From an optimization exercise on the open Yosys and OpenROAD flow, aimed at small area and a short achievable clock period; shortcuts taken in it are not production practice. At most, simulation tests tie the RTL to the original design; equivalence was not proved. Some runs may be left out. An edit can pass the tests and still lose a function that they never use. For runs 1, 4, 10 and 11, only the layout was checked, not whether the RTL still works. Power figures rest on the tool's default switching activity, not on a simulated workload.

**Run 1: where the registers sit**

Other sequential cells in the stronger gray, the rest of the logic in the fainter gray.
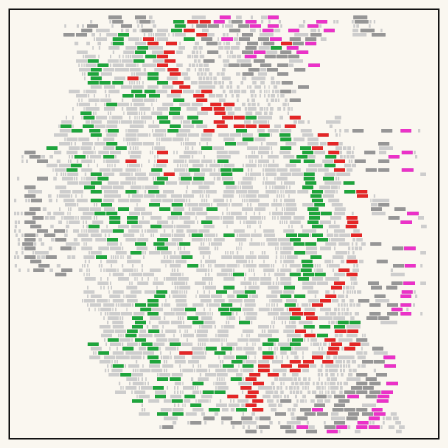
**Run 1: routed clock nets over the placement**

Scale bar: 100 um.
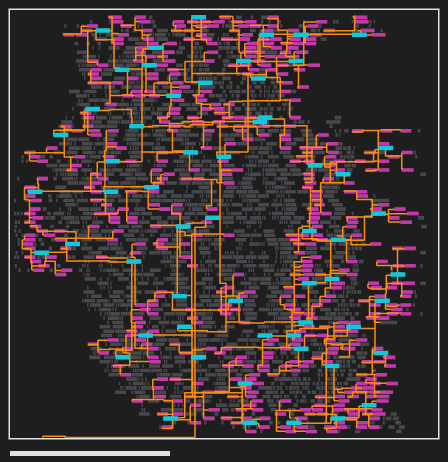
**Run 1: placed standard cells**

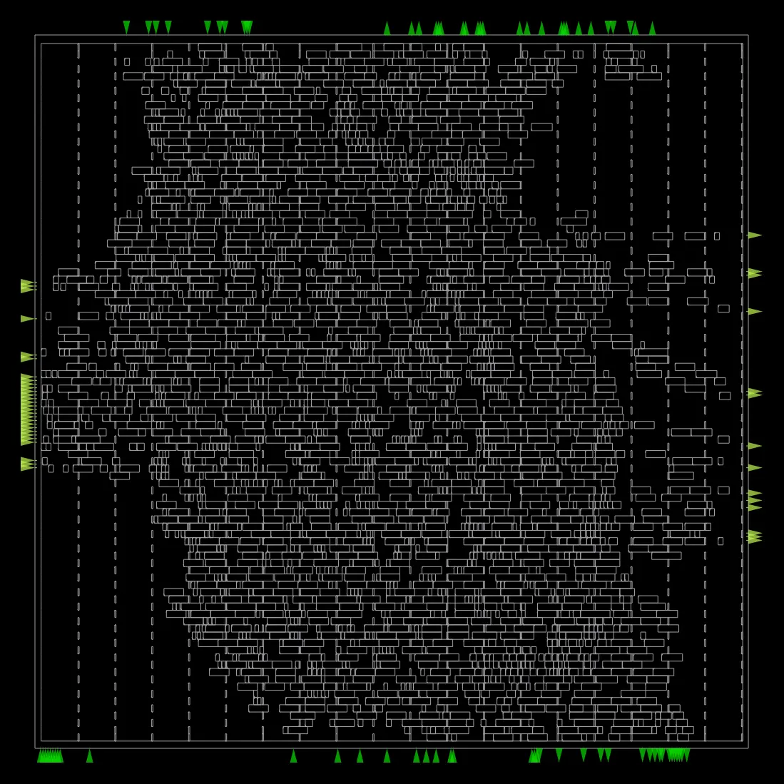
`flow/config.mk`:
```
export PLATFORM = sky130hd
export DESIGN_NAME = Power_Spec_Cal
export DESIGN_NICKNAME = Power_Spec_Cal
export VERILOG_FILES = /design/flow/design.v
export SDC_FILE = /design/flow/constraint.sdc
export NUM_CORES = 4
export LEC_CHECK = 0
export CAP_MARGIN = 20
export CORE_MARGIN = 2
export CORE_UTILIZATION = 40
export PLACE_DENSITY = 0.6
export SLEW_MARGIN = 20
export SYNTH_HIERARCHICAL = 1
export SYNTH_MINIMUM_KEEP_SIZE = 0
```
`flow/constraint.sdc`:
```
create_clock -name core_clock -period 8.0 [get_ports {clk}]
set_input_delay 1.6000 -clock core_clock [delete_from_list [all_inputs] [get_ports {clk}]]
set_output_delay 1.6000 -clock core_clock [all_outputs]
set_load 0.01 [all_outputs]
```
`flow/design.v`:
```
`timescale 1ns / 1ps
module Power_Spec_Cal(
           input wire clk,
           input wire rst,
           input wire dv,
           input wire [9:0] xk_index,
           input wire [24:0] fft_data_out_re,
           input wire [24:0] fft_data_out_im,
           output reg [49:0] Power_Spec,
           output reg data_valid,
           output reg dv_FFT
       );
reg [0:1] dv_reg;
always @(posedge clk or posedge rst) begin
    if (rst == 1'b1) begin
        dv_reg[0] <= 1'b0;
        dv_reg[1] <= 1'b0;
        data_valid <= 1'b0;
        dv_FFT <= 1'b0;
    end else begin
        dv_reg[0] <= dv & xk_index[9];
        dv_reg[1] <= dv_reg[0];
        data_valid <= dv_reg[1];
        dv_FFT <= dv;
    end
end
reg [24:0] re1, im1;
always @(posedge clk) begin re1 <= fft_data_out_re; im1 <= fft_data_out_im; end
reg [227:0] r2;
always @(posedge clk) r2[0] <= w0;
always @(posedge clk) r2[1] <= w654;
always @(posedge clk) r2[2] <= w702;
always @(posedge clk) r2[3] <= w1308;
always @(posedge clk) r2[4] <= w2108;
always @(posedge clk) r2[5] <= w2647;
always @(posedge clk) r2[6] <= w1320;
always @(posedge clk) r2[7] <= w2112;
always @(posedge clk) r2[8] <= w2648;
always @(posedge clk) r2[9] <= w2116;
always @(posedge clk) r2[10] <= w2651;
always @(posedge clk) r2[11] <= w2652;
always @(posedge clk) r2[12] <= w2655;
always @(posedge clk) r2[13] <= w2656;
always @(posedge clk) r2[14] <= w2659;
always @(posedge clk) r2[15] <= w2132;
always @(posedge clk) r2[16] <= w2136;
always @(posedge clk) r2[17] <= w2660;
always @(posedge clk) r2[18] <= w2663;
always @(posedge clk) r2[19] <= w2144;
always @(posedge clk) r2[20] <= w2664;
always @(posedge clk) r2[21] <= w2667;
always @(posedge clk) r2[22] <= w2668;
always @(posedge clk) r2[23] <= w2671;
always @(posedge clk) r2[24] <= w2675;
always @(posedge clk) r2[25] <= w2160;
always @(posedge clk) r2[26] <= w2164;
always @(posedge clk) r2[27] <= w2672;
always @(posedge clk) r2[28] <= w2676;
always @(posedge clk) r2[29] <= w2679;
always @(posedge clk) r2[30] <= w2172;
always @(posedge clk) r2[31] <= w2680;
always @(posedge clk) r2[32] <= w2683;
always @(posedge clk) r2[33] <= w2687;
always @(posedge clk) r2[34] <= w2684;
always @(posedge clk) r2[35] <= w2688;
always @(posedge clk) r2[36] <= w2691;
always @(posedge clk) r2[37] <= w2695;
always @(posedge clk) r2[38] <= w2192;
always @(posedge clk) r2[39] <= w2196;
always @(posedge clk) r2[40] <= w2692;
always @(posedge clk) r2[41] <= w2699;
always @(posedge clk) r2[42] <= w2696;
always @(posedge clk) r2[43] <= w2703;
always @(posedge clk) r2[44] <= w2208;
always @(posedge clk) r2[45] <= w2700;
always @(posedge clk) r2[46] <= w2704;
always @(posedge clk) r2[47] <= w2707;
always @(posedge clk) r2[48] <= w2711;
always @(posedge clk) r2[49] <= w2224;
always @(posedge clk) r2[50] <= w2708;
always @(posedge clk) r2[51] <= w2712;
always @(posedge clk) r2[52] <= w2715;
always @(posedge clk) r2[53] <= w2719;
always @(posedge clk) r2[54] <= w2716;
always @(posedge clk) r2[55] <= w2723;
always @(posedge clk) r2[56] <= w2720;
always @(posedge clk) r2[57] <= w2727;
always @(posedge clk) r2[58] <= w2731;
always @(posedge clk) r2[59] <= w2252;
always @(posedge clk) r2[60] <= w2256;
always @(posedge clk) r2[61] <= w2724;
always @(posedge clk) r2[62] <= w2728;
always @(posedge clk) r2[63] <= w2732;
always @(posedge clk) r2[64] <= w2735;
always @(posedge clk) r2[65] <= w2739;
always @(posedge clk) r2[66] <= w2272;
always @(posedge clk) r2[67] <= w2736;
always @(posedge clk) r2[68] <= w2740;
always @(posedge clk) r2[69] <= w2743;
always @(posedge clk) r2[70] <= w2747;
always @(posedge clk) r2[71] <= w2751;
always @(posedge clk) r2[72] <= w2744;
always @(posedge clk) r2[73] <= w2748;
always @(posedge clk) r2[74] <= w2752;
always @(posedge clk) r2[75] <= w2755;
always @(posedge clk) r2[76] <= w2759;
always @(posedge clk) r2[77] <= w2763;
always @(posedge clk) r2[78] <= w2304;
always @(posedge clk) r2[79] <= w2308;
always @(posedge clk) r2[80] <= w2756;
always @(posedge clk) r2[81] <= w2760;
always @(posedge clk) r2[82] <= w2767;
always @(posedge clk) r2[83] <= w2764;
always @(posedge clk) r2[84] <= w2771;
always @(posedge clk) r2[85] <= w2775;
always @(posedge clk) r2[86] <= w2328;
always @(posedge clk) r2[87] <= w2768;
always @(posedge clk) r2[88] <= w2772;
always @(posedge clk) r2[89] <= w2776;
always @(posedge clk) r2[90] <= w2779;
always @(posedge clk) r2[91] <= w2783;
always @(posedge clk) r2[92] <= w2787;
always @(posedge clk) r2[93] <= w2780;
always @(posedge clk) r2[94] <= w2784;
always @(posedge clk) r2[95] <= w2791;
always @(posedge clk) r2[96] <= w2788;
always @(posedge clk) r2[97] <= w2795;
always @(posedge clk) r2[98] <= w2799;
always @(posedge clk) r2[99] <= w2803;
always @(posedge clk) r2[100] <= w2368;
always @(posedge clk) r2[101] <= w2372;
always @(posedge clk) r2[102] <= w2792;
always @(posedge clk) r2[103] <= w2796;
always @(posedge clk) r2[104] <= w2800;
always @(posedge clk) r2[105] <= w2807;
always @(posedge clk) r2[106] <= w2804;
always @(posedge clk) r2[107] <= w2811;
always @(posedge clk) r2[108] <= w2815;
always @(posedge clk) r2[109] <= w2808;
always @(posedge clk) r2[110] <= w2812;
always @(posedge clk) r2[111] <= w2819;
always @(posedge clk) r2[112] <= w2816;
always @(posedge clk) r2[113] <= w2823;
always @(posedge clk) r2[114] <= w2827;
always @(posedge clk) r2[115] <= w2831;
always @(posedge clk) r2[116] <= w2820;
always @(posedge clk) r2[117] <= w2824;
always @(posedge clk) r2[118] <= w2828;
always @(posedge clk) r2[119] <= w2835;
always @(posedge clk) r2[120] <= w2832;
always @(posedge clk) r2[121] <= w2839;
always @(posedge clk) r2[122] <= w2843;
always @(posedge clk) r2[123] <= w2847;
always @(posedge clk) r2[124] <= w2436;
always @(posedge clk) r2[125] <= w2836;
always @(posedge clk) r2[126] <= w2840;
always @(posedge clk) r2[127] <= w2844;
always @(posedge clk) r2[128] <= w2851;
always @(posedge clk) r2[129] <= w2848;
always @(posedge clk) r2[130] <= w2855;
always @(posedge clk) r2[131] <= w2859;
always @(posedge clk) r2[132] <= w2452;
always @(posedge clk) r2[133] <= w2456;
always @(posedge clk) r2[134] <= w2852;
always @(posedge clk) r2[135] <= w2856;
always @(posedge clk) r2[136] <= w2863;
always @(posedge clk) r2[137] <= w2860;
always @(posedge clk) r2[138] <= w2867;
always @(posedge clk) r2[139] <= w2871;
always @(posedge clk) r2[140] <= w2468;
always @(posedge clk) r2[141] <= w2472;
always @(posedge clk) r2[142] <= w2864;
always @(posedge clk) r2[143] <= w2868;
always @(posedge clk) r2[144] <= w2872;
always @(posedge clk) r2[145] <= w2875;
always @(posedge clk) r2[146] <= w2879;
always @(posedge clk) r2[147] <= w2883;
always @(posedge clk) r2[148] <= w2876;
always @(posedge clk) r2[149] <= w2880;
always @(posedge clk) r2[150] <= w2884;
always @(posedge clk) r2[151] <= w2887;
always @(posedge clk) r2[152] <= w2891;
always @(posedge clk) r2[153] <= w2895;
always @(posedge clk) r2[154] <= w2504;
always @(posedge clk) r2[155] <= w2888;
always @(posedge clk) r2[156] <= w2892;
always @(posedge clk) r2[157] <= w2899;
always @(posedge clk) r2[158] <= w2896;
always @(posedge clk) r2[159] <= w2903;
always @(posedge clk) r2[160] <= w2907;
always @(posedge clk) r2[161] <= w2516;
always @(posedge clk) r2[162] <= w2520;
always @(posedge clk) r2[163] <= w2900;
always @(posedge clk) r2[164] <= w2904;
always @(posedge clk) r2[165] <= w2908;
always @(posedge clk) r2[166] <= w2911;
always @(posedge clk) r2[167] <= w2915;
always @(posedge clk) r2[168] <= w2912;
always @(posedge clk) r2[169] <= w2916;
always @(posedge clk) r2[170] <= w2919;
always @(posedge clk) r2[171] <= w2923;
always @(posedge clk) r2[172] <= w2927;
always @(posedge clk) r2[173] <= w2548;
always @(posedge clk) r2[174] <= w2920;
always @(posedge clk) r2[175] <= w2924;
always @(posedge clk) r2[176] <= w2928;
always @(posedge clk) r2[177] <= w2931;
always @(posedge clk) r2[178] <= w2935;
always @(posedge clk) r2[179] <= w2556;
always @(posedge clk) r2[180] <= w2560;
always @(posedge clk) r2[181] <= w2932;
always @(posedge clk) r2[182] <= w2939;
always @(posedge clk) r2[183] <= w2936;
always @(posedge clk) r2[184] <= w2943;
always @(posedge clk) r2[185] <= w2940;
always @(posedge clk) r2[186] <= w2944;
always @(posedge clk) r2[187] <= w2947;
always @(posedge clk) r2[188] <= w2951;
always @(posedge clk) r2[189] <= w2584;
always @(posedge clk) r2[190] <= w2948;
always @(posedge clk) r2[191] <= w2952;
always @(posedge clk) r2[192] <= w2955;
always @(posedge clk) r2[193] <= w2959;
always @(posedge clk) r2[194] <= w2592;
always @(posedge clk) r2[195] <= w2956;
always @(posedge clk) r2[196] <= w2960;
always @(posedge clk) r2[197] <= w2963;
always @(posedge clk) r2[198] <= w2967;
always @(posedge clk) r2[199] <= w2596;
always @(posedge clk) r2[200] <= w2600;
always @(posedge clk) r2[201] <= w2964;
always @(posedge clk) r2[202] <= w2968;
always @(posedge clk) r2[203] <= w2971;
always @(posedge clk) r2[204] <= w2972;
always @(posedge clk) r2[205] <= w2975;
always @(posedge clk) r2[206] <= w2979;
always @(posedge clk) r2[207] <= w2616;
always @(posedge clk) r2[208] <= w2976;
always @(posedge clk) r2[209] <= w2980;
always @(posedge clk) r2[210] <= w2983;
always @(posedge clk) r2[211] <= w2617;
always @(posedge clk) r2[212] <= w2620;
always @(posedge clk) r2[213] <= w2984;
always @(posedge clk) r2[214] <= w2987;
always @(posedge clk) r2[215] <= w2988;
always @(posedge clk) r2[216] <= w2991;
always @(posedge clk) r2[217] <= w2632;
always @(posedge clk) r2[218] <= w2992;
always @(posedge clk) r2[219] <= w2995;
always @(posedge clk) r2[220] <= w2633;
always @(posedge clk) r2[221] <= w2636;
always @(posedge clk) r2[222] <= w2996;
always @(posedge clk) r2[223] <= w2999;
always @(posedge clk) r2[224] <= w3000;
always @(posedge clk) r2[225] <= w3003;
always @(posedge clk) r2[226] <= w2644;
always @(posedge clk) r2[227] <= w3004;
reg [95:0] r3;
always @(posedge clk) r3[0] <= r2[0];
always @(posedge clk) r3[1] <= r2[1];
always @(posedge clk) r3[2] <= r2[2];
always @(posedge clk) r3[3] <= r2[3];
always @(posedge clk) r3[4] <= r2[4];
always @(posedge clk) r3[5] <= r2[5];
always @(posedge clk) r3[6] <= r2[8];
always @(posedge clk) r3[7] <= w3679;
always @(posedge clk) r3[8] <= w3680;
always @(posedge clk) r3[9] <= w3683;
always @(posedge clk) r3[10] <= w3684;
always @(posedge clk) r3[11] <= w3687;
always @(posedge clk) r3[12] <= w3688;
always @(posedge clk) r3[13] <= w3691;
always @(posedge clk) r3[14] <= w3692;
always @(posedge clk) r3[15] <= w3695;
always @(posedge clk) r3[16] <= w3696;
always @(posedge clk) r3[17] <= w3699;
always @(posedge clk) r3[18] <= w3700;
always @(posedge clk) r3[19] <= w3703;
always @(posedge clk) r3[20] <= w3704;
always @(posedge clk) r3[21] <= w3707;
always @(posedge clk) r3[22] <= w3708;
always @(posedge clk) r3[23] <= w3711;
always @(posedge clk) r3[24] <= w3712;
always @(posedge clk) r3[25] <= w3715;
always @(posedge clk) r3[26] <= w3716;
always @(posedge clk) r3[27] <= w3719;
always @(posedge clk) r3[28] <= w3720;
always @(posedge clk) r3[29] <= w3723;
always @(posedge clk) r3[30] <= w3724;
always @(posedge clk) r3[31] <= w3727;
always @(posedge clk) r3[32] <= w3728;
always @(posedge clk) r3[33] <= w3731;
always @(posedge clk) r3[34] <= w3732;
always @(posedge clk) r3[35] <= w3735;
always @(posedge clk) r3[36] <= w3736;
always @(posedge clk) r3[37] <= w3739;
always @(posedge clk) r3[38] <= w3740;
always @(posedge clk) r3[39] <= w3743;
always @(posedge clk) r3[40] <= w3744;
always @(posedge clk) r3[41] <= w3747;
always @(posedge clk) r3[42] <= w3748;
always @(posedge clk) r3[43] <= w3751;
always @(posedge clk) r3[44] <= w3752;
always @(posedge clk) r3[45] <= w3755;
always @(posedge clk) r3[46] <= w3756;
always @(posedge clk) r3[47] <= w3759;
always @(posedge clk) r3[48] <= w3760;
always @(posedge clk) r3[49] <= w3763;
always @(posedge clk) r3[50] <= w3764;
always @(posedge clk) r3[51] <= w3767;
always @(posedge clk) r3[52] <= w3768;
always @(posedge clk) r3[53] <= w3771;
always @(posedge clk) r3[54] <= w3772;
always @(posedge clk) r3[55] <= w3775;
always @(posedge clk) r3[56] <= w3776;
always @(posedge clk) r3[57] <= w3779;
always @(posedge clk) r3[58] <= w3780;
always @(posedge clk) r3[59] <= w3783;
always @(posedge clk) r3[60] <= w3784;
always @(posedge clk) r3[61] <= w3787;
always @(posedge clk) r3[62] <= w3788;
always @(posedge clk) r3[63] <= w3791;
always @(posedge clk) r3[64] <= w3792;
always @(posedge clk) r3[65] <= w3795;
always @(posedge clk) r3[66] <= w3796;
always @(posedge clk) r3[67] <= w3799;
always @(posedge clk) r3[68] <= w3803;
always @(posedge clk) r3[69] <= w3800;
always @(posedge clk) r3[70] <= w3804;
always @(posedge clk) r3[71] <= w3807;
always @(posedge clk) r3[72] <= w3808;
always @(posedge clk) r3[73] <= w3811;
always @(posedge clk) r3[74] <= w3812;
always @(posedge clk) r3[75] <= w3815;
always @(posedge clk) r3[76] <= w3816;
always @(posedge clk) r3[77] <= w3819;
always @(posedge clk) r3[78] <= w3820;
always @(posedge clk) r3[79] <= w3823;
always @(posedge clk) r3[80] <= w3827;
always @(posedge clk) r3[81] <= w3824;
always @(posedge clk) r3[82] <= w3828;
always @(posedge clk) r3[83] <= w3831;
always @(posedge clk) r3[84] <= w3832;
always @(posedge clk) r3[85] <= w3835;
always @(posedge clk) r3[86] <= w3839;
always @(posedge clk) r3[87] <= w3836;
always @(posedge clk) r3[88] <= w3840;
always @(posedge clk) r3[89] <= w3843;
always @(posedge clk) r3[90] <= r2[223];
always @(posedge clk) r3[91] <= w3844;
always @(posedge clk) r3[92] <= r2[224];
always @(posedge clk) r3[93] <= r2[225];
always @(posedge clk) r3[94] <= r2[226];
always @(posedge clk) r3[95] <= r2[227];
reg [49:0] p4;
always @(posedge clk) p4 <= add_y;
reg [49:0] p5;
always @(posedge clk) p5 <= p4;
always @(posedge clk) Power_Spec <= p5;
wire w0 = ~(re1[0]);
wire w2 = ~(re1[1]);
wire w4 = ~(re1[2]);
wire w6 = ~(re1[3]);
wire w8 = ~(re1[4]);
wire w10 = ~(re1[5]);
wire w12 = ~(re1[6]);
wire w14 = ~(re1[7]);
wire w16 = ~(re1[8]);
wire w18 = ~(re1[9]);
wire w20 = ~(re1[10]);
wire w22 = ~(re1[11]);
wire w24 = ~(re1[12]);
wire w26 = ~(re1[13]);
wire w28 = ~(re1[14]);
wire w30 = ~(re1[15]);
wire w32 = ~(re1[16]);
wire w34 = ~(re1[17]);
wire w36 = ~(re1[18]);
wire w38 = ~(re1[19]);
wire w40 = ~(re1[20]);
wire w42 = ~(re1[21]);
wire w44 = ~(re1[22]);
wire w46 = ~(re1[23]);
wire w48 = ~(re1[0] & re1[1]);
wire w50 = ~(re1[0] & re1[2]);
wire w52 = ~(re1[0] & re1[3]);
wire w54 = ~(re1[0] & re1[4]);
wire w56 = ~(re1[0] & re1[5]);
wire w58 = ~(re1[0] & re1[6]);
wire w60 = ~(re1[0] & re1[7]);
wire w62 = ~(re1[0] & re1[8]);
wire w64 = ~(re1[0] & re1[9]);
wire w66 = ~(re1[0] & re1[10]);
wire w68 = ~(re1[0] & re1[11]);
wire w70 = ~(re1[0] & re1[12]);
wire w72 = ~(re1[0] & re1[13]);
wire w74 = ~(re1[0] & re1[14]);
wire w76 = ~(re1[0] & re1[15]);
wire w78 = ~(re1[0] & re1[16]);
wire w80 = ~(re1[0] & re1[17]);
wire w82 = ~(re1[0] & re1[18]);
wire w84 = ~(re1[0] & re1[19]);
wire w86 = ~(re1[0] & re1[20]);
wire w88 = ~(re1[0] & re1[21]);
wire w90 = ~(re1[0] & re1[22]);
wire w92 = ~(re1[0] & re1[23]);
wire w94 = ~(re1[1] & re1[2]);
wire w96 = ~(re1[1] & re1[3]);
wire w98 = ~(re1[1] & re1[4]);
wire w100 = ~(re1[1] & re1[5]);
wire w102 = ~(re1[1] & re1[6]);
wire w104 = ~(re1[1] & re1[7]);
wire w106 = ~(re1[1] & re1[8]);
wire w108 = ~(re1[1] & re1[9]);
wire w110 = ~(re1[1] & re1[10]);
wire w112 = ~(re1[1] & re1[11]);
wire w114 = ~(re1[1] & re1[12]);
wire w116 = ~(re1[1] & re1[13]);
wire w118 = ~(re1[1] & re1[14]);
wire w120 = ~(re1[1] & re1[15]);
wire w122 = ~(re1[1] & re1[16]);
wire w124 = ~(re1[1] & re1[17]);
wire w126 = ~(re1[1] & re1[18]);
wire w128 = ~(re1[1] & re1[19]);
wire w130 = ~(re1[1] & re1[20]);
wire w132 = ~(re1[1] & re1[21]);
wire w134 = ~(re1[1] & re1[22]);
wire w136 = ~(re1[1] & re1[23]);
wire w138 = ~(re1[2] & re1[3]);
wire w140 = ~(re1[2] & re1[4]);
wire w142 = ~(re1[2] & re1[5]);
wire w144 = ~(re1[2] & re1[6]);
wire w146 = ~(re1[2] & re1[7]);
wire w148 = ~(re1[2] & re1[8]);
wire w150 = ~(re1[2] & re1[9]);
wire w152 = ~(re1[2] & re1[10]);
wire w154 = ~(re1[2] & re1[11]);
wire w156 = ~(re1[2] & re1[12]);
wire w158 = ~(re1[2] & re1[13]);
wire w160 = ~(re1[2] & re1[14]);
wire w162 = ~(re1[2] & re1[15]);
wire w164 = ~(re1[2] & re1[16]);
wire w166 = ~(re1[2] & re1[17]);
wire w168 = ~(re1[2] & re1[18]);
wire w170 = ~(re1[2] & re1[19]);
wire w172 = ~(re1[2] & re1[20]);
wire w174 = ~(re1[2] & re1[21]);
wire w176 = ~(re1[2] & re1[22]);
wire w178 = ~(re1[2] & re1[23]);
wire w180 = ~(re1[3] & re1[4]);
wire w182 = ~(re1[3] & re1[5]);
wire w184 = ~(re1[3] & re1[6]);
wire w186 = ~(re1[3] & re1[7]);
wire w188 = ~(re1[3] & re1[8]);
wire w190 = ~(re1[3] & re1[9]);
wire w192 = ~(re1[3] & re1[10]);
wire w194 = ~(re1[3] & re1[11]);
wire w196 = ~(re1[3] & re1[12]);
wire w198 = ~(re1[3] & re1[13]);
wire w200 = ~(re1[3] & re1[14]);
wire w202 = ~(re1[3] & re1[15]);
wire w204 = ~(re1[3] & re1[16]);
wire w206 = ~(re1[3] & re1[17]);
wire w208 = ~(re1[3] & re1[18]);
wire w210 = ~(re1[3] & re1[19]);
wire w212 = ~(re1[3] & re1[20]);
wire w214 = ~(re1[3] & re1[21]);
wire w216 = ~(re1[3] & re1[22]);
wire w218 = ~(re1[3] & re1[23]);
wire w220 = ~(re1[4] & re1[5]);
wire w222 = ~(re1[4] & re1[6]);
wire w224 = ~(re1[4] & re1[7]);
wire w226 = ~(re1[4] & re1[8]);
wire w228 = ~(re1[4] & re1[9]);
wire w230 = ~(re1[4] & re1[10]);
wire w232 = ~(re1[4] & re1[11]);
wire w234 = ~(re1[4] & re1[12]);
wire w236 = ~(re1[4] & re1[13]);
wire w238 = ~(re1[4] & re1[14]);
wire w240 = ~(re1[4] & re1[15]);
wire w242 = ~(re1[4] & re1[16]);
wire w244 = ~(re1[4] & re1[17]);
wire w246 = ~(re1[4] & re1[18]);
wire w248 = ~(re1[4] & re1[19]);
wire w250 = ~(re1[4] & re1[20]);
wire w252 = ~(re1[4] & re1[21]);
wire w254 = ~(re1[4] & re1[22]);
wire w256 = ~(re1[4] & re1[23]);
wire w258 = ~(re1[5] & re1[6]);
wire w260 = ~(re1[5] & re1[7]);
wire w262 = ~(re1[5] & re1[8]);
wire w264 = ~(re1[5] & re1[9]);
wire w266 = ~(re1[5] & re1[10]);
wire w268 = ~(re1[5] & re1[11]);
wire w270 = ~(re1[5] & re1[12]);
wire w272 = ~(re1[5] & re1[13]);
wire w274 = ~(re1[5] & re1[14]);
wire w276 = ~(re1[5] & re1[15]);
wire w278 = ~(re1[5] & re1[16]);
wire w280 = ~(re1[5] & re1[17]);
wire w282 = ~(re1[5] & re1[18]);
wire w284 = ~(re1[5] & re1[19]);
wire w286 = ~(re1[5] & re1[20]);
wire w288 = ~(re1[5] & re1[21]);
wire w290 = ~(re1[5] & re1[22]);
wire w292 = ~(re1[5] & re1[23]);
wire w294 = ~(re1[6] & re1[7]);
wire w296 = ~(re1[6] & re1[8]);
wire w298 = ~(re1[6] & re1[9]);
wire w300 = ~(re1[6] & re1[10]);
wire w302 = ~(re1[6] & re1[11]);
wire w304 = ~(re1[6] & re1[12]);
wire w306 = ~(re1[6] & re1[13]);
wire w308 = ~(re1[6] & re1[14]);
wire w310 = ~(re1[6] & re1[15]);
wire w312 = ~(re1[6] & re1[16]);
wire w314 = ~(re1[6] & re1[17]);
wire w316 = ~(re1[6] & re1[18]);
wire w318 = ~(re1[6] & re1[19]);
wire w320 = ~(re1[6] & re1[20]);
wire w322 = ~(re1[6] & re1[21]);
wire w324 = ~(re1[6] & re1[22]);
wire w326 = ~(re1[6] & re1[23]);
wire w328 = ~(re1[7] & re1[8]);
wire w330 = ~(re1[7] & re1[9]);
wire w332 = ~(re1[7] & re1[10]);
wire w334 = ~(re1[7] & re1[11]);
wire w336 = ~(re1[7] & re1[12]);
wire w338 = ~(re1[7] & re1[13]);
wire w340 = ~(re1[7] & re1[14]);
wire w342 = ~(re1[7] & re1[15]);
wire w344 = ~(re1[7] & re1[16]);
wire w346 = ~(re1[7] & re1[17]);
wire w348 = ~(re1[7] & re1[18]);
wire w350 = ~(re1[7] & re1[19]);
wire w352 = ~(re1[7] & re1[20]);
wire w354 = ~(re1[7] & re1[21]);
wire w356 = ~(re1[7] & re1[22]);
wire w358 = ~(re1[7] & re1[23]);
wire w360 = ~(re1[8] & re1[9]);
wire w362 = ~(re1[8] & re1[10]);
wire w364 = ~(re1[8] & re1[11]);
wire w366 = ~(re1[8] & re1[12]);
wire w368 = ~(re1[8] & re1[13]);
wire w370 = ~(re1[8] & re1[14]);
wire w372 = ~(re1[8] & re1[15]);
wire w374 = ~(re1[8] & re1[16]);
wire w376 = ~(re1[8] & re1[17]);
wire w378 = ~(re1[8] & re1[18]);
wire w380 = ~(re1[8] & re1[19]);
wire w382 = ~(re1[8] & re1[20]);
wire w384 = ~(re1[8] & re1[21]);
wire w386 = ~(re1[8] & re1[22]);
wire w388 = ~(re1[8] & re1[23]);
wire w390 = ~(re1[9] & re1[10]);
wire w392 = ~(re1[9] & re1[11]);
wire w394 = ~(re1[9] & re1[12]);
wire w396 = ~(re1[9] & re1[13]);
wire w398 = ~(re1[9] & re1[14]);
wire w400 = ~(re1[9] & re1[15]);
wire w402 = ~(re1[9] & re1[16]);
wire w404 = ~(re1[9] & re1[17]);
wire w406 = ~(re1[9] & re1[18]);
wire w408 = ~(re1[9] & re1[19]);
wire w410 = ~(re1[9] & re1[20]);
wire w412 = ~(re1[9] & re1[21]);
wire w414 = ~(re1[9] & re1[22]);
wire w416 = ~(re1[9] & re1[23]);
wire w418 = ~(re1[10] & re1[11]);
wire w420 = ~(re1[10] & re1[12]);
wire w422 = ~(re1[10] & re1[13]);
wire w424 = ~(re1[10] & re1[14]);
wire w426 = ~(re1[10] & re1[15]);
wire w428 = ~(re1[10] & re1[16]);
wire w430 = ~(re1[10] & re1[17]);
wire w432 = ~(re1[10] & re1[18]);
wire w434 = ~(re1[10] & re1[19]);
wire w436 = ~(re1[10] & re1[20]);
wire w438 = ~(re1[10] & re1[21]);
wire w440 = ~(re1[10] & re1[22]);
wire w442 = ~(re1[10] & re1[23]);
wire w444 = ~(re1[11] & re1[12]);
wire w446 = ~(re1[11] & re1[13]);
wire w448 = ~(re1[11] & re1[14]);
wire w450 = ~(re1[11] & re1[15]);
wire w452 = ~(re1[11] & re1[16]);
wire w454 = ~(re1[11] & re1[17]);
wire w456 = ~(re1[11] & re1[18]);
wire w458 = ~(re1[11] & re1[19]);
wire w460 = ~(re1[11] & re1[20]);
wire w462 = ~(re1[11] & re1[21]);
wire w464 = ~(re1[11] & re1[22]);
wire w466 = ~(re1[11] & re1[23]);
wire w468 = ~(re1[12] & re1[13]);
wire w470 = ~(re1[12] & re1[14]);
wire w472 = ~(re1[12] & re1[15]);
wire w474 = ~(re1[12] & re1[16]);
wire w476 = ~(re1[12] & re1[17]);
wire w478 = ~(re1[12] & re1[18]);
wire w480 = ~(re1[12] & re1[19]);
wire w482 = ~(re1[12] & re1[20]);
wire w484 = ~(re1[12] & re1[21]);
wire w486 = ~(re1[12] & re1[22]);
wire w488 = ~(re1[12] & re1[23]);
wire w490 = ~(re1[13] & re1[14]);
wire w492 = ~(re1[13] & re1[15]);
wire w494 = ~(re1[13] & re1[16]);
wire w496 = ~(re1[13] & re1[17]);
wire w498 = ~(re1[13] & re1[18]);
wire w500 = ~(re1[13] & re1[19]);
wire w502 = ~(re1[13] & re1[20]);
wire w504 = ~(re1[13] & re1[21]);
wire w506 = ~(re1[13] & re1[22]);
wire w508 = ~(re1[13] & re1[23]);
wire w510 = ~(re1[14] & re1[15]);
wire w512 = ~(re1[14] & re1[16]);
wire w514 = ~(re1[14] & re1[17]);
wire w516 = ~(re1[14] & re1[18]);
wire w518 = ~(re1[14] & re1[19]);
wire w520 = ~(re1[14] & re1[20]);
wire w522 = ~(re1[14] & re1[21]);
wire w524 = ~(re1[14] & re1[22]);
wire w526 = ~(re1[14] & re1[23]);
wire w528 = ~(re1[15] & re1[16]);
wire w530 = ~(re1[15] & re1[17]);
wire w532 = ~(re1[15] & re1[18]);
wire w534 = ~(re1[15] & re1[19]);
wire w536 = ~(re1[15] & re1[20]);
wire w538 = ~(re1[15] & re1[21]);
wire w540 = ~(re1[15] & re1[22]);
wire w542 = ~(re1[15] & re1[23]);
wire w544 = ~(re1[16] & re1[17]);
wire w546 = ~(re1[16] & re1[18]);
wire w548 = ~(re1[16] & re1[19]);
wire w550 = ~(re1[16] & re1[20]);
wire w552 = ~(re1[16] & re1[21]);
wire w554 = ~(re1[16] & re1[22]);
wire w556 = ~(re1[16] & re1[23]);
wire w558 = ~(re1[17] & re1[18]);
wire w560 = ~(re1[17] & re1[19]);
wire w562 = ~(re1[17] & re1[20]);
wire w564 = ~(re1[17] & re1[21]);
wire w566 = ~(re1[17] & re1[22]);
wire w568 = ~(re1[17] & re1[23]);
wire w570 = ~(re1[18] & re1[19]);
wire w572 = ~(re1[18] & re1[20]);
wire w574 = ~(re1[18] & re1[21]);
wire w576 = ~(re1[18] & re1[22]);
wire w578 = ~(re1[18] & re1[23]);
wire w580 = ~(re1[19] & re1[20]);
wire w582 = ~(re1[19] & re1[21]);
wire w584 = ~(re1[19] & re1[22]);
wire w586 = ~(re1[19] & re1[23]);
wire w588 = ~(re1[20] & re1[21]);
wire w590 = ~(re1[20] & re1[22]);
wire w592 = ~(re1[20] & re1[23]);
wire w594 = ~(re1[21] & re1[22]);
wire w596 = ~(re1[21] & re1[23]);
wire w598 = ~(re1[22] & re1[23]);
wire w600 = ~(re1[24] & ~re1[0]);
wire w602 = ~(re1[24] & ~re1[1]);
wire w604 = ~(re1[24] & ~re1[2]);
wire w606 = ~(re1[24] & ~re1[3]);
wire w608 = ~(re1[24] & ~re1[4]);
wire w610 = ~(re1[24] & ~re1[5]);
wire w612 = ~(re1[24] & ~re1[6]);
wire w614 = ~(re1[24] & ~re1[7]);
wire w616 = ~(re1[24] & ~re1[8]);
wire w618 = ~(re1[24] & ~re1[9]);
wire w620 = ~(re1[24] & ~re1[10]);
wire w622 = ~(re1[24] & ~re1[11]);
wire w624 = ~(re1[24] & ~re1[12]);
wire w626 = ~(re1[24] & ~re1[13]);
wire w628 = ~(re1[24] & ~re1[14]);
wire w630 = ~(re1[24] & ~re1[15]);
wire w632 = ~(re1[24] & ~re1[16]);
wire w634 = ~(re1[24] & ~re1[17]);
wire w636 = ~(re1[24] & ~re1[18]);
wire w638 = ~(re1[24] & ~re1[19]);
wire w640 = ~(re1[24] & ~re1[20]);
wire w642 = ~(re1[24] & ~re1[21]);
wire w644 = ~(re1[24] & ~re1[22]);
wire w646 = ~(re1[24] & ~re1[23]);
wire w648 = ~(re1[24]);
wire w650 = ~(re1[24]);
wire w652 = ~(re1[24]);
wire w654 = ~(im1[0]);
wire w656 = ~(im1[1]);
wire w658 = ~(im1[2]);
wire w660 = ~(im1[3]);
wire w662 = ~(im1[4]);
wire w664 = ~(im1[5]);
wire w666 = ~(im1[6]);
wire w668 = ~(im1[7]);
wire w670 = ~(im1[8]);
wire w672 = ~(im1[9]);
wire w674 = ~(im1[10]);
wire w676 = ~(im1[11]);
wire w678 = ~(im1[12]);
wire w680 = ~(im1[13]);
wire w682 = ~(im1[14]);
wire w684 = ~(im1[15]);
wire w686 = ~(im1[16]);
wire w688 = ~(im1[17]);
wire w690 = ~(im1[18]);
wire w692 = ~(im1[19]);
wire w694 = ~(im1[20]);
wire w696 = ~(im1[21]);
wire w698 = ~(im1[22]);
wire w700 = ~(im1[23]);
wire w702 = ~(im1[0] & im1[1]);
wire w704 = ~(im1[0] & im1[2]);
wire w706 = ~(im1[0] & im1[3]);
wire w708 = ~(im1[0] & im1[4]);
wire w710 = ~(im1[0] & im1[5]);
wire w712 = ~(im1[0] & im1[6]);
wire w714 = ~(im1[0] & im1[7]);
wire w716 = ~(im1[0] & im1[8]);
wire w718 = ~(im1[0] & im1[9]);
wire w720 = ~(im1[0] & im1[10]);
wire w722 = ~(im1[0] & im1[11]);
wire w724 = ~(im1[0] & im1[12]);
wire w726 = ~(im1[0] & im1[13]);
wire w728 = ~(im1[0] & im1[14]);
wire w730 = ~(im1[0] & im1[15]);
wire w732 = ~(im1[0] & im1[16]);
wire w734 = ~(im1[0] & im1[17]);
wire w736 = ~(im1[0] & im1[18]);
wire w738 = ~(im1[0] & im1[19]);
wire w740 = ~(im1[0] & im1[20]);
wire w742 = ~(im1[0] & im1[21]);
wire w744 = ~(im1[0] & im1[22]);
wire w746 = ~(im1[0] & im1[23]);
wire w748 = ~(im1[1] & im1[2]);
wire w750 = ~(im1[1] & im1[3]);
wire w752 = ~(im1[1] & im1[4]);
wire w754 = ~(im1[1] & im1[5]);
wire w756 = ~(im1[1] & im1[6]);
wire w758 = ~(im1[1] & im1[7]);
wire w760 = ~(im1[1] & im1[8]);
wire w762 = ~(im1[1] & im1[9]);
wire w764 = ~(im1[1] & im1[10]);
wire w766 = ~(im1[1] & im1[11]);
wire w768 = ~(im1[1] & im1[12]);
wire w770 = ~(im1[1] & im1[13]);
wire w772 = ~(im1[1] & im1[14]);
wire w774 = ~(im1[1] & im1[15]);
wire w776 = ~(im1[1] & im1[16]);
wire w778 = ~(im1[1] & im1[17]);
wire w780 = ~(im1[1] & im1[18]);
wire w782 = ~(im1[1] & im1[19]);
wire w784 = ~(im1[1] & im1[20]);
wire w786 = ~(im1[1] & im1[21]);
wire w788 = ~(im1[1] & im1[22]);
wire w790 = ~(im1[1] & im1[23]);
wire w792 = ~(im1[2] & im1[3]);
wire w794 = ~(im1[2] & im1[4]);
wire w796 = ~(im1[2] & im1[5]);
wire w798 = ~(im1[2] & im1[6]);
wire w800 = ~(im1[2] & im1[7]);
wire w802 = ~(im1[2] & im1[8]);
wire w804 = ~(im1[2] & im1[9]);
wire w806 = ~(im1[2] & im1[10]);
wire w808 = ~(im1[2] & im1[11]);
wire w810 = ~(im1[2] & im1[12]);
wire w812 = ~(im1[2] & im1[13]);
wire w814 = ~(im1[2] & im1[14]);
wire w816 = ~(im1[2] & im1[15]);
wire w818 = ~(im1[2] & im1[16]);
wire w820 = ~(im1[2] & im1[17]);
wire w822 = ~(im1[2] & im1[18]);
wire w824 = ~(im1[2] & im1[19]);
wire w826 = ~(im1[2] & im1[20]);
wire w828 = ~(im1[2] & im1[21]);
wire w830 = ~(im1[2] & im1[22]);
wire w832 = ~(im1[2] & im1[23]);
wire w834 = ~(im1[3] & im1[4]);
wire w836 = ~(im1[3] & im1[5]);
wire w838 = ~(im1[3] & im1[6]);
wire w840 = ~(im1[3] & im1[7]);
wire w842 = ~(im1[3] & im1[8]);
wire w844 = ~(im1[3] & im1[9]);
wire w846 = ~(im1[3] & im1[10]);
wire w848 = ~(im1[3] & im1[11]);
wire w850 = ~(im1[3] & im1[12]);
wire w852 = ~(im1[3] & im1[13]);
wire w854 = ~(im1[3] & im1[14]);
wire w856 = ~(im1[3] & im1[15]);
wire w858 = ~(im1[3] & im1[16]);
wire w860 = ~(im1[3] & im1[17]);
wire w862 = ~(im1[3] & im1[18]);
wire w864 = ~(im1[3] & im1[19]);
wire w866 = ~(im1[3] & im1[20]);
wire w868 = ~(im1[3] & im1[21]);
wire w870 = ~(im1[3] & im1[22]);
wire w872 = ~(im1[3] & im1[23]);
wire w874 = ~(im1[4] & im1[5]);
wire w876 = ~(im1[4] & im1[6]);
wire w878 = ~(im1[4] & im1[7]);
wire w880 = ~(im1[4] & im1[8]);
wire w882 = ~(im1[4] & im1[9]);
wire w884 = ~(im1[4] & im1[10]);
wire w886 = ~(im1[4] & im1[11]);
wire w888 = ~(im1[4] & im1[12]);
wire w890 = ~(im1[4] & im1[13]);
wire w892 = ~(im1[4] & im1[14]);
wire w894 = ~(im1[4] & im1[15]);
wire w896 = ~(im1[4] & im1[16]);
wire w898 = ~(im1[4] & im1[17]);
wire w900 = ~(im1[4] & im1[18]);
wire w902 = ~(im1[4] & im1[19]);
wire w904 = ~(im1[4] & im1[20]);
wire w906 = ~(im1[4] & im1[21]);
wire w908 = ~(im1[4] & im1[22]);
wire w910 = ~(im1[4] & im1[23]);
wire w912 = ~(im1[5] & im1[6]);
wire w914 = ~(im1[5] & im1[7]);
wire w916 = ~(im1[5] & im1[8]);
wire w918 = ~(im1[5] & im1[9]);
wire w920 = ~(im1[5] & im1[10]);
wire w922 = ~(im1[5] & im1[11]);
wire w924 = ~(im1[5] & im1[12]);
wire w926 = ~(im1[5] & im1[13]);
wire w928 = ~(im1[5] & im1[14]);
wire w930 = ~(im1[5] & im1[15]);
wire w932 = ~(im1[5] & im1[16]);
wire w934 = ~(im1[5] & im1[17]);
wire w936 = ~(im1[5] & im1[18]);
wire w938 = ~(im1[5] & im1[19]);
wire w940 = ~(im1[5] & im1[20]);
wire w942 = ~(im1[5] & im1[21]);
wire w944 = ~(im1[5] & im1[22]);
wire w946 = ~(im1[5] & im1[23]);
wire w948 = ~(im1[6] & im1[7]);
wire w950 = ~(im1[6] & im1[8]);
wire w952 = ~(im1[6] & im1[9]);
wire w954 = ~(im1[6] & im1[10]);
wire w956 = ~(im1[6] & im1[11]);
wire w958 = ~(im1[6] & im1[12]);
wire w960 = ~(im1[6] & im1[13]);
wire w962 = ~(im1[6] & im1[14]);
wire w964 = ~(im1[6] & im1[15]);
wire w966 = ~(im1[6] & im1[16]);
wire w968 = ~(im1[6] & im1[17]);
wire w970 = ~(im1[6] & im1[18]);
wire w972 = ~(im1[6] & im1[19]);
wire w974 = ~(im1[6] & im1[20]);
wire w976 = ~(im1[6] & im1[21]);
wire w978 = ~(im1[6] & im1[22]);
wire w980 = ~(im1[6] & im1[23]);
wire w982 = ~(im1[7] & im1[8]);
wire w984 = ~(im1[7] & im1[9]);
wire w986 = ~(im1[7] & im1[10]);
wire w988 = ~(im1[7] & im1[11]);
wire w990 = ~(im1[7] & im1[12]);
wire w992 = ~(im1[7] & im1[13]);
wire w994 = ~(im1[7] & im1[14]);
wire w996 = ~(im1[7] & im1[15]);
wire w998 = ~(im1[7] & im1[16]);
wire w1000 = ~(im1[7] & im1[17]);
wire w1002 = ~(im1[7] & im1[18]);
wire w1004 = ~(im1[7] & im1[19]);
wire w1006 = ~(im1[7] & im1[20]);
wire w1008 = ~(im1[7] & im1[21]);
wire w1010 = ~(im1[7] & im1[22]);
wire w1012 = ~(im1[7] & im1[23]);
wire w1014 = ~(im1[8] & im1[9]);
wire w1016 = ~(im1[8] & im1[10]);
wire w1018 = ~(im1[8] & im1[11]);
wire w1020 = ~(im1[8] & im1[12]);
wire w1022 = ~(im1[8] & im1[13]);
wire w1024 = ~(im1[8] & im1[14]);
wire w1026 = ~(im1[8] & im1[15]);
wire w1028 = ~(im1[8] & im1[16]);
wire w1030 = ~(im1[8] & im1[17]);
wire w1032 = ~(im1[8] & im1[18]);
wire w1034 = ~(im1[8] & im1[19]);
wire w1036 = ~(im1[8] & im1[20]);
wire w1038 = ~(im1[8] & im1[21]);
wire w1040 = ~(im1[8] & im1[22]);
wire w1042 = ~(im1[8] & im1[23]);
wire w1044 = ~(im1[9] & im1[10]);
wire w1046 = ~(im1[9] & im1[11]);
wire w1048 = ~(im1[9] & im1[12]);
wire w1050 = ~(im1[9] & im1[13]);
wire w1052 = ~(im1[9] & im1[14]);
wire w1054 = ~(im1[9] & im1[15]);
wire w1056 = ~(im1[9] & im1[16]);
wire w1058 = ~(im1[9] & im1[17]);
wire w1060 = ~(im1[9] & im1[18]);
wire w1062 = ~(im1[9] & im1[19]);
wire w1064 = ~(im1[9] & im1[20]);
wire w1066 = ~(im1[9] & im1[21]);
wire w1068 = ~(im1[9] & im1[22]);
wire w1070 = ~(im1[9] & im1[23]);
wire w1072 = ~(im1[10] & im1[11]);
wire w1074 = ~(im1[10] & im1[12]);
wire w1076 = ~(im1[10] & im1[13]);
wire w1078 = ~(im1[10] & im1[14]);
wire w1080 = ~(im1[10] & im1[15]);
wire w1082 = ~(im1[10] & im1[16]);
wire w1084 = ~(im1[10] & im1[17]);
wire w1086 = ~(im1[10] & im1[18]);
wire w1088 = ~(im1[10] & im1[19]);
wire w1090 = ~(im1[10] & im1[20]);
wire w1092 = ~(im1[10] & im1[21]);
wire w1094 = ~(im1[10] & im1[22]);
wire w1096 = ~(im1[10] & im1[23]);
wire w1098 = ~(im1[11] & im1[12]);
wire w1100 = ~(im1[11] & im1[13]);
wire w1102 = ~(im1[11] & im1[14]);
wire w1104 = ~(im1[11] & im1[15]);
wire w1106 = ~(im1[11] & im1[16]);
wire w1108 = ~(im1[11] & im1[17]);
wire w1110 = ~(im1[11] & im1[18]);
wire w1112 = ~(im1[11] & im1[19]);
wire w1114 = ~(im1[11] & im1[20]);
wire w1116 = ~(im1[11] & im1[21]);
wire w1118 = ~(im1[11] & im1[22]);
wire w1120 = ~(im1[11] & im1[23]);
wire w1122 = ~(im1[12] & im1[13]);
wire w1124 = ~(im1[12] & im1[14]);
wire w1126 = ~(im1[12] & im1[15]);
wire w1128 = ~(im1[12] & im1[16]);
wire w1130 = ~(im1[12] & im1[17]);
wire w1132 = ~(im1[12] & im1[18]);
wire w1134 = ~(im1[12] & im1[19]);
wire w1136 = ~(im1[12] & im1[20]);
wire w1138 = ~(im1[12] & im1[21]);
wire w1140 = ~(im1[12] & im1[22]);
wire w1142 = ~(im1[12] & im1[23]);
wire w1144 = ~(im1[13] & im1[14]);
wire w1146 = ~(im1[13] & im1[15]);
wire w1148 = ~(im1[13] & im1[16]);
wire w1150 = ~(im1[13] & im1[17]);
wire w1152 = ~(im1[13] & im1[18]);
wire w1154 = ~(im1[13] & im1[19]);
wire w1156 = ~(im1[13] & im1[20]);
wire w1158 = ~(im1[13] & im1[21]);
wire w1160 = ~(im1[13] & im1[22]);
wire w1162 = ~(im1[13] & im1[23]);
wire w1164 = ~(im1[14] & im1[15]);
wire w1166 = ~(im1[14] & im1[16]);
wire w1168 = ~(im1[14] & im1[17]);
wire w1170 = ~(im1[14] & im1[18]);
wire w1172 = ~(im1[14] & im1[19]);
wire w1174 = ~(im1[14] & im1[20]);
wire w1176 = ~(im1[14] & im1[21]);
wire w1178 = ~(im1[14] & im1[22]);
wire w1180 = ~(im1[14] & im1[23]);
wire w1182 = ~(im1[15] & im1[16]);
wire w1184 = ~(im1[15] & im1[17]);
wire w1186 = ~(im1[15] & im1[18]);
wire w1188 = ~(im1[15] & im1[19]);
wire w1190 = ~(im1[15] & im1[20]);
wire w1192 = ~(im1[15] & im1[21]);
wire w1194 = ~(im1[15] & im1[22]);
wire w1196 = ~(im1[15] & im1[23]);
wire w1198 = ~(im1[16] & im1[17]);
wire w1200 = ~(im1[16] & im1[18]);
wire w1202 = ~(im1[16] & im1[19]);
wire w1204 = ~(im1[16] & im1[20]);
wire w1206 = ~(im1[16] & im1[21]);
wire w1208 = ~(im1[16] & im1[22]);
wire w1210 = ~(im1[16] & im1[23]);
wire w1212 = ~(im1[17] & im1[18]);
wire w1214 = ~(im1[17] & im1[19]);
wire w1216 = ~(im1[17] & im1[20]);
wire w1218 = ~(im1[17] & im1[21]);
wire w1220 = ~(im1[17] & im1[22]);
wire w1222 = ~(im1[17] & im1[23]);
wire w1224 = ~(im1[18] & im1[19]);
wire w1226 = ~(im1[18] & im1[20]);
wire w1228 = ~(im1[18] & im1[21]);
wire w1230 = ~(im1[18] & im1[22]);
wire w1232 = ~(im1[18] & im1[23]);
wire w1234 = ~(im1[19] & im1[20]);
wire w1236 = ~(im1[19] & im1[21]);
wire w1238 = ~(im1[19] & im1[22]);
wire w1240 = ~(im1[19] & im1[23]);
wire w1242 = ~(im1[20] & im1[21]);
wire w1244 = ~(im1[20] & im1[22]);
wire w1246 = ~(im1[20] & im1[23]);
wire w1248 = ~(im1[21] & im1[22]);
wire w1250 = ~(im1[21] & im1[23]);
wire w1252 = ~(im1[22] & im1[23]);
wire w1254 = ~(im1[24] & ~im1[0]);
wire w1256 = ~(im1[24] & ~im1[1]);
wire w1258 = ~(im1[24] & ~im1[2]);
wire w1260 = ~(im1[24] & ~im1[3]);
wire w1262 = ~(im1[24] & ~im1[4]);
wire w1264 = ~(im1[24] & ~im1[5]);
wire w1266 = ~(im1[24] & ~im1[6]);
wire w1268 = ~(im1[24] & ~im1[7]);
wire w1270 = ~(im1[24] & ~im1[8]);
wire w1272 = ~(im1[24] & ~im1[9]);
wire w1274 = ~(im1[24] & ~im1[10]);
wire w1276 = ~(im1[24] & ~im1[11]);
wire w1278 = ~(im1[24] & ~im1[12]);
wire w1280 = ~(im1[24] & ~im1[13]);
wire w1282 = ~(im1[24] & ~im1[14]);
wire w1284 = ~(im1[24] & ~im1[15]);
wire w1286 = ~(im1[24] & ~im1[16]);
wire w1288 = ~(im1[24] & ~im1[17]);
wire w1290 = ~(im1[24] & ~im1[18]);
wire w1292 = ~(im1[24] & ~im1[19]);
wire w1294 = ~(im1[24] & ~im1[20]);
wire w1296 = ~(im1[24] & ~im1[21]);
wire w1298 = ~(im1[24] & ~im1[22]);
wire w1300 = ~(im1[24] & ~im1[23]);
wire w1302 = ~(im1[24]);
wire w1304 = ~(im1[24]);
wire w1306 = ~(im1[24]);
wire w1308, w1309;
fa uw1308 (.a(w2), .b(w656), .c(w48), .s(w1308), .co(w1309));
wire w1312, w1313;
fa uw1312 (.a(w4), .b(w658), .c(w52), .s(w1312), .co(w1313));
wire w1316, w1317;
fa uw1316 (.a(w94), .b(w706), .c(w748), .s(w1316), .co(w1317));
wire w1320, w1321;
fa uw1320 (.a(w54), .b(w96), .c(w708), .s(w1320), .co(w1321));
wire w1324, w1325;
fa uw1324 (.a(w6), .b(w660), .c(w56), .s(w1324), .co(w1325));
wire w1328, w1329;
fa uw1328 (.a(w98), .b(w138), .c(w710), .s(w1328), .co(w1329));
wire w1332, w1333;
fa uw1332 (.a(w58), .b(w100), .c(w140), .s(w1332), .co(w1333));
wire w1336, w1337;
fa uw1336 (.a(w712), .b(w754), .c(w794), .s(w1336), .co(w1337));
wire w1340, w1341;
fa uw1340 (.a(w8), .b(w662), .c(w60), .s(w1340), .co(w1341));
wire w1344, w1345;
fa uw1344 (.a(w102), .b(w142), .c(w180), .s(w1344), .co(w1345));
wire w1348, w1349;
fa uw1348 (.a(w714), .b(w756), .c(w796), .s(w1348), .co(w1349));
wire w1352, w1353;
fa uw1352 (.a(w62), .b(w104), .c(w144), .s(w1352), .co(w1353));
wire w1356, w1357;
fa uw1356 (.a(w182), .b(w716), .c(w758), .s(w1356), .co(w1357));
wire w1360, w1361;
fa uw1360 (.a(w10), .b(w664), .c(w64), .s(w1360), .co(w1361));
wire w1364, w1365;
fa uw1364 (.a(w106), .b(w146), .c(w184), .s(w1364), .co(w1365));
wire w1368, w1369;
fa uw1368 (.a(w220), .b(w718), .c(w760), .s(w1368), .co(w1369));
wire w1372, w1373;
fa uw1372 (.a(w800), .b(w838), .c(w874), .s(w1372), .co(w1373));
wire w1376, w1377;
fa uw1376 (.a(w66), .b(w108), .c(w148), .s(w1376), .co(w1377));
wire w1380, w1381;
fa uw1380 (.a(w186), .b(w222), .c(w720), .s(w1380), .co(w1381));
wire w1384, w1385;
fa uw1384 (.a(w762), .b(w802), .c(w840), .s(w1384), .co(w1385));
wire w1388, w1389;
fa uw1388 (.a(w12), .b(w666), .c(w68), .s(w1388), .co(w1389));
wire w1392, w1393;
fa uw1392 (.a(w110), .b(w150), .c(w188), .s(w1392), .co(w1393));
wire w1396, w1397;
fa uw1396 (.a(w224), .b(w258), .c(w722), .s(w1396), .co(w1397));
wire w1400, w1401;
fa uw1400 (.a(w764), .b(w804), .c(w842), .s(w1400), .co(w1401));
wire w1404, w1405;
fa uw1404 (.a(w70), .b(w112), .c(w152), .s(w1404), .co(w1405));
wire w1408, w1409;
fa uw1408 (.a(w190), .b(w226), .c(w260), .s(w1408), .co(w1409));
wire w1412, w1413;
fa uw1412 (.a(w724), .b(w766), .c(w806), .s(w1412), .co(w1413));
wire w1416, w1417;
fa uw1416 (.a(w844), .b(w880), .c(w914), .s(w1416), .co(w1417));
wire w1420, w1421;
fa uw1420 (.a(w14), .b(w668), .c(w72), .s(w1420), .co(w1421));
wire w1424, w1425;
fa uw1424 (.a(w114), .b(w154), .c(w192), .s(w1424), .co(w1425));
wire w1428, w1429;
fa uw1428 (.a(w228), .b(w262), .c(w294), .s(w1428), .co(w1429));
wire w1432, w1433;
fa uw1432 (.a(w726), .b(w768), .c(w808), .s(w1432), .co(w1433));
wire w1436, w1437;
fa uw1436 (.a(w846), .b(w882), .c(w916), .s(w1436), .co(w1437));
wire w1440, w1441;
fa uw1440 (.a(w74), .b(w116), .c(w156), .s(w1440), .co(w1441));
wire w1444, w1445;
fa uw1444 (.a(w194), .b(w230), .c(w264), .s(w1444), .co(w1445));
wire w1448, w1449;
fa uw1448 (.a(w296), .b(w728), .c(w770), .s(w1448), .co(w1449));
wire w1452, w1453;
fa uw1452 (.a(w810), .b(w848), .c(w884), .s(w1452), .co(w1453));
wire w1456, w1457;
fa uw1456 (.a(w16), .b(w670), .c(w76), .s(w1456), .co(w1457));
wire w1460, w1461;
fa uw1460 (.a(w118), .b(w158), .c(w196), .s(w1460), .co(w1461));
wire w1464, w1465;
fa uw1464 (.a(w232), .b(w266), .c(w298), .s(w1464), .co(w1465));
wire w1468, w1469;
fa uw1468 (.a(w328), .b(w730), .c(w772), .s(w1468), .co(w1469));
wire w1472, w1473;
fa uw1472 (.a(w812), .b(w850), .c(w886), .s(w1472), .co(w1473));
wire w1476, w1477;
fa uw1476 (.a(w920), .b(w952), .c(w982), .s(w1476), .co(w1477));
wire w1480, w1481;
fa uw1480 (.a(w78), .b(w120), .c(w160), .s(w1480), .co(w1481));
wire w1484, w1485;
fa uw1484 (.a(w198), .b(w234), .c(w268), .s(w1484), .co(w1485));
wire w1488, w1489;
fa uw1488 (.a(w300), .b(w330), .c(w732), .s(w1488), .co(w1489));
wire w1492, w1493;
fa uw1492 (.a(w774), .b(w814), .c(w852), .s(w1492), .co(w1493));
wire w1496, w1497;
fa uw1496 (.a(w888), .b(w922), .c(w954), .s(w1496), .co(w1497));
wire w1500, w1501;
fa uw1500 (.a(w18), .b(w672), .c(w80), .s(w1500), .co(w1501));
wire w1504, w1505;
fa uw1504 (.a(w122), .b(w162), .c(w200), .s(w1504), .co(w1505));
wire w1508, w1509;
fa uw1508 (.a(w236), .b(w270), .c(w302), .s(w1508), .co(w1509));
wire w1512, w1513;
fa uw1512 (.a(w332), .b(w360), .c(w734), .s(w1512), .co(w1513));
wire w1516, w1517;
fa uw1516 (.a(w776), .b(w816), .c(w854), .s(w1516), .co(w1517));
wire w1520, w1521;
fa uw1520 (.a(w890), .b(w924), .c(w956), .s(w1520), .co(w1521));
wire w1524, w1525;
fa uw1524 (.a(w82), .b(w124), .c(w164), .s(w1524), .co(w1525));
wire w1528, w1529;
fa uw1528 (.a(w202), .b(w238), .c(w272), .s(w1528), .co(w1529));
wire w1532, w1533;
fa uw1532 (.a(w304), .b(w334), .c(w362), .s(w1532), .co(w1533));
wire w1536, w1537;
fa uw1536 (.a(w736), .b(w778), .c(w818), .s(w1536), .co(w1537));
wire w1540, w1541;
fa uw1540 (.a(w856), .b(w892), .c(w926), .s(w1540), .co(w1541));
wire w1544, w1545;
fa uw1544 (.a(w958), .b(w988), .c(w1016), .s(w1544), .co(w1545));
wire w1548, w1549;
fa uw1548 (.a(w20), .b(w674), .c(w84), .s(w1548), .co(w1549));
wire w1552, w1553;
fa uw1552 (.a(w126), .b(w166), .c(w204), .s(w1552), .co(w1553));
wire w1556, w1557;
fa uw1556 (.a(w240), .b(w274), .c(w306), .s(w1556), .co(w1557));
wire w1560, w1561;
fa uw1560 (.a(w336), .b(w364), .c(w390), .s(w1560), .co(w1561));
wire w1564, w1565;
fa uw1564 (.a(w738), .b(w780), .c(w820), .s(w1564), .co(w1565));
wire w1568, w1569;
fa uw1568 (.a(w858), .b(w894), .c(w928), .s(w1568), .co(w1569));
wire w1572, w1573;
fa uw1572 (.a(w960), .b(w990), .c(w1018), .s(w1572), .co(w1573));
wire w1576, w1577;
fa uw1576 (.a(w86), .b(w128), .c(w168), .s(w1576), .co(w1577));
wire w1580, w1581;
fa uw1580 (.a(w206), .b(w242), .c(w276), .s(w1580), .co(w1581));
wire w1584, w1585;
fa uw1584 (.a(w308), .b(w338), .c(w366), .s(w1584), .co(w1585));
wire w1588, w1589;
fa uw1588 (.a(w392), .b(w740), .c(w782), .s(w1588), .co(w1589));
wire w1592, w1593;
fa uw1592 (.a(w822), .b(w860), .c(w896), .s(w1592), .co(w1593));
wire w1596, w1597;
fa uw1596 (.a(w930), .b(w962), .c(w992), .s(w1596), .co(w1597));
wire w1600, w1601;
fa uw1600 (.a(w22), .b(w676), .c(w88), .s(w1600), .co(w1601));
wire w1604, w1605;
fa uw1604 (.a(w130), .b(w170), .c(w208), .s(w1604), .co(w1605));
wire w1608, w1609;
fa uw1608 (.a(w244), .b(w278), .c(w310), .s(w1608), .co(w1609));
wire w1612, w1613;
fa uw1612 (.a(w340), .b(w368), .c(w394), .s(w1612), .co(w1613));
wire w1616, w1617;
fa uw1616 (.a(w418), .b(w742), .c(w784), .s(w1616), .co(w1617));
wire w1620, w1621;
fa uw1620 (.a(w824), .b(w862), .c(w898), .s(w1620), .co(w1621));
wire w1624, w1625;
fa uw1624 (.a(w932), .b(w964), .c(w994), .s(w1624), .co(w1625));
wire w1628, w1629;
fa uw1628 (.a(w1022), .b(w1048), .c(w1072), .s(w1628), .co(w1629));
wire w1632, w1633;
fa uw1632 (.a(w90), .b(w132), .c(w172), .s(w1632), .co(w1633));
wire w1636, w1637;
fa uw1636 (.a(w210), .b(w246), .c(w280), .s(w1636), .co(w1637));
wire w1640, w1641;
fa uw1640 (.a(w312), .b(w342), .c(w370), .s(w1640), .co(w1641));
wire w1644, w1645;
fa uw1644 (.a(w396), .b(w420), .c(w744), .s(w1644), .co(w1645));
wire w1648, w1649;
fa uw1648 (.a(w786), .b(w826), .c(w864), .s(w1648), .co(w1649));
wire w1652, w1653;
fa uw1652 (.a(w900), .b(w934), .c(w966), .s(w1652), .co(w1653));
wire w1656, w1657;
fa uw1656 (.a(w996), .b(w1024), .c(w1050), .s(w1656), .co(w1657));
wire w1660, w1661;
fa uw1660 (.a(w24), .b(w678), .c(w92), .s(w1660), .co(w1661));
wire w1664, w1665;
fa uw1664 (.a(w134), .b(w174), .c(w212), .s(w1664), .co(w1665));
wire w1668, w1669;
fa uw1668 (.a(w248), .b(w282), .c(w314), .s(w1668), .co(w1669));
wire w1672, w1673;
fa uw1672 (.a(w344), .b(w372), .c(w398), .s(w1672), .co(w1673));
wire w1676, w1677;
fa uw1676 (.a(w422), .b(w444), .c(w746), .s(w1676), .co(w1677));
wire w1680, w1681;
fa uw1680 (.a(w788), .b(w828), .c(w866), .s(w1680), .co(w1681));
wire w1684, w1685;
fa uw1684 (.a(w902), .b(w936), .c(w968), .s(w1684), .co(w1685));
wire w1688, w1689;
fa uw1688 (.a(w998), .b(w1026), .c(w1052), .s(w1688), .co(w1689));
wire w1692, w1693;
fa uw1692 (.a(w648), .b(w1302), .c(w136), .s(w1692), .co(w1693));
wire w1696, w1697;
fa uw1696 (.a(w176), .b(w214), .c(w250), .s(w1696), .co(w1697));
wire w1700, w1701;
fa uw1700 (.a(w284), .b(w316), .c(w346), .s(w1700), .co(w1701));
wire w1704, w1705;
fa uw1704 (.a(w374), .b(w400), .c(w424), .s(w1704), .co(w1705));
wire w1708, w1709;
fa uw1708 (.a(w446), .b(w600), .c(w790), .s(w1708), .co(w1709));
wire w1712, w1713;
fa uw1712 (.a(w830), .b(w868), .c(w904), .s(w1712), .co(w1713));
wire w1716, w1717;
fa uw1716 (.a(w938), .b(w970), .c(w1000), .s(w1716), .co(w1717));
wire w1720, w1721;
fa uw1720 (.a(w1028), .b(w1054), .c(w1078), .s(w1720), .co(w1721));
wire w1724, w1725;
fa uw1724 (.a(w26), .b(w680), .c(w178), .s(w1724), .co(w1725));
wire w1728, w1729;
fa uw1728 (.a(w216), .b(w252), .c(w286), .s(w1728), .co(w1729));
wire w1732, w1733;
fa uw1732 (.a(w318), .b(w348), .c(w376), .s(w1732), .co(w1733));
wire w1736, w1737;
fa uw1736 (.a(w402), .b(w426), .c(w448), .s(w1736), .co(w1737));
wire w1740, w1741;
fa uw1740 (.a(w468), .b(w602), .c(w832), .s(w1740), .co(w1741));
wire w1744, w1745;
fa uw1744 (.a(w870), .b(w906), .c(w940), .s(w1744), .co(w1745));
wire w1748, w1749;
fa uw1748 (.a(w972), .b(w1002), .c(w1030), .s(w1748), .co(w1749));
wire w1752, w1753;
fa uw1752 (.a(w1056), .b(w1080), .c(w1102), .s(w1752), .co(w1753));
wire w1756, w1757;
fa uw1756 (.a(w218), .b(w254), .c(w288), .s(w1756), .co(w1757));
wire w1760, w1761;
fa uw1760 (.a(w320), .b(w350), .c(w378), .s(w1760), .co(w1761));
wire w1764, w1765;
fa uw1764 (.a(w404), .b(w428), .c(w450), .s(w1764), .co(w1765));
wire w1768, w1769;
fa uw1768 (.a(w470), .b(w604), .c(w872), .s(w1768), .co(w1769));
wire w1772, w1773;
fa uw1772 (.a(w908), .b(w942), .c(w974), .s(w1772), .co(w1773));
wire w1776, w1777;
fa uw1776 (.a(w1004), .b(w1032), .c(w1058), .s(w1776), .co(w1777));
wire w1780, w1781;
fa uw1780 (.a(w1082), .b(w1104), .c(w1124), .s(w1780), .co(w1781));
wire w1784, w1785;
fa uw1784 (.a(w28), .b(w682), .c(w256), .s(w1784), .co(w1785));
wire w1788, w1789;
fa uw1788 (.a(w290), .b(w322), .c(w352), .s(w1788), .co(w1789));
wire w1792, w1793;
fa uw1792 (.a(w380), .b(w406), .c(w430), .s(w1792), .co(w1793));
wire w1796, w1797;
fa uw1796 (.a(w452), .b(w472), .c(w490), .s(w1796), .co(w1797));
wire w1800, w1801;
fa uw1800 (.a(w606), .b(w910), .c(w944), .s(w1800), .co(w1801));
wire w1804, w1805;
fa uw1804 (.a(w976), .b(w1006), .c(w1034), .s(w1804), .co(w1805));
wire w1808, w1809;
fa uw1808 (.a(w1060), .b(w1084), .c(w1106), .s(w1808), .co(w1809));
wire w1812, w1813;
fa uw1812 (.a(w1126), .b(w1144), .c(w1260), .s(w1812), .co(w1813));
wire w1816, w1817;
fa uw1816 (.a(w292), .b(w324), .c(w354), .s(w1816), .co(w1817));
wire w1820, w1821;
fa uw1820 (.a(w382), .b(w408), .c(w432), .s(w1820), .co(w1821));
wire w1824, w1825;
fa uw1824 (.a(w454), .b(w474), .c(w492), .s(w1824), .co(w1825));
wire w1828, w1829;
fa uw1828 (.a(w608), .b(w946), .c(w978), .s(w1828), .co(w1829));
wire w1832, w1833;
fa uw1832 (.a(w1008), .b(w1036), .c(w1062), .s(w1832), .co(w1833));
wire w1836, w1837;
fa uw1836 (.a(w1086), .b(w1108), .c(w1128), .s(w1836), .co(w1837));
wire w1840, w1841;
fa uw1840 (.a(w30), .b(w684), .c(w326), .s(w1840), .co(w1841));
wire w1844, w1845;
fa uw1844 (.a(w356), .b(w384), .c(w410), .s(w1844), .co(w1845));
wire w1848, w1849;
fa uw1848 (.a(w434), .b(w456), .c(w476), .s(w1848), .co(w1849));
wire w1852, w1853;
fa uw1852 (.a(w494), .b(w510), .c(w610), .s(w1852), .co(w1853));
wire w1856, w1857;
fa uw1856 (.a(w980), .b(w1010), .c(w1038), .s(w1856), .co(w1857));
wire w1860, w1861;
fa uw1860 (.a(w1064), .b(w1088), .c(w1110), .s(w1860), .co(w1861));
wire w1864, w1865;
fa uw1864 (.a(w1130), .b(w1148), .c(w1164), .s(w1864), .co(w1865));
wire w1868, w1869;
fa uw1868 (.a(w358), .b(w386), .c(w412), .s(w1868), .co(w1869));
wire w1872, w1873;
fa uw1872 (.a(w436), .b(w458), .c(w478), .s(w1872), .co(w1873));
wire w1876, w1877;
fa uw1876 (.a(w496), .b(w512), .c(w612), .s(w1876), .co(w1877));
wire w1880, w1881;
fa uw1880 (.a(w1012), .b(w1040), .c(w1066), .s(w1880), .co(w1881));
wire w1884, w1885;
fa uw1884 (.a(w1090), .b(w1112), .c(w1132), .s(w1884), .co(w1885));
wire w1888, w1889;
fa uw1888 (.a(w1150), .b(w1166), .c(w1266), .s(w1888), .co(w1889));
wire w1892, w1893;
fa uw1892 (.a(w32), .b(w686), .c(w388), .s(w1892), .co(w1893));
wire w1896, w1897;
fa uw1896 (.a(w414), .b(w438), .c(w460), .s(w1896), .co(w1897));
wire w1900, w1901;
fa uw1900 (.a(w480), .b(w498), .c(w514), .s(w1900), .co(w1901));
wire w1904, w1905;
fa uw1904 (.a(w528), .b(w614), .c(w1042), .s(w1904), .co(w1905));
wire w1908, w1909;
fa uw1908 (.a(w1068), .b(w1092), .c(w1114), .s(w1908), .co(w1909));
wire w1912, w1913;
fa uw1912 (.a(w1134), .b(w1152), .c(w1168), .s(w1912), .co(w1913));
wire w1916, w1917;
fa uw1916 (.a(w416), .b(w440), .c(w462), .s(w1916), .co(w1917));
wire w1920, w1921;
fa uw1920 (.a(w482), .b(w500), .c(w516), .s(w1920), .co(w1921));
wire w1924, w1925;
fa uw1924 (.a(w530), .b(w616), .c(w1070), .s(w1924), .co(w1925));
wire w1928, w1929;
fa uw1928 (.a(w1094), .b(w1116), .c(w1136), .s(w1928), .co(w1929));
wire w1932, w1933;
fa uw1932 (.a(w1154), .b(w1170), .c(w1184), .s(w1932), .co(w1933));
wire w1936, w1937;
fa uw1936 (.a(w34), .b(w688), .c(w442), .s(w1936), .co(w1937));
wire w1940, w1941;
fa uw1940 (.a(w464), .b(w484), .c(w502), .s(w1940), .co(w1941));
wire w1944, w1945;
fa uw1944 (.a(w518), .b(w532), .c(w544), .s(w1944), .co(w1945));
wire w1948, w1949;
fa uw1948 (.a(w618), .b(w1096), .c(w1118), .s(w1948), .co(w1949));
wire w1952, w1953;
fa uw1952 (.a(w1138), .b(w1156), .c(w1172), .s(w1952), .co(w1953));
wire w1956, w1957;
fa uw1956 (.a(w1186), .b(w1198), .c(w1272), .s(w1956), .co(w1957));
wire w1960, w1961;
fa uw1960 (.a(w466), .b(w486), .c(w504), .s(w1960), .co(w1961));
wire w1964, w1965;
fa uw1964 (.a(w520), .b(w534), .c(w546), .s(w1964), .co(w1965));
wire w1968, w1969;
fa uw1968 (.a(w620), .b(w1120), .c(w1140), .s(w1968), .co(w1969));
wire w1972, w1973;
fa uw1972 (.a(w1158), .b(w1174), .c(w1188), .s(w1972), .co(w1973));
wire w1976, w1977;
fa uw1976 (.a(w36), .b(w690), .c(w488), .s(w1976), .co(w1977));
wire w1980, w1981;
fa uw1980 (.a(w506), .b(w522), .c(w536), .s(w1980), .co(w1981));
wire w1984, w1985;
fa uw1984 (.a(w548), .b(w558), .c(w622), .s(w1984), .co(w1985));
wire w1988, w1989;
fa uw1988 (.a(w1142), .b(w1160), .c(w1176), .s(w1988), .co(w1989));
wire w1992, w1993;
fa uw1992 (.a(w1190), .b(w1202), .c(w1212), .s(w1992), .co(w1993));
wire w1996, w1997;
fa uw1996 (.a(w508), .b(w524), .c(w538), .s(w1996), .co(w1997));
wire w2000, w2001;
fa uw2000 (.a(w550), .b(w560), .c(w624), .s(w2000), .co(w2001));
wire w2004, w2005;
fa uw2004 (.a(w1162), .b(w1178), .c(w1192), .s(w2004), .co(w2005));
wire w2008, w2009;
fa uw2008 (.a(w1204), .b(w1214), .c(w1278), .s(w2008), .co(w2009));
wire w2012, w2013;
fa uw2012 (.a(w38), .b(w692), .c(w526), .s(w2012), .co(w2013));
wire w2016, w2017;
fa uw2016 (.a(w540), .b(w552), .c(w562), .s(w2016), .co(w2017));
wire w2020, w2021;
fa uw2020 (.a(w570), .b(w626), .c(w1180), .s(w2020), .co(w2021));
wire w2024, w2025;
fa uw2024 (.a(w1194), .b(w1206), .c(w1216), .s(w2024), .co(w2025));
wire w2028, w2029;
fa uw2028 (.a(w542), .b(w554), .c(w564), .s(w2028), .co(w2029));
wire w2032, w2033;
fa uw2032 (.a(w572), .b(w628), .c(w1196), .s(w2032), .co(w2033));
wire w2036, w2037;
fa uw2036 (.a(w1208), .b(w1218), .c(w1226), .s(w2036), .co(w2037));
wire w2040, w2041;
fa uw2040 (.a(w40), .b(w694), .c(w556), .s(w2040), .co(w2041));
wire w2044, w2045;
fa uw2044 (.a(w566), .b(w574), .c(w580), .s(w2044), .co(w2045));
wire w2048, w2049;
fa uw2048 (.a(w630), .b(w1210), .c(w1220), .s(w2048), .co(w2049));
wire w2052, w2053;
fa uw2052 (.a(w1228), .b(w1234), .c(w1284), .s(w2052), .co(w2053));
wire w2056, w2057;
fa uw2056 (.a(w568), .b(w576), .c(w582), .s(w2056), .co(w2057));
wire w2060, w2061;
fa uw2060 (.a(w632), .b(w1222), .c(w1230), .s(w2060), .co(w2061));
wire w2064, w2065;
fa uw2064 (.a(w42), .b(w696), .c(w578), .s(w2064), .co(w2065));
wire w2068, w2069;
fa uw2068 (.a(w584), .b(w588), .c(w634), .s(w2068), .co(w2069));
wire w2072, w2073;
fa uw2072 (.a(w1232), .b(w1238), .c(w1242), .s(w2072), .co(w2073));
wire w2076, w2077;
fa uw2076 (.a(w586), .b(w590), .c(w636), .s(w2076), .co(w2077));
wire w2080, w2081;
fa uw2080 (.a(w1240), .b(w1244), .c(w1290), .s(w2080), .co(w2081));
wire w2084, w2085;
fa uw2084 (.a(w44), .b(w698), .c(w592), .s(w2084), .co(w2085));
wire w2088, w2089;
fa uw2088 (.a(w594), .b(w638), .c(w1246), .s(w2088), .co(w2089));
wire w2092, w2093;
fa uw2092 (.a(w596), .b(w640), .c(w1250), .s(w2092), .co(w2093));
wire w2096, w2097;
fa uw2096 (.a(w46), .b(w700), .c(w598), .s(w2096), .co(w2097));
wire w2100, w2101;
fa uw2100 (.a(w642), .b(w1252), .c(w1296), .s(w2100), .co(w2101));
wire w2104, w2105;
fa uw2104 (.a(w650), .b(w1304), .c(w646), .s(w2104), .co(w2105));
wire w2108, w2109;
fa uw2108 (.a(w50), .b(w704), .c(w1309), .s(w2108), .co(w2109));
wire w2112, w2113;
fa uw2112 (.a(w750), .b(w1313), .c(w1317), .s(w2112), .co(w2113));
wire w2116, w2117;
fa uw2116 (.a(w752), .b(w792), .c(w1321), .s(w2116), .co(w2117));
wire w2120, w2121;
fa uw2120 (.a(w1325), .b(w1329), .c(w1332), .s(w2120), .co(w2121));
wire w2124, w2125;
fa uw2124 (.a(w834), .b(w1333), .c(w1337), .s(w2124), .co(w2125));
wire w2128, w2129;
fa uw2128 (.a(w1340), .b(w1344), .c(w1348), .s(w2128), .co(w2129));
wire w2132, w2133;
fa uw2132 (.a(w798), .b(w836), .c(w1341), .s(w2132), .co(w2133));
wire w2136, w2137;
fa uw2136 (.a(w1345), .b(w1349), .c(w1352), .s(w2136), .co(w2137));
wire w2140, w2141;
fa uw2140 (.a(w1353), .b(w1357), .c(w1360), .s(w2140), .co(w2141));
wire w2144, w2145;
fa uw2144 (.a(w1364), .b(w1368), .c(w1372), .s(w2144), .co(w2145));
wire w2148, w2149;
fa uw2148 (.a(w876), .b(w1361), .c(w1365), .s(w2148), .co(w2149));
wire w2152, w2153;
fa uw2152 (.a(w1369), .b(w1373), .c(w1376), .s(w2152), .co(w2153));
wire w2156, w2157;
fa uw2156 (.a(w878), .b(w912), .c(w1377), .s(w2156), .co(w2157));
wire w2160, w2161;
fa uw2160 (.a(w1381), .b(w1385), .c(w1388), .s(w2160), .co(w2161));
wire w2164, w2165;
fa uw2164 (.a(w1392), .b(w1396), .c(w1400), .s(w2164), .co(w2165));
wire w2168, w2169;
fa uw2168 (.a(w1389), .b(w1393), .c(w1397), .s(w2168), .co(w2169));
wire w2172, w2173;
fa uw2172 (.a(w1401), .b(w1404), .c(w1408), .s(w2172), .co(w2173));
wire w2176, w2177;
fa uw2176 (.a(w948), .b(w1405), .c(w1409), .s(w2176), .co(w2177));
wire w2180, w2181;
fa uw2180 (.a(w1413), .b(w1417), .c(w1420), .s(w2180), .co(w2181));
wire w2184, w2185;
fa uw2184 (.a(w1424), .b(w1428), .c(w1432), .s(w2184), .co(w2185));
wire w2188, w2189;
fa uw2188 (.a(w918), .b(w950), .c(w1421), .s(w2188), .co(w2189));
wire w2192, w2193;
fa uw2192 (.a(w1425), .b(w1429), .c(w1433), .s(w2192), .co(w2193));
wire w2196, w2197;
fa uw2196 (.a(w1437), .b(w1440), .c(w1444), .s(w2196), .co(w2197));
wire w2200, w2201;
fa uw2200 (.a(w1441), .b(w1445), .c(w1449), .s(w2200), .co(w2201));
wire w2204, w2205;
fa uw2204 (.a(w1453), .b(w1456), .c(w1460), .s(w2204), .co(w2205));
wire w2208, w2209;
fa uw2208 (.a(w1464), .b(w1468), .c(w1472), .s(w2208), .co(w2209));
wire w2212, w2213;
fa uw2212 (.a(w984), .b(w1457), .c(w1461), .s(w2212), .co(w2213));
wire w2216, w2217;
fa uw2216 (.a(w1465), .b(w1469), .c(w1473), .s(w2216), .co(w2217));
wire w2220, w2221;
fa uw2220 (.a(w1477), .b(w1480), .c(w1484), .s(w2220), .co(w2221));
wire w2224, w2225;
fa uw2224 (.a(w1488), .b(w1492), .c(w1496), .s(w2224), .co(w2225));
wire w2228, w2229;
fa uw2228 (.a(w986), .b(w1014), .c(w1481), .s(w2228), .co(w2229));
wire w2232, w2233;
fa uw2232 (.a(w1485), .b(w1489), .c(w1493), .s(w2232), .co(w2233));
wire w2236, w2237;
fa uw2236 (.a(w1497), .b(w1500), .c(w1504), .s(w2236), .co(w2237));
wire w2240, w2241;
fa uw2240 (.a(w1508), .b(w1512), .c(w1516), .s(w2240), .co(w2241));
wire w2244, w2245;
fa uw2244 (.a(w1501), .b(w1505), .c(w1509), .s(w2244), .co(w2245));
wire w2248, w2249;
fa uw2248 (.a(w1513), .b(w1517), .c(w1521), .s(w2248), .co(w2249));
wire w2252, w2253;
fa uw2252 (.a(w1524), .b(w1528), .c(w1532), .s(w2252), .co(w2253));
wire w2256, w2257;
fa uw2256 (.a(w1536), .b(w1540), .c(w1544), .s(w2256), .co(w2257));
wire w2260, w2261;
fa uw2260 (.a(w1044), .b(w1525), .c(w1529), .s(w2260), .co(w2261));
wire w2264, w2265;
fa uw2264 (.a(w1533), .b(w1537), .c(w1541), .s(w2264), .co(w2265));
wire w2268, w2269;
fa uw2268 (.a(w1545), .b(w1548), .c(w1552), .s(w2268), .co(w2269));
wire w2272, w2273;
fa uw2272 (.a(w1556), .b(w1560), .c(w1564), .s(w2272), .co(w2273));
wire w2276, w2277;
fa uw2276 (.a(w1020), .b(w1046), .c(w1549), .s(w2276), .co(w2277));
wire w2280, w2281;
fa uw2280 (.a(w1553), .b(w1557), .c(w1561), .s(w2280), .co(w2281));
wire w2284, w2285;
fa uw2284 (.a(w1565), .b(w1569), .c(w1573), .s(w2284), .co(w2285));
wire w2288, w2289;
fa uw2288 (.a(w1576), .b(w1580), .c(w1584), .s(w2288), .co(w2289));
wire w2292, w2293;
fa uw2292 (.a(w1588), .b(w1592), .c(w1596), .s(w2292), .co(w2293));
wire w2296, w2297;
fa uw2296 (.a(w1577), .b(w1581), .c(w1585), .s(w2296), .co(w2297));
wire w2300, w2301;
fa uw2300 (.a(w1589), .b(w1593), .c(w1597), .s(w2300), .co(w2301));
wire w2304, w2305;
fa uw2304 (.a(w1600), .b(w1604), .c(w1608), .s(w2304), .co(w2305));
wire w2308, w2309;
fa uw2308 (.a(w1612), .b(w1616), .c(w1620), .s(w2308), .co(w2309));
wire w2312, w2313;
fa uw2312 (.a(w1074), .b(w1601), .c(w1605), .s(w2312), .co(w2313));
wire w2316, w2317;
fa uw2316 (.a(w1609), .b(w1613), .c(w1617), .s(w2316), .co(w2317));
wire w2320, w2321;
fa uw2320 (.a(w1621), .b(w1625), .c(w1629), .s(w2320), .co(w2321));
wire w2324, w2325;
fa uw2324 (.a(w1632), .b(w1636), .c(w1640), .s(w2324), .co(w2325));
wire w2328, w2329;
fa uw2328 (.a(w1644), .b(w1648), .c(w1652), .s(w2328), .co(w2329));
wire w2332, w2333;
fa uw2332 (.a(w1076), .b(w1098), .c(w1633), .s(w2332), .co(w2333));
wire w2336, w2337;
fa uw2336 (.a(w1637), .b(w1641), .c(w1645), .s(w2336), .co(w2337));
wire w2340, w2341;
fa uw2340 (.a(w1649), .b(w1653), .c(w1657), .s(w2340), .co(w2341));
wire w2344, w2345;
fa uw2344 (.a(w1660), .b(w1664), .c(w1668), .s(w2344), .co(w2345));
wire w2348, w2349;
fa uw2348 (.a(w1672), .b(w1676), .c(w1680), .s(w2348), .co(w2349));
wire w2352, w2353;
fa uw2352 (.a(w1100), .b(w1254), .c(w1661), .s(w2352), .co(w2353));
wire w2356, w2357;
fa uw2356 (.a(w1665), .b(w1669), .c(w1673), .s(w2356), .co(w2357));
wire w2360, w2361;
fa uw2360 (.a(w1677), .b(w1681), .c(w1685), .s(w2360), .co(w2361));
wire w2364, w2365;
fa uw2364 (.a(w1689), .b(w1692), .c(w1696), .s(w2364), .co(w2365));
wire w2368, w2369;
fa uw2368 (.a(w1700), .b(w1704), .c(w1708), .s(w2368), .co(w2369));
wire w2372, w2373;
fa uw2372 (.a(w1712), .b(w1716), .c(w1720), .s(w2372), .co(w2373));
wire w2376, w2377;
fa uw2376 (.a(w1122), .b(w1256), .c(w1693), .s(w2376), .co(w2377));
wire w2380, w2381;
fa uw2380 (.a(w1697), .b(w1701), .c(w1705), .s(w2380), .co(w2381));
wire w2384, w2385;
fa uw2384 (.a(w1709), .b(w1713), .c(w1717), .s(w2384), .co(w2385));
wire w2388, w2389;
fa uw2388 (.a(w1721), .b(w1724), .c(w1728), .s(w2388), .co(w2389));
wire w2392, w2393;
fa uw2392 (.a(w1732), .b(w1736), .c(w1740), .s(w2392), .co(w2393));
wire w2396, w2397;
fa uw2396 (.a(w1744), .b(w1748), .c(w1752), .s(w2396), .co(w2397));
wire w2400, w2401;
fa uw2400 (.a(w1258), .b(w1725), .c(w1729), .s(w2400), .co(w2401));
wire w2404, w2405;
fa uw2404 (.a(w1733), .b(w1737), .c(w1741), .s(w2404), .co(w2405));
wire w2408, w2409;
fa uw2408 (.a(w1745), .b(w1749), .c(w1753), .s(w2408), .co(w2409));
wire w2412, w2413;
fa uw2412 (.a(w1756), .b(w1760), .c(w1764), .s(w2412), .co(w2413));
wire w2416, w2417;
fa uw2416 (.a(w1768), .b(w1772), .c(w1776), .s(w2416), .co(w2417));
wire w2420, w2421;
fa uw2420 (.a(w1757), .b(w1761), .c(w1765), .s(w2420), .co(w2421));
wire w2424, w2425;
fa uw2424 (.a(w1769), .b(w1773), .c(w1777), .s(w2424), .co(w2425));
wire w2428, w2429;
fa uw2428 (.a(w1781), .b(w1784), .c(w1788), .s(w2428), .co(w2429));
wire w2432, w2433;
fa uw2432 (.a(w1792), .b(w1796), .c(w1800), .s(w2432), .co(w2433));
wire w2436, w2437;
fa uw2436 (.a(w1804), .b(w1808), .c(w1812), .s(w2436), .co(w2437));
wire w2440, w2441;
fa uw2440 (.a(w1146), .b(w1262), .c(w1785), .s(w2440), .co(w2441));
wire w2444, w2445;
fa uw2444 (.a(w1789), .b(w1793), .c(w1797), .s(w2444), .co(w2445));
wire w2448, w2449;
fa uw2448 (.a(w1801), .b(w1805), .c(w1809), .s(w2448), .co(w2449));
wire w2452, w2453;
fa uw2452 (.a(w1813), .b(w1816), .c(w1820), .s(w2452), .co(w2453));
wire w2456, w2457;
fa uw2456 (.a(w1824), .b(w1828), .c(w1832), .s(w2456), .co(w2457));
wire w2460, w2461;
fa uw2460 (.a(w1264), .b(w1817), .c(w1821), .s(w2460), .co(w2461));
wire w2464, w2465;
fa uw2464 (.a(w1825), .b(w1829), .c(w1833), .s(w2464), .co(w2465));
wire w2468, w2469;
fa uw2468 (.a(w1837), .b(w1840), .c(w1844), .s(w2468), .co(w2469));
wire w2472, w2473;
fa uw2472 (.a(w1848), .b(w1852), .c(w1856), .s(w2472), .co(w2473));
wire w2476, w2477;
fa uw2476 (.a(w1841), .b(w1845), .c(w1849), .s(w2476), .co(w2477));
wire w2480, w2481;
fa uw2480 (.a(w1853), .b(w1857), .c(w1861), .s(w2480), .co(w2481));
wire w2484, w2485;
fa uw2484 (.a(w1865), .b(w1868), .c(w1872), .s(w2484), .co(w2485));
wire w2488, w2489;
fa uw2488 (.a(w1876), .b(w1880), .c(w1884), .s(w2488), .co(w2489));
wire w2492, w2493;
fa uw2492 (.a(w1182), .b(w1268), .c(w1869), .s(w2492), .co(w2493));
wire w2496, w2497;
fa uw2496 (.a(w1873), .b(w1877), .c(w1881), .s(w2496), .co(w2497));
wire w2500, w2501;
fa uw2500 (.a(w1885), .b(w1889), .c(w1892), .s(w2500), .co(w2501));
wire w2504, w2505;
fa uw2504 (.a(w1896), .b(w1900), .c(w1904), .s(w2504), .co(w2505));
wire w2508, w2509;
fa uw2508 (.a(w1270), .b(w1893), .c(w1897), .s(w2508), .co(w2509));
wire w2512, w2513;
fa uw2512 (.a(w1901), .b(w1905), .c(w1909), .s(w2512), .co(w2513));
wire w2516, w2517;
fa uw2516 (.a(w1913), .b(w1916), .c(w1920), .s(w2516), .co(w2517));
wire w2520, w2521;
fa uw2520 (.a(w1924), .b(w1928), .c(w1932), .s(w2520), .co(w2521));
wire w2524, w2525;
fa uw2524 (.a(w1917), .b(w1921), .c(w1925), .s(w2524), .co(w2525));
wire w2528, w2529;
fa uw2528 (.a(w1929), .b(w1933), .c(w1936), .s(w2528), .co(w2529));
wire w2532, w2533;
fa uw2532 (.a(w1940), .b(w1944), .c(w1948), .s(w2532), .co(w2533));
wire w2536, w2537;
fa uw2536 (.a(w1200), .b(w1274), .c(w1937), .s(w2536), .co(w2537));
wire w2540, w2541;
fa uw2540 (.a(w1941), .b(w1945), .c(w1949), .s(w2540), .co(w2541));
wire w2544, w2545;
fa uw2544 (.a(w1953), .b(w1957), .c(w1960), .s(w2544), .co(w2545));
wire w2548, w2549;
fa uw2548 (.a(w1964), .b(w1968), .c(w1972), .s(w2548), .co(w2549));
wire w2552, w2553;
fa uw2552 (.a(w1276), .b(w1961), .c(w1965), .s(w2552), .co(w2553));
wire w2556, w2557;
fa uw2556 (.a(w1969), .b(w1973), .c(w1976), .s(w2556), .co(w2557));
wire w2560, w2561;
fa uw2560 (.a(w1980), .b(w1984), .c(w1988), .s(w2560), .co(w2561));
wire w2564, w2565;
fa uw2564 (.a(w1977), .b(w1981), .c(w1985), .s(w2564), .co(w2565));
wire w2568, w2569;
fa uw2568 (.a(w1989), .b(w1993), .c(w1996), .s(w2568), .co(w2569));
wire w2572, w2573;
fa uw2572 (.a(w2000), .b(w2004), .c(w2008), .s(w2572), .co(w2573));
wire w2576, w2577;
fa uw2576 (.a(w1224), .b(w1280), .c(w1997), .s(w2576), .co(w2577));
wire w2580, w2581;
fa uw2580 (.a(w2001), .b(w2005), .c(w2009), .s(w2580), .co(w2581));
wire w2584, w2585;
fa uw2584 (.a(w2012), .b(w2016), .c(w2020), .s(w2584), .co(w2585));
wire w2588, w2589;
fa uw2588 (.a(w1282), .b(w2013), .c(w2017), .s(w2588), .co(w2589));
wire w2592, w2593;
fa uw2592 (.a(w2021), .b(w2025), .c(w2028), .s(w2592), .co(w2593));
wire w2596, w2597;
fa uw2596 (.a(w2029), .b(w2033), .c(w2037), .s(w2596), .co(w2597));
wire w2600, w2601;
fa uw2600 (.a(w2040), .b(w2044), .c(w2048), .s(w2600), .co(w2601));
wire w2604, w2605;
fa uw2604 (.a(w1236), .b(w1286), .c(w2041), .s(w2604), .co(w2605));
wire w2608, w2609;
fa uw2608 (.a(w2045), .b(w2049), .c(w2053), .s(w2608), .co(w2609));
wire w2612, w2613;
fa uw2612 (.a(w1288), .b(w2057), .c(w2061), .s(w2612), .co(w2613));
wire w2616, w2617;
fa uw2616 (.a(w2064), .b(w2068), .c(w2072), .s(w2616), .co(w2617));
wire w2620, w2621;
fa uw2620 (.a(w2065), .b(w2069), .c(w2073), .s(w2620), .co(w2621));
wire w2624, w2625;
fa uw2624 (.a(w1248), .b(w1292), .c(w2077), .s(w2624), .co(w2625));
wire w2628, w2629;
fa uw2628 (.a(w2081), .b(w2084), .c(w2088), .s(w2628), .co(w2629));
wire w2632, w2633;
fa uw2632 (.a(w1294), .b(w2085), .c(w2089), .s(w2632), .co(w2633));
wire w2636, w2637;
fa uw2636 (.a(w2093), .b(w2096), .c(w2100), .s(w2636), .co(w2637));
wire w2640, w2641;
fa uw2640 (.a(w644), .b(w1298), .c(w2097), .s(w2640), .co(w2641));
wire w2644, w2645;
fa uw2644 (.a(w652), .b(w1306), .c(w2105), .s(w2644), .co(w2645));
wire w2647, w2648;
fa uw2647 (.a(w1312), .b(w1316), .c(w2109), .s(w2647), .co(w2648));
wire w2651, w2652;
fa uw2651 (.a(w1324), .b(w1328), .c(w2113), .s(w2651), .co(w2652));
wire w2655, w2656;
fa uw2655 (.a(w1336), .b(w2117), .c(w2120), .s(w2655), .co(w2656));
wire w2659, w2660;
fa uw2659 (.a(w2121), .b(w2124), .c(w2128), .s(w2659), .co(w2660));
wire w2663, w2664;
fa uw2663 (.a(w1356), .b(w2125), .c(w2129), .s(w2663), .co(w2664));
wire w2667, w2668;
fa uw2667 (.a(w2133), .b(w2137), .c(w2140), .s(w2667), .co(w2668));
wire w2671, w2672;
fa uw2671 (.a(w1380), .b(w1384), .c(w2141), .s(w2671), .co(w2672));
wire w2675, w2676;
fa uw2675 (.a(w2145), .b(w2148), .c(w2152), .s(w2675), .co(w2676));
wire w2679, w2680;
fa uw2679 (.a(w2149), .b(w2153), .c(w2156), .s(w2679), .co(w2680));
wire w2683, w2684;
fa uw2683 (.a(w1412), .b(w1416), .c(w2157), .s(w2683), .co(w2684));
wire w2687, w2688;
fa uw2687 (.a(w2161), .b(w2165), .c(w2168), .s(w2687), .co(w2688));
wire w2691, w2692;
fa uw2691 (.a(w1436), .b(w2169), .c(w2173), .s(w2691), .co(w2692));
wire w2695, w2696;
fa uw2695 (.a(w2176), .b(w2180), .c(w2184), .s(w2695), .co(w2696));
wire w2699, w2700;
fa uw2699 (.a(w1448), .b(w1452), .c(w2177), .s(w2699), .co(w2700));
wire w2703, w2704;
fa uw2703 (.a(w2181), .b(w2185), .c(w2188), .s(w2703), .co(w2704));
wire w2707, w2708;
fa uw2707 (.a(w1476), .b(w2189), .c(w2193), .s(w2707), .co(w2708));
wire w2711, w2712;
fa uw2711 (.a(w2197), .b(w2200), .c(w2204), .s(w2711), .co(w2712));
wire w2715, w2716;
fa uw2715 (.a(w2201), .b(w2205), .c(w2209), .s(w2715), .co(w2716));
wire w2719, w2720;
fa uw2719 (.a(w2212), .b(w2216), .c(w2220), .s(w2719), .co(w2720));
wire w2723, w2724;
fa uw2723 (.a(w1520), .b(w2213), .c(w2217), .s(w2723), .co(w2724));
wire w2727, w2728;
fa uw2727 (.a(w2221), .b(w2225), .c(w2228), .s(w2727), .co(w2728));
wire w2731, w2732;
fa uw2731 (.a(w2232), .b(w2236), .c(w2240), .s(w2731), .co(w2732));
wire w2735, w2736;
fa uw2735 (.a(w2229), .b(w2233), .c(w2237), .s(w2735), .co(w2736));
wire w2739, w2740;
fa uw2739 (.a(w2241), .b(w2244), .c(w2248), .s(w2739), .co(w2740));
wire w2743, w2744;
fa uw2743 (.a(w1568), .b(w1572), .c(w2245), .s(w2743), .co(w2744));
wire w2747, w2748;
fa uw2747 (.a(w2249), .b(w2253), .c(w2257), .s(w2747), .co(w2748));
wire w2751, w2752;
fa uw2751 (.a(w2260), .b(w2264), .c(w2268), .s(w2751), .co(w2752));
wire w2755, w2756;
fa uw2755 (.a(w2261), .b(w2265), .c(w2269), .s(w2755), .co(w2756));
wire w2759, w2760;
fa uw2759 (.a(w2273), .b(w2276), .c(w2280), .s(w2759), .co(w2760));
wire w2763, w2764;
fa uw2763 (.a(w2284), .b(w2288), .c(w2292), .s(w2763), .co(w2764));
wire w2767, w2768;
fa uw2767 (.a(w1624), .b(w1628), .c(w2277), .s(w2767), .co(w2768));
wire w2771, w2772;
fa uw2771 (.a(w2281), .b(w2285), .c(w2289), .s(w2771), .co(w2772));
wire w2775, w2776;
fa uw2775 (.a(w2293), .b(w2296), .c(w2300), .s(w2775), .co(w2776));
wire w2779, w2780;
fa uw2779 (.a(w1656), .b(w2297), .c(w2301), .s(w2779), .co(w2780));
wire w2783, w2784;
fa uw2783 (.a(w2305), .b(w2309), .c(w2312), .s(w2783), .co(w2784));
wire w2787, w2788;
fa uw2787 (.a(w2316), .b(w2320), .c(w2324), .s(w2787), .co(w2788));
wire w2791, w2792;
fa uw2791 (.a(w1684), .b(w1688), .c(w2313), .s(w2791), .co(w2792));
wire w2795, w2796;
fa uw2795 (.a(w2317), .b(w2321), .c(w2325), .s(w2795), .co(w2796));
wire w2799, w2800;
fa uw2799 (.a(w2329), .b(w2332), .c(w2336), .s(w2799), .co(w2800));
wire w2803, w2804;
fa uw2803 (.a(w2340), .b(w2344), .c(w2348), .s(w2803), .co(w2804));
wire w2807, w2808;
fa uw2807 (.a(w2333), .b(w2337), .c(w2341), .s(w2807), .co(w2808));
wire w2811, w2812;
fa uw2811 (.a(w2345), .b(w2349), .c(w2352), .s(w2811), .co(w2812));
wire w2815, w2816;
fa uw2815 (.a(w2356), .b(w2360), .c(w2364), .s(w2815), .co(w2816));
wire w2819, w2820;
fa uw2819 (.a(w2353), .b(w2357), .c(w2361), .s(w2819), .co(w2820));
wire w2823, w2824;
fa uw2823 (.a(w2365), .b(w2369), .c(w2373), .s(w2823), .co(w2824));
wire w2827, w2828;
fa uw2827 (.a(w2376), .b(w2380), .c(w2384), .s(w2827), .co(w2828));
wire w2831, w2832;
fa uw2831 (.a(w2388), .b(w2392), .c(w2396), .s(w2831), .co(w2832));
wire w2835, w2836;
fa uw2835 (.a(w1780), .b(w2377), .c(w2381), .s(w2835), .co(w2836));
wire w2839, w2840;
fa uw2839 (.a(w2385), .b(w2389), .c(w2393), .s(w2839), .co(w2840));
wire w2843, w2844;
fa uw2843 (.a(w2397), .b(w2400), .c(w2404), .s(w2843), .co(w2844));
wire w2847, w2848;
fa uw2847 (.a(w2408), .b(w2412), .c(w2416), .s(w2847), .co(w2848));
wire w2851, w2852;
fa uw2851 (.a(w2401), .b(w2405), .c(w2409), .s(w2851), .co(w2852));
wire w2855, w2856;
fa uw2855 (.a(w2413), .b(w2417), .c(w2420), .s(w2855), .co(w2856));
wire w2859, w2860;
fa uw2859 (.a(w2424), .b(w2428), .c(w2432), .s(w2859), .co(w2860));
wire w2863, w2864;
fa uw2863 (.a(w1836), .b(w2421), .c(w2425), .s(w2863), .co(w2864));
wire w2867, w2868;
fa uw2867 (.a(w2429), .b(w2433), .c(w2437), .s(w2867), .co(w2868));
wire w2871, w2872;
fa uw2871 (.a(w2440), .b(w2444), .c(w2448), .s(w2871), .co(w2872));
wire w2875, w2876;
fa uw2875 (.a(w1860), .b(w1864), .c(w2441), .s(w2875), .co(w2876));
wire w2879, w2880;
fa uw2879 (.a(w2445), .b(w2449), .c(w2453), .s(w2879), .co(w2880));
wire w2883, w2884;
fa uw2883 (.a(w2457), .b(w2460), .c(w2464), .s(w2883), .co(w2884));
wire w2887, w2888;
fa uw2887 (.a(w1888), .b(w2461), .c(w2465), .s(w2887), .co(w2888));
wire w2891, w2892;
fa uw2891 (.a(w2469), .b(w2473), .c(w2476), .s(w2891), .co(w2892));
wire w2895, w2896;
fa uw2895 (.a(w2480), .b(w2484), .c(w2488), .s(w2895), .co(w2896));
wire w2899, w2900;
fa uw2899 (.a(w1908), .b(w1912), .c(w2477), .s(w2899), .co(w2900));
wire w2903, w2904;
fa uw2903 (.a(w2481), .b(w2485), .c(w2489), .s(w2903), .co(w2904));
wire w2907, w2908;
fa uw2907 (.a(w2492), .b(w2496), .c(w2500), .s(w2907), .co(w2908));
wire w2911, w2912;
fa uw2911 (.a(w2493), .b(w2497), .c(w2501), .s(w2911), .co(w2912));
wire w2915, w2916;
fa uw2915 (.a(w2505), .b(w2508), .c(w2512), .s(w2915), .co(w2916));
wire w2919, w2920;
fa uw2919 (.a(w1952), .b(w1956), .c(w2509), .s(w2919), .co(w2920));
wire w2923, w2924;
fa uw2923 (.a(w2513), .b(w2517), .c(w2521), .s(w2923), .co(w2924));
wire w2927, w2928;
fa uw2927 (.a(w2524), .b(w2528), .c(w2532), .s(w2927), .co(w2928));
wire w2931, w2932;
fa uw2931 (.a(w2525), .b(w2529), .c(w2533), .s(w2931), .co(w2932));
wire w2935, w2936;
fa uw2935 (.a(w2536), .b(w2540), .c(w2544), .s(w2935), .co(w2936));
wire w2939, w2940;
fa uw2939 (.a(w1992), .b(w2537), .c(w2541), .s(w2939), .co(w2940));
wire w2943, w2944;
fa uw2943 (.a(w2545), .b(w2549), .c(w2552), .s(w2943), .co(w2944));
wire w2947, w2948;
fa uw2947 (.a(w2553), .b(w2557), .c(w2561), .s(w2947), .co(w2948));
wire w2951, w2952;
fa uw2951 (.a(w2564), .b(w2568), .c(w2572), .s(w2951), .co(w2952));
wire w2955, w2956;
fa uw2955 (.a(w2024), .b(w2565), .c(w2569), .s(w2955), .co(w2956));
wire w2959, w2960;
fa uw2959 (.a(w2573), .b(w2576), .c(w2580), .s(w2959), .co(w2960));
wire w2963, w2964;
fa uw2963 (.a(w2032), .b(w2036), .c(w2577), .s(w2963), .co(w2964));
wire w2967, w2968;
fa uw2967 (.a(w2581), .b(w2585), .c(w2588), .s(w2967), .co(w2968));
wire w2971, w2972;
fa uw2971 (.a(w2052), .b(w2589), .c(w2593), .s(w2971), .co(w2972));
wire w2975, w2976;
fa uw2975 (.a(w2056), .b(w2060), .c(w2597), .s(w2975), .co(w2976));
wire w2979, w2980;
fa uw2979 (.a(w2601), .b(w2604), .c(w2608), .s(w2979), .co(w2980));
wire w2983, w2984;
fa uw2983 (.a(w2605), .b(w2609), .c(w2612), .s(w2983), .co(w2984));
wire w2987, w2988;
fa uw2987 (.a(w2076), .b(w2080), .c(w2613), .s(w2987), .co(w2988));
wire w2991, w2992;
fa uw2991 (.a(w2621), .b(w2624), .c(w2628), .s(w2991), .co(w2992));
wire w2995, w2996;
fa uw2995 (.a(w2092), .b(w2625), .c(w2629), .s(w2995), .co(w2996));
wire w2999, w3000;
fa uw2999 (.a(w2101), .b(w2637), .c(w2640), .s(w2999), .co(w3000));
wire w3003, w3004;
fa uw3003 (.a(w1300), .b(w2104), .c(w2641), .s(w3003), .co(w3004));
wire w3235, w3236;
hai uw3235 (.a(r2[59]), .b(r2[60]), .s(w3235), .co(w3236));
wire w3239, w3240;
hai uw3239 (.a(r2[66]), .b(r2[67]), .s(w3239), .co(w3240));
wire w3243, w3244;
hai uw3243 (.a(r2[72]), .b(r2[73]), .s(w3243), .co(w3244));
wire w3247, w3248;
fa uw3247 (.a(r2[78]), .b(r2[79]), .c(r2[80]), .s(w3247), .co(w3248));
wire w3251, w3252;
hai uw3251 (.a(r2[81]), .b(r2[82]), .s(w3251), .co(w3252));
wire w3255, w3256;
fa uw3255 (.a(r2[86]), .b(r2[87]), .c(r2[88]), .s(w3255), .co(w3256));
wire w3259, w3260;
hai uw3259 (.a(r2[89]), .b(r2[90]), .s(w3259), .co(w3260));
wire w3263, w3264;
fa uw3263 (.a(r2[93]), .b(r2[94]), .c(r2[95]), .s(w3263), .co(w3264));
wire w3267, w3268;
hai uw3267 (.a(r2[96]), .b(r2[97]), .s(w3267), .co(w3268));
wire w3271, w3272;
fa uw3271 (.a(r2[100]), .b(r2[101]), .c(r2[102]), .s(w3271), .co(w3272));
wire w3275, w3276;
fa uw3275 (.a(r2[103]), .b(r2[104]), .c(r2[105]), .s(w3275), .co(w3276));
wire w3279, w3280;
hai uw3279 (.a(r2[106]), .b(r2[107]), .s(w3279), .co(w3280));
wire w3283, w3284;
fa uw3283 (.a(r2[109]), .b(r2[110]), .c(r2[111]), .s(w3283), .co(w3284));
wire w3287, w3288;
fa uw3287 (.a(r2[112]), .b(r2[113]), .c(r2[114]), .s(w3287), .co(w3288));
wire w3291, w3292;
fa uw3291 (.a(r2[116]), .b(r2[117]), .c(r2[118]), .s(w3291), .co(w3292));
wire w3295, w3296;
fa uw3295 (.a(r2[119]), .b(r2[120]), .c(r2[121]), .s(w3295), .co(w3296));
wire w3299, w3300;
fa uw3299 (.a(r2[124]), .b(r2[125]), .c(r2[126]), .s(w3299), .co(w3300));
wire w3303, w3304;
fa uw3303 (.a(r2[127]), .b(r2[128]), .c(r2[129]), .s(w3303), .co(w3304));
wire w3307, w3308;
fa uw3307 (.a(r2[132]), .b(r2[133]), .c(r2[134]), .s(w3307), .co(w3308));
wire w3311, w3312;
fa uw3311 (.a(r2[135]), .b(r2[136]), .c(r2[137]), .s(w3311), .co(w3312));
wire w3315, w3316;
fa uw3315 (.a(r2[140]), .b(r2[141]), .c(r2[142]), .s(w3315), .co(w3316));
wire w3319, w3320;
fa uw3319 (.a(r2[143]), .b(r2[144]), .c(r2[145]), .s(w3319), .co(w3320));
wire w3323, w3324;
fa uw3323 (.a(r2[148]), .b(r2[149]), .c(r2[150]), .s(w3323), .co(w3324));
wire w3327, w3328;
fa uw3327 (.a(r2[154]), .b(r2[155]), .c(r2[156]), .s(w3327), .co(w3328));
wire w3331, w3332;
fa uw3331 (.a(r2[161]), .b(r2[162]), .c(r2[163]), .s(w3331), .co(w3332));
wire w3335, w3336;
hai uw3335 (.a(r2[25]), .b(r2[26]), .s(w3335), .co(w3336));
wire w3339, w3340;
hai uw3339 (.a(r2[30]), .b(r2[31]), .s(w3339), .co(w3340));
wire w3343, w3344;
hai uw3343 (.a(r2[34]), .b(r2[35]), .s(w3343), .co(w3344));
wire w3347, w3348;
fa uw3347 (.a(r2[38]), .b(r2[39]), .c(r2[40]), .s(w3347), .co(w3348));
wire w3351, w3352;
hai uw3351 (.a(r2[41]), .b(r2[42]), .s(w3351), .co(w3352));
wire w3355, w3356;
fa uw3355 (.a(r2[44]), .b(r2[45]), .c(r2[46]), .s(w3355), .co(w3356));
wire w3359, w3360;
hai uw3359 (.a(r2[47]), .b(r2[48]), .s(w3359), .co(w3360));
wire w3363, w3364;
fa uw3363 (.a(r2[49]), .b(r2[50]), .c(r2[51]), .s(w3363), .co(w3364));
wire w3367, w3368;
hai uw3367 (.a(r2[52]), .b(r2[53]), .s(w3367), .co(w3368));
wire w3371, w3372;
fa uw3371 (.a(r2[54]), .b(r2[55]), .c(r2[56]), .s(w3371), .co(w3372));
wire w3375, w3376;
hai uw3375 (.a(r2[57]), .b(r2[58]), .s(w3375), .co(w3376));
wire w3379, w3380;
fa uw3379 (.a(r2[61]), .b(r2[62]), .c(r2[63]), .s(w3379), .co(w3380));
wire w3383, w3384;
fa uw3383 (.a(r2[64]), .b(r2[65]), .c(w3235), .s(w3383), .co(w3384));
wire w3387, w3388;
fa uw3387 (.a(r2[68]), .b(r2[69]), .c(r2[70]), .s(w3387), .co(w3388));
wire w3391, w3392;
fa uw3391 (.a(r2[71]), .b(w3236), .c(w3239), .s(w3391), .co(w3392));
wire w3395, w3396;
fa uw3395 (.a(r2[74]), .b(r2[75]), .c(r2[76]), .s(w3395), .co(w3396));
wire w3399, w3400;
fa uw3399 (.a(r2[77]), .b(w3240), .c(w3243), .s(w3399), .co(w3400));
wire w3403, w3404;
fa uw3403 (.a(r2[83]), .b(r2[84]), .c(r2[85]), .s(w3403), .co(w3404));
wire w3407, w3408;
fa uw3407 (.a(w3244), .b(w3247), .c(w3251), .s(w3407), .co(w3408));
wire w3411, w3412;
fa uw3411 (.a(r2[91]), .b(r2[92]), .c(w3248), .s(w3411), .co(w3412));
wire w3415, w3416;
fa uw3415 (.a(w3252), .b(w3255), .c(w3259), .s(w3415), .co(w3416));
wire w3419, w3420;
fa uw3419 (.a(r2[98]), .b(r2[99]), .c(w3256), .s(w3419), .co(w3420));
wire w3423, w3424;
fa uw3423 (.a(w3260), .b(w3263), .c(w3267), .s(w3423), .co(w3424));
wire w3427, w3428;
fa uw3427 (.a(r2[108]), .b(w3264), .c(w3268), .s(w3427), .co(w3428));
wire w3431, w3432;
fa uw3431 (.a(w3271), .b(w3275), .c(w3279), .s(w3431), .co(w3432));
wire w3435, w3436;
fa uw3435 (.a(r2[115]), .b(w3272), .c(w3276), .s(w3435), .co(w3436));
wire w3439, w3440;
fa uw3439 (.a(w3280), .b(w3283), .c(w3287), .s(w3439), .co(w3440));
wire w3443, w3444;
fa uw3443 (.a(r2[122]), .b(r2[123]), .c(w3284), .s(w3443), .co(w3444));
wire w3447, w3448;
fa uw3447 (.a(w3288), .b(w3291), .c(w3295), .s(w3447), .co(w3448));
wire w3451, w3452;
fa uw3451 (.a(r2[130]), .b(r2[131]), .c(w3292), .s(w3451), .co(w3452));
wire w3455, w3456;
fa uw3455 (.a(w3296), .b(w3299), .c(w3303), .s(w3455), .co(w3456));
wire w3459, w3460;
fa uw3459 (.a(r2[138]), .b(r2[139]), .c(w3300), .s(w3459), .co(w3460));
wire w3463, w3464;
fa uw3463 (.a(w3304), .b(w3307), .c(w3311), .s(w3463), .co(w3464));
wire w3467, w3468;
fa uw3467 (.a(r2[146]), .b(r2[147]), .c(w3308), .s(w3467), .co(w3468));
wire w3471, w3472;
fa uw3471 (.a(w3312), .b(w3315), .c(w3319), .s(w3471), .co(w3472));
wire w3475, w3476;
fa uw3475 (.a(r2[151]), .b(r2[152]), .c(r2[153]), .s(w3475), .co(w3476));
wire w3479, w3480;
fa uw3479 (.a(w3316), .b(w3320), .c(w3323), .s(w3479), .co(w3480));
wire w3483, w3484;
fa uw3483 (.a(r2[157]), .b(r2[158]), .c(r2[159]), .s(w3483), .co(w3484));
wire w3487, w3488;
fa uw3487 (.a(r2[160]), .b(w3324), .c(w3327), .s(w3487), .co(w3488));
wire w3491, w3492;
fa uw3491 (.a(r2[164]), .b(r2[165]), .c(r2[166]), .s(w3491), .co(w3492));
wire w3495, w3496;
fa uw3495 (.a(r2[167]), .b(w3328), .c(w3331), .s(w3495), .co(w3496));
wire w3499, w3500;
fa uw3499 (.a(r2[168]), .b(r2[169]), .c(r2[170]), .s(w3499), .co(w3500));
wire w3503, w3504;
fa uw3503 (.a(r2[171]), .b(r2[172]), .c(w3332), .s(w3503), .co(w3504));
wire w3507, w3508;
fa uw3507 (.a(r2[173]), .b(r2[174]), .c(r2[175]), .s(w3507), .co(w3508));
wire w3511, w3512;
fa uw3511 (.a(r2[176]), .b(r2[177]), .c(r2[178]), .s(w3511), .co(w3512));
wire w3515, w3516;
fa uw3515 (.a(r2[179]), .b(r2[180]), .c(r2[181]), .s(w3515), .co(w3516));
wire w3519, w3520;
fa uw3519 (.a(r2[182]), .b(r2[183]), .c(r2[184]), .s(w3519), .co(w3520));
wire w3523, w3524;
fa uw3523 (.a(r2[185]), .b(r2[186]), .c(r2[187]), .s(w3523), .co(w3524));
wire w3527, w3528;
fa uw3527 (.a(r2[189]), .b(r2[190]), .c(r2[191]), .s(w3527), .co(w3528));
wire w3531, w3532;
fa uw3531 (.a(r2[194]), .b(r2[195]), .c(r2[196]), .s(w3531), .co(w3532));
wire w3535, w3536;
fa uw3535 (.a(r2[199]), .b(r2[200]), .c(r2[201]), .s(w3535), .co(w3536));
wire w3539, w3540;
hai uw3539 (.a(r2[15]), .b(r2[16]), .s(w3539), .co(w3540));
wire w3543, w3544;
hai uw3543 (.a(r2[19]), .b(r2[20]), .s(w3543), .co(w3544));
wire w3547, w3548;
hai uw3547 (.a(r2[22]), .b(r2[23]), .s(w3547), .co(w3548));
wire w3551, w3552;
fa uw3551 (.a(r2[27]), .b(r2[28]), .c(r2[29]), .s(w3551), .co(w3552));
wire w3555, w3556;
fa uw3555 (.a(r2[32]), .b(r2[33]), .c(w3336), .s(w3555), .co(w3556));
wire w3559, w3560;
fa uw3559 (.a(r2[36]), .b(r2[37]), .c(w3340), .s(w3559), .co(w3560));
wire w3563, w3564;
fa uw3563 (.a(r2[43]), .b(w3344), .c(w3347), .s(w3563), .co(w3564));
wire w3567, w3568;
fa uw3567 (.a(w3348), .b(w3352), .c(w3355), .s(w3567), .co(w3568));
wire w3571, w3572;
fa uw3571 (.a(w3356), .b(w3360), .c(w3363), .s(w3571), .co(w3572));
wire w3575, w3576;
fa uw3575 (.a(w3364), .b(w3368), .c(w3371), .s(w3575), .co(w3576));
wire w3579, w3580;
fa uw3579 (.a(w3372), .b(w3376), .c(w3379), .s(w3579), .co(w3580));
wire w3583, w3584;
fa uw3583 (.a(w3380), .b(w3387), .c(w3384), .s(w3583), .co(w3584));
wire w3587, w3588;
fa uw3587 (.a(w3388), .b(w3395), .c(w3392), .s(w3587), .co(w3588));
wire w3591, w3592;
fa uw3591 (.a(w3396), .b(w3403), .c(w3400), .s(w3591), .co(w3592));
wire w3595, w3596;
fa uw3595 (.a(w3404), .b(w3408), .c(w3411), .s(w3595), .co(w3596));
wire w3599, w3600;
fa uw3599 (.a(w3412), .b(w3416), .c(w3419), .s(w3599), .co(w3600));
wire w3603, w3604;
fa uw3603 (.a(w3420), .b(w3424), .c(w3427), .s(w3603), .co(w3604));
wire w3607, w3608;
fa uw3607 (.a(w3428), .b(w3432), .c(w3435), .s(w3607), .co(w3608));
wire w3611, w3612;
fa uw3611 (.a(w3436), .b(w3440), .c(w3443), .s(w3611), .co(w3612));
wire w3615, w3616;
fa uw3615 (.a(w3444), .b(w3448), .c(w3451), .s(w3615), .co(w3616));
wire w3619, w3620;
fa uw3619 (.a(w3452), .b(w3456), .c(w3459), .s(w3619), .co(w3620));
wire w3623, w3624;
fa uw3623 (.a(w3460), .b(w3464), .c(w3467), .s(w3623), .co(w3624));
wire w3627, w3628;
fa uw3627 (.a(w3475), .b(w3468), .c(w3472), .s(w3627), .co(w3628));
wire w3631, w3632;
fa uw3631 (.a(w3476), .b(w3483), .c(w3480), .s(w3631), .co(w3632));
wire w3635, w3636;
fa uw3635 (.a(w3484), .b(w3491), .c(w3488), .s(w3635), .co(w3636));
wire w3639, w3640;
fa uw3639 (.a(w3492), .b(w3499), .c(w3496), .s(w3639), .co(w3640));
wire w3643, w3644;
fa uw3643 (.a(w3500), .b(w3507), .c(w3511), .s(w3643), .co(w3644));
wire w3647, w3648;
fa uw3647 (.a(w3508), .b(w3512), .c(w3515), .s(w3647), .co(w3648));
wire w3651, w3652;
fa uw3651 (.a(r2[188]), .b(w3516), .c(w3520), .s(w3651), .co(w3652));
wire w3655, w3656;
fa uw3655 (.a(r2[192]), .b(r2[193]), .c(w3524), .s(w3655), .co(w3656));
wire w3659, w3660;
fa uw3659 (.a(r2[197]), .b(r2[198]), .c(w3528), .s(w3659), .co(w3660));
wire w3663, w3664;
fa uw3663 (.a(r2[202]), .b(r2[203]), .c(w3532), .s(w3663), .co(w3664));
wire w3667, w3668;
fa uw3667 (.a(r2[204]), .b(r2[205]), .c(r2[206]), .s(w3667), .co(w3668));
wire w3671, w3672;
fa uw3671 (.a(r2[207]), .b(r2[208]), .c(r2[209]), .s(w3671), .co(w3672));
wire w3675, w3676;
fa uw3675 (.a(r2[211]), .b(r2[212]), .c(r2[213]), .s(w3675), .co(w3676));
wire w3679, w3680;
hai uw3679 (.a(r2[6]), .b(r2[7]), .s(w3679), .co(w3680));
wire w3683, w3684;
hai uw3683 (.a(r2[9]), .b(r2[10]), .s(w3683), .co(w3684));
wire w3687, w3688;
hai uw3687 (.a(r2[11]), .b(r2[12]), .s(w3687), .co(w3688));
wire w3691, w3692;
hai uw3691 (.a(r2[13]), .b(r2[14]), .s(w3691), .co(w3692));
wire w3695, w3696;
fa uw3695 (.a(r2[17]), .b(r2[18]), .c(w3539), .s(w3695), .co(w3696));
wire w3699, w3700;
fa uw3699 (.a(r2[21]), .b(w3540), .c(w3543), .s(w3699), .co(w3700));
wire w3703, w3704;
fa uw3703 (.a(r2[24]), .b(w3544), .c(w3547), .s(w3703), .co(w3704));
wire w3707, w3708;
fa uw3707 (.a(w3548), .b(w3335), .c(w3551), .s(w3707), .co(w3708));
wire w3711, w3712;
fa uw3711 (.a(w3552), .b(w3339), .c(w3555), .s(w3711), .co(w3712));
wire w3715, w3716;
fa uw3715 (.a(w3343), .b(w3556), .c(w3559), .s(w3715), .co(w3716));
wire w3719, w3720;
fa uw3719 (.a(w3351), .b(w3560), .c(w3563), .s(w3719), .co(w3720));
wire w3723, w3724;
fa uw3723 (.a(w3359), .b(w3564), .c(w3567), .s(w3723), .co(w3724));
wire w3727, w3728;
fa uw3727 (.a(w3367), .b(w3568), .c(w3571), .s(w3727), .co(w3728));
wire w3731, w3732;
fa uw3731 (.a(w3375), .b(w3572), .c(w3575), .s(w3731), .co(w3732));
wire w3735, w3736;
fa uw3735 (.a(w3576), .b(w3383), .c(w3579), .s(w3735), .co(w3736));
wire w3739, w3740;
fa uw3739 (.a(w3580), .b(w3391), .c(w3583), .s(w3739), .co(w3740));
wire w3743, w3744;
fa uw3743 (.a(w3399), .b(w3584), .c(w3587), .s(w3743), .co(w3744));
wire w3747, w3748;
fa uw3747 (.a(w3407), .b(w3588), .c(w3591), .s(w3747), .co(w3748));
wire w3751, w3752;
fa uw3751 (.a(w3415), .b(w3592), .c(w3595), .s(w3751), .co(w3752));
wire w3755, w3756;
fa uw3755 (.a(w3423), .b(w3596), .c(w3599), .s(w3755), .co(w3756));
wire w3759, w3760;
fa uw3759 (.a(w3431), .b(w3600), .c(w3603), .s(w3759), .co(w3760));
wire w3763, w3764;
fa uw3763 (.a(w3439), .b(w3604), .c(w3607), .s(w3763), .co(w3764));
wire w3767, w3768;
fa uw3767 (.a(w3447), .b(w3608), .c(w3611), .s(w3767), .co(w3768));
wire w3771, w3772;
fa uw3771 (.a(w3455), .b(w3612), .c(w3615), .s(w3771), .co(w3772));
wire w3775, w3776;
fa uw3775 (.a(w3463), .b(w3616), .c(w3619), .s(w3775), .co(w3776));
wire w3779, w3780;
fa uw3779 (.a(w3471), .b(w3620), .c(w3623), .s(w3779), .co(w3780));
wire w3783, w3784;
fa uw3783 (.a(w3479), .b(w3624), .c(w3627), .s(w3783), .co(w3784));
wire w3787, w3788;
fa uw3787 (.a(w3487), .b(w3628), .c(w3631), .s(w3787), .co(w3788));
wire w3791, w3792;
fa uw3791 (.a(w3495), .b(w3632), .c(w3635), .s(w3791), .co(w3792));
wire w3795, w3796;
fa uw3795 (.a(w3503), .b(w3636), .c(w3639), .s(w3795), .co(w3796));
wire w3799, w3800;
fa uw3799 (.a(w3504), .b(w3643), .c(w3640), .s(w3799), .co(w3800));
wire w3803, w3804;
fa uw3803 (.a(w3519), .b(w3644), .c(w3647), .s(w3803), .co(w3804));
wire w3807, w3808;
fa uw3807 (.a(w3523), .b(w3648), .c(w3651), .s(w3807), .co(w3808));
wire w3811, w3812;
fa uw3811 (.a(w3527), .b(w3652), .c(w3655), .s(w3811), .co(w3812));
wire w3815, w3816;
fa uw3815 (.a(w3531), .b(w3656), .c(w3659), .s(w3815), .co(w3816));
wire w3819, w3820;
fa uw3819 (.a(w3535), .b(w3660), .c(w3663), .s(w3819), .co(w3820));
wire w3823, w3824;
fa uw3823 (.a(w3536), .b(w3667), .c(w3664), .s(w3823), .co(w3824));
wire w3827, w3828;
fa uw3827 (.a(r2[210]), .b(w3668), .c(w3671), .s(w3827), .co(w3828));
wire w3831, w3832;
fa uw3831 (.a(r2[214]), .b(w3672), .c(w3675), .s(w3831), .co(w3832));
wire w3835, w3836;
fa uw3835 (.a(r2[215]), .b(r2[216]), .c(w3676), .s(w3835), .co(w3836));
wire w3839, w3840;
fa uw3839 (.a(r2[217]), .b(r2[218]), .c(r2[219]), .s(w3839), .co(w3840));
wire w3843, w3844;
fa uw3843 (.a(r2[220]), .b(r2[221]), .c(r2[222]), .s(w3843), .co(w3844));
wire [49:0] add_a = {r3[94], r3[92], r3[90], r3[88], r3[86], r3[84], r3[82], r3[80], r3[78], r3[76], r3[74], r3[72], r3[70], r3[68], r3[66], r3[64], r3[62], r3[60], r3[58], r3[56], r3[54], r3[52], r3[50], r3[48], r3[46], r3[44], r3[42], r3[40], r3[38], r3[36], r3[34], r3[32], r3[30], r3[28], r3[26], r3[24], r3[22], r3[20], r3[18], r3[16], r3[14], r3[12], r3[10], r3[8], r3[6], r3[5], r3[4], r3[2], 1'b1, r3[0]};
wire [49:0] add_b = {r3[95], r3[93], r3[91], r3[89], r3[87], r3[85], r3[83], r3[81], r3[79], r3[77], r3[75], r3[73], r3[71], r3[69], r3[67], r3[65], r3[63], r3[61], r3[59], r3[57], r3[55], r3[53], r3[51], r3[49], r3[47], r3[45], r3[43], r3[41], r3[39], r3[37], r3[35], r3[33], r3[31], r3[29], r3[27], r3[25], r3[23], r3[21], r3[19], r3[17], r3[15], r3[13], r3[11], r3[9], r3[7], 1'b1, 1'b1, r3[3], 1'b1, r3[1]};
wire [50:0] add_t = {add_a, 1'b1} + {add_b, 1'b1};
wire [49:0] add_y = ~add_t[50:1];
endmodule
module fa (input wire a, input wire b, input wire c, output wire s, output wire co);
assign s = a ^ b ^ c;
assign co = (a & b) | (a & c) | (b & c);
endmodule
module hai (input wire a, input wire b, output wire s, output wire co);
assign s = ~(a ^ b);
assign co = a | b;
endmodule
module ha (input wire a, input wire b, output wire s, output wire co);
assign s = a ^ b;
assign co = a & b;
endmodule
```
`flow/flow/run.sh`:
```
#!/bin/bash
set -euo pipefail
MARGIN=$(cat flow/margin.txt)
PORTBUF=$(cat flow/port_buffer.txt)
bash standard.sh "SETUP_SLACK_MARGIN=$MARGIN" "BUFFER_PORTS_ARGS=-buffer_cell $PORTBUF" finish > standard_flow.log 2>&1
```
`flow/flow/margin.txt`:
```
5.3
```
`flow/flow/port_buffer.txt`:
```
sky130_fd_sc_hd__buf_2
```
`flow/standard.sh`:
```
#!/bin/bash
# synth_recipe.tcl (not shown) runs the flow's synth.tcl, then flattens the netlist and writes it again
# the make line also repeats each setting of config.mk as NAME=value (left out here)
make -C /OpenROAD-flow-scripts/flow DESIGN_CONFIG=/design/flow/config.mk WORK_HOME=/design/flow/orfs CLKGATE_MAP_FILE= SYNTH_SCRIPT=/design/flow/synth_recipe.tcl "${@:-finish}"
```
==> flow_metrics.env, run 1 <==
export IMPL_internal_power_mw=8.212
export IMPL_finalWeightedCongestion=0.8809
export IMPL_drv_slew=0
export IMPL_routed_wire_length_per_instance_um=22.00
export IMPL_cts_made_buffers=58
export IMPL_met2_wirelength_um=34880
export IMPL_floorplan_rows=96
export IMPL_hold_end="r3[6]"
export IMPL_sort_of_element_at_the_end_of_the_critical_path="flip-flop"
export IMPL_placed_cell_area_um2=29320
export IMPL_remaining_drc_errors=0
export IMPL_postSynth_topFlopCell="sky130_fd_sc_hd__dfxtp_1"
export IMPL_grt_use_met2_pct=34.09
export IMPL_mostFrequentLayoutCells="sky130_fd_sc_hd__nand2_1, sky130_fd_sc_hd__fa_1, sky130_fd_sc_hd__dfxtp_1"
export IMPL_htree_num_levels=2
export IMPL_result_of_the_run="no timing/DRC/antenna violations"
export IMPL_reg_top3="r2: 228 flops, r3: 96 flops"
export IMPL_drt_met1_wl_um=28930
export IMPL_met3_routed_wl_um=7843
export IMPL_post_route_min_period_ns=2.841
export IMPL_synth_seq_cells=528
export IMPL_critPathArrivalTime_ns=3.34
export IMPL_comb_power_share_pct=46.8
export IMPL_post_synth_cell_area_avg_um2=12.01
export IMPL_power_group_top="combinational cells"
export IMPL_path_class="reg2reg"
export IMPL_ys_types=52
export IMPL_clock_sinks=528
export IMPL_die_y_um=267.1
export IMPL_layout_cell_area_non_filler_um2=31950
export IMPL_leak_pwr_nw=12.69
export IMPL_reg2reg_setup_slack_ns=5.16
export IMPL_clk_pin_slew_worst_paths_ns=0.06
export IMPL_part_of_the_total_power_dissipated_in_sequential_elements_pct=31.8
export IMPL_worstReg2RegEnd="p4[46]"
export IMPL_clk_root_buffer_cell="sky130_fd_sc_hd__clkbuf_16"
export IMPL_cp_depth=10
export IMPL_antenna_found_initial=2
export IMPL_timing_rr_start="r3[31]"
export IMPL_final_layout_size_suffix_gt1_share_pct=13.72
export IMPL_cts_tree="built"
export IMPL_vdd_drop_max_mv=0.2311
export IMPL_layout_commonest_cell="sky130_fd_sc_hd__nand2_1"
export IMPL_post_route_period_util_pct=35.51
export IMPL_flip_flop_count_of_the_largest_register_after_layout=228
export IMPL_timing_hold_worst_class="reg2reg"
export IMPL_fill_cells=6142
export IMPL_global_route_wire_length_before_repair_um=113200
export IMPL_pg_comb_mw=6.18
export IMPL_max_flop_register="r2"
export IMPL_vias_in_the_first_global_route=19520
export IMPL_power_share_clock_pct=21.4
export IMPL_design_final_nets=3111
-- 'where the registers sit' (at the start) --
legend:
  red:
    signal: `r3`
    flops: 96
  magenta:
    signal: `Power_Spec`
    flops: 50
  green:
    signal: `r2`
    flops: 228

-- 'routed clock nets over the placement' (at the start) --
legend:
  cyan:
    item: clock-net drivers
    count: 58
  orange:
    item: clock wires
    length: 6620 um
  magenta:
    item: flip-flops
    count: 528
routed clock nets: 59

-- 'placed standard cells' (at the start) --
num tapcells: 931
end-of-flow core utilization: 46.58%
Core Region: 68590 um2

## run 1: cell usage after synthesis (5+ instances only)
| master | instances | area, um2 |
|---|---|---|
| sky130_fd_sc_hd__a21o_1 | 25 | 187.7 |
| sky130_fd_sc_hd__xnor2_1 | 23 | 201.4 |
| sky130_fd_sc_hd__nand2b_1 | 8 | 50.05 |
| sky130_fd_sc_hd__clkbuf_1 | 111 | 416.7 |
| sky130_fd_sc_hd__nand3_1 | 17 | 85.08 |
| sky130_fd_sc_hd__ha_1 | 68 | 850.8 |
| sky130_fd_sc_hd__o21ai_0 | 24 | 120.1 |
| sky130_fd_sc_hd__and2_1 | 7 | 43.79 |
| sky130_fd_sc_hd__nand2_1 | 621 | 2331 |
| sky130_fd_sc_hd__fa_1 | 557 | 11150 |
| sky130_fd_sc_hd__nor2_1 | 22 | 82.58 |
| sky130_fd_sc_hd__or3_1 | 6 | 37.54 |
| sky130_fd_sc_hd__nand4_1 | 6 | 37.54 |
| sky130_fd_sc_hd__a21oi_1 | 43 | 215.2 |
| sky130_fd_sc_hd__xor2_1 | 21 | 183.9 |
| sky130_fd_sc_hd__inv_1 | 150 | 563.0 |
| sky130_fd_sc_hd__nor3_1 | 5 | 25.02 |
| sky130_fd_sc_hd__dfxtp_1 | 524 | 10490 |
| sky130_fd_sc_hd__a31oi_1 | 7 | 43.79 |
## run 1: repair_timing
| action | 4_1_cts | 5_1_grt |
|---|---|---|
| setup endpoints to repair | 48 | 43 |
| hold buffers | 0 | 0 |
| gates resized for setup | 52 | 52 |
| pin swaps | 18 | 11 |
| setup buffers | 14 | 1 |
## run 1: cells by family (layout without fill, tap and decap cells)
family | Yosys count | after routing | share of synthesized area [%]
xor gates and xnor gates | 44 | 44 | 1.392
buffers and inverters | 261 | 427 | 3.539
muxes | 1 | 1 | 0.03616
DFF | 528 | 528 | 38.26
and+or+nand+nor | 708 | 708 | 10.12
AOI/OAI and AO/OA | 138 | 138 | 3.300
adders and majority gates | 625 | 625 | 43.36
## run 1: cell type report
type                            instances  area (um2)  share of cell area [%]
Inverter                              150       563.0                   1.762
Multi-Input combinational cell       1516       16370                   51.24
Tap cell                              931        1165                   3.646
Sequential cell                       528       10630                   33.27
Clock buffer                           77        1633                   5.111
Clock inverter                         31       421.7                   1.320
Timing Repair Buffer                  169        1165                   3.646
==> run 2: changes to the inputs <==
--- a/flow/design.v
+++ b/flow/design.v
@@ -2169,8 +2169,7 @@
 fa uw3843 (.a(r2[220]), .b(r2[221]), .c(r2[222]), .s(w3843), .co(w3844));
 wire [49:0] add_a = {r3[94], r3[92], r3[90], r3[88], r3[86], r3[84], r3[82], r3[80], r3[78], r3[76], r3[74], r3[72], r3[70], r3[68], r3[66], r3[64], r3[62], r3[60], r3[58], r3[56], r3[54], r3[52], r3[50], r3[48], r3[46], r3[44], r3[42], r3[40], r3[38], r3[36], r3[34], r3[32], r3[30], r3[28], r3[26], r3[24], r3[22], r3[20], r3[18], r3[16], r3[14], r3[12], r3[10], r3[8], r3[6], r3[5], r3[4], r3[2], 1'b1, r3[0]};
 wire [49:0] add_b = {r3[95], r3[93], r3[91], r3[89], r3[87], r3[85], r3[83], r3[81], r3[79], r3[77], r3[75], r3[73], r3[71], r3[69], r3[67], r3[65], r3[63], r3[61], r3[59], r3[57], r3[55], r3[53], r3[51], r3[49], r3[47], r3[45], r3[43], r3[41], r3[39], r3[37], r3[35], r3[33], r3[31], r3[29], r3[27], r3[25], r3[23], r3[21], r3[19], r3[17], r3[15], r3[13], r3[11], r3[9], r3[7], 1'b1, 1'b1, r3[3], 1'b1, r3[1]};
-wire [50:0] add_t = {add_a, 1'b1} + {add_b, 1'b1};
-wire [49:0] add_y = ~add_t[50:1];
+wire [49:0] add_y = ~(add_a + add_b + 50'd1);
 endmodule
 module fa (input wire a, input wire b, input wire c, output wire s, output wire co);
 assign s = a ^ b ^ c;
==> flow/run.sh (new file) <==
#!/bin/bash
# synth_recipe.tcl (not shown) runs the flow's synth.tcl, then flattens the netlist and writes it again
# the make line also repeats each setting of config.mk as NAME=value (left out here)
make -C /OpenROAD-flow-scripts/flow DESIGN_CONFIG=/design/flow/config.mk WORK_HOME=/design/flow/orfs CLKGATE_MAP_FILE= SYNTH_SCRIPT=/design/flow/synth_recipe.tcl finish
removed: flow/flow/run.sh
removed: flow/flow/margin.txt
removed: flow/flow/port_buffer.txt
removed: flow/standard.sh
**Run 2: placed standard cells**

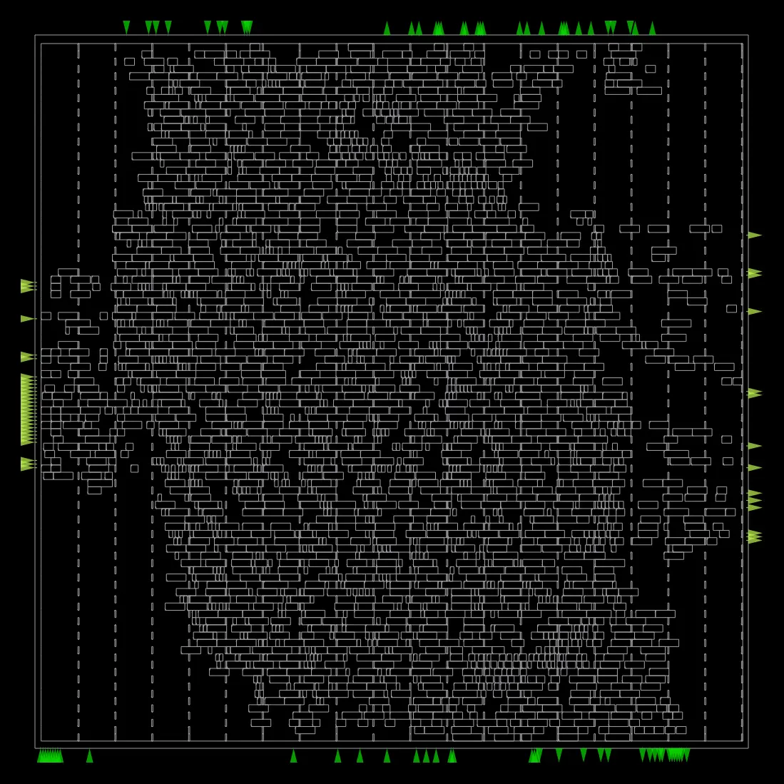
Layout fillers: 6133
end-of-flow core utilization: 46.38%
flip-flop and latch share of the layout cell area: 33.29%
count of standard-cell rows: 96

==> run 2 against run 1 <==
Against the previous run: still clean on timing, DRC and antenna; area after synthesis is the same; design area shrank 0.43%; global-route usage is essentially flat; register-to-register slack lost 0.57 ns; synthesized cell count is the same; largest cell class unchanged.
==> flow_metrics.env, run 2 <==
export IMPL_hold_end="Power_Spec[28]"
export IMPL_vdd_drop_max_mv=0.2100
export IMPL_design_final_nets=3095
export IMPL_vias_in_the_first_global_route=19720
export IMPL_timing_rr_start="r3[24]"
export IMPL_worstReg2RegEnd="p4[45]"
export IMPL_post_cts_setup_buffer_count=0
export IMPL_ys_types=52
export IMPL_post_synth_cell_area_avg_um2=12.01
export IMPL_synth_top_family_by_area="adder cells"
export IMPL_power_share_clock_pct=21.2
export IMPL_antenna_found_initial=3
export IMPL_global_route_wire_length_before_repair_um=113600
export IMPL_yosys_area_top_type="sky130_fd_sc_hd__fa_1"
export IMPL_post_route_min_period_ns=3.413
export IMPL_remaining_drc_errors=0
export IMPL_yosys_area_share_simple_pct=10.12
export IMPL_flip_flop_count_of_the_largest_register_after_layout=228
export IMPL_reg_top3="r2: 228 flops, r3: 96 flops"
export IMPL_cp_depth=9
export IMPL_result_of_the_run="no timing/DRC/antenna violations"
export IMPL_cts_repair_resize_count=0
export IMPL_synth_top_cells_by_area="sky130_fd_sc_hd__fa_1, sky130_fd_sc_hd__dfxtp_1, sky130_fd_sc_hd__nand2_1, sky130_fd_sc_hd__ha_1, sky130_fd_sc_hd__inv_1"
export IMPL_mostFrequentLayoutCells="sky130_fd_sc_hd__nand2_1, sky130_fd_sc_hd__fa_1, sky130_fd_sc_hd__dfxtp_1"
export IMPL_netlist_top_cells_count="sky130_fd_sc_hd__nand2_1, sky130_fd_sc_hd__fa_1, sky130_fd_sc_hd__dfxtp_1, sky130_fd_sc_hd__inv_1, sky130_fd_sc_hd__clkbuf_1"
export IMPL_synth_top_area_share_pct=40.28
export IMPL_part_of_the_total_power_dissipated_in_sequential_elements_pct=32.3
export IMPL_layout_commonest_cell="sky130_fd_sc_hd__nand2_1"
export IMPL_synth_seq_cells=528
export IMPL_met3_routed_wl_um=7738
export IMPL_timing_hold_worst_class="reg2reg"
export IMPL_path_class="reg2reg"
export IMPL_yosys_area_share_adder_pct=43.36
export IMPL_post_route_period_util_pct=42.66
export IMPL_htree_num_levels=2
export IMPL_synth_xor_xnor_area_share_pct=1.392
export IMPL_routed_wire_length_per_instance_um=22.07
export IMPL_max_flop_register="r2"
export IMPL_met2_wirelength_um=34690
export IMPL_reg2reg_setup_slack_ns=4.59
export IMPL_drv_slew=0
export IMPL_hold_buffers=0
export IMPL_synth_compound_area_share_pct=3.300
export IMPL_comb_power_share_pct=46.5
export IMPL_cts_tree="built"
export IMPL_leak_pwr_nw=12.51
export IMPL_sort_of_element_at_the_end_of_the_critical_path="flip-flop"
export IMPL_die_y_um=267.1
export IMPL_finalWeightedCongestion=0.8972
export IMPL_clk_pin_slew_worst_paths_ns=0.06
export IMPL_design_core_area_um2=68590
export IMPL_clk_root_buffer_cell="sky130_fd_sc_hd__clkbuf_16"
export IMPL_critPathArrivalTime_ns=3.91
**Run 2: signal metal coverage by tile**

Scale bar: 100 um. The die is cut into 27 by 27 equal tiles; dark blue is low, red is high, scaled to the fullest tile. Values are wire area over tile area, all layers added.
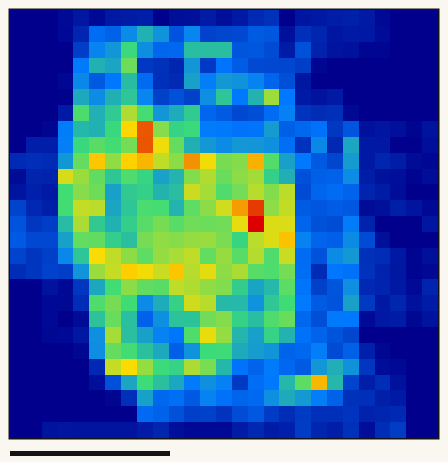
emptiest ninth of the die: upper right
mean over tiles: 0.18
nearly empty tiles: 22%

## run 2: cell types whose count changed in the layout (fill, tap and decap cells not counted), moves of 7 or more
cell,delta
sky130_fd_sc_hd__clkdlybuf4s50_1,+105
sky130_fd_sc_hd__buf_2,-84
sky130_fd_sc_hd__dfxtp_1,+27
sky130_fd_sc_hd__buf_6,-25
sky130_fd_sc_hd__dfxtp_2,-25
sky130_fd_sc_hd__ha_1,+12
sky130_fd_sc_hd__buf_4,-10
sky130_fd_sc_hd__clkinv_2,+7
sky130_fd_sc_hd__ha_4,-7
## run 2: metal layers
metal / vias up / track usage [%]
li1: 7246 / -
met1: 8962 / 27.59
met2: 1110 / 34.11
met3: 263 / 5.443
met4: 4 / 9.186
met5: - / 0
## run 2: worst max-delay path by stage
stage	start	to	slack [ns]
6_report	r3[24]	p4[45]	4.59
4_1_cts	r3[22]	p4[45]	4.57
5_1_grt	r3[24]	p4[45]	4.45
2_1_floorplan	r3[2]	p4[46]	5.44
3_3_place_gp	r3[24]	p4[45]	4.66
3_5_place_dp	r3[24]	p4[45]	4.59
## run 2: layout make-up
type / instances / area [um2] / area share (%)
Multi-Input combinational cell: 1516 / 16110 / 50.65
Sequential cell: 528 / 10590 / 33.29
Clock buffer: 81 / 1648 / 5.180
Timing Repair Buffer: 154 / 1419 / 4.460
Tap cell: 931 / 1165 / 3.662
Inverter: 150 / 563.0 / 1.770
Clock inverter: 25 / 314.1 / 0.9872
## run 2: power by group through the flow
stage                     logic [mW]  clock network [mW]  registers, mW
after global placement          5.83                   0           4.21
final                           5.97                2.72           4.15
after CTS                       5.97                2.79           4.18
after floorplan                 3.64                   0           4.19
after global routing            6.68                2.88           4.26
after detailed placement        5.95                   0           4.23
## run 2: metrics by stage
step                util, %  instance area (um2)
floorplan                 -                27680
global placement      43.52                29850
detailed placement    43.52                29850
CTS                   46.38                31810
global route          46.38                31810
finish                46.38                31810
## run 2: per-module statistics from Yosys, one instance, submodules excluded
module	cells inside	area, um2	flip-flops and latches	times used
Power_Spec_Cal	1643	15950	528	1
hai	5	27.53	0	21
fa	1	20.02	0	557
==> run 3: changes to the inputs <==
--- a/flow/config.mk
+++ b/flow/config.mk
@@ -9,6 +9,7 @@
 export CORE_MARGIN = 2
 export CORE_UTILIZATION = 40
 export PLACE_DENSITY = 0.6
+export SETUP_SLACK_MARGIN = 5
 export SLEW_MARGIN = 20
 export SYNTH_HIERARCHICAL = 1
 export SYNTH_MINIMUM_KEEP_SIZE = 0
**Run 3: top view of the die**

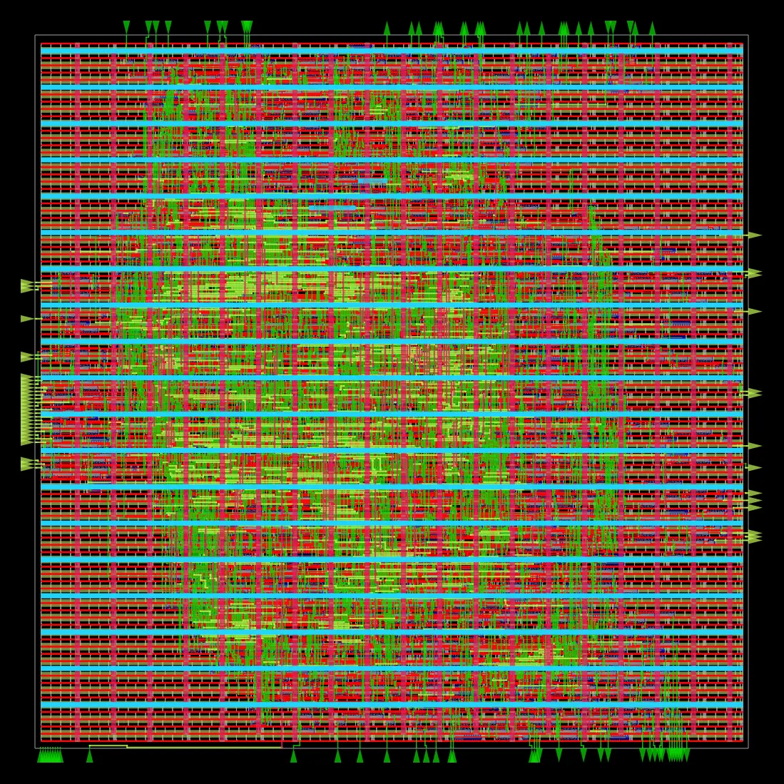
Routed Wire Length: 74960 um
die area: 71320 um2
Die Height: 267.1 um
end-of-flow core utilization: 46.63%

==> run 3 against run 2 <==
Against the previous run: non-clock buffer count grew 5; synthesized cell count is the same; clock skew shrank 0.0024 ns; routed wire length grew 0.34%; global-route usage grew 0.069 points; register-to-register slack gained 0.45 ns; critical path type unchanged; critical endpoint unchanged.
==> flow_metrics.env, run 3 <==
export IMPL_result_of_the_run="no timing/DRC/antenna violations"
export IMPL_netlist_top_cells_count="sky130_fd_sc_hd__nand2_1, sky130_fd_sc_hd__fa_1, sky130_fd_sc_hd__dfxtp_1, sky130_fd_sc_hd__inv_1, sky130_fd_sc_hd__clkbuf_1"
export IMPL_post_synth_cell_area_avg_um2=12.01
export IMPL_yosys_area_top_type="sky130_fd_sc_hd__fa_1"
export IMPL_sort_of_element_at_the_end_of_the_critical_path="flip-flop"
export IMPL_post_synth_instance_area_um2=27680
export IMPL_ys_types=52
export IMPL_critical_path_endpoint="p4[45]"
export IMPL_hold_end="Power_Spec[28]"
export IMPL_post_route_period_util_pct=37.08
export IMPL_clk_root_buffer_cell="sky130_fd_sc_hd__clkbuf_16"
export IMPL_vias_in_the_first_global_route=19750
export IMPL_antenna_found_initial=3
export IMPL_remaining_drc_errors=0
export IMPL_synth_top_cells_by_area="sky130_fd_sc_hd__fa_1, sky130_fd_sc_hd__dfxtp_1, sky130_fd_sc_hd__nand2_1, sky130_fd_sc_hd__ha_1, sky130_fd_sc_hd__inv_1"
export IMPL_power_share_clock_pct=21.0
export IMPL_worst_slew_pin_transition_ns=0.8720
export IMPL_post_route_min_period_ns=2.967
export IMPL_routed_wire_length_per_instance_um=22.11
export IMPL_mostFrequentLayoutCells="sky130_fd_sc_hd__nand2_1, sky130_fd_sc_hd__fa_1, sky130_fd_sc_hd__dfxtp_1"
export IMPL_required_ns=8.49
export IMPL_design_core_area_um2=68590
export IMPL_comb_power_share_pct=46.9
export IMPL_timing_hold_worst_class="reg2reg"
export IMPL_hold_buffers=0
export IMPL_global_route_wire_length_before_repair_um=114000
export IMPL_insertion_delay_ns=0.62
export IMPL_placedCellCount=3279
export IMPL_path_class="reg2reg"
export IMPL_vdd_drop_max_mv=0.2107
export IMPL_synth_seq_cells=528
export IMPL_drv_slew=0
export IMPL_layout_cell_area_non_filler_um2=31980
export IMPL_fmax_ghz=0.3371
export IMPL_post_cts_setup_buffer_count=2
export IMPL_layout_commonest_cell="sky130_fd_sc_hd__nand2_1"
export IMPL_cts_tree="built"
export IMPL_clk_pin_slew_worst_paths_ns=0.06
export IMPL_cts_repair_resize_count=68
export IMPL_leak_pwr_nw=12.62
export IMPL_critPathArrivalTime_ns=3.46
export IMPL_reg2reg_setup_slack_ns=5.03
export IMPL_reg_top3="r2: 228 flops, r3: 96 flops"
export IMPL_setup_worst_path_start_class="flip-flop"
export IMPL_synth_top_area_share_pct=40.28
export IMPL_design_final_nets=3100
export IMPL_cp_startpoint="r3[23]"
export IMPL_part_of_the_total_power_dissipated_in_sequential_elements_pct=32.1
export IMPL_finalWeightedCongestion=0.8972
export IMPL_globalRouteTotalUtil_pct=21.41
export IMPL_htree_num_levels=2
export IMPL_finalClockSkew_ns=0.02741
export IMPL_worstReg2RegEnd="p4[45]"
export IMPL_flip_flop_count_of_the_largest_register_after_layout=228
export IMPL_timing_rr_start="r3[23]"
export IMPL_floorplan_rows=96
export IMPL_max_flop_register="r2"
export IMPL_placed_cell_area_um2=29850
**Run 3: signal metal coverage by tile**

Scale bar: 100 um. The die is cut into 27 by 27 equal tiles; dark blue is low, red is high, scaled to the fullest tile. Values are wire area over tile area, all layers added.
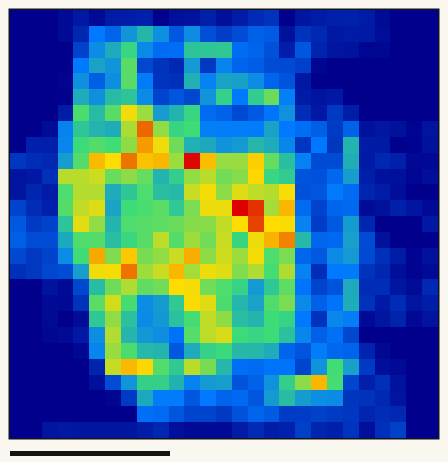
fullest tile: 0.70
emptiest ninth of the die: upper right
tiles over half the peak: 21%
nearly empty tiles: 20%
densest ninth of the die: center

-- run 3: cell types whose count changed in the layout (fill, tap and decap cells not counted), sizes merged --
cell and delta:
clkdlybuf4s50 -52, buf +5, dlygate4sd2 +52
-- run 3: worst max-delay path, cell delays in order (launching register included) --
cell and delay (ns):
sky130_fd_sc_hd__dfxtp_1 0.33, sky130_fd_sc_hd__ha_4 0.31, sky130_fd_sc_hd__nand4_1 0.25, sky130_fd_sc_hd__nor3_2 0.32
sky130_fd_sc_hd__a221oi_2 0.09, sky130_fd_sc_hd__buf_4 0.19, sky130_fd_sc_hd__a211oi_4 0.22, sky130_fd_sc_hd__buf_4 0.18
sky130_fd_sc_hd__o21ai_1 0.14, sky130_fd_sc_hd__a31oi_2 0.30, sky130_fd_sc_hd__a2111oi_0 0.11, sky130_fd_sc_hd__a311oi_1 0.40
-- run 3: logic make-up (layout without fill, tap and decap cells) --
| group | count (synthesis) | after routing | share of synthesized area, % |
|---|---|---|---|
| buffers and inverters | 261 | 415 | 3.539 |
| muxes | 1 | 1 | 0.03616 |
| and+or+nand+nor | 708 | 708 | 10.12 |
| adders and majority gates | 625 | 625 | 43.36 |
| xor gates and xnor gates | 44 | 44 | 1.392 |
| DFF | 528 | 528 | 38.26 |
| AOI/OAI and AO/OA | 138 | 138 | 3.300 |
-- run 3: power by group through the flow --
stage / logic, mW / clock network (mW) / registers [mW]
finish: 6.08 / 2.72 / 4.17
global route: 6.80 / 2.88 / 4.28
CTS: 5.98 / 2.79 / 4.18
detailed placement: 5.95 / 0 / 4.23
global placement: 5.83 / 0 / 4.21
floorplan: 3.64 / 0 / 4.19
-- run 3: cell type report --
class / count / area (um2)
inverters: 150 / 563.0
flip-flops and latches: 528 / 10590
clock buffers: 81 / 1648
well taps: 931 / 1165
clock inverters: 25 / 314.1
fillers: 6124 / 36600
multi-input cells: 1516 / 16300
repair buffers: 159 / 1404
-- run 3: layer usage --
metal	GRT usage [%]	vias to the layer above	wire [um]
met5	0	-	24
met3	5.462	254	7858
met4	9.338	4	2974
met1	27.65	8961	29240
li1	-	7262	-
met2	34.20	1121	34870
-- run 3: Yosys stat by module, one instance, submodules excluded --
module          cell area (um2)  cells inside  times used  flip-flops and latches
hai                       27.53             5          21                       0
fa                        20.02             1         557                       0
Power_Spec_Cal            15950          1643           1                     528
==> run 4: changes to the inputs <==
--- a/flow/design.v
+++ b/flow/design.v
@@ -1861,30 +1861,44 @@
 fa uw2999 (.a(w2101), .b(w2637), .c(w2640), .s(w2999), .co(w3000));
 wire w3003, w3004;
 fa uw3003 (.a(w1300), .b(w2104), .c(w2641), .s(w3003), .co(w3004));
-wire w3235, w3236;
-hai uw3235 (.a(r2[59]), .b(r2[60]), .s(w3235), .co(w3236));
-wire w3239, w3240;
-hai uw3239 (.a(r2[66]), .b(r2[67]), .s(w3239), .co(w3240));
-wire w3243, w3244;
-hai uw3243 (.a(r2[72]), .b(r2[73]), .s(w3243), .co(w3244));
+wire w3235;
+g_xnor2 uw3235 (.a(r2[59]), .b(r2[60]), .y(w3235));
+wire w3236;
+g_or2 uw3236 (.a(r2[59]), .b(r2[60]), .y(w3236));
+wire w3239;
+g_xnor2 uw3239 (.a(r2[66]), .b(r2[67]), .y(w3239));
+wire w3240;
+g_or2 uw3240 (.a(r2[66]), .b(r2[67]), .y(w3240));
+wire w3243;
+g_xnor2 uw3243 (.a(r2[72]), .b(r2[73]), .y(w3243));
+wire w3244;
+g_or2 uw3244 (.a(r2[72]), .b(r2[73]), .y(w3244));
 wire w3247, w3248;
 fa uw3247 (.a(r2[78]), .b(r2[79]), .c(r2[80]), .s(w3247), .co(w3248));
-wire w3251, w3252;
-hai uw3251 (.a(r2[81]), .b(r2[82]), .s(w3251), .co(w3252));
+wire w3251;
+g_xnor2 uw3251 (.a(r2[81]), .b(r2[82]), .y(w3251));
+wire w3252;
+g_or2 uw3252 (.a(r2[81]), .b(r2[82]), .y(w3252));
 wire w3255, w3256;
 fa uw3255 (.a(r2[86]), .b(r2[87]), .c(r2[88]), .s(w3255), .co(w3256));
-wire w3259, w3260;
-hai uw3259 (.a(r2[89]), .b(r2[90]), .s(w3259), .co(w3260));
+wire w3259;
+g_xnor2 uw3259 (.a(r2[89]), .b(r2[90]), .y(w3259));
+wire w3260;
+g_or2 uw3260 (.a(r2[89]), .b(r2[90]), .y(w3260));
 wire w3263, w3264;
 fa uw3263 (.a(r2[93]), .b(r2[94]), .c(r2[95]), .s(w3263), .co(w3264));
-wire w3267, w3268;
-hai uw3267 (.a(r2[96]), .b(r2[97]), .s(w3267), .co(w3268));
+wire w3267;
+g_xnor2 uw3267 (.a(r2[96]), .b(r2[97]), .y(w3267));
+wire w3268;
+g_or2 uw3268 (.a(r2[96]), .b(r2[97]), .y(w3268));
 wire w3271, w3272;
 fa uw3271 (.a(r2[100]), .b(r2[101]), .c(r2[102]), .s(w3271), .co(w3272));
 wire w3275, w3276;
 fa uw3275 (.a(r2[103]), .b(r2[104]), .c(r2[105]), .s(w3275), .co(w3276));
-wire w3279, w3280;
-hai uw3279 (.a(r2[106]), .b(r2[107]), .s(w3279), .co(w3280));
+wire w3279;
+g_xnor2 uw3279 (.a(r2[106]), .b(r2[107]), .y(w3279));
+wire w3280;
+g_or2 uw3280 (.a(r2[106]), .b(r2[107]), .y(w3280));
 wire w3283, w3284;
 fa uw3283 (.a(r2[109]), .b(r2[110]), .c(r2[111]), .s(w3283), .co(w3284));
 wire w3287, w3288;
@@ -1911,28 +1925,42 @@
 fa uw3327 (.a(r2[154]), .b(r2[155]), .c(r2[156]), .s(w3327), .co(w3328));
 wire w3331, w3332;
 fa uw3331 (.a(r2[161]), .b(r2[162]), .c(r2[163]), .s(w3331), .co(w3332));
-wire w3335, w3336;
-hai uw3335 (.a(r2[25]), .b(r2[26]), .s(w3335), .co(w3336));
-wire w3339, w3340;
-hai uw3339 (.a(r2[30]), .b(r2[31]), .s(w3339), .co(w3340));
-wire w3343, w3344;
-hai uw3343 (.a(r2[34]), .b(r2[35]), .s(w3343), .co(w3344));
+wire w3335;
+g_xnor2 uw3335 (.a(r2[25]), .b(r2[26]), .y(w3335));
+wire w3336;
+g_or2 uw3336 (.a(r2[25]), .b(r2[26]), .y(w3336));
+wire w3339;
+g_xnor2 uw3339 (.a(r2[30]), .b(r2[31]), .y(w3339));
+wire w3340;
+g_or2 uw3340 (.a(r2[30]), .b(r2[31]), .y(w3340));
+wire w3343;
+g_xnor2 uw3343 (.a(r2[34]), .b(r2[35]), .y(w3343));
+wire w3344;
+g_or2 uw3344 (.a(r2[34]), .b(r2[35]), .y(w3344));
 wire w3347, w3348;
 fa uw3347 (.a(r2[38]), .b(r2[39]), .c(r2[40]), .s(w3347), .co(w3348));
-wire w3351, w3352;
-hai uw3351 (.a(r2[41]), .b(r2[42]), .s(w3351), .co(w3352));
+wire w3351;
+g_xnor2 uw3351 (.a(r2[41]), .b(r2[42]), .y(w3351));
+wire w3352;
+g_or2 uw3352 (.a(r2[41]), .b(r2[42]), .y(w3352));
 wire w3355, w3356;
 fa uw3355 (.a(r2[44]), .b(r2[45]), .c(r2[46]), .s(w3355), .co(w3356));
-wire w3359, w3360;
-hai uw3359 (.a(r2[47]), .b(r2[48]), .s(w3359), .co(w3360));
+wire w3359;
+g_xnor2 uw3359 (.a(r2[47]), .b(r2[48]), .y(w3359));
+wire w3360;
+g_or2 uw3360 (.a(r2[47]), .b(r2[48]), .y(w3360));
 wire w3363, w3364;
 fa uw3363 (.a(r2[49]), .b(r2[50]), .c(r2[51]), .s(w3363), .co(w3364));
-wire w3367, w3368;
-hai uw3367 (.a(r2[52]), .b(r2[53]), .s(w3367), .co(w3368));
+wire w3367;
+g_xnor2 uw3367 (.a(r2[52]), .b(r2[53]), .y(w3367));
+wire w3368;
+g_or2 uw3368 (.a(r2[52]), .b(r2[53]), .y(w3368));
 wire w3371, w3372;
 fa uw3371 (.a(r2[54]), .b(r2[55]), .c(r2[56]), .s(w3371), .co(w3372));
-wire w3375, w3376;
-hai uw3375 (.a(r2[57]), .b(r2[58]), .s(w3375), .co(w3376));
+wire w3375;
+g_xnor2 uw3375 (.a(r2[57]), .b(r2[58]), .y(w3375));
+wire w3376;
+g_or2 uw3376 (.a(r2[57]), .b(r2[58]), .y(w3376));
 wire w3379, w3380;
 fa uw3379 (.a(r2[61]), .b(r2[62]), .c(r2[63]), .s(w3379), .co(w3380));
 wire w3383, w3384;
@@ -2013,12 +2041,18 @@
 fa uw3531 (.a(r2[194]), .b(r2[195]), .c(r2[196]), .s(w3531), .co(w3532));
 wire w3535, w3536;
 fa uw3535 (.a(r2[199]), .b(r2[200]), .c(r2[201]), .s(w3535), .co(w3536));
-wire w3539, w3540;
-hai uw3539 (.a(r2[15]), .b(r2[16]), .s(w3539), .co(w3540));
-wire w3543, w3544;
-hai uw3543 (.a(r2[19]), .b(r2[20]), .s(w3543), .co(w3544));
-wire w3547, w3548;
-hai uw3547 (.a(r2[22]), .b(r2[23]), .s(w3547), .co(w3548));
+wire w3539;
+g_xnor2 uw3539 (.a(r2[15]), .b(r2[16]), .y(w3539));
+wire w3540;
+g_or2 uw3540 (.a(r2[15]), .b(r2[16]), .y(w3540));
+wire w3543;
+g_xnor2 uw3543 (.a(r2[19]), .b(r2[20]), .y(w3543));
+wire w3544;
+g_or2 uw3544 (.a(r2[19]), .b(r2[20]), .y(w3544));
+wire w3547;
+g_xnor2 uw3547 (.a(r2[22]), .b(r2[23]), .y(w3547));
+wire w3548;
+g_or2 uw3548 (.a(r2[22]), .b(r2[23]), .y(w3548));
 wire w3551, w3552;
 fa uw3551 (.a(r2[27]), .b(r2[28]), .c(r2[29]), .s(w3551), .co(w3552));
 wire w3555, w3556;
@@ -2083,14 +2117,22 @@
 fa uw3671 (.a(r2[207]), .b(r2[208]), .c(r2[209]), .s(w3671), .co(w3672));
 wire w3675, w3676;
 fa uw3675 (.a(r2[211]), .b(r2[212]), .c(r2[213]), .s(w3675), .co(w3676));
-wire w3679, w3680;
-hai uw3679 (.a(r2[6]), .b(r2[7]), .s(w3679), .co(w3680));
-wire w3683, w3684;
-hai uw3683 (.a(r2[9]), .b(r2[10]), .s(w3683), .co(w3684));
-wire w3687, w3688;
-hai uw3687 (.a(r2[11]), .b(r2[12]), .s(w3687), .co(w3688));
-wire w3691, w3692;
-hai uw3691 (.a(r2[13]), .b(r2[14]), .s(w3691), .co(w3692));
+wire w3679;
+g_xnor2 uw3679 (.a(r2[6]), .b(r2[7]), .y(w3679));
+wire w3680;
+g_or2 uw3680 (.a(r2[6]), .b(r2[7]), .y(w3680));
+wire w3683;
+g_xnor2 uw3683 (.a(r2[9]), .b(r2[10]), .y(w3683));
+wire w3684;
+g_or2 uw3684 (.a(r2[9]), .b(r2[10]), .y(w3684));
+wire w3687;
+g_xnor2 uw3687 (.a(r2[11]), .b(r2[12]), .y(w3687));
+wire w3688;
+g_or2 uw3688 (.a(r2[11]), .b(r2[12]), .y(w3688));
+wire w3691;
+g_xnor2 uw3691 (.a(r2[13]), .b(r2[14]), .y(w3691));
+wire w3692;
+g_or2 uw3692 (.a(r2[13]), .b(r2[14]), .y(w3692));
 wire w3695, w3696;
 fa uw3695 (.a(r2[17]), .b(r2[18]), .c(w3539), .s(w3695), .co(w3696));
 wire w3699, w3700;
@@ -2169,7 +2211,8 @@
 fa uw3843 (.a(r2[220]), .b(r2[221]), .c(r2[222]), .s(w3843), .co(w3844));
 wire [49:0] add_a = {r3[94], r3[92], r3[90], r3[88], r3[86], r3[84], r3[82], r3[80], r3[78], r3[76], r3[74], r3[72], r3[70], r3[68], r3[66], r3[64], r3[62], r3[60], r3[58], r3[56], r3[54], r3[52], r3[50], r3[48], r3[46], r3[44], r3[42], r3[40], r3[38], r3[36], r3[34], r3[32], r3[30], r3[28], r3[26], r3[24], r3[22], r3[20], r3[18], r3[16], r3[14], r3[12], r3[10], r3[8], r3[6], r3[5], r3[4], r3[2], 1'b1, r3[0]};
 wire [49:0] add_b = {r3[95], r3[93], r3[91], r3[89], r3[87], r3[85], r3[83], r3[81], r3[79], r3[77], r3[75], r3[73], r3[71], r3[69], r3[67], r3[65], r3[63], r3[61], r3[59], r3[57], r3[55], r3[53], r3[51], r3[49], r3[47], r3[45], r3[43], r3[41], r3[39], r3[37], r3[35], r3[33], r3[31], r3[29], r3[27], r3[25], r3[23], r3[21], r3[19], r3[17], r3[15], r3[13], r3[11], r3[9], r3[7], 1'b1, 1'b1, r3[3], 1'b1, r3[1]};
-wire [49:0] add_y = ~(add_a + add_b + 50'd1);
+wire [50:0] add_t = {add_a, 1'b1} + {add_b, 1'b1};
+wire [49:0] add_y = ~add_t[50:1];
 endmodule
 module fa (input wire a, input wire b, input wire c, output wire s, output wire co);
 assign s = a ^ b ^ c;
@@ -2183,3 +2226,9 @@
 assign s = a ^ b;
 assign co = a & b;
 endmodule
+module g_or2 (input wire a, input wire b, output wire y);
+assign y = a | b;
+endmodule
+module g_xnor2 (input wire a, input wire b, output wire y);
+assign y = ~(a ^ b);
+endmodule
==> flow/flow/run.sh (new file) <==
#!/bin/bash
set -euo pipefail
MARGIN=$(cat flow/margin.txt)
PORTBUF=$(cat flow/port_buffer.txt)
bash standard.sh "SETUP_SLACK_MARGIN=$MARGIN" "BUFFER_PORTS_ARGS=-buffer_cell $PORTBUF" finish > standard_flow.log 2>&1
==> flow/flow/margin.txt (new file) <==
5.3
==> flow/flow/port_buffer.txt (new file) <==
sky130_fd_sc_hd__buf_2
==> flow/standard.sh (new file) <==
#!/bin/bash
# synth_recipe.tcl (not shown) runs the flow's synth.tcl, then flattens the netlist and writes it again
# the make line also repeats each setting of config.mk as NAME=value (left out here)
make -C /OpenROAD-flow-scripts/flow DESIGN_CONFIG=/design/flow/config.mk WORK_HOME=/design/flow/orfs CLKGATE_MAP_FILE= SYNTH_SCRIPT=/design/flow/synth_recipe.tcl "${@:-finish}"
--- a/flow/config.mk
+++ b/flow/config.mk
@@ -8,8 +8,9 @@
 export CAP_MARGIN = 20
 export CORE_MARGIN = 2
 export CORE_UTILIZATION = 40
+export CTS_CLUSTER_DIAMETER = 120
+export CTS_CLUSTER_SIZE = 25
 export PLACE_DENSITY = 0.6
-export SETUP_SLACK_MARGIN = 5
 export SLEW_MARGIN = 20
 export SYNTH_HIERARCHICAL = 1
 export SYNTH_MINIMUM_KEEP_SIZE = 0
removed: flow/run.sh
**Run 4: placed standard cells**

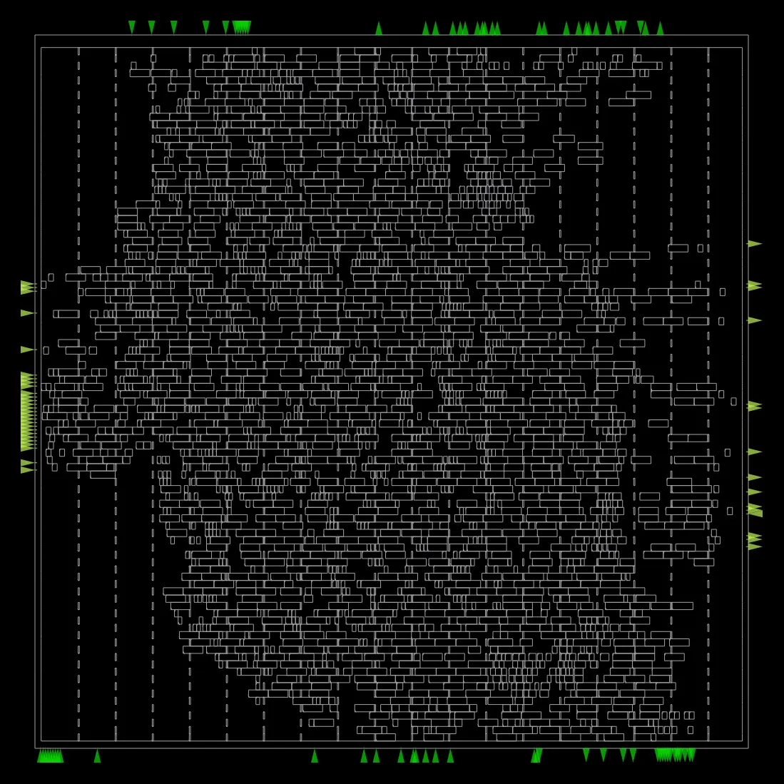
count of standard-cell rows: 95
end-of-flow core utilization: 44.55%
Core Region: 67510 um2

==> run 4 against run 3 <==
Against the previous run: still clean; count of clock-buffer cells in the layout shrank 54; synthesized cell count shrank 2.7%; first-iteration DRC count shrank 4.0%; global-route usage shrank 0.13 points; hold slack gained 0.0046 ns; die area shrank 0.93%; cell count shrank 5.6%; area after synthesis shrank 0.95%; sequential power grew 1%; core utilization shrank 2.1 points; clock power shrank 47%.
==> flow_metrics.env, run 4 <==
export IMPL_drv_slew=0
export IMPL_post_route_min_period_ns=2.809
export IMPL_critPathArrivalTime_ns=3.28
export IMPL_crit_family="compound AO/OA/AOI/OAI gates"
export IMPL_vias_in_the_first_global_route=19200
export IMPL_vdd_drop_max_mv=0.2175
export IMPL_insertion_delay_ns=0.60
export IMPL_critical_path_cell_chain="inv_1, ha_2, ha_4, nand2b_4, nand4_1, a2111o_1, a31oi_4, buf_12, a22oi_2, o32a_1, a31o_1, xor2_1"
export IMPL_setup_worst_path_start_class="flip-flop"
export IMPL_reg_top3="r2: 228 flops, r3: 96 flops"
export IMPL_worst_slew_pin_transition_ns=0.5414
export IMPL_clk_root_buffer_cell="sky130_fd_sc_hd__clkbuf_16"
export IMPL_post_synth_instance_area_um2=27420
export IMPL_multi_input_comb_area_um2=16420
export IMPL_grt_met1_usage_pct=28.03
export IMPL_layout_cell_area_non_filler_um2=30080
export IMPL_die_area_um2=70660
export IMPL_antenna_found_initial=2
export IMPL_fmax_ghz=0.3560
export IMPL_yosys_area_top_type="sky130_fd_sc_hd__fa_1"
export IMPL_cpPeakStageDelay_ns=0.52
export IMPL_cts_tree="built"
export IMPL_finalWeightedCongestion=0.8514
export IMPL_design_final_nets=2992
export IMPL_ys_types=53
export IMPL_register_area_um2=10610
export IMPL_netlist_top_cells_count="sky130_fd_sc_hd__nand2_1, sky130_fd_sc_hd__fa_1, sky130_fd_sc_hd__dfxtp_1, sky130_fd_sc_hd__clkbuf_1, sky130_fd_sc_hd__inv_1"
export IMPL_global_route_wire_length_before_repair_um=113200
export IMPL_post_route_period_util_pct=35.12
export IMPL_required_ns=8.47
export IMPL_path_class="reg2reg"
export IMPL_grt_use_met2_pct=34.11
export IMPL_sort_of_element_at_the_end_of_the_critical_path="flip-flop"
export IMPL_routed_wire_length_per_instance_um=23.31
export IMPL_layout_commonest_cell="sky130_fd_sc_hd__nand2_1"
export IMPL_globalRouteMet3Util_pct=5.028
export IMPL_max_flop_register="r2"
export IMPL_synth_seq_cells=528
export IMPL_result_of_the_run="no timing/DRC/antenna violations"
**Run 4: nets reached from selected ports**

Scale bar: 100 um.
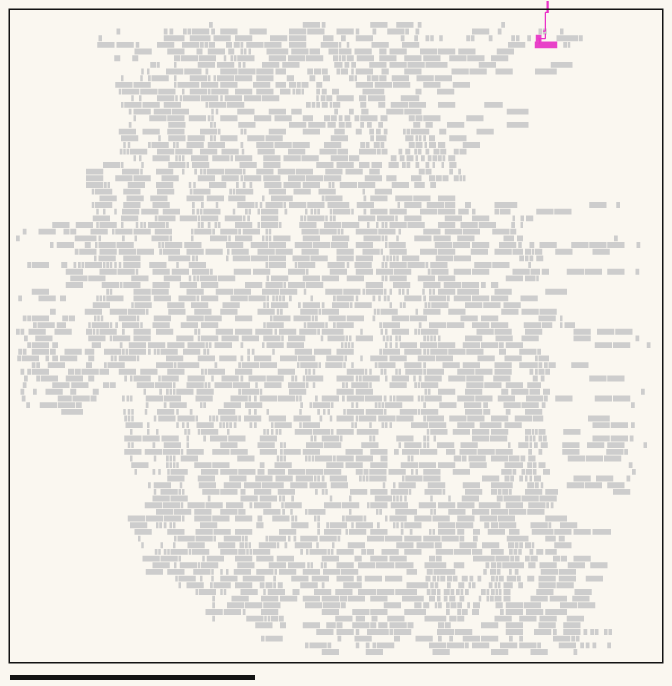
legend:
  magenta:
    port: `dv`
    bits: 1
    direction: input
    edge: top
    end_cells: 2
    wire: 17.5 um

run 4: timing repair:
action,CTS,global route
setup buffers,10,4
endpoints found under the setup margin,37,22
pin swaps,19,12
endpoints found under the hold margin,0,0
hold buffers,0,0
gates resized for setup,41,17
run 4: kinds of logic after synthesis:
group | after synthesis | share of synthesized area (%)
flops | 528 | 38.62
buf+inv | 177 | 2.423
compound gates | 138 | 3.331
mux | 1 | 0.03651
simple gates | 729 | 10.70
xor+xnor | 65 | 2.076
fa+ha+maj | 604 | 42.81
run 4: where the power goes:
group | switching (mW) | total, mW | internal, mW
logic | 3.46 | 6.18 | 2.72
registers | 0.426 | 4.21 | 3.78
clock network | 0.837 | 1.43 | 0.589
total | 4.72 | 11.8 | 7.10
run 4: per-stage QoR:
stage                     cells  hold WS [ns]  worst slack [ns]
after floorplan            2242        0.3096             5.438
after global placement     3157        0.3109             4.786
after detailed placement   3157        0.3121             4.758
after CTS                  3196        0.3243             5.205
after global routing       3200        0.3340             5.064
final                      3200        0.3261             5.191
run 4: worst register-to-register path, delay by kind of cell (launching register included):
family | cells | cell delay [ns]
AO/OA/AOI/OAI | 5 | 1.51
adder cells (fa/ha/maj) | 2 | 0.36
flip-flops | 1 | 0.32
buffers and inverters | 2 | 0.19
AND/OR/NAND/NOR | 2 | 0.18
XOR/XNOR | 1 | 0.13
run 4: per-layer routing:
layer	share of wire [%]	wire length (um)
met1	40	29530
met2	46	34470
met3	10	7753
met4	3.8	2813
met5	0.017	13
run 4: cell type report:
| cell class | count | share of cell area [%] |
|---|---|---|
| Clock inverter | 2 | 0.07072 |
| Inverter | 66 | 0.8236 |
| Clock buffer | 27 | 2.176 |
| Tap cell | 873 | 3.631 |
| Timing Repair Buffer | 167 | 3.436 |
| Multi-Input combinational cell | 1537 | 54.60 |
| Sequential cell | 528 | 35.26 |
run 4: how the worst max path moves through the flow:
stage	end	from	cells after the start
floorplan	p4[46]	r3[2]	11
global placement	p4[45]	r3[24]	9
detailed placement	p4[45]	r3[24]	9
CTS	p4[48]	r3[3]	12
global route	p4[46]	r3[2]	12
finish	p4[46]	r3[2]	12
run 4: Yosys stat by module (local to each module, per instance):
module / area (um2) / flip-flops and latches / cells inside / copies in the design
Power_Spec_Cal: 15950 / 528 / 1643 / 1
fa: 20.02 / 0 / 1 / 557
g_or2: 6.256 / 0 / 1 / 21
g_xnor2: 8.758 / 0 / 1 / 21
==> run 5: too many edits to list; what changed since run 4 <==
flow/design.v: 2234 -> 2958 lines; modules unchanged: 5
  Power_Spec_Cal: edited, 2215 -> 2924 lines
  g_and2: new, 3 lines
  g_ao21: new, 3 lines
  g_inv: new, 3 lines
  g_nor2: new, 3 lines
  g_xor2: new, 3 lines
==> module g_inv as of run 5 <==
module g_inv (input wire a, output wire y);
assign y = ~a;
endmodule
==> module g_and2 as of run 5 <==
module g_and2 (input wire a, input wire b, output wire y);
assign y = a & b;
endmodule
==> module g_ao21 as of run 5 <==
module g_ao21 (input wire a, input wire b, input wire c, output wire y);
assign y = a | (b & c);
endmodule
==> module g_xor2 as of run 5 <==
module g_xor2 (input wire a, input wire b, output wire y);
assign y = a ^ b;
endmodule
==> module g_nor2 as of run 5 <==
module g_nor2 (input wire a, input wire b, output wire y);
assign y = ~(a | b);
endmodule
**Run 5: where the registers sit**

Other sequential cells in the stronger gray, the rest of the logic in the fainter gray.
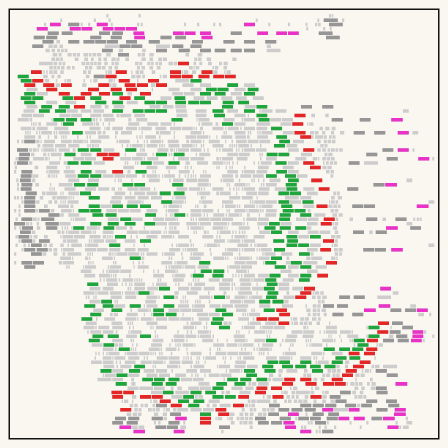
legend:
  red:
    signal: `r3`
    flops: 96
  magenta:
    signal: `Power_Spec`
    flops: 50
    where: widely spread
  green:
    signal: `r2`
    flops: 228

==> run 5 against run 4 <==
Against the previous run: non-clock buffer count decreased by 14; cell count rose by 1.6%; setup slack better by 0.12 ns; sequential power hardly changed; hold slack lost 0.020 ns; area after synthesis up 2.4%; total power shrank 11%; maximum frequency grew 4.6%; clock skew decreased by 0.00072 ns; critical path type is now reg2out; critical endpoint is now dv_FFT; highest routed layer unchanged.
==> flow_metrics.env, run 5 <==
export IMPL_post_route_worst_setup_slack_ns=5.314
export IMPL_final_util_pct=42.90
export IMPL_drt_met1_wl_um=26060
export IMPL_crit_family="flip-flops"
export IMPL_synth_seq_cells=528
export IMPL_design_final_nets=2928
export IMPL_sort_of_element_at_the_end_of_the_critical_path="output pin"
export IMPL_hold_buffers=0
export IMPL_critPathArrivalTime_ns=1.09
export IMPL_vdd_drop_max_mv=0.1964
export IMPL_critical_path_cell_chain="buf_2"
export IMPL_ys_types=15
export IMPL_post_cts_setup_buffer_count=0
export IMPL_synth_xor_xnor_area_share_pct=3.589
export IMPL_synth_compound_area_share_pct=3.317
export IMPL_layout_commonest_cell="sky130_fd_sc_hd__fa_1"
export IMPL_yosys_area_share_adder_pct=39.73
export IMPL_finalWeightedCongestion=0.8385
export IMPL_timing_hold_ws_ns=0.3059
export IMPL_yosys_area_top_type="sky130_fd_sc_hd__fa_1"
export IMPL_worst_slew_pin_transition_ns=0.5392
export IMPL_max_flop_register="r2"
export IMPL_result_of_the_run="no timing/DRC/antenna violations"
export IMPL_synth_top_family_by_area="adder cells"
export IMPL_antenna_found_initial=3
**Run 5: top view of the die**

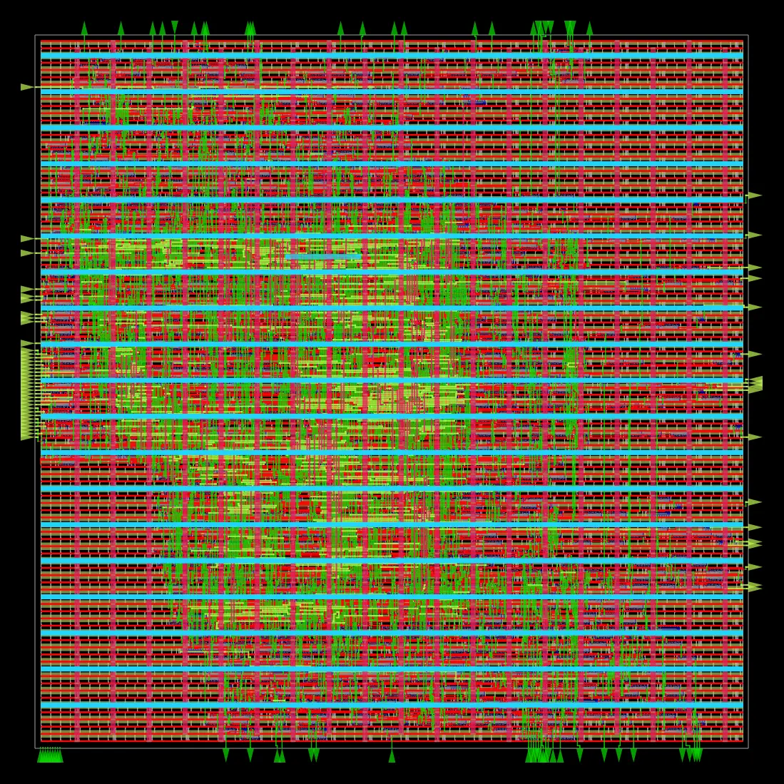
Die Height: 268.9 um
horizontal die dimension: 268.9 um
post-route standard cell area excluding fillers: 29940 um2

==> run 5: cell types whose count changed after synthesis, moves of 36 or more <==
cell | previous run | this run
sky130_fd_sc_hd__ha_1 | 47 | 0
sky130_fd_sc_hd__clkbuf_1 | 111 | 0
sky130_fd_sc_hd__a21oi_1 | 43 | 0
sky130_fd_sc_hd__nand2_1 | 621 | 552
sky130_fd_sc_hd__xor2_1 | 21 | 94
sky130_fd_sc_hd__buf_2 | 0 | 53
sky130_fd_sc_hd__a21o_1 | 25 | 124
sky130_fd_sc_hd__and2_1 | 7 | 84
sky130_fd_sc_hd__nand2b_1 | 8 | 44
sky130_fd_sc_hd__buf_4 | 0 | 95
==> run 5: worst max path at each step <==
stage / start / endpoint / slack [ns] / depth (start not counted)
finish: dv_FFT / dv_FFT / 5.31 / 1
global route: dv_FFT / dv_FFT / 5.26 / 1
CTS: dv_FFT / dv_FFT / 5.27 / 1
detailed placement: r3[8] / p4[39] / 4.84 / 8
global placement: r3[8] / p4[45] / 4.90 / 8
floorplan: r2[100] / r3[49] / 5.71 / 4
==> run 5: power by group <==
part           internal, mW  switching (mW)  total [mW]
Combinational          2.25            2.63        4.88
Clock                 0.569           0.832        1.40
Sequential             3.78           0.456        4.24
==> run 5: area by class of cell <==
type / instances / area [um2]
fill: 6419 / 39850
multi-input combinational: 1547 / 16310
sequential: 528 / 10610
tap: 940 / 1176
timing repair buffer: 153 / 977.2
clock buffer: 25 / 625.6
inverter: 53 / 198.9
clock inverter: 3 / 33.78
antenna: 1 / 2.502
==> run 5: per-layer routing <==
| metal | track usage, % | vias up |
|---|---|---|
| li1 | - | 6836 |
| met1 | 24.51 | 8493 |
| met2 | 31.83 | 937 |
| met3 | 4.219 | 229 |
| met4 | 7.207 | 2 |
| met5 | 0 | - |
==> run 5: per-module statistics from Yosys, one instance, submodules excluded <==
module          cells  cell area (um2)
g_inv               1            3.754
g_nor2              1            3.754
Power_Spec_Cal   1328            14140
g_xor2              1            8.758
g_xnor2             1            8.758
g_ao21              1            7.507
fa                  1            20.02
g_and2              1            6.256
g_or2               1            6.256
==> run 5: timing repair <==
item                       4_1_cts  5_1_grt
gates resized for setup          9       26
hold endpoints to repair         0        0
setup endpoints to repair       25       49
==> run 5: stage by stage <==
step | area [um2] | cells
global placement | 29150 | 3221
global route | 29940 | 3249
detailed placement | 29150 | 3221
finish | 29940 | 3250
CTS | 29840 | 3249
floorplan | 28060 | 2276
==> run 6: too many edits to list; what changed since run 5 <==
flow/design.v: 2958 -> 2127 lines; modules unchanged: 3
  Power_Spec_Cal: edited, 2924 -> 2114 lines
  removed: g_and2, g_ao21, g_inv, g_nor2, g_or2, g_xnor2, g_xor2
==> flow/run.sh (new file) <==
#!/bin/bash
# synth_recipe.tcl (not shown) runs the flow's synth.tcl, then flattens the netlist and writes it again
# the make line also repeats each setting of config.mk as NAME=value (left out here)
make -C /OpenROAD-flow-scripts/flow DESIGN_CONFIG=/design/flow/config.mk WORK_HOME=/design/flow/orfs CLKGATE_MAP_FILE= SYNTH_SCRIPT=/design/flow/synth_recipe.tcl finish
--- a/flow/config.mk
+++ b/flow/config.mk
@@ -9,6 +9,4 @@
 export CORE_MARGIN = 2
 export CORE_UTILIZATION = 40
-export CTS_CLUSTER_DIAMETER = 120
-export CTS_CLUSTER_SIZE = 25
 export PLACE_DENSITY = 0.6
 export SLEW_MARGIN = 20
removed: flow/flow/run.sh
removed: flow/flow/margin.txt
removed: flow/flow/port_buffer.txt
removed: flow/standard.sh
**Run 6: top view of the die**

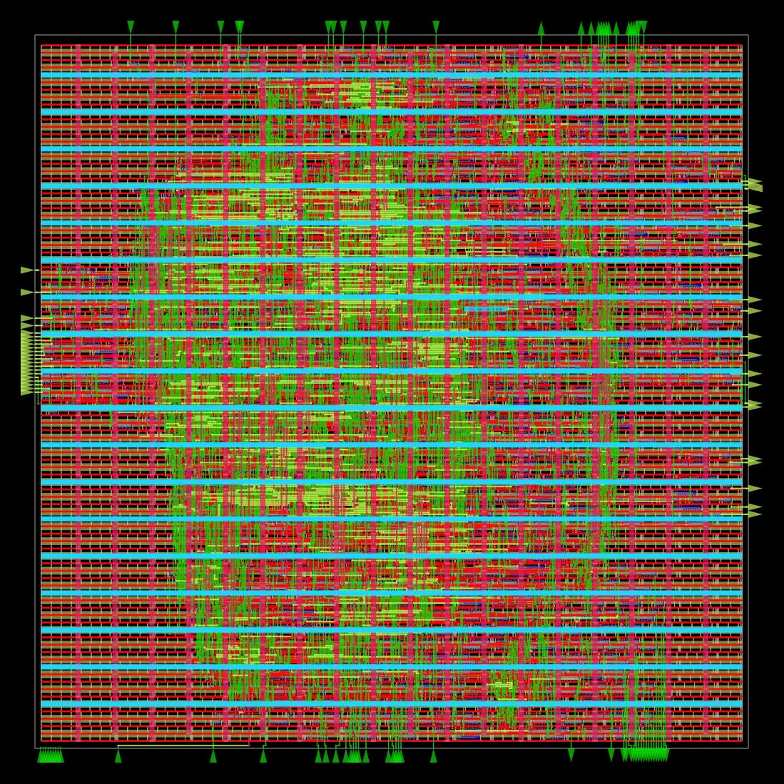
I/O Pins: 115
final cell count without fillers: 3259
count of standard-cell rows: 94
Routed Wire Length: 72560 um

==> run 6 against run 5 <==
Against the previous run: critical endpoint is now p4[47]; via count increased by 2.6%; sequential power decreased by 9.4%; first-iteration DRC count increased by 12%; largest cell class unchanged; non-clock buffer count increased by 2; routed wire length increased by 8.5%.
==> flow_metrics.env, run 6 <==
export IMPL_yosys_area_top_type="sky130_fd_sc_hd__fa_1"
export IMPL_power_share_clock_pct=19.7
export IMPL_pg_comb_mw=5.76
export IMPL_max_cap_viol_count=0
export IMPL_power_switching_mw=4.637
export IMPL_pwr_group_sequential_mw=3.84
export IMPL_part_of_the_total_power_dissipated_in_sequential_elements_pct=32.1
export IMPL_max_flop_register="r2"
export IMPL_insertion_delay_ns=0.60
export IMPL_timing_hold_ws_ns=0.3205
export IMPL_globalRouteTotalUtil_pct=21.26
export IMPL_die_x_um=262.2
export IMPL_critical_path_cell_chain="ha_1, nand2_1, nor2_1, nand3_1, o311ai_0, nor3_2, o31ai_2, a41oi_2, xnor2_1"
export IMPL_finalWeightedCongestion=0.8630
export IMPL_internal_power_mw=7.321
export IMPL_fill_cells=5930
export IMPL_antenna_found_initial=1
export IMPL_count_of_antenna_diodes_in_the_layout=0
export IMPL_sort_of_element_at_the_end_of_the_critical_path="flip-flop"
export IMPL_hold_buffers=0
export IMPL_post_synth_cell_area_avg_um2=11.76
export IMPL_result_of_the_run="no timing/DRC/antenna violations"
export IMPL_multi_input_comb_area_um2=16250
export IMPL_comb_power_share_pct=48.2
export IMPL_layout_commonest_cell="sky130_fd_sc_hd__nand2_1"
export IMPL_routed_via_count=16920
export IMPL_vdd_drop_max_mv=0.2216
export IMPL_htree_num_levels=2
export IMPL_cts_tree="built"
export IMPL_register_area_um2=9429
export IMPL_p_sw_share_pct=38.77
export IMPL_cts_repair_resize_count=0
export IMPL_synth_seq_cells=470
export IMPL_die_y_um=262.2
export IMPL_power_group_top="combinational cells"
export IMPL_worst_slew_pin_transition_ns=1.142
export IMPL_critPathArrivalTime_ns=4.01
**Run 6: placed standard cells**

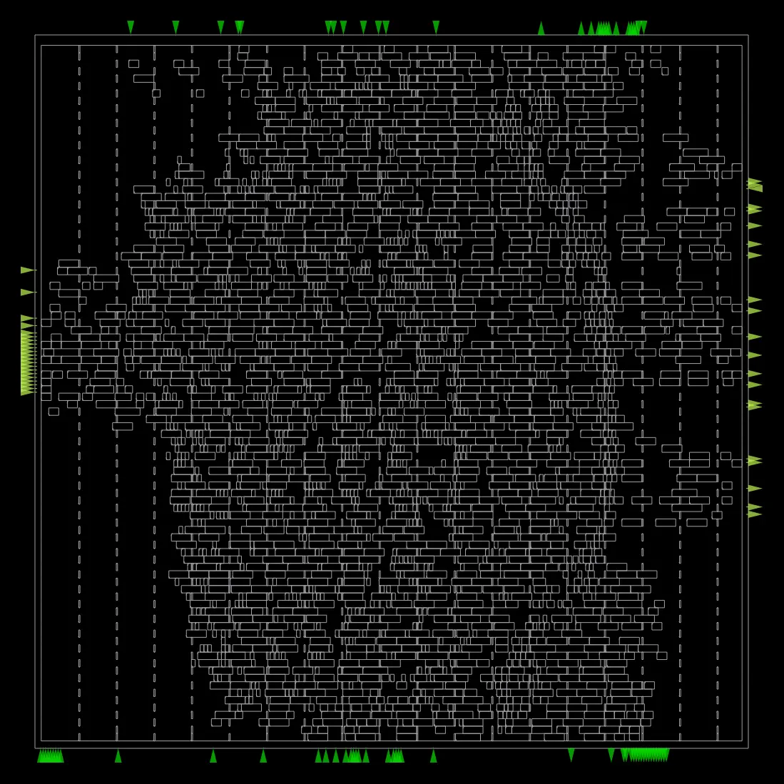
num tapcells: 864
Core Region: 65860 um2

==> run 6: cell count changes in the layout (fill, tap and decap cells not counted), sizes merged, moves of 66 or more <==
cell / delta
a21o: -91
clkdlybuf4s50: +105
and2: -82
nand2: +76
ha: +66
buf: -103
inv: +97
xor2: -68
==> run 6: cell type report <==
class                           instances  area share [%]
Multi-Input combinational cell       1534           53.41
Sequential cell                       470           30.99
Timing Repair Buffer                  155           4.688
Clock buffer                           60           4.437
Tap cell                              864           3.553
Inverter                              145           1.789
Clock inverter                         31           1.127
==> run 6: metrics by stage <==
| step | util (%) | setup WS (ns) | std cells | area (um2) | power (mW) |
|---|---|---|---|---|---|
| floorplan | - | 5.028 | 2267 | 26670 | 7.395 |
| global placement | 43.62 | 4.687 | 3168 | 28730 | 9.423 |
| detailed placement | 43.62 | 4.666 | 3168 | 28730 | 9.576 |
| CTS | 46.19 | 4.639 | 3259 | 30420 | 11.98 |
| global route | 46.19 | 4.515 | 3259 | 30420 | 12.89 |
| finish | 46.19 | 4.469 | 3259 | 30420 | 11.96 |
==> run 6: worst paths after layout <==
| check | startpoint | endpoint | slack (ns) | cells after the start |
|---|---|---|---|---|
| worst min register to register | p5[39] | Power_Spec[39] | 0.32 | 0 |
| worst max register to register | r3[45] | p4[47] | 4.47 | 9 |
| worst max-delay path | r3[45] | p4[47] | 4.47 | 9 |
| worst min-delay path | p5[39] | Power_Spec[39] | 0.32 | 0 |
| max in group asynchronous | rst | dv_reg[1] | 6.67 | 2 |
| min in group asynchronous | rst | dv_FFT | 1.19 | 2 |
==> run 6: per-module statistics from Yosys, one instance, submodules excluded <==
module,cells inside,area [um2]
Power_Spec_Cal,1609,14950
hai,5,27.53
fa,1,20.02
==> run 6: kinds of logic (layout without fill, tap and decap cells) <==
kind of cell | Yosys count | after routing | synth area share (%)
simple gates | 713 | 713 | 10.65
fa+ha+maj | 624 | 624 | 44.98
flops | 470 | 470 | 35.36
buf+inv | 263 | 391 | 3.711
compound gates | 154 | 154 | 3.884
xor+xnor | 42 | 42 | 1.379
mux | 1 | 1 | 0.03753
==> run 6: routing by layer <==
metal	global-route usage, %	wire length (um)	part of all wire [%]	up-vias
li1	-	-	-	7138
met1	26.47	28120	39	8506
met2	33.53	33040	46	1042
met3	6.730	8024	11	230
met4	10.40	3368	4.6	2
met5	0	13	0.018	-
==> run 7: changes to the inputs <==
--- a/flow/config.mk
+++ b/flow/config.mk
@@ -9,6 +9,7 @@
 export CORE_MARGIN = 2
 export CORE_UTILIZATION = 40
 export PLACE_DENSITY = 0.6
+export SETUP_SLACK_MARGIN = 5
 export SLEW_MARGIN = 20
 export SYNTH_HIERARCHICAL = 1
 export SYNTH_MINIMUM_KEEP_SIZE = 0
**Run 7: top view of the die**

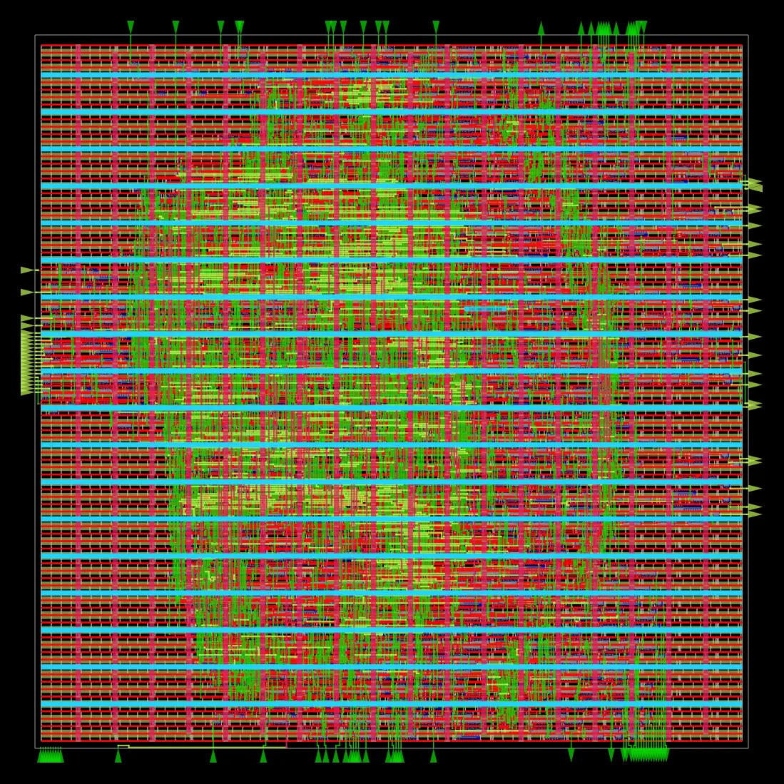
final cell count without fillers: 3261
Die Height: 262.2 um
Routed Wire Length: 72410 um

==> run 7 against run 6 <==
Against the previous run: cell count about the same; routed wire length down 0.21%; count of clock-buffer cells in the layout unchanged; sequential cell count unchanged; clock skew up 0.00091 ns; maximum frequency up 17%; core utilization up 0.34 points; synthesized cell count unchanged; sequential power about the same; setup slack better by 0.52 ns; design area up 0.73%; highest routed layer unchanged.
==> flow_metrics.env, run 7 <==
export IMPL_result_of_the_run="no timing/DRC/antenna violations"
export IMPL_post_synth_cell_area_avg_um2=11.76
export IMPL_layout_cell_area_non_filler_um2=30650
export IMPL_layout_nonclk_buf_share_pct=5.250
export IMPL_insertion_delay_ns=0.61
export IMPL_fill_cells=5945
export IMPL_max_cap_viol_count=0
export IMPL_part_of_the_total_power_dissipated_in_sequential_elements_pct=32.2
export IMPL_pwr_group_sequential_mw=3.84
export IMPL_hold_buffers=0
export IMPL_comb_power_share_pct=48.0
export IMPL_synth_seq_cells=470
export IMPL_logic_inverters=145
export IMPL_cp_startpoint="r3[2]"
export IMPL_hold_path_cell_count=0
export IMPL_vdd_drop_max_mv=0.2228
export IMPL_sort_of_element_at_the_end_of_the_critical_path="flip-flop"
export IMPL_multi_input_comb_area_um2=16290
export IMPL_met2_wirelength_um=33160
export IMPL_sequential_cell_total=470
export IMPL_die_x_um=262.2
export IMPL_multi_input_gates=1534
export IMPL_r2r_worst_path_cells=11
export IMPL_max_flop_register="r2"
export IMPL_pg_comb_mw=5.73
export IMPL_layout_commonest_cell="sky130_fd_sc_hd__nand2_1"
export IMPL_drt_met1_wl_um=27880
export IMPL_area_dominant_class="multi-input combinational cells"
export IMPL_timing_rr_start="r3[2]"
export IMPL_power_group_top="combinational cells"
export IMPL_routed_via_count=17020
export IMPL_min_delay_start="p5[39]"
export IMPL_count_of_antenna_diodes_in_the_layout=0
export IMPL_yosys_area_top_type="sky130_fd_sc_hd__fa_1"
export IMPL_cts_tree="built"
export IMPL_p_sw_share_pct=39.12
export IMPL_placed_cell_area_um2=28730
export IMPL_clock_cell_area_share_pct=5.524
export IMPL_num_io_pins=115
export IMPL_worst_slew_pin_transition_ns=0.5080
export IMPL_floorplan_rows=94
export IMPL_worstReg2RegEnd="p4[46]"
export IMPL_power_share_clock_pct=19.8
export IMPL_seq_area_share_pct=30.77
export IMPL_register_area_um2=9429
export IMPL_critPathArrivalTime_ns=3.52
export IMPL_tapCellCount=864
export IMPL_internal_power_mw=7.258
export IMPL_n_all_buffers=157
export IMPL_hold_end="Power_Spec[39]"
export IMPL_design_core_area_um2=65860
export IMPL_finalWeightedCongestion=0.8630
export IMPL_critical_path_cell_chain="inv_1, ha_1, ha_1, nor3b_2, o2bb2ai_1, a211oi_4, a211o_1, a21oi_2, a31oi_2, o41ai_1, xnor2_1"
export IMPL_htree_num_levels=2
**Run 7: nets reached from selected ports**

Scale bar: 100 um.
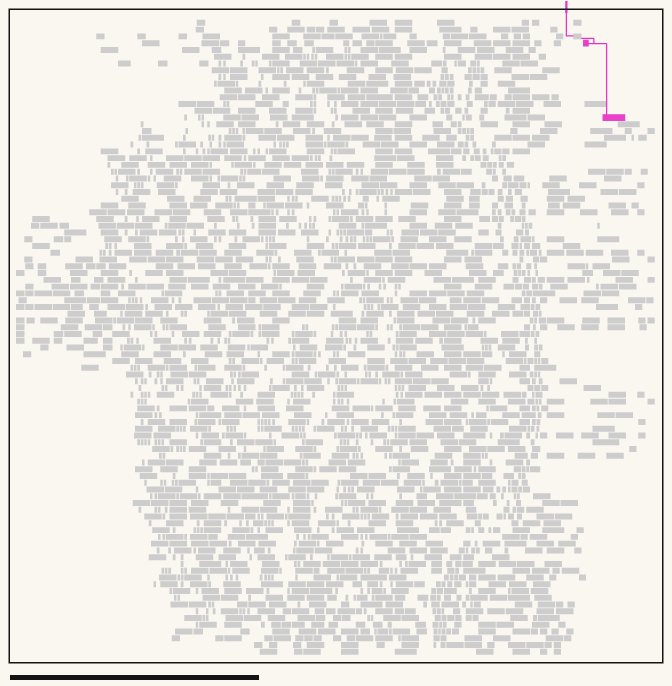
legend:
  magenta:
    port: `dv`
    bits: 1
    direction: input
    edge: top
    end_cells: 2
    wire: 57.6 um

## run 7: cell counts after synthesis
No cell type changed its count.
## run 7: cells by family (layout without fill, tap and decap cells)
family | count (synthesis) | in the layout | share of synthesized area (%)
flip-flops | 470 | 470 | 35.36
XOR/XNOR | 42 | 42 | 1.379
adder cells (fa/ha/maj) | 624 | 624 | 44.98
AND/OR/NAND/NOR | 713 | 713 | 10.65
AO/OA/AOI/OAI | 154 | 154 | 3.884
multiplexers | 1 | 1 | 0.03753
buffers and inverters | 263 | 393 | 3.711
## run 7: per-stage QoR
| stage | instances | hold WS [ns] | setup WS, ns | power (mW) | util [%] |
|---|---|---|---|---|---|
| after detailed placement | 3168 | 0.3121 | 4.666 | 9.576 | 43.62 |
| after global routing | 3261 | 0.3246 | 4.945 | 12.84 | 46.53 |
| after global placement | 3168 | 0.3097 | 4.687 | 9.423 | 43.62 |
| final | 3261 | 0.3195 | 4.993 | 11.92 | 46.53 |
| after floorplan | 2267 | 0.3096 | 5.028 | 7.395 | - |
| after CTS | 3260 | 0.3235 | 5.004 | 11.91 | 46.25 |
## run 7: worst max path at each step
stage          endpoint  cells after the start
6_report         p4[46]                     11
5_1_grt          p4[46]                     11
4_1_cts          r2[90]                      6
3_5_place_dp     p4[47]                      9
3_3_place_gp     p4[47]                      9
2_1_floorplan    r2[84]                      7
## run 7: per-layer routing
layer / vias up / GRT usage (%)
li1: 7144 / -
met1: 8586 / 26.46
met2: 1037 / 33.78
met3: 249 / 6.514
met4: 2 / 10.26
met5: - / 0
## run 7: worst register-to-register path, cell delays in order (launching register included)
cell	delay (ns)
sky130_fd_sc_hd__dfxtp_1	0.31
sky130_fd_sc_hd__inv_1	0.04
sky130_fd_sc_hd__ha_1	0.22
sky130_fd_sc_hd__ha_1	0.21
sky130_fd_sc_hd__nor3b_2	0.19
sky130_fd_sc_hd__o2bb2ai_1	0.26
sky130_fd_sc_hd__a211oi_4	0.15
sky130_fd_sc_hd__a211o_1	0.34
sky130_fd_sc_hd__a21oi_2	0.34
sky130_fd_sc_hd__a31oi_2	0.22
sky130_fd_sc_hd__o41ai_1	0.46
sky130_fd_sc_hd__xnor2_1	0.19
## run 7: repair_timing
action,in CTS,in global routing
buffers inserted,1,1
pin swaps,1,1
setup endpoints to repair,79,35
resized for setup,76,46
==> run 8: changes to the inputs <==
--- a/flow/config.mk
+++ b/flow/config.mk
@@ -8,6 +8,7 @@
 export CAP_MARGIN = 20
 export CORE_MARGIN = 2
 export CORE_UTILIZATION = 40
+export CTS_BUF_LIST = sky130_fd_sc_hd__clkbuf_4 sky130_fd_sc_hd__clkbuf_8
 export PLACE_DENSITY = 0.6
 export SETUP_SLACK_MARGIN = 5
 export SLEW_MARGIN = 20
**Run 8: routed clock nets over the placement**

Scale bar: 100 um.
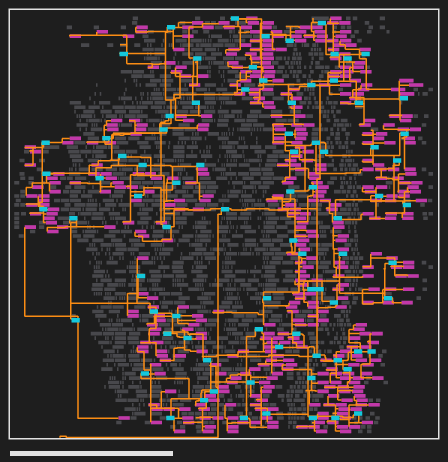
legend:
  orange:
    item: clock wires
    length: 6440 um
  magenta:
    item: flip-flops
    count: 470
  cyan:
    item: clock-net drivers
    count: 81
routed clock nets: 82

==> run 8 against run 7 <==
Against the previous run: largest power group unchanged; hold slack improved by 0.0012 ns; critical endpoint is now p4[47]; clock skew is 0.022 ns higher; routed wire length is 0.62% higher; sequential cell count stayed put; register-to-register slack barely moved; non-clock buffer count shrank 1; clock power increased by 4%; total power rose by 1.0%; via count grew 0.81%.
==> flow_metrics.env, run 8 <==
export IMPL_design_core_area_um2=65860
export IMPL_multi_input_comb_area_um2=16290
export IMPL_grt_met1_usage_pct=26.39
export IMPL_internal_power_mw=7.357
export IMPL_yosys_area_share_simple_pct=10.65
export IMPL_max_flop_register="r2"
export IMPL_hold_buffers=0
export IMPL_synth_xor_xnor_area_share_pct=1.379
export IMPL_top_usage_layer="met2"
export IMPL_vdd_drop_max_mv=0.2675
export IMPL_synth_compound_area_share_pct=3.885
export IMPL_sort_of_element_at_the_end_of_the_critical_path="flip-flop"
export IMPL_yosys_area_share_adder_pct=44.98
export IMPL_critical_path_endpoint="p4[47]"
export IMPL_timing_rr_start="r3[45]"
export IMPL_insertion_delay_ns=0.68
export IMPL_grt_use_met2_pct=33.74
export IMPL_post_synth_cell_area_avg_um2=11.76
export IMPL_comb_power_share_pct=47.7
export IMPL_worst_slew_pin_transition_ns=0.5167
export IMPL_die_x_um=262.2
export IMPL_routed_via_count=17160
export IMPL_register_area_um2=9429
export IMPL_worstReg2RegEnd="p4[47]"
export IMPL_hold_end="p5[13]"
export IMPL_max_cap_viol_count=0
export IMPL_result_of_the_run="no timing/DRC/antenna violations"
**Run 8: placed standard cells**

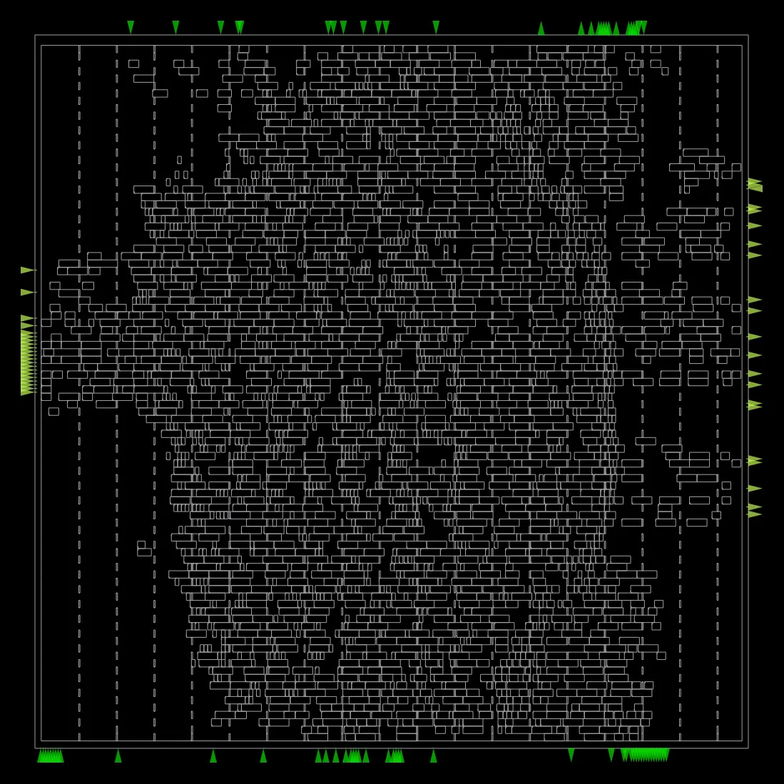
num sequential: 470
end-of-flow core utilization: 46.76%

-- run 8: modules after synthesis (local to each module, per instance) --
module | flip-flops and latches | cell area [um2] | copies in the design
Power_Spec_Cal | 470 | 14950 | 1
hai | 0 | 27.53 | 20
fa | 0 | 20.02 | 558
-- run 8: through the flow --
step                instances  setup slack, ns  cell area (um2)  hold slack (ns)  total power [mW]
global placement         3168            4.687            28730           0.3097             9.423
floorplan                2267            5.028            26670           0.3096             7.395
finish                   3315            4.990            30800           0.3206             12.04
detailed placement       3168            4.666            28730           0.3121             9.576
global route             3315            4.957            30800           0.3170             12.98
CTS                      3314            5.002            30640           0.3227             12.04
-- run 8: power by group through the flow --
| stage | clock (mW) | combinational (mW) | sequential (mW) |
|---|---|---|---|
| after floorplan | 0 | 3.53 | 3.86 |
| after global placement | 0 | 5.54 | 3.88 |
| after detailed placement | 0 | 5.67 | 3.91 |
| after CTS | 2.55 | 5.64 | 3.85 |
| after global routing | 2.65 | 6.38 | 3.94 |
| final | 2.46 | 5.74 | 3.84 |
-- run 8: area by class of cell --
type,count,share of cell area (%)
Multi-Input combinational cell,1534,52.88
Sequential cell,470,30.62
Timing Repair Buffer,156,5.160
Clock buffer,115,4.713
Tap cell,864,3.510
Inverter,145,1.767
Clock inverter,30,1.345
Antenna cell,1,0.008125
-- run 8: worst max-delay path, cell delays in order, from the launching register on --
cell and delay (ns):
sky130_fd_sc_hd__dfxtp_1 0.30, sky130_fd_sc_hd__ha_1 0.39, sky130_fd_sc_hd__nand2_1 0.14, sky130_fd_sc_hd__nor2_1 0.21
sky130_fd_sc_hd__nand3_1 0.35, sky130_fd_sc_hd__o311ai_2 0.60, sky130_fd_sc_hd__nor3_2 0.14, sky130_fd_sc_hd__o31ai_2 0.45
sky130_fd_sc_hd__a41oi_2 0.18, sky130_fd_sc_hd__xnor2_1 0.16
-- run 8: cell families after synthesis --
kind of cell | count (synthesis)
and+or+nand+nor | 713
adders and majority gates | 624
DFF | 470
buffers and inverters | 263
AOI/OAI and AO/OA | 154
xor gates and xnor gates | 42
muxes | 1
-- run 8: repair_timing --
item | CTS | global route
resized for setup | 77 | 41
setup buffers | 1 | 0
pin swaps | 1 | 1
hold endpoints to repair | 0 | 0
setup endpoints to repair | 81 | 30
==> run 9: changes to the inputs <==
--- a/flow/config.mk
+++ b/flow/config.mk
@@ -7,9 +7,8 @@
 export LEC_CHECK = 0
 export CAP_MARGIN = 20
 export CORE_MARGIN = 2
-export CORE_UTILIZATION = 40
-export CTS_BUF_LIST = sky130_fd_sc_hd__clkbuf_4 sky130_fd_sc_hd__clkbuf_8
-export PLACE_DENSITY = 0.6
+export CORE_UTILIZATION = 60
+export PLACE_DENSITY = 0.75
 export SETUP_SLACK_MARGIN = 5
 export SLEW_MARGIN = 20
 export SYNTH_HIERARCHICAL = 1
**Run 9: nets reached from selected ports**

Scale bar: 50 um.
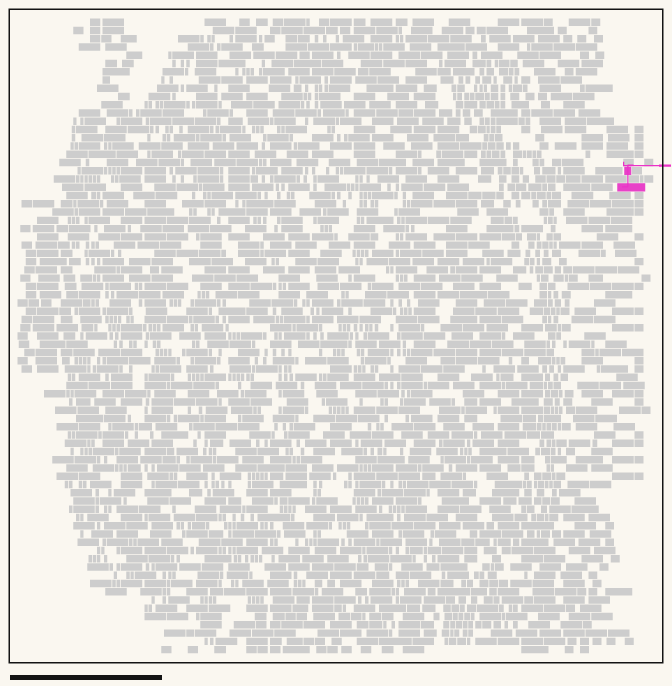
legend:
  magenta:
    port: `dv`
    bits: 1
    direction: input
    edge: right
    end_cells: 2
    wire: 24.3 um

==> run 9 against run 8 <==
Against the previous run: still clean on timing, DRC and antenna; sequential share of layout area is 0.69 points higher; die area is 33% lower; combinational power is 3% higher; area after synthesis stayed put; global-route usage is 10 points higher; routed wire length is 2.5% lower; hold slack worse by 0.00051 ns; maximum frequency is 0.68% lower; non-clock buffer count is 2 lower; critical path type unchanged; critical endpoint is now r2[62].
==> flow_metrics.env, run 9 <==
export IMPL_timing_rr_start="re1[10]"
export IMPL_pre_cts_ws_ns=4.537
export IMPL_synth_top_area_share_pct=41.89
export IMPL_timing_hold_ws_ns=0.3201
export IMPL_comb_power_share_pct=49.5
export IMPL_cts_made_buffers=47
export IMPL_worst_path_buf_inv=2
export IMPL_hold_end="p5[0]"
export IMPL_post_cts_setup_buffer_count=0
export IMPL_reg_top3="r2: 171 flops, r3: 95 flops"
export IMPL_critical_path_cell_chain="buf_6, inv_1, fa_1, fa_1, fa_1, fa_1"
export IMPL_hold_buffers=0
export IMPL_internal_power_mw=7.229
export IMPL_flip_flop_count_of_the_largest_register_after_layout=171
export IMPL_vias_in_the_first_global_route=19550
export IMPL_post_layout_nonfiller_instances=2980
export IMPL_yosys_cell_count_top_type="sky130_fd_sc_hd__nand2_1"
export IMPL_global_route_wire_length_before_repair_um=108800
export IMPL_result_of_the_run="no timing/DRC/antenna violations"
export IMPL_insertion_delay_ns=0.60
export IMPL_max_flop_register="r2"
export IMPL_crit_family="adder cells"
export IMPL_register_area_um2=9433
export IMPL_detailedRoute_firstIterationViolations=1868
export IMPL_post_route_period_util_pct=37.89
export IMPL_worstReg2RegEnd="r2[62]"
export IMPL_max_cap_viol_count=0
export IMPL_placedCellCount=2895
export IMPL_multi_input_comb_area_um2=16280
export IMPL_remaining_drc_errors=0
export IMPL_worst_slew_pin_transition_ns=0.5362
export IMPL_sort_of_element_at_the_end_of_the_critical_path="flip-flop"
export IMPL_routed_via_count=17660
export IMPL_worst_path_most_repeated_cell="sky130_fd_sc_hd__fa_1"
export IMPL_post_route_worst_setup_slack_ns=4.969
export IMPL_fill_cells=3098
export IMPL_post_synth_cell_area_avg_um2=11.76
export IMPL_die_y_um=214.8
export IMPL_htree_num_levels=2
export IMPL_cts_repair_resize_count=68
export IMPL_worst_path_max_delay_cell="sky130_fd_sc_hd__fa_1"
export IMPL_setup_violations=0
export IMPL_vdd_drop_max_mv=0.2506
export IMPL_globalRouteTotalUtil_pct=31.46
export IMPL_cpPeakStageDelay_ns=0.55
export IMPL_design_core_area_um2=44030
export IMPL_drv_slew=0
export IMPL_timing_hold_worst_class="reg2reg"
export IMPL_die_x_um=214.8
export IMPL_leak_pwr_nw=11.99
export IMPL_placement_io_buffers=105
export IMPL_mostFrequentLayoutCells="sky130_fd_sc_hd__nand2_1, sky130_fd_sc_hd__fa_1, sky130_fd_sc_hd__dfxtp_1"
**Run 9: placed standard cells**

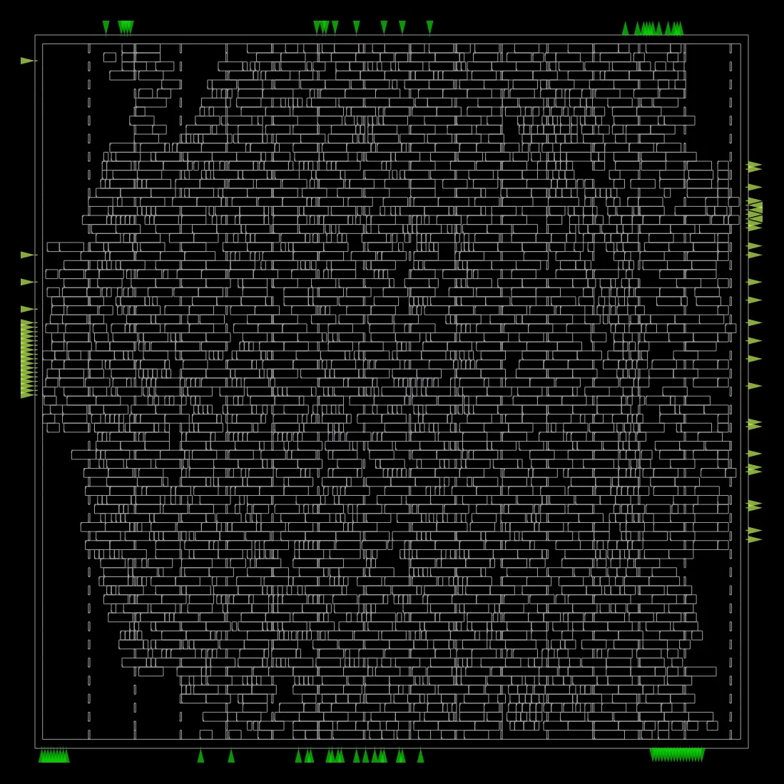
num tapcells: 592
count of standard-cell rows: 77
end-of-flow core utilization: 68.42%

[run 9: worst reg2reg max path, delay by kind of cell (launching register included)]
kind / cells / cell delay (ns)
buffers and inverters: 2 / 0.51
adders and majority gates: 4 / 2.04
DFF: 1 / 0.32
[run 9: power by group through the flow]
| stage | logic (mW) | registers, mW | clock network (mW) |
|---|---|---|---|
| 5_1_grt | 6.46 | 3.94 | 2.33 |
| 3_5_place_dp | 5.69 | 3.89 | 0 |
| 4_1_cts | 5.69 | 3.84 | 2.25 |
| 3_3_place_gp | 5.50 | 3.85 | 0 |
| 2_1_floorplan | 3.53 | 3.86 | 0 |
| 6_report | 5.92 | 3.83 | 2.21 |
[run 9: kinds of logic (layout without fill, tap and decap cells)]
family | after synthesis | after routing | share of synthesized area (%)
adder cells (fa/ha/maj) | 624 | 624 | 44.98
other | 0 | 1 | 0
AO/OA/AOI/OAI | 154 | 154 | 3.884
flip-flops | 470 | 470 | 35.36
XOR/XNOR | 42 | 42 | 1.379
AND/OR/NAND/NOR | 713 | 713 | 10.65
multiplexers | 1 | 1 | 0.03753
buffers and inverters | 263 | 383 | 3.711
[run 9: worst max path at each step]
stage	startpoint	endpoint	slack [ns]	cells after the start
2_1_floorplan	re1[24]	r2[84]	5.03	7
3_3_place_gp	re1[0]	r2[57]	4.56	5
3_5_place_dp	re1[0]	r2[57]	4.54	5
4_1_cts	im1[19]	r2[57]	4.99	6
5_1_grt	r3[37]	p4[48]	4.93	9
6_report	re1[10]	r2[62]	4.97	6
[run 9: through the flow]
stage | total power [mW] | instance area [um2]
floorplan | 7.395 | 26670
global placement | 9.358 | 28380
global route | 12.73 | 30120
detailed placement | 9.579 | 28380
finish | 11.97 | 30130
CTS | 11.79 | 29950
[run 9: final cells by class]
| cell class | instances | share of cell area, % |
|---|---|---|
| inverters | 145 | 1.807 |
| well taps | 592 | 2.459 |
| flip-flops and latches | 470 | 31.31 |
| multi-input cells | 1534 | 54.04 |
| clock buffers | 61 | 4.382 |
| clock inverters | 23 | 0.8431 |
| repair buffers | 154 | 5.150 |
| diodes | 1 | 0.008306 |
[run 9: layer usage]
metal / global-route usage [%] / vias up
met5: 0 / -
met4: 17.55 / 4
met3: 10.79 / 361
met2: 48.79 / 1433
met1: 38.94 / 8740
li1: - / 7117
## Run 10: large edit since run 9, in outline
flow/design.v: 2127 -> 2975 lines; modules unchanged: 2
  Power_Spec_Cal: edited, 2114 -> 2945 lines
  g_and2: new, 3 lines
  g_ao21: new, 3 lines
  g_inv: new, 3 lines
  g_nor2: new, 3 lines
  g_or2: new, 3 lines
  g_xnor2: new, 3 lines
  g_xor2: new, 3 lines
  removed: hai
==> module g_xor2 as of run 10 <==
module g_xor2 (input wire a, input wire b, output wire y);
assign y = a ^ b;
endmodule
==> module g_or2 as of run 10 <==
module g_or2 (input wire a, input wire b, output wire y);
assign y = a | b;
endmodule
==> module g_ao21 as of run 10 <==
module g_ao21 (input wire a, input wire b, input wire c, output wire y);
assign y = a | (b & c);
endmodule
==> module g_inv as of run 10 <==
module g_inv (input wire a, output wire y);
assign y = ~a;
endmodule
==> module g_and2 as of run 10 <==
module g_and2 (input wire a, input wire b, output wire y);
assign y = a & b;
endmodule
==> module g_nor2 as of run 10 <==
module g_nor2 (input wire a, input wire b, output wire y);
assign y = ~(a | b);
endmodule
==> module g_xnor2 as of run 10 <==
module g_xnor2 (input wire a, input wire b, output wire y);
assign y = ~(a ^ b);
endmodule
==> flow/flow/run.sh (new file) <==
#!/bin/bash
set -euo pipefail
MARGIN=$(cat flow/margin.txt)
PORTBUF=$(cat flow/port_buffer.txt)
bash standard.sh "SETUP_SLACK_MARGIN=$MARGIN" "BUFFER_PORTS_ARGS=-buffer_cell $PORTBUF" finish > standard_flow.log 2>&1
==> flow/flow/margin.txt (new file) <==
5.3
==> flow/flow/port_buffer.txt (new file) <==
sky130_fd_sc_hd__buf_2
==> flow/standard.sh (new file) <==
#!/bin/bash
# synth_recipe.tcl (not shown) runs the flow's synth.tcl, then flattens the netlist and writes it again
# the make line also repeats each setting of config.mk as NAME=value (left out here)
make -C /OpenROAD-flow-scripts/flow DESIGN_CONFIG=/design/flow/config.mk WORK_HOME=/design/flow/orfs CLKGATE_MAP_FILE= SYNTH_SCRIPT=/design/flow/synth_recipe.tcl "${@:-finish}"
--- a/flow/config.mk
+++ b/flow/config.mk
@@ -8,7 +8,8 @@
 export CAP_MARGIN = 20
 export CORE_MARGIN = 2
-export CORE_UTILIZATION = 60
-export PLACE_DENSITY = 0.75
-export SETUP_SLACK_MARGIN = 5
+export CORE_UTILIZATION = 40
+export CTS_CLUSTER_DIAMETER = 120
+export CTS_CLUSTER_SIZE = 25
+export PLACE_DENSITY = 0.6
 export SLEW_MARGIN = 20
 export SYNTH_HIERARCHICAL = 1
removed: flow/run.sh
**Run 10: nets reached from selected ports**

Scale bar: 100 um.
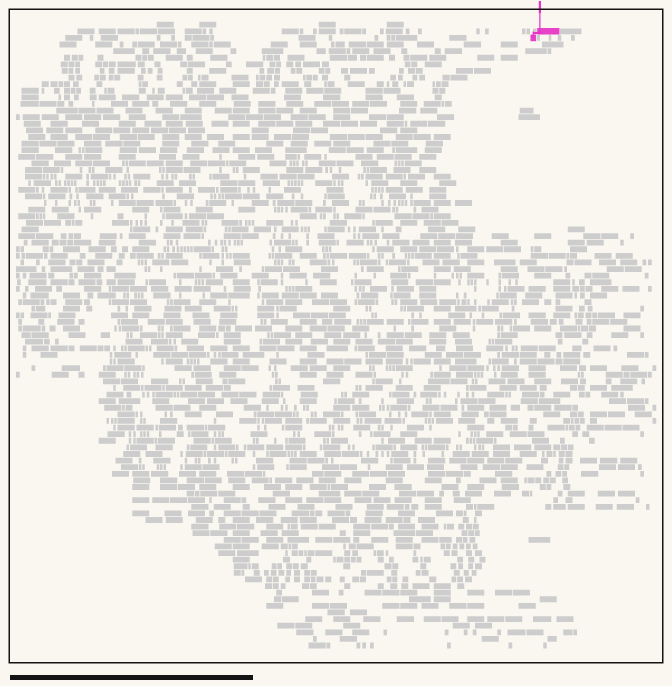
legend:
  magenta:
    port: `dv`
    bits: 1
    direction: input
    edge: top
    end_cells: 2
    wire: 17.4 um

==> run 10 against run 9 <==
Against the previous run: routed wire length decreased by 3.9%; setup slack gained 0.34 ns; hold slack improved by 0.0010 ns; combinational power fell by 12%; critical path type unchanged; area after synthesis increased by 5.0%; highest routed layer is now met4; sequential power up 12%; sequential share of layout area rose by 4.2 points; count of clock-buffer cells in the layout down 31.
==> flow_metrics.env, run 10 <==
export IMPL_result_of_the_run="no timing/DRC/antenna violations"
export IMPL_die_x_um=268.5
export IMPL_routed_via_count=16520
export IMPL_critical_path_cell_chain="nand2_1, fa_1, fa_1, fa_1"
export IMPL_insertion_delay_ns=0.61
export IMPL_comb_power_share_pct=47.4
export IMPL_design_core_area_um2=68950
export IMPL_worst_slew_pin_transition_ns=0.6984
export IMPL_worst_path_buf_inv=0
export IMPL_detailedRoute_firstIterationViolations=1553
export IMPL_drv_slew=0
export IMPL_vdd_drop_max_mv=0.2334
export IMPL_globalRouteTotalUtil_pct=19.41
export IMPL_power_group_top="combinational cells"
export IMPL_pre_cts_ws_ns=4.728
export IMPL_pg_comb_mw=5.20
export IMPL_final_util_pct=43.27
export IMPL_netlist_top_cells_count="sky130_fd_sc_hd__fa_1, sky130_fd_sc_hd__nand2_1, sky130_fd_sc_hd__dfxtp_1, sky130_fd_sc_hd__a21o_1, sky130_fd_sc_hd__buf_6"
export IMPL_max_flop_register="r2"
export IMPL_flip_flop_count_of_the_largest_register_after_layout=228
export IMPL_placed_cell_area_um2=28940
export IMPL_setup_violations=0
export IMPL_htree_num_levels=1
export IMPL_layout_cell_area_non_filler_um2=29830
export IMPL_placedCellCount=3207
export IMPL_post_layout_nonfiller_instances=3245
export IMPL_design_final_nets=2925
export IMPL_syn2layout_area_growth_pct=6.575
export IMPL_die_y_um=268.5
export IMPL_post_route_period_util_pct=33.69
export IMPL_remaining_drc_errors=0
export IMPL_global_route_wire_length_before_repair_um=105400
export IMPL_timing_hold_ws_ns=0.3212
export IMPL_pwr_group_sequential_mw=4.28
export IMPL_post_synth_cell_area_avg_um2=12.60
export IMPL_max_cap_viol_count=0
export IMPL_initial_utilization_pct=40.60
export IMPL_reg_top3="r2: 228 flops, r3: 96 flops"
export IMPL_mostFrequentLayoutCells="sky130_fd_sc_hd__fa_1, sky130_fd_sc_hd__nand2_1, sky130_fd_sc_hd__dfxtp_1"
export IMPL_sort_of_element_at_the_end_of_the_critical_path="flip-flop"
export IMPL_crit_family="adder cells"
export IMPL_cpPeakStageDelay_ns=0.76
export IMPL_p_total_mw=10.98
export IMPL_yosys_cell_count_top_type="sky130_fd_sc_hd__fa_1"
export IMPL_worst_path_most_repeated_cell="sky130_fd_sc_hd__fa_1"
export IMPL_vias_in_the_first_global_route=18700
export IMPL_leak_pwr_nw=12.24
export IMPL_floorplan_rows=96
export IMPL_cts_made_buffers=26
**Run 10: signal metal coverage by tile**

Scale bar: 100 um. The die is cut into 27 by 27 equal tiles; dark blue is low, red is high, scaled to the fullest tile. Values are wire area over tile area, all layers added.
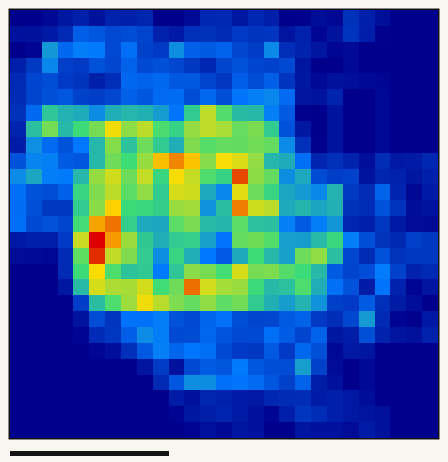
densest ninth of the die: center
emptiest ninth of the die: upper right
tiles over half the peak: 14%

-- run 10: changes by cell type after synthesis, moves of 65 or more --
cell,delta
sky130_fd_sc_hd__clkbuf_1,-116
sky130_fd_sc_hd__buf_6,+96
sky130_fd_sc_hd__inv_1,-92
sky130_fd_sc_hd__a21o_1,+91
sky130_fd_sc_hd__and2_1,+82
sky130_fd_sc_hd__nand2_1,-76
sky130_fd_sc_hd__nor2_1,+72
sky130_fd_sc_hd__xor2_1,+68
sky130_fd_sc_hd__ha_1,-65
-- run 10: modules after synthesis, one instance, submodules excluded, a selection --
module          flops+latches  area (um2)  cells
Power_Spec_Cal            528       13940   1228
fa                          0       20.02      1
g_and2                      0       6.256      1
g_ao21                      0       7.507      1
g_inv                       0       3.754      1
g_nor2                      0       3.754      1
g_xnor2                     0       8.758      1
g_xor2                      0       8.758      1
ha                          0       12.51      1
-- run 10: routing by layer --
metal  track usage [%]  routed length [um]  part of all wire, %
met2             31.72               32270                   47
met1             24.73               26040                   38
met5                 0                   0                    0
met4             8.258                3224                  4.7
met3             4.648                6755                  9.9
-- run 10: layout make-up --
cell class                      instances  area (um2)  share of cell area [%]
Inverter                               53       202.7                  0.6794
Clock buffer                           30       706.9                   2.370
Clock inverter                          4       55.05                  0.1845
Multi-Input combinational cell       1545       16140                   54.11
Timing Repair Buffer                  152       945.9                   3.171
Sequential cell                       528       10610                   35.55
Antenna cell                            1       2.502                0.008388
Timing Repair inverter                  1       7.507                 0.02516
Tap cell                              931        1165                   3.905
-- run 10: worst paths after layout --
| path | start | endpoint | slack, ns | cells after the start |
|---|---|---|---|---|
| setup / recovery | re1[23] | r2[123] | 5.30 | 4 |
| hold / removal | p5[29] | Power_Spec[29] | 0.32 | 0 |
| setup reg to reg | re1[23] | r2[123] | 5.30 | 4 |
| hold reg to reg | p5[29] | Power_Spec[29] | 0.32 | 0 |
| max in group asynchronous | rst | dv_reg[0] | 6.98 | 2 |
| min in group asynchronous | rst | data_valid | 0.88 | 2 |
-- run 10: kinds of logic after synthesis --
group	Yosys count	synth area share [%]
simple gates	751	11.01
fa+ha+maj	555	39.66
flops	528	37.83
buf+inv	149	4.572
compound gates	124	3.325
xor+xnor	115	3.598
-- run 10: what timing repair did --
action,in CTS,in global routing
pin swaps,0,0
setup endpoints to repair,179,21
buffers inserted,2,0
hold buffers,0,0
gates resized for setup,10,20
gates cloned,1,0
==> run 11: changes to the inputs <==
==> flow/flow/margin.txt (replaced) <==
5.4
**Run 11: where the registers sit**

Other sequential cells in the stronger gray, the rest of the logic in the fainter gray.
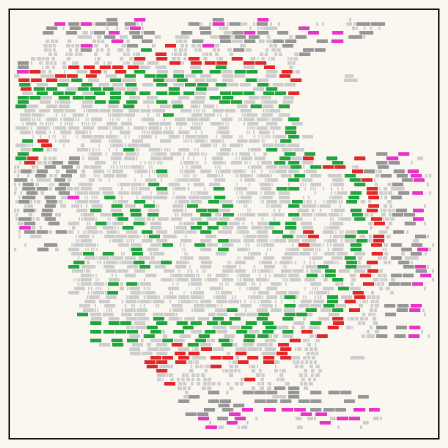
legend:
  green:
    signal: `r2`
    flops: 228
  red:
    signal: `r3`
    flops: 96
    where: widely spread
  magenta:
    signal: `Power_Spec`
    flops: 50
    where: widely spread

==> run 11 against run 10 <==
Against the previous run: still clean on timing, DRC and antenna; global-route usage about the same; via count fell by 0.77%; setup slack better by 0.015 ns; synthesized cell count unchanged; total power rose by 0.42%; first-iteration DRC count shrank 4.3%; area after synthesis unchanged; sequential share of layout area is 0.18 points lower; die area unchanged; clock skew decreased by 0.00063 ns; critical endpoint is now data_valid; highest routed layer is now met5.
==> flow_metrics.env, run 11 <==
export IMPL_result_of_the_run="no timing/DRC/antenna violations"
export IMPL_insertion_delay_ns=0.61
export IMPL_layout_cell_area_non_filler_um2=30050
export IMPL_post_layout_nonfiller_instances=3245
export IMPL_hold_buffers=0
export IMPL_yosys_area_share_adder_pct=39.66
export IMPL_placedCellCount=3207
export IMPL_global_route_wire_length_before_repair_um=105500
export IMPL_syn2layout_area_growth_pct=7.344
export IMPL_cts_made_buffers=26
export IMPL_leak_pwr_nw=12.30
export IMPL_vdd_drop_max_mv=0.2414
export IMPL_pg_comb_mw=5.23
export IMPL_remaining_drc_errors=0
export IMPL_timing_hold_ws_ns=0.3221
export IMPL_yosys_cell_count_top_type="sky130_fd_sc_hd__fa_1"
export IMPL_placed_cell_area_um2=28940
export IMPL_r2r_worst_path_cells=5
export IMPL_p_total_mw=11.03
export IMPL_floorplan_rows=96
export IMPL_crit_family="flip-flops"
export IMPL_synth_xor_xnor_area_share_pct=3.598
export IMPL_netlist_top_cells_count="sky130_fd_sc_hd__fa_1, sky130_fd_sc_hd__nand2_1, sky130_fd_sc_hd__dfxtp_1, sky130_fd_sc_hd__a21o_1, sky130_fd_sc_hd__buf_6"
export IMPL_mostFrequentLayoutCells="sky130_fd_sc_hd__fa_1, sky130_fd_sc_hd__nand2_1, sky130_fd_sc_hd__dfxtp_1"
export IMPL_htree_num_levels=1
export IMPL_worst_path_buf_inv=1
export IMPL_post_route_period_util_pct=33.50
export IMPL_pre_cts_ws_ns=4.728
export IMPL_pwr_group_sequential_mw=4.29
export IMPL_sort_of_element_at_the_end_of_the_critical_path="output pin"
export IMPL_design_core_area_um2=68950
export IMPL_max_flop_register="r2"
export IMPL_setup_violations=0
export IMPL_cts_repair_resize_count=29
export IMPL_flip_flop_count_of_the_largest_register_after_layout=228
export IMPL_die_y_um=268.5
export IMPL_synthMuxAreaShare_pct=0
export IMPL_hold_path_cell_count=0
export IMPL_detailedRoute_firstIterationViolations=1486
export IMPL_synth_top_family_by_area="adder cells"
export IMPL_post_cts_setup_buffer_count=2
**Run 11: nets reached from selected ports**

Scale bar: 100 um.
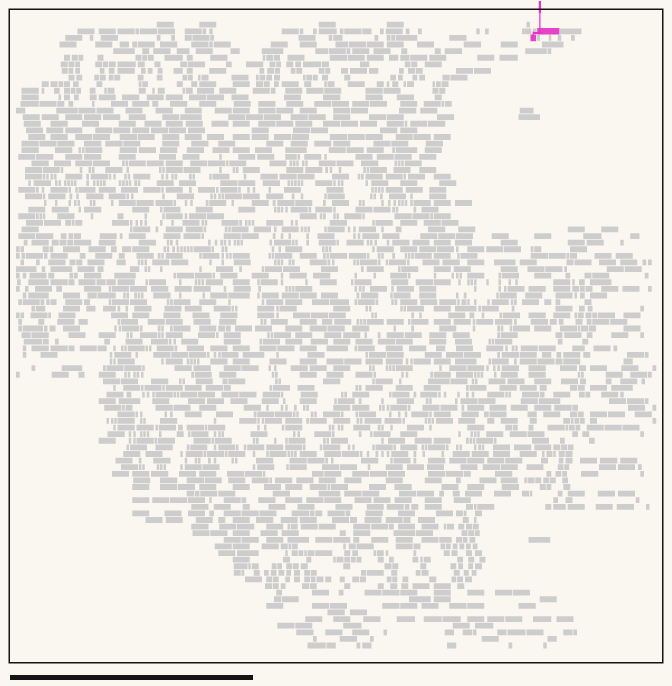
legend:
  magenta:
    port: `dv`
    bits: 1
    direction: input
    edge: top
    end_cells: 2
    wire: 17.4 um

-- run 11: changes by cell type in the layout (fill, tap and decap cells not counted), moves of 3 or more --
cell,change
sky130_fd_sc_hd__dfxtp_2,+7
sky130_fd_sc_hd__dfxtp_4,+4
sky130_fd_sc_hd__buf_12,+3
sky130_fd_sc_hd__buf_4,-16
sky130_fd_sc_hd__dfxtp_1,-11
sky130_fd_sc_hd__buf_6,+21
sky130_fd_sc_hd__buf_2,-13
sky130_fd_sc_hd__buf_8,+5
-- run 11: Yosys stat by module (local to each module, per instance), excerpt --
| module | cells | cell area [um2] | times used |
|---|---|---|---|
| g_ao21 | 1 | 7.507 | 124 |
| g_inv | 1 | 3.754 | 2 |
| g_nor2 | 1 | 3.754 | 94 |
| g_or2 | 1 | 6.256 | 21 |
| g_xnor2 | 1 | 8.758 | 21 |
| g_xor2 | 1 | 8.758 | 94 |
| ha | 1 | 12.51 | 1 |
-- run 11: cells by family (layout without fill, tap and decap cells) --
logic type / after synthesis / count (layout)
AND/OR/NAND/NOR: 751 / 751
adder cells (fa/ha/maj): 555 / 555
flip-flops: 528 / 528
buffers and inverters: 149 / 240
AO/OA/AOI/OAI: 124 / 124
XOR/XNOR: 115 / 115
other: 0 / 1
-- run 11: path summary, 6_finish.rpt --
| path | startpoint | endpoint | slack, ns |
|---|---|---|---|
| setup reg to reg | re1[16] | r2[160] | 5.39 |
| hold / removal | p5[29] | Power_Spec[29] | 0.32 |
| min in group asynchronous | rst | data_valid | 0.88 |
| max in group asynchronous | rst | dv_reg[0] | 6.98 |
| setup / recovery | data_valid | data_valid | 5.32 |
| hold reg to reg | p5[29] | Power_Spec[29] | 0.32 |
-- run 11: per-layer routing --
metal	vias up	wire, um	global-route usage (%)
met5	-	12	0
met4	2	3309	8.183
met3	234	6978	4.721
met2	966	32120	31.79
met1	8342	25750	24.73
li1	6845	-	-
-- run 11: area by class of cell --
class / instances / area [um2] / share of cell area, %
Clock buffer: 30 / 706.9 / 2.353
Timing Repair inverter: 1 / 7.507 / 0.02498
Timing Repair Buffer: 152 / 1132 / 3.768
Sequential cell: 528 / 10630 / 35.38
Tap cell: 931 / 1165 / 3.877
Antenna cell: 1 / 2.502 / 0.008328
Clock inverter: 4 / 55.05 / 0.1832
Inverter: 53 / 202.7 / 0.6745
Multi-Input combinational cell: 1545 / 16150 / 53.73
==> run 12: too many edits to list; what changed since run 11 <==
flow/design.v: 2975 -> 2851 lines; modules unchanged: 7
  Power_Spec_Cal: edited, 2945 -> 2566 lines
  pfx_net: new, 261 lines
  removed: g_and2, g_ao21
**Run 12: top view of the die**

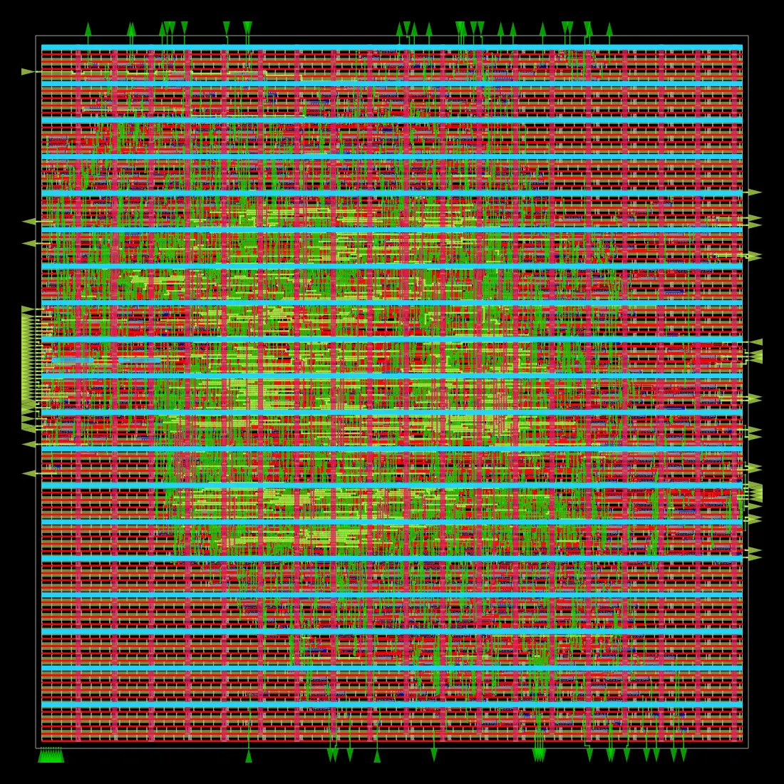
end-of-flow core utilization: 44.34%
die area: 70430 um2
final cell count without fillers: 3132
Die Height: 265.4 um
count of standard-cell rows: 95

==> run 12 against run 11 <==
Against the previous run: setup slack got worse by 0.0015 ns; design area decreased by 0.54%; critical path depth unchanged; maximum frequency about the same; still clean; non-clock buffer count rose by 25; cell count fell by 3.5%; area after synthesis is 2.4% lower; sequential share of layout area grew 0.30 points; register-to-register slack is essentially flat; global-route usage grew 0.21 points.
==> flow_metrics.env, run 12 <==
export IMPL_cts_made_buffers=25
export IMPL_sort_of_element_at_the_end_of_the_critical_path="output pin"
export IMPL_design_core_area_um2=67400
export IMPL_crit_family="flip-flops"
export IMPL_global_route_wire_length_before_repair_um=104000
export IMPL_multi_input_comb_area_um2=15810
export IMPL_vdd_drop_max_mv=0.2145
export IMPL_worst_path_max_delay_cell="sky130_fd_sc_hd__dfrtp_1"
export IMPL_flip_flop_count_of_the_largest_register_after_layout=228
export IMPL_timing_hold_worst_class="reg2reg"
export IMPL_htree_num_levels=1
export IMPL_syn2layout_area_growth_pct=9.363
export IMPL_post_route_period_util_pct=33.52
export IMPL_max_cap_viol_count=0
export IMPL_worst_path_buf_inv=1
export IMPL_insertion_delay_ns=0.60
export IMPL_max_flop_register="r2"
export IMPL_count_of_antenna_diodes_in_the_layout=0
export IMPL_placedCellCount=3073
export IMPL_timing_hold_ws_ns=0.3250
export IMPL_register_area_um2=10660
export IMPL_result_of_the_run="no timing/DRC/antenna violations"
export IMPL_mostFrequentLayoutCells="sky130_fd_sc_hd__nand2_1, sky130_fd_sc_hd__fa_1, sky130_fd_sc_hd__dfxtp_1"
export IMPL_setup_violations=0
export IMPL_hold_buffers=0
**Run 12: routed clock nets over the placement**

Scale bar: 100 um.
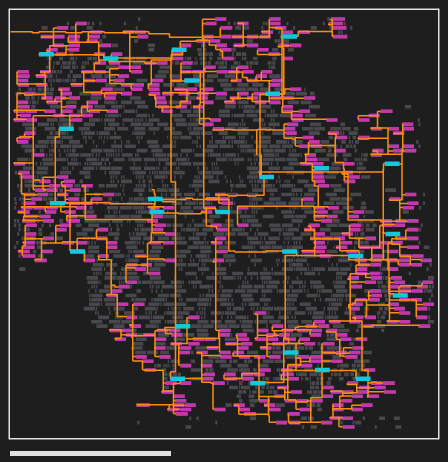
legend:
  cyan:
    item: clock-net drivers
    count: 25
  magenta:
    item: flip-flops
    count: 528
  orange:
    item: clock wires
    length: 5780 um
flops lie: widely spread

## run 12: changes by cell type in the layout (fill, tap and decap cells not counted), moves of 5 or more
| cell | change |
|---|---|
| sky130_fd_sc_hd__a21o_1 | -97 |
| sky130_fd_sc_hd__a21oi_1 | +15 |
| sky130_fd_sc_hd__and2_1 | -79 |
| sky130_fd_sc_hd__buf_2 | -6 |
| sky130_fd_sc_hd__buf_4 | +18 |
| sky130_fd_sc_hd__buf_6 | +14 |
| sky130_fd_sc_hd__dfxtp_1 | -26 |
| sky130_fd_sc_hd__dfxtp_2 | +26 |
| sky130_fd_sc_hd__inv_1 | +5 |
| sky130_fd_sc_hd__nand2_1 | +17 |
| sky130_fd_sc_hd__xor2_1 | -21 |
| sky130_fd_sc_hd__xor2_2 | +19 |
## run 12: worst paths after layout
path	startpoint	to	slack (ns)	cells past startpoint
min	p5[20]	Power_Spec[20]	0.33	0
max	data_valid	data_valid	5.32	1
max in group asynchronous	rst	dv_FFT	6.99	2
min in group asynchronous	rst	data_valid	0.87	2
max reg2reg	r3[30]	p4[49]	5.39	12
min reg2reg	p5[20]	Power_Spec[20]	0.33	0
## run 12: stage by stage
step / instance area (um2) / setup WS [ns] / total power, mW / utilization, %
6_report: 29890 / 5.318 / 10.94 / 44.34
5_1_grt: 29890 / 5.255 / 11.89 / 44.34
4_1_cts: 29260 / 5.271 / 10.75 / 43.42
3_5_place_dp: 28200 / 4.477 / 9.068 / 41.84
3_3_place_gp: 28190 / 4.487 / 8.977 / 41.83
2_1_floorplan: 27330 / 5.585 / 7.417 / -
## run 12: cell type report
cell class | instances | area share [%]
flip-flops and latches | 528 | 35.68
clock inverters | 4 | 0.2010
repair inverters | 2 | 0.05024
repair buffers | 177 | 4.647
inverters | 60 | 0.7787
multi-input cells | 1463 | 52.90
well taps | 873 | 3.655
clock buffers | 25 | 2.093
## run 12: what timing repair did
action / CTS / global route
pin swaps: 7 / 29
endpoints found under the hold margin: 0 / 0
buffers inserted: 11 / 17
setup endpoints to repair: 184 / 109
gates cloned: 2 / 0
gates resized for setup: 59 / 123
## run 12: per-layer routing
metal,part of all wire (%),global-route usage (%),up-vias
li1,-,-,6619
met1,37,24.55,8321
met2,48,32.56,946
met3,10,5.286,211
met4,4.2,7.665,4
met5,0.040,0,-
## run 12: power breakdown
part / internal, mW / switching [mW]
Clock: 0.601 / 0.823
Sequential: 3.83 / 0.523
Combinational: 2.38 / 2.78
==> run 13: changes to the inputs <==
==> flow/flow/margin.txt (replaced) <==
5.2
**Run 13: top view of the die**

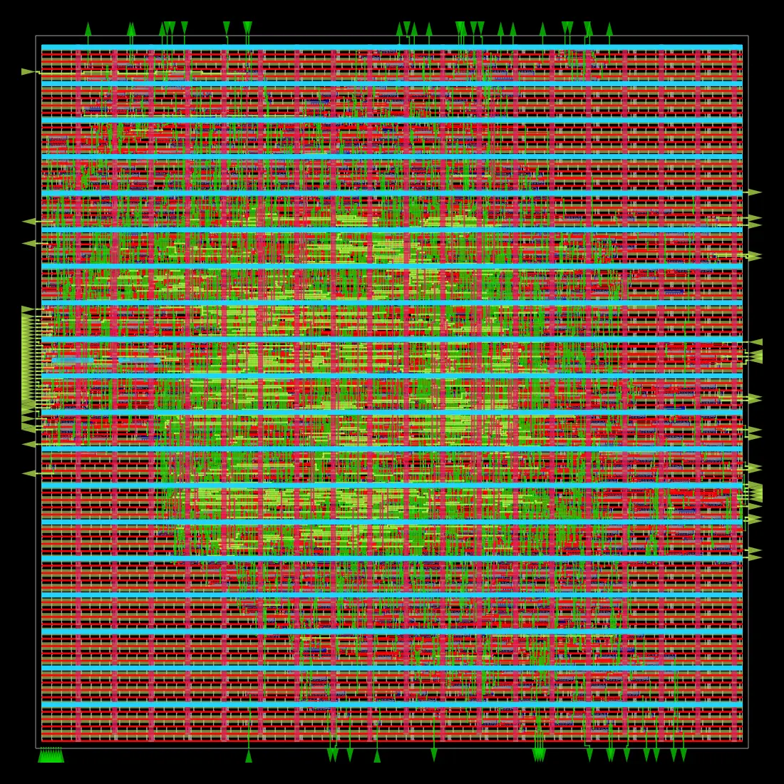
final cell count without fillers: 3113
horizontal die dimension: 265.4 um
Routed Wire Length: 67730 um
end-of-flow core utilization: 43.22%

==> run 13 against run 12 <==
Against the previous run: via count shrank 0.13%; count of clock-buffer cells in the layout unchanged; register-to-register slack worse by 0.17 ns; die area stayed put; clock skew is 0.0014 ns lower; sequential share of layout area grew 0.71 points; sequential cell count unchanged; core utilization is 1.1 points lower; design area fell by 2.5%; first-iteration DRC count increased by 1.1%.
==> flow_metrics.env, run 13 <==
export IMPL_reg2reg_setup_slack_ns=5.22
export IMPL_clock_tree_buffer_depth=3
export IMPL_timing_hold_worst_class="reg2reg"
export IMPL_sort_of_element_at_the_end_of_the_critical_path="flip-flop"
export IMPL_mostFrequentLayoutCells="sky130_fd_sc_hd__nand2_1, sky130_fd_sc_hd__fa_1, sky130_fd_sc_hd__dfxtp_1"
export IMPL_vdd_drop_max_mv=0.2189
export IMPL_htree_num_levels=1
export IMPL_post_route_worst_setup_slack_ns=5.225
export IMPL_cts_made_buffers=25
export IMPL_count_of_antenna_diodes_in_the_layout=0
export IMPL_leak_pwr_nw=11.45
export IMPL_pre_cts_ws_ns=4.477
export IMPL_path_class="reg2reg"
export IMPL_drv_slew=0
export IMPL_p_total_mw=10.51
export IMPL_setup_violations=0
export IMPL_syn2layout_area_growth_pct=6.602
export IMPL_post_synth_cell_area_avg_um2=12.73
export IMPL_finalClockSkew_ns=0.02205
export IMPL_cts_tree="built"
export IMPL_die_area_um2=70430
export IMPL_fmax_ghz=0.3603
export IMPL_placedCellCount=3073
export IMPL_flip_flop_count_of_the_largest_register_after_layout=228
export IMPL_global_route_wire_length_before_repair_um=103600
export IMPL_setup_tns_ns=0
export IMPL_max_cap_viol_count=0
export IMPL_insertion_delay_ns=0.60
export IMPL_post_route_period_util_pct=34.69
export IMPL_initial_utilization_pct=40.55
export IMPL_result_of_the_run="no timing/DRC/antenna violations"
export IMPL_max_flop_register="r2"
export IMPL_timing_final_hold_violations=0
export IMPL_r2r_worst_path_cells=5
export IMPL_floorplan_rows=95
export IMPL_hold_path_cell_count=0
**Run 13: placed standard cells**

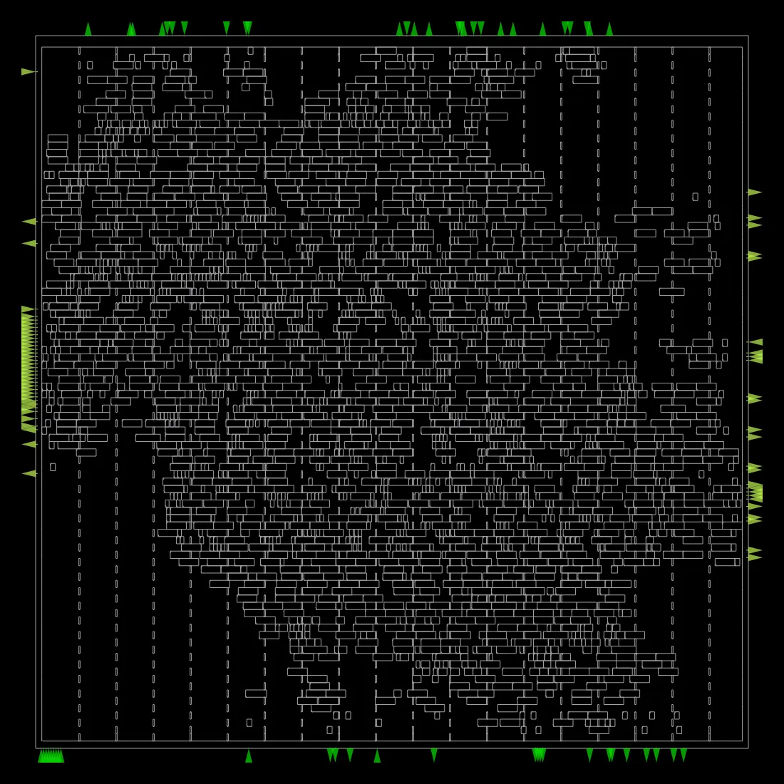
Core Region: 67400 um2
flip-flop and latch share of the layout cell area: 36.38%
Layout fillers: 6158
num sequential: 528

[run 13: timing repair]
| action | CTS | global route |
|---|---|---|
| buffers inserted | 6 | 3 |
| cloned | 2 | 0 |
| hold buffers | 0 | 0 |
| pin swaps | 0 | 4 |
| setup endpoints to repair | 84 | 22 |
| gates resized for setup | 21 | 13 |
[run 13: area by class of cell]
| class | count | area (um2) |
|---|---|---|
| Multi-Input combinational cell | 1463 | 15570 |
| Fill cell | 6158 | 38260 |
| Sequential cell | 528 | 10600 |
| Tap cell | 873 | 1092 |
| Timing Repair inverter | 2 | 15.01 |
| Inverter | 60 | 232.7 |
| Clock inverter | 4 | 60.06 |
| Clock buffer | 25 | 625.6 |
| Timing Repair Buffer | 158 | 939.7 |
[run 13: worst max-delay path, cell delays in order, from the launching register on]
cell and delay, ns:
sky130_fd_sc_hd__dfxtp_1 0.53, sky130_fd_sc_hd__clkinvlp_4 0.46, sky130_fd_sc_hd__nor2_1 0.27, sky130_fd_sc_hd__fa_1 0.48
sky130_fd_sc_hd__fa_1 0.43, sky130_fd_sc_hd__fa_1 0.48
[run 13: final timing paths]
kind / endpoint / from
max in group asynchronous: dv_FFT / rst
min reg2reg: Power_Spec[20] / p5[20]
min in group asynchronous: data_valid / rst
max reg2reg: r2[187] / re1[24]
min: Power_Spec[20] / p5[20]
max: r2[187] / re1[24]
[run 13: stage by stage]
stage	area (um2)	hold slack [ns]
final	29130	0.3289
after global routing	29130	0.3354
after CTS	29050	0.3254
after detailed placement	28200	0.3121
after global placement	28190	0.3122
after floorplan	27330	0.3096
[run 13: where the power goes]
group | leakage, nW | internal (mW) | total (mW) | switching [mW]
clock network | 0.338 | 0.601 | 1.42 | 0.823
logic | 6.65 | 2.12 | 4.80 | 2.68
registers | 4.46 | 3.80 | 4.28 | 0.474
[run 13: routing by layer]
metal  track usage [%]  share of wire [%]
met4             7.452                4.3
met2             32.52                 48
met3             5.166                 11
met5                 0              0.040
met1             24.58                 37
==> run 14: changes to the inputs <==
==> flow/flow/margin.txt (replaced) <==
5.3
**Run 14: signal metal coverage by tile**

Scale bar: 100 um. The die is cut into 27 by 27 equal tiles; dark blue is low, red is high, scaled to the fullest tile. Values are wire area over tile area, all layers added.
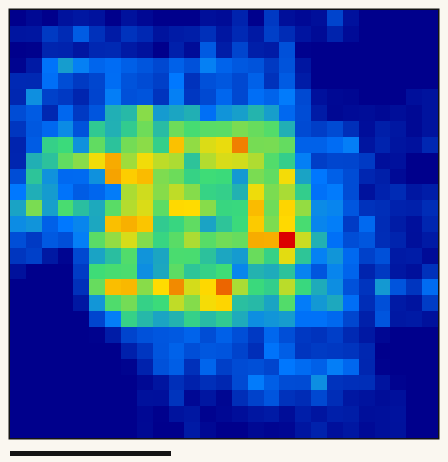
fullest tile: 0.77
mean over tiles: 0.16
emptiest ninth of the die: upper right
densest ninth of the die: center

==> run 14 against run 13 <==
Against the previous run: still clean on timing, DRC and antenna; synthesized cell count unchanged; sequential share of layout area down 0.20 points; via count up 0.30%; die area unchanged; first-iteration DRC count down 7.5%; critical path type is now reg2out; largest power group unchanged; highest routed layer unchanged.
==> flow_metrics.env, run 14 <==
export IMPL_r2r_worst_path_cells=6
export IMPL_die_area_um2=70430
export IMPL_routed_wire_length_um=67990
export IMPL_post_route_period_util_pct=33.55
export IMPL_mostFrequentLayoutCells="sky130_fd_sc_hd__nand2_1, sky130_fd_sc_hd__fa_1, sky130_fd_sc_hd__dfxtp_1"
export IMPL_initial_utilization_pct=40.55
export IMPL_timing_hold_worst_class="reg2reg"
export IMPL_drt_met1_wl_um=24970
export IMPL_fill_cells=6155
export IMPL_die_x_um=265.4
export IMPL_met2_wirelength_um=32840
export IMPL_cpPeakStageDelay_ns=0.37
export IMPL_hold_path_cell_count=0
export IMPL_syn2layout_area_growth_pct=7.284
export IMPL_max_flop_register="r2"
export IMPL_result_of_the_run="no timing/DRC/antenna violations"
export IMPL_cts_tree="built"
export IMPL_timing_hold_ws_ns=0.3281
export IMPL_vdd_drop_max_mv=0.2187
export IMPL_sort_of_element_at_the_end_of_the_critical_path="output pin"
export IMPL_drv_slew=0
export IMPL_worst_path_buf_inv=1
export IMPL_met3_routed_wl_um=7413
export IMPL_timing_rr_start="im1[12]"
export IMPL_worstReg2RegEnd="r2[188]"
export IMPL_critical_path_cell_chain="buf_2"
export IMPL_clock_tree_buffer_depth=3
export IMPL_finalClockSkew_ns=0.02003
export IMPL_register_area_um2=10610
export IMPL_worst_path_max_delay_cell="sky130_fd_sc_hd__dfrtp_1"
export IMPL_flip_flop_count_of_the_largest_register_after_layout=228
export IMPL_hold_end="r3[92]"
export IMPL_htree_num_levels=1
export IMPL_leak_pwr_nw=11.52
export IMPL_setup_worst_path_start_class="flip-flop"
export IMPL_setup_tns_ns=0
export IMPL_setup_violations=0
export IMPL_insertion_delay_ns=0.60
export IMPL_floorplan_rows=95
export IMPL_timing_final_hold_violations=0
export IMPL_hold_buffers=0
export IMPL_global_route_wire_length_before_repair_um=103700
export IMPL_layout_cell_area_non_filler_um2=29320
export IMPL_crit_family="flip-flops"
export IMPL_cts_made_buffers=25
export IMPL_multi_input_comb_area_um2=15640
**Run 14: where the registers sit**

Other sequential cells in the stronger gray, the rest of the logic in the fainter gray.
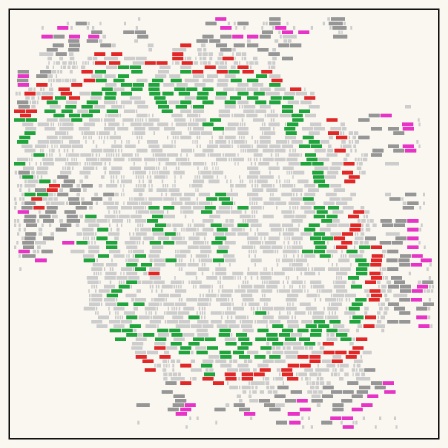
legend:
  green:
    signal: `r2`
    flops: 228
  magenta:
    signal: `Power_Spec`
    flops: 50
    where: widely spread
  red:
    signal: `r3`
    flops: 96
    where: widely spread
not colored: 154

==> run 14: metrics by stage <==
| stage | cells | total power [mW] | worst slack, ns | util, % |
|---|---|---|---|---|
| after floorplan | 2147 | 7.417 | 5.585 | - |
| after global placement | 3073 | 8.977 | 4.487 | 41.83 |
| after detailed placement | 3073 | 9.068 | 4.477 | 41.84 |
| after CTS | 3114 | 10.63 | 5.266 | 43.19 |
| after global routing | 3122 | 11.57 | 5.235 | 43.50 |
| final | 3122 | 10.61 | 5.316 | 43.50 |
==> run 14: layout make-up <==
type	instances	share of cell area, %
Tap cell	873	3.726
Clock buffer	25	2.134
Inverter	60	0.7938
Timing Repair Buffer	167	3.551
Clock inverter	4	0.2048
Multi-Input combinational cell	1463	53.35
Timing Repair inverter	2	0.05121
Sequential cell	528	36.19
==> run 14: power by group <==
part | total, mW | internal [mW] | switching, mW
combinational | 4.90 | 2.19 | 2.71
sequential | 4.29 | 3.81 | 0.487
clock | 1.42 | 0.601 | 0.822
total | 10.6 | 6.60 | 4.02
==> run 14: repair_timing <==
item                       in CTS  in global routing
setup buffers                  10                  8
cloned                          2                  0
setup endpoints to repair     116                 32
pin swaps                       4                 11
gates resized for setup        28                 30
==> run 14: worst max path at each step <==
| stage | from | endpoint | slack (ns) | depth (start not counted) |
|---|---|---|---|---|
| 2_1_floorplan | r3[7] | p4[14] | 5.59 | 10 |
| 3_3_place_gp | r3[7] | p4[49] | 4.49 | 10 |
| 3_5_place_dp | r3[7] | p4[49] | 4.48 | 10 |
| 4_1_cts | r3[46] | p4[49] | 5.27 | 10 |
| 5_1_grt | r3[25] | p4[49] | 5.23 | 11 |
| 6_report | data_valid | data_valid | 5.32 | 1 |
==> run 14: metal layers <==
| layer | vias to the layer above | GRT usage [%] |
|---|---|---|
| li1 | 6607 | - |
| met1 | 8346 | 24.57 |
| met2 | 976 | 32.54 |
| met3 | 196 | 5.221 |
| met4 | 4 | 7.452 |
| met5 | - | 0 |
==> run 15: changes to the inputs <==
--- a/flow/config.mk
+++ b/flow/config.mk
@@ -10,7 +10,7 @@
 export CORE_UTILIZATION = 40
 export CTS_CLUSTER_DIAMETER = 120
 export CTS_CLUSTER_SIZE = 25
-export PLACE_DENSITY = 0.6
+export PLACE_DENSITY = 0.65
 export SLEW_MARGIN = 20
 export SYNTH_HIERARCHICAL = 1
 export SYNTH_MINIMUM_KEEP_SIZE = 0
**Run 15: placed standard cells**

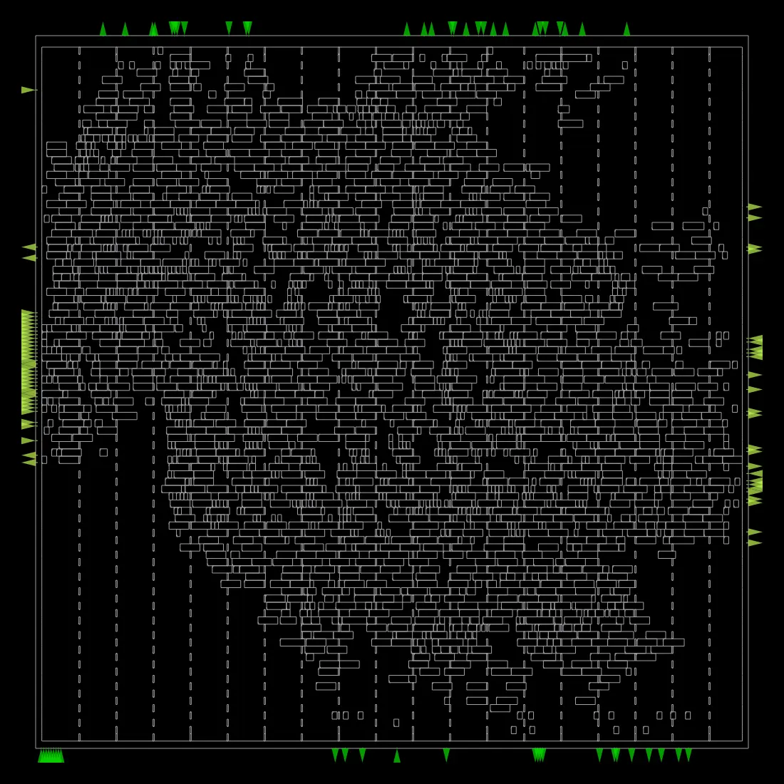
Layout fillers: 6118
num tapcells: 873
end-of-flow core utilization: 43.43%
flip-flop and latch share of the layout cell area: 36.24%

==> run 15 against run 14 <==
Against the previous run: combinational power about the same; count of clock-buffer cells in the layout stayed put; critical endpoint is now r2[121]; global-route usage hardly changed; routed wire length rose by 0.33%; setup slack got worse by 0.046 ns; non-clock buffer count decreased by 4; still clean; register-to-register slack lost 0.05 ns; hold slack got worse by 0.011 ns; total power about the same; core utilization fell by 0.067 points.
==> flow_metrics.env, run 15 <==
export IMPL_result_of_the_run="no timing/DRC/antenna violations"
export IMPL_setup_worst_path_start_class="flip-flop"
export IMPL_reg_top3="r2: 228 flops, r3: 96 flops"
export IMPL_layout_commonest_cell="sky130_fd_sc_hd__nand2_1"
export IMPL_cts_made_buffers=25
export IMPL_drv_slew=0
export IMPL_setup_violations=0
export IMPL_ant_nets=0
export IMPL_timing_hold_worst_class="reg2reg"
export IMPL_initial_utilization_pct=40.55
export IMPL_insertion_delay_ns=0.61
export IMPL_pre_cts_ws_ns=4.535
export IMPL_max_flop_register="r2"
export IMPL_flip_flop_count_of_the_largest_register_after_layout=228
export IMPL_htree_num_levels=1
export IMPL_setup_tns_ns=0
export IMPL_cts_tree="built"
export IMPL_die_area_um2=70430
export IMPL_clock_tree_buffer_depth=3
export IMPL_floorplan_rows=95
export IMPL_post_route_worst_setup_slack_ns=5.270
export IMPL_leak_pwr_nw=11.49
export IMPL_finalClockSkew_ns=0.04075
export IMPL_timing_final_hold_violations=0
export IMPL_post_route_period_util_pct=34.12
export IMPL_global_route_wire_length_before_repair_um=104400
export IMPL_syn2layout_area_growth_pct=7.120
export IMPL_die_x_um=265.4
export IMPL_routed_wire_length_um=68220
export IMPL_vdd_drop_max_mv=0.1888
export IMPL_worst_slew_margin_relative_to_its_limit_pct=51.15
export IMPL_sort_of_element_at_the_end_of_the_critical_path="flip-flop"
export IMPL_mostFrequentLayoutCells="sky130_fd_sc_hd__nand2_1, sky130_fd_sc_hd__fa_1, sky130_fd_sc_hd__dfxtp_1"
**Run 15: signal metal coverage by tile**

Scale bar: 100 um. The die is cut into 27 by 27 equal tiles; dark blue is low, red is high, scaled to the fullest tile. Values are wire area over tile area, all layers added.
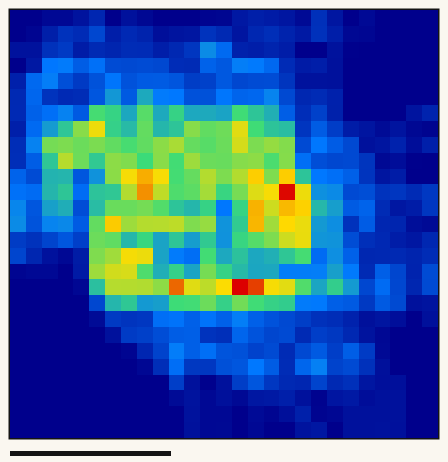
densest ninth of the die: center
emptiest ninth of the die: lower left
tiles over half the peak: 16%
mean over tiles: 0.17

## run 15: worst max-delay path: stages (launching register included)
cell                      delay, ns
sky130_fd_sc_hd__dfxtp_2       0.80
sky130_fd_sc_hd__inv_1         0.23
sky130_fd_sc_hd__nor2_1        0.22
sky130_fd_sc_hd__fa_1          0.47
sky130_fd_sc_hd__fa_1          0.41
sky130_fd_sc_hd__fa_1          0.46
## run 15: timing repair
item,CTS,global route
buffers inserted,9,4
pin swaps,4,9
hold endpoints to repair,0,0
resized for setup,31,33
cloned,2,0
hold buffers,0,0
endpoints found under the setup margin,197,34
## run 15: cell type report
class | instances | area (um2)
inverter | 60 | 232.7
multi-input combinational | 1463 | 15650
timing repair inverter | 2 | 15.01
sequential | 528 | 10610
timing repair buffer | 163 | 1008
fill | 6118 | 38120
tap | 873 | 1092
clock buffer | 25 | 625.6
clock inverter | 3 | 36.28
## run 15: power breakdown
part | leakage (nW) | internal (mW) | switching (mW) | total [mW]
logic | 6.70 | 2.18 | 2.75 | 4.93
clock network | 0.326 | 0.569 | 0.826 | 1.40
registers | 4.46 | 3.81 | 0.489 | 4.30
total | 11.5 | 6.55 | 4.07 | 10.6
## run 15: per-layer routing
layer | share of wire [%] | global-route usage [%] | up-vias | wire (um)
li1 | - | - | 6606 | -
met1 | 36 | 24.41 | 8321 | 24670
met2 | 47 | 31.69 | 1138 | 31910
met3 | 12 | 5.443 | 255 | 8025
met4 | 5.3 | 9.284 | 0 | 3612
met5 | 0 | 0 | - | 0
## run 15: final timing paths
| kind | from | to | slack, ns | depth (start not counted) |
|---|---|---|---|---|
| worst max-delay path | re1[1] | r2[121] | 5.27 | 5 |
| max in group asynchronous | rst | dv_FFT | 6.99 | 2 |
| worst min register to register | p4[22] | p5[22] | 0.32 | 0 |
| worst min-delay path | p4[22] | p5[22] | 0.32 | 0 |
| worst max register to register | re1[1] | r2[121] | 5.27 | 5 |
| min in group asynchronous | rst | data_valid | 0.87 | 2 |
## run 15: stage by stage
step                      power [mW]  util, %  instance area [um2]  instances  hold WS [ns]
after global routing           11.51    43.43                29270       3117        0.3174
after global placement         8.950    41.85                28200       3074        0.3119
after CTS                      10.64    43.17                29100       3113        0.3204
after detailed placement       9.078    41.85                28200       3074        0.3121
final                          10.62    43.43                29270       3117        0.3174
after floorplan                7.417        -                27330       2147        0.3096
==> run 16: changes to the inputs <==
--- a/flow/config.mk
+++ b/flow/config.mk
@@ -7,10 +7,10 @@
 export LEC_CHECK = 0
 export CAP_MARGIN = 20
 export CORE_MARGIN = 2
-export CORE_UTILIZATION = 40
+export CORE_UTILIZATION = 55
 export CTS_CLUSTER_DIAMETER = 120
 export CTS_CLUSTER_SIZE = 25
-export PLACE_DENSITY = 0.65
+export PLACE_DENSITY = 0.7
 export SLEW_MARGIN = 20
 export SYNTH_HIERARCHICAL = 1
 export SYNTH_MINIMUM_KEEP_SIZE = 0
**Run 16: routed clock nets over the placement**

Scale bar: 50 um.
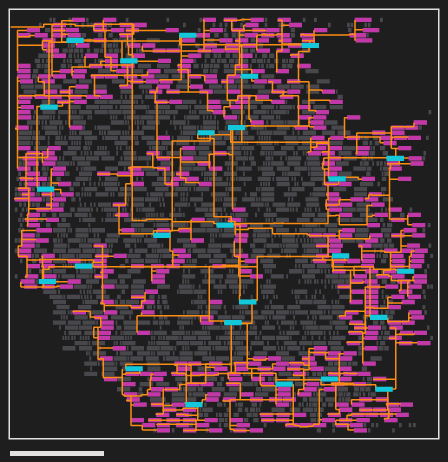
legend:
  orange:
    item: clock wires
    length: 5460 um
  cyan:
    item: clock-net drivers
    count: 25
  magenta:
    item: flip-flops
    count: 528
routed clock nets: 26

==> run 16 against run 15 <==
Against the previous run: die area fell by 27%; count of clock-buffer cells in the layout rose by 1; highest routed layer is now met5; sequential share of layout area rose by 0.42 points; synthesized cell count did not move; critical path type unchanged; core utilization rose by 16 points; critical endpoint is now r2[188]; still clean; clock power barely moved.
==> flow_metrics.env, run 16 <==
export IMPL_result_of_the_run="no timing/DRC/antenna violations"
export IMPL_path_class="reg2reg"
export IMPL_p_total_mw=10.57
export IMPL_layout_commonest_cell="sky130_fd_sc_hd__nand2_1"
export IMPL_cts_made_buffers=25
export IMPL_sort_of_element_at_the_end_of_the_critical_path="flip-flop"
export IMPL_cts_tree="built"
export IMPL_global_route_wire_length_before_repair_um=101700
export IMPL_vdd_drop_max_mv=0.2099
export IMPL_r2r_worst_path_cells=6
export IMPL_die_x_um=226.9
export IMPL_synthesis_instances=2147
export IMPL_reg2reg_setup_slack_ns=5.30
export IMPL_setup_worst_path_start_class="flip-flop"
export IMPL_insertion_delay_ns=0.60
export IMPL_setup_violations=0
export IMPL_timing_hold_ws_ns=0.3208
export IMPL_worst_slew_pin_transition_ns=0.6998
export IMPL_mostFrequentLayoutCells="sky130_fd_sc_hd__nand2_1, sky130_fd_sc_hd__fa_1, sky130_fd_sc_hd__dfxtp_1"
export IMPL_clock_tree_buffer_depth=3
export IMPL_routed_via_count=16300
export IMPL_final_util_pct=59.07
export IMPL_clk_root_buffer_cell="sky130_fd_sc_hd__clkbuf_16"
export IMPL_htree_num_levels=1
export IMPL_design_core_area_um2=48950
export IMPL_timing_final_hold_violations=0
export IMPL_fmax_ghz=0.3703
export IMPL_largest_net_degree_at_the_start_of_global_routing=26
export IMPL_timing_hold_worst_class="reg2reg"
export IMPL_finalWeightedCongestion=0.9086
export IMPL_detailedRoute_firstIterationViolations=1521
export IMPL_max_flop_register="r2"
export IMPL_worst_slew_margin_relative_to_its_limit_pct=53.35
export IMPL_ant_nets=0
export IMPL_leak_pwr_nw=11.48
export IMPL_routed_wire_length_um=66350
export IMPL_finalClockSkew_ns=0.03593
export IMPL_critical_path_endpoint="r2[188]"
export IMPL_cp_startpoint="im1[12]"
export IMPL_worstReg2RegEnd="r2[188]"
export IMPL_grt_setup_unrepaired="true"
export IMPL_flip_flop_count_of_the_largest_register_after_layout=228
export IMPL_die_area_um2=51490
export IMPL_critPathArrivalTime_ns=3.19
export IMPL_setup_tns_ns=0
export IMPL_routed_wire_length_per_instance_um=22.83
export IMPL_vias_per_cell=5.606
export IMPL_timing_rr_start="im1[12]"
export IMPL_drv_slew=0
export IMPL_reg_top3="r2: 228 flops, r3: 96 flops"
export IMPL_fill_cells=3899
export IMPL_post_route_period_util_pct=33.76
export IMPL_syn2layout_area_growth_pct=5.806
export IMPL_initial_utilization_pct=55.83
export IMPL_floorplan_rows=81
export IMPL_drt_pass1_iterations=7
**Run 16: where the registers sit**

Other sequential cells in the stronger gray, the rest of the logic in the fainter gray.
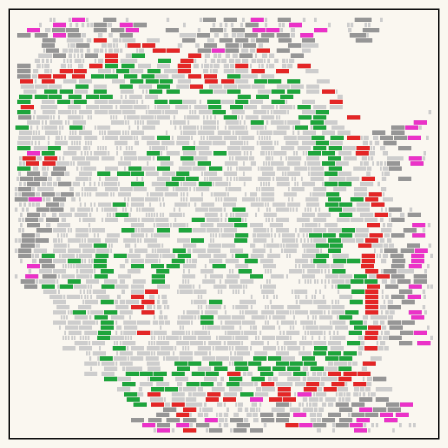
legend:
  green:
    signal: `r2`
    flops: 228
  magenta:
    signal: `Power_Spec`
    flops: 50
    where: widely spread
  red:
    signal: `r3`
    flops: 96
    where: widely spread

run 16: layout make-up:
type,count,area (um2),share of cell area (%)
repair buffers,163,992.2,3.432
clock buffers,26,639.4,2.211
well taps,664,830.8,2.873
multi-input cells,1463,15590,53.92
inverters,60,229.0,0.7919
flip-flops and latches,528,10600,36.66
clock inverters,2,25.02,0.08655
repair inverters,1,7.507,0.02596
run 16: stage by stage:
step	instances	setup slack [ns]	instance area, um2
after CTS	2898	5.275	28750
after global placement	2866	4.512	27950
after detailed placement	2866	4.455	27950
final	2907	5.299	28910
after global routing	2907	5.217	28910
after floorplan	2147	5.585	27330
run 16: how the worst min path moves through the flow:
stage | cells after the start | slack (ns) | endpoint | startpoint
after global placement | 0 | 0.31 | p5[25] | p4[25]
after CTS | 0 | 0.33 | Power_Spec[26] | p5[26]
final | 0 | 0.32 | Power_Spec[26] | p5[26]
after detailed placement | 0 | 0.31 | Power_Spec[42] | p5[42]
after global routing | 0 | 0.33 | Power_Spec[48] | p5[48]
after floorplan | 0 | 0.31 | Power_Spec[0] | p5[0]
run 16: repair_timing:
action | CTS | global route
buffers inserted | 3 | 9
setup endpoints to repair | 187 | 29
gates resized for setup | 22 | 21
hold buffers | 0 | 0
pin swaps | 4 | 10
gates cloned | 1 | 0
run 16: power by group:
group / total (mW) / switching, mW / internal [mW]
Clock: 1.39 / 0.816 / 0.577
Sequential: 4.29 / 0.483 / 3.80
Combinational: 4.89 / 2.74 / 2.15
run 16: routing by layer:
metal,global-route usage [%],part of all wire (%)
met1,33.91,36
met2,42.97,47
met3,7.918,12
met4,12.14,4.9
met5,0,0.036
run 16: critical path, cell delays in order (launching register included):
cell,delay (ns)
sky130_fd_sc_hd__dfxtp_1,0.32
sky130_fd_sc_hd__buf_4,0.42
sky130_fd_sc_hd__inv_1,0.15
sky130_fd_sc_hd__nor2_1,0.27
sky130_fd_sc_hd__fa_1,0.49
sky130_fd_sc_hd__fa_1,0.54
sky130_fd_sc_hd__fa_1,0.41

==> notes/layouts.md <==
Pictures saved along the way, in no particular order.

Signal metal coverage by tile.
Plate I
Scale bar: 100 um. The die is cut into 26 by 26 equal tiles; dark blue is low, red is high, scaled to the fullest tile. Values are wire area over tile area, all layers added.
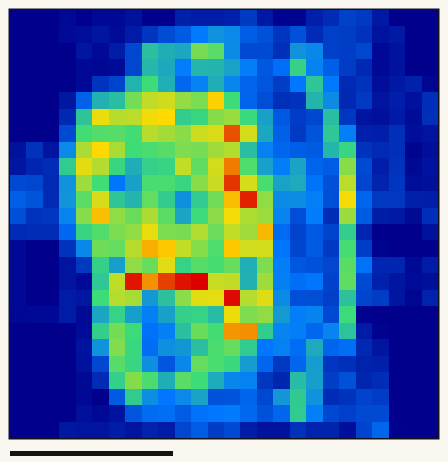
Plate II
Scale bar: 100 um. The die is cut into 27 by 27 equal tiles; dark blue is low, red is high, scaled to the fullest tile. Values are wire area over tile area, all layers added.
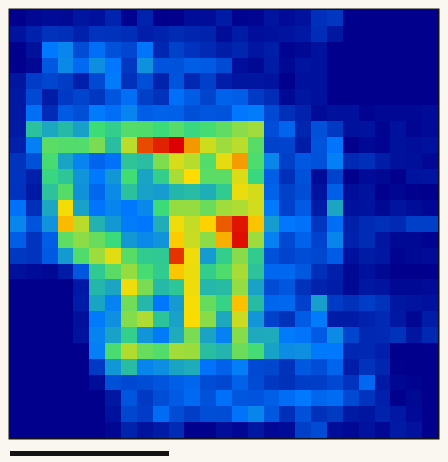
Plate III
Scale bar: 50 um. The die is cut into 23 by 23 equal tiles; dark blue is low, red is high, scaled to the fullest tile. Values are wire area over tile area, all layers added.
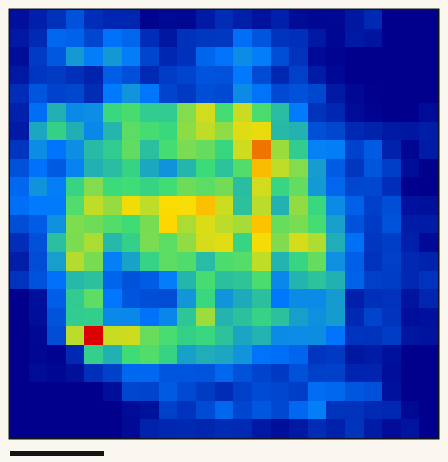
Plate IV
Scale bar: 50 um. The die is cut into 21 by 21 equal tiles; dark blue is low, red is high, scaled to the fullest tile. Values are wire area over tile area, all layers added.
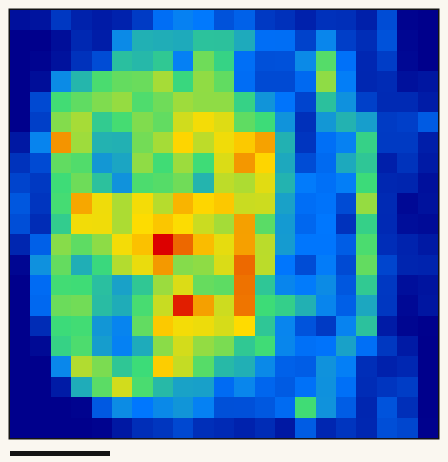
Plate V
Scale bar: 100 um. The die is cut into 27 by 27 equal tiles; dark blue is low, red is high, scaled to the fullest tile. Values are wire area over tile area, all layers added.
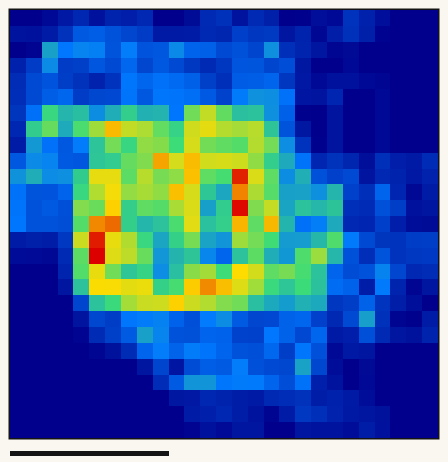
Plate III -> run 16
Plate II -> run 5
Plate V -> run 11
Plate I -> run 8
Plate IV -> run 9

Key to Plate V:
fullest tile: 0.73
densest ninth of the die: center
emptiest ninth of the die: upper right
nearly empty tiles: 24%
mean over tiles: 0.16
tiles over half the peak: 16%


==> screenshots <==
Top view of the die.
shot_01.png
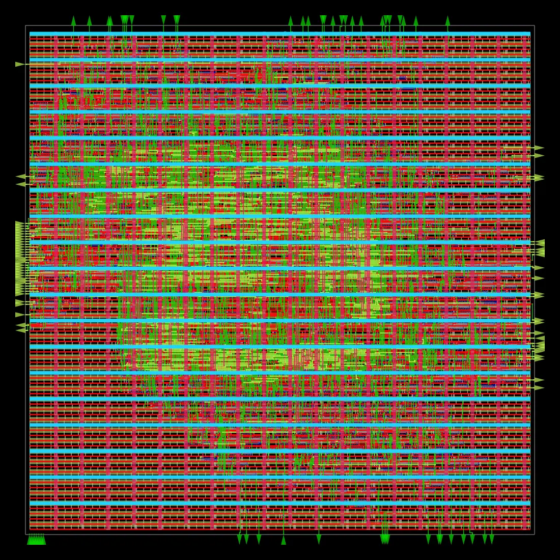
shot_02.png
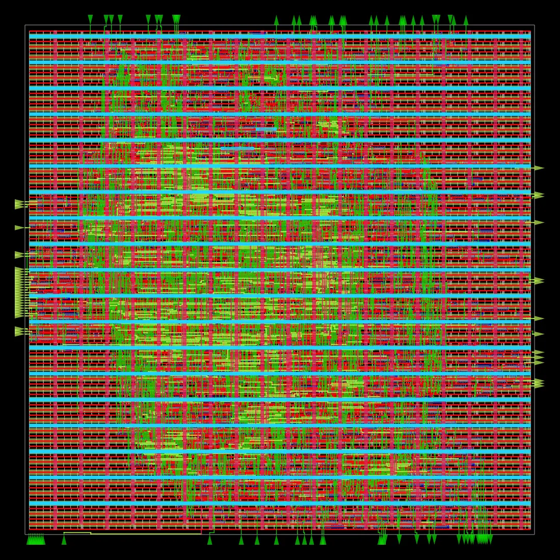
shot_03.png
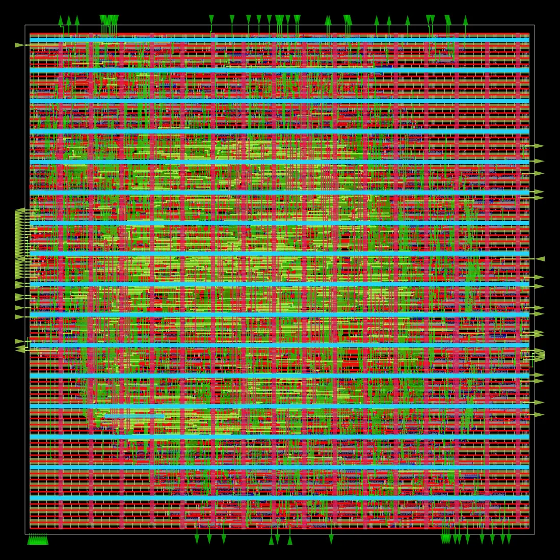
shot_04.png
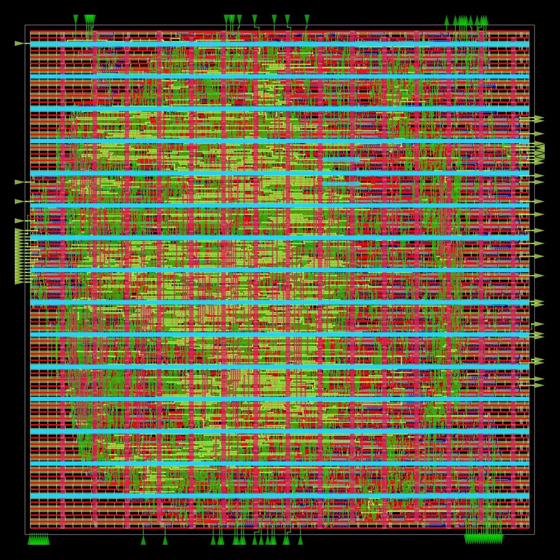
shot_04.png -> run 9
shot_02.png -> run 2
shot_01.png -> run 15
shot_03.png -> run 16
Of these, highest utilization: shot_04.png

## what the ideal ports hide
Ports are ideal in the flow. The routed layouts listed here were re-timed in OpenROAD.
Step 1: set_driving_cell puts a clkbuf_16 on clk and a buf_2 on each other input, an assumption about the parent block.
Step 2 times the ports against the registers' clock, not the clock port: input delays grow and output delays shrink by t, the midpoint of the rising clock arrivals with the driver on.
Slacks: ideal / step 1 / step 2; pairs: ideal / step 1.
run | t, ns | setup WS [ns] | latest minus earliest clock arrival (ns) | worst register clock-pin slew, ns | cell pins on the clock port's net
run 1 | 0.684 | 5.159 / 5.159 / 5.159 | 0.032 / 0.032 | 0.07 / 0.07 | 1
run 2 | 0.669 | 4.587 / 4.587 / 4.587 | 0.031 / 0.031 | 0.07 / 0.07 | 1
run 3 | 0.669 | 5.033 / 5.033 / 5.033 | 0.029 / 0.029 | 0.07 / 0.07 | 1
run 4 | 0.649 | 5.191 / 5.191 / 5.191 | 0.031 / 0.031 | 0.11 / 0.11 | 1
run 5 | 0.655 | 5.314 / 5.254 / 5.336 | 0.030 / 0.031 | 0.11 / 0.11 | 1
run 6 | 0.657 | 4.469 / 4.469 / 4.469 | 0.015 / 0.016 | 0.07 / 0.07 | 1
run 7 | 0.657 | 4.993 / 4.993 / 4.993 | 0.017 / 0.017 | 0.07 / 0.07 | 1
run 8 | 0.718 | 4.990 / 4.990 / 4.990 | 0.041 / 0.041 | 0.07 / 0.07 | 1
run 9 | 0.645 | 4.969 / 4.969 / 4.969 | 0.019 / 0.019 | 0.07 / 0.07 | 1
run 10 | 0.661 | 5.305 / 5.256 / 5.305 | 0.036 / 0.037 | 0.11 / 0.11 | 1
run 11 | 0.661 | 5.320 / 5.253 / 5.391 | 0.037 / 0.037 | 0.11 / 0.11 | 1
run 12 | 0.648 | 5.318 / 5.258 / 5.388 | 0.024 / 0.024 | 0.11 / 0.11 | 1
run 13 | 0.650 | 5.225 / 5.225 / 5.225 | 0.023 / 0.022 | 0.11 / 0.11 | 1
run 14 | 0.649 | 5.316 / 5.255 / 5.319 | 0.021 / 0.021 | 0.11 / 0.11 | 1
run 15 | 0.647 | 5.270 / 5.252 / 5.270 | 0.041 / 0.041 | 0.11 / 0.11 | 1
run 16 | 0.641 | 5.299 / 5.252 / 5.299 | 0.037 / 0.037 | 0.11 / 0.11 | 1
After both steps every run listed still meets setup and hold.
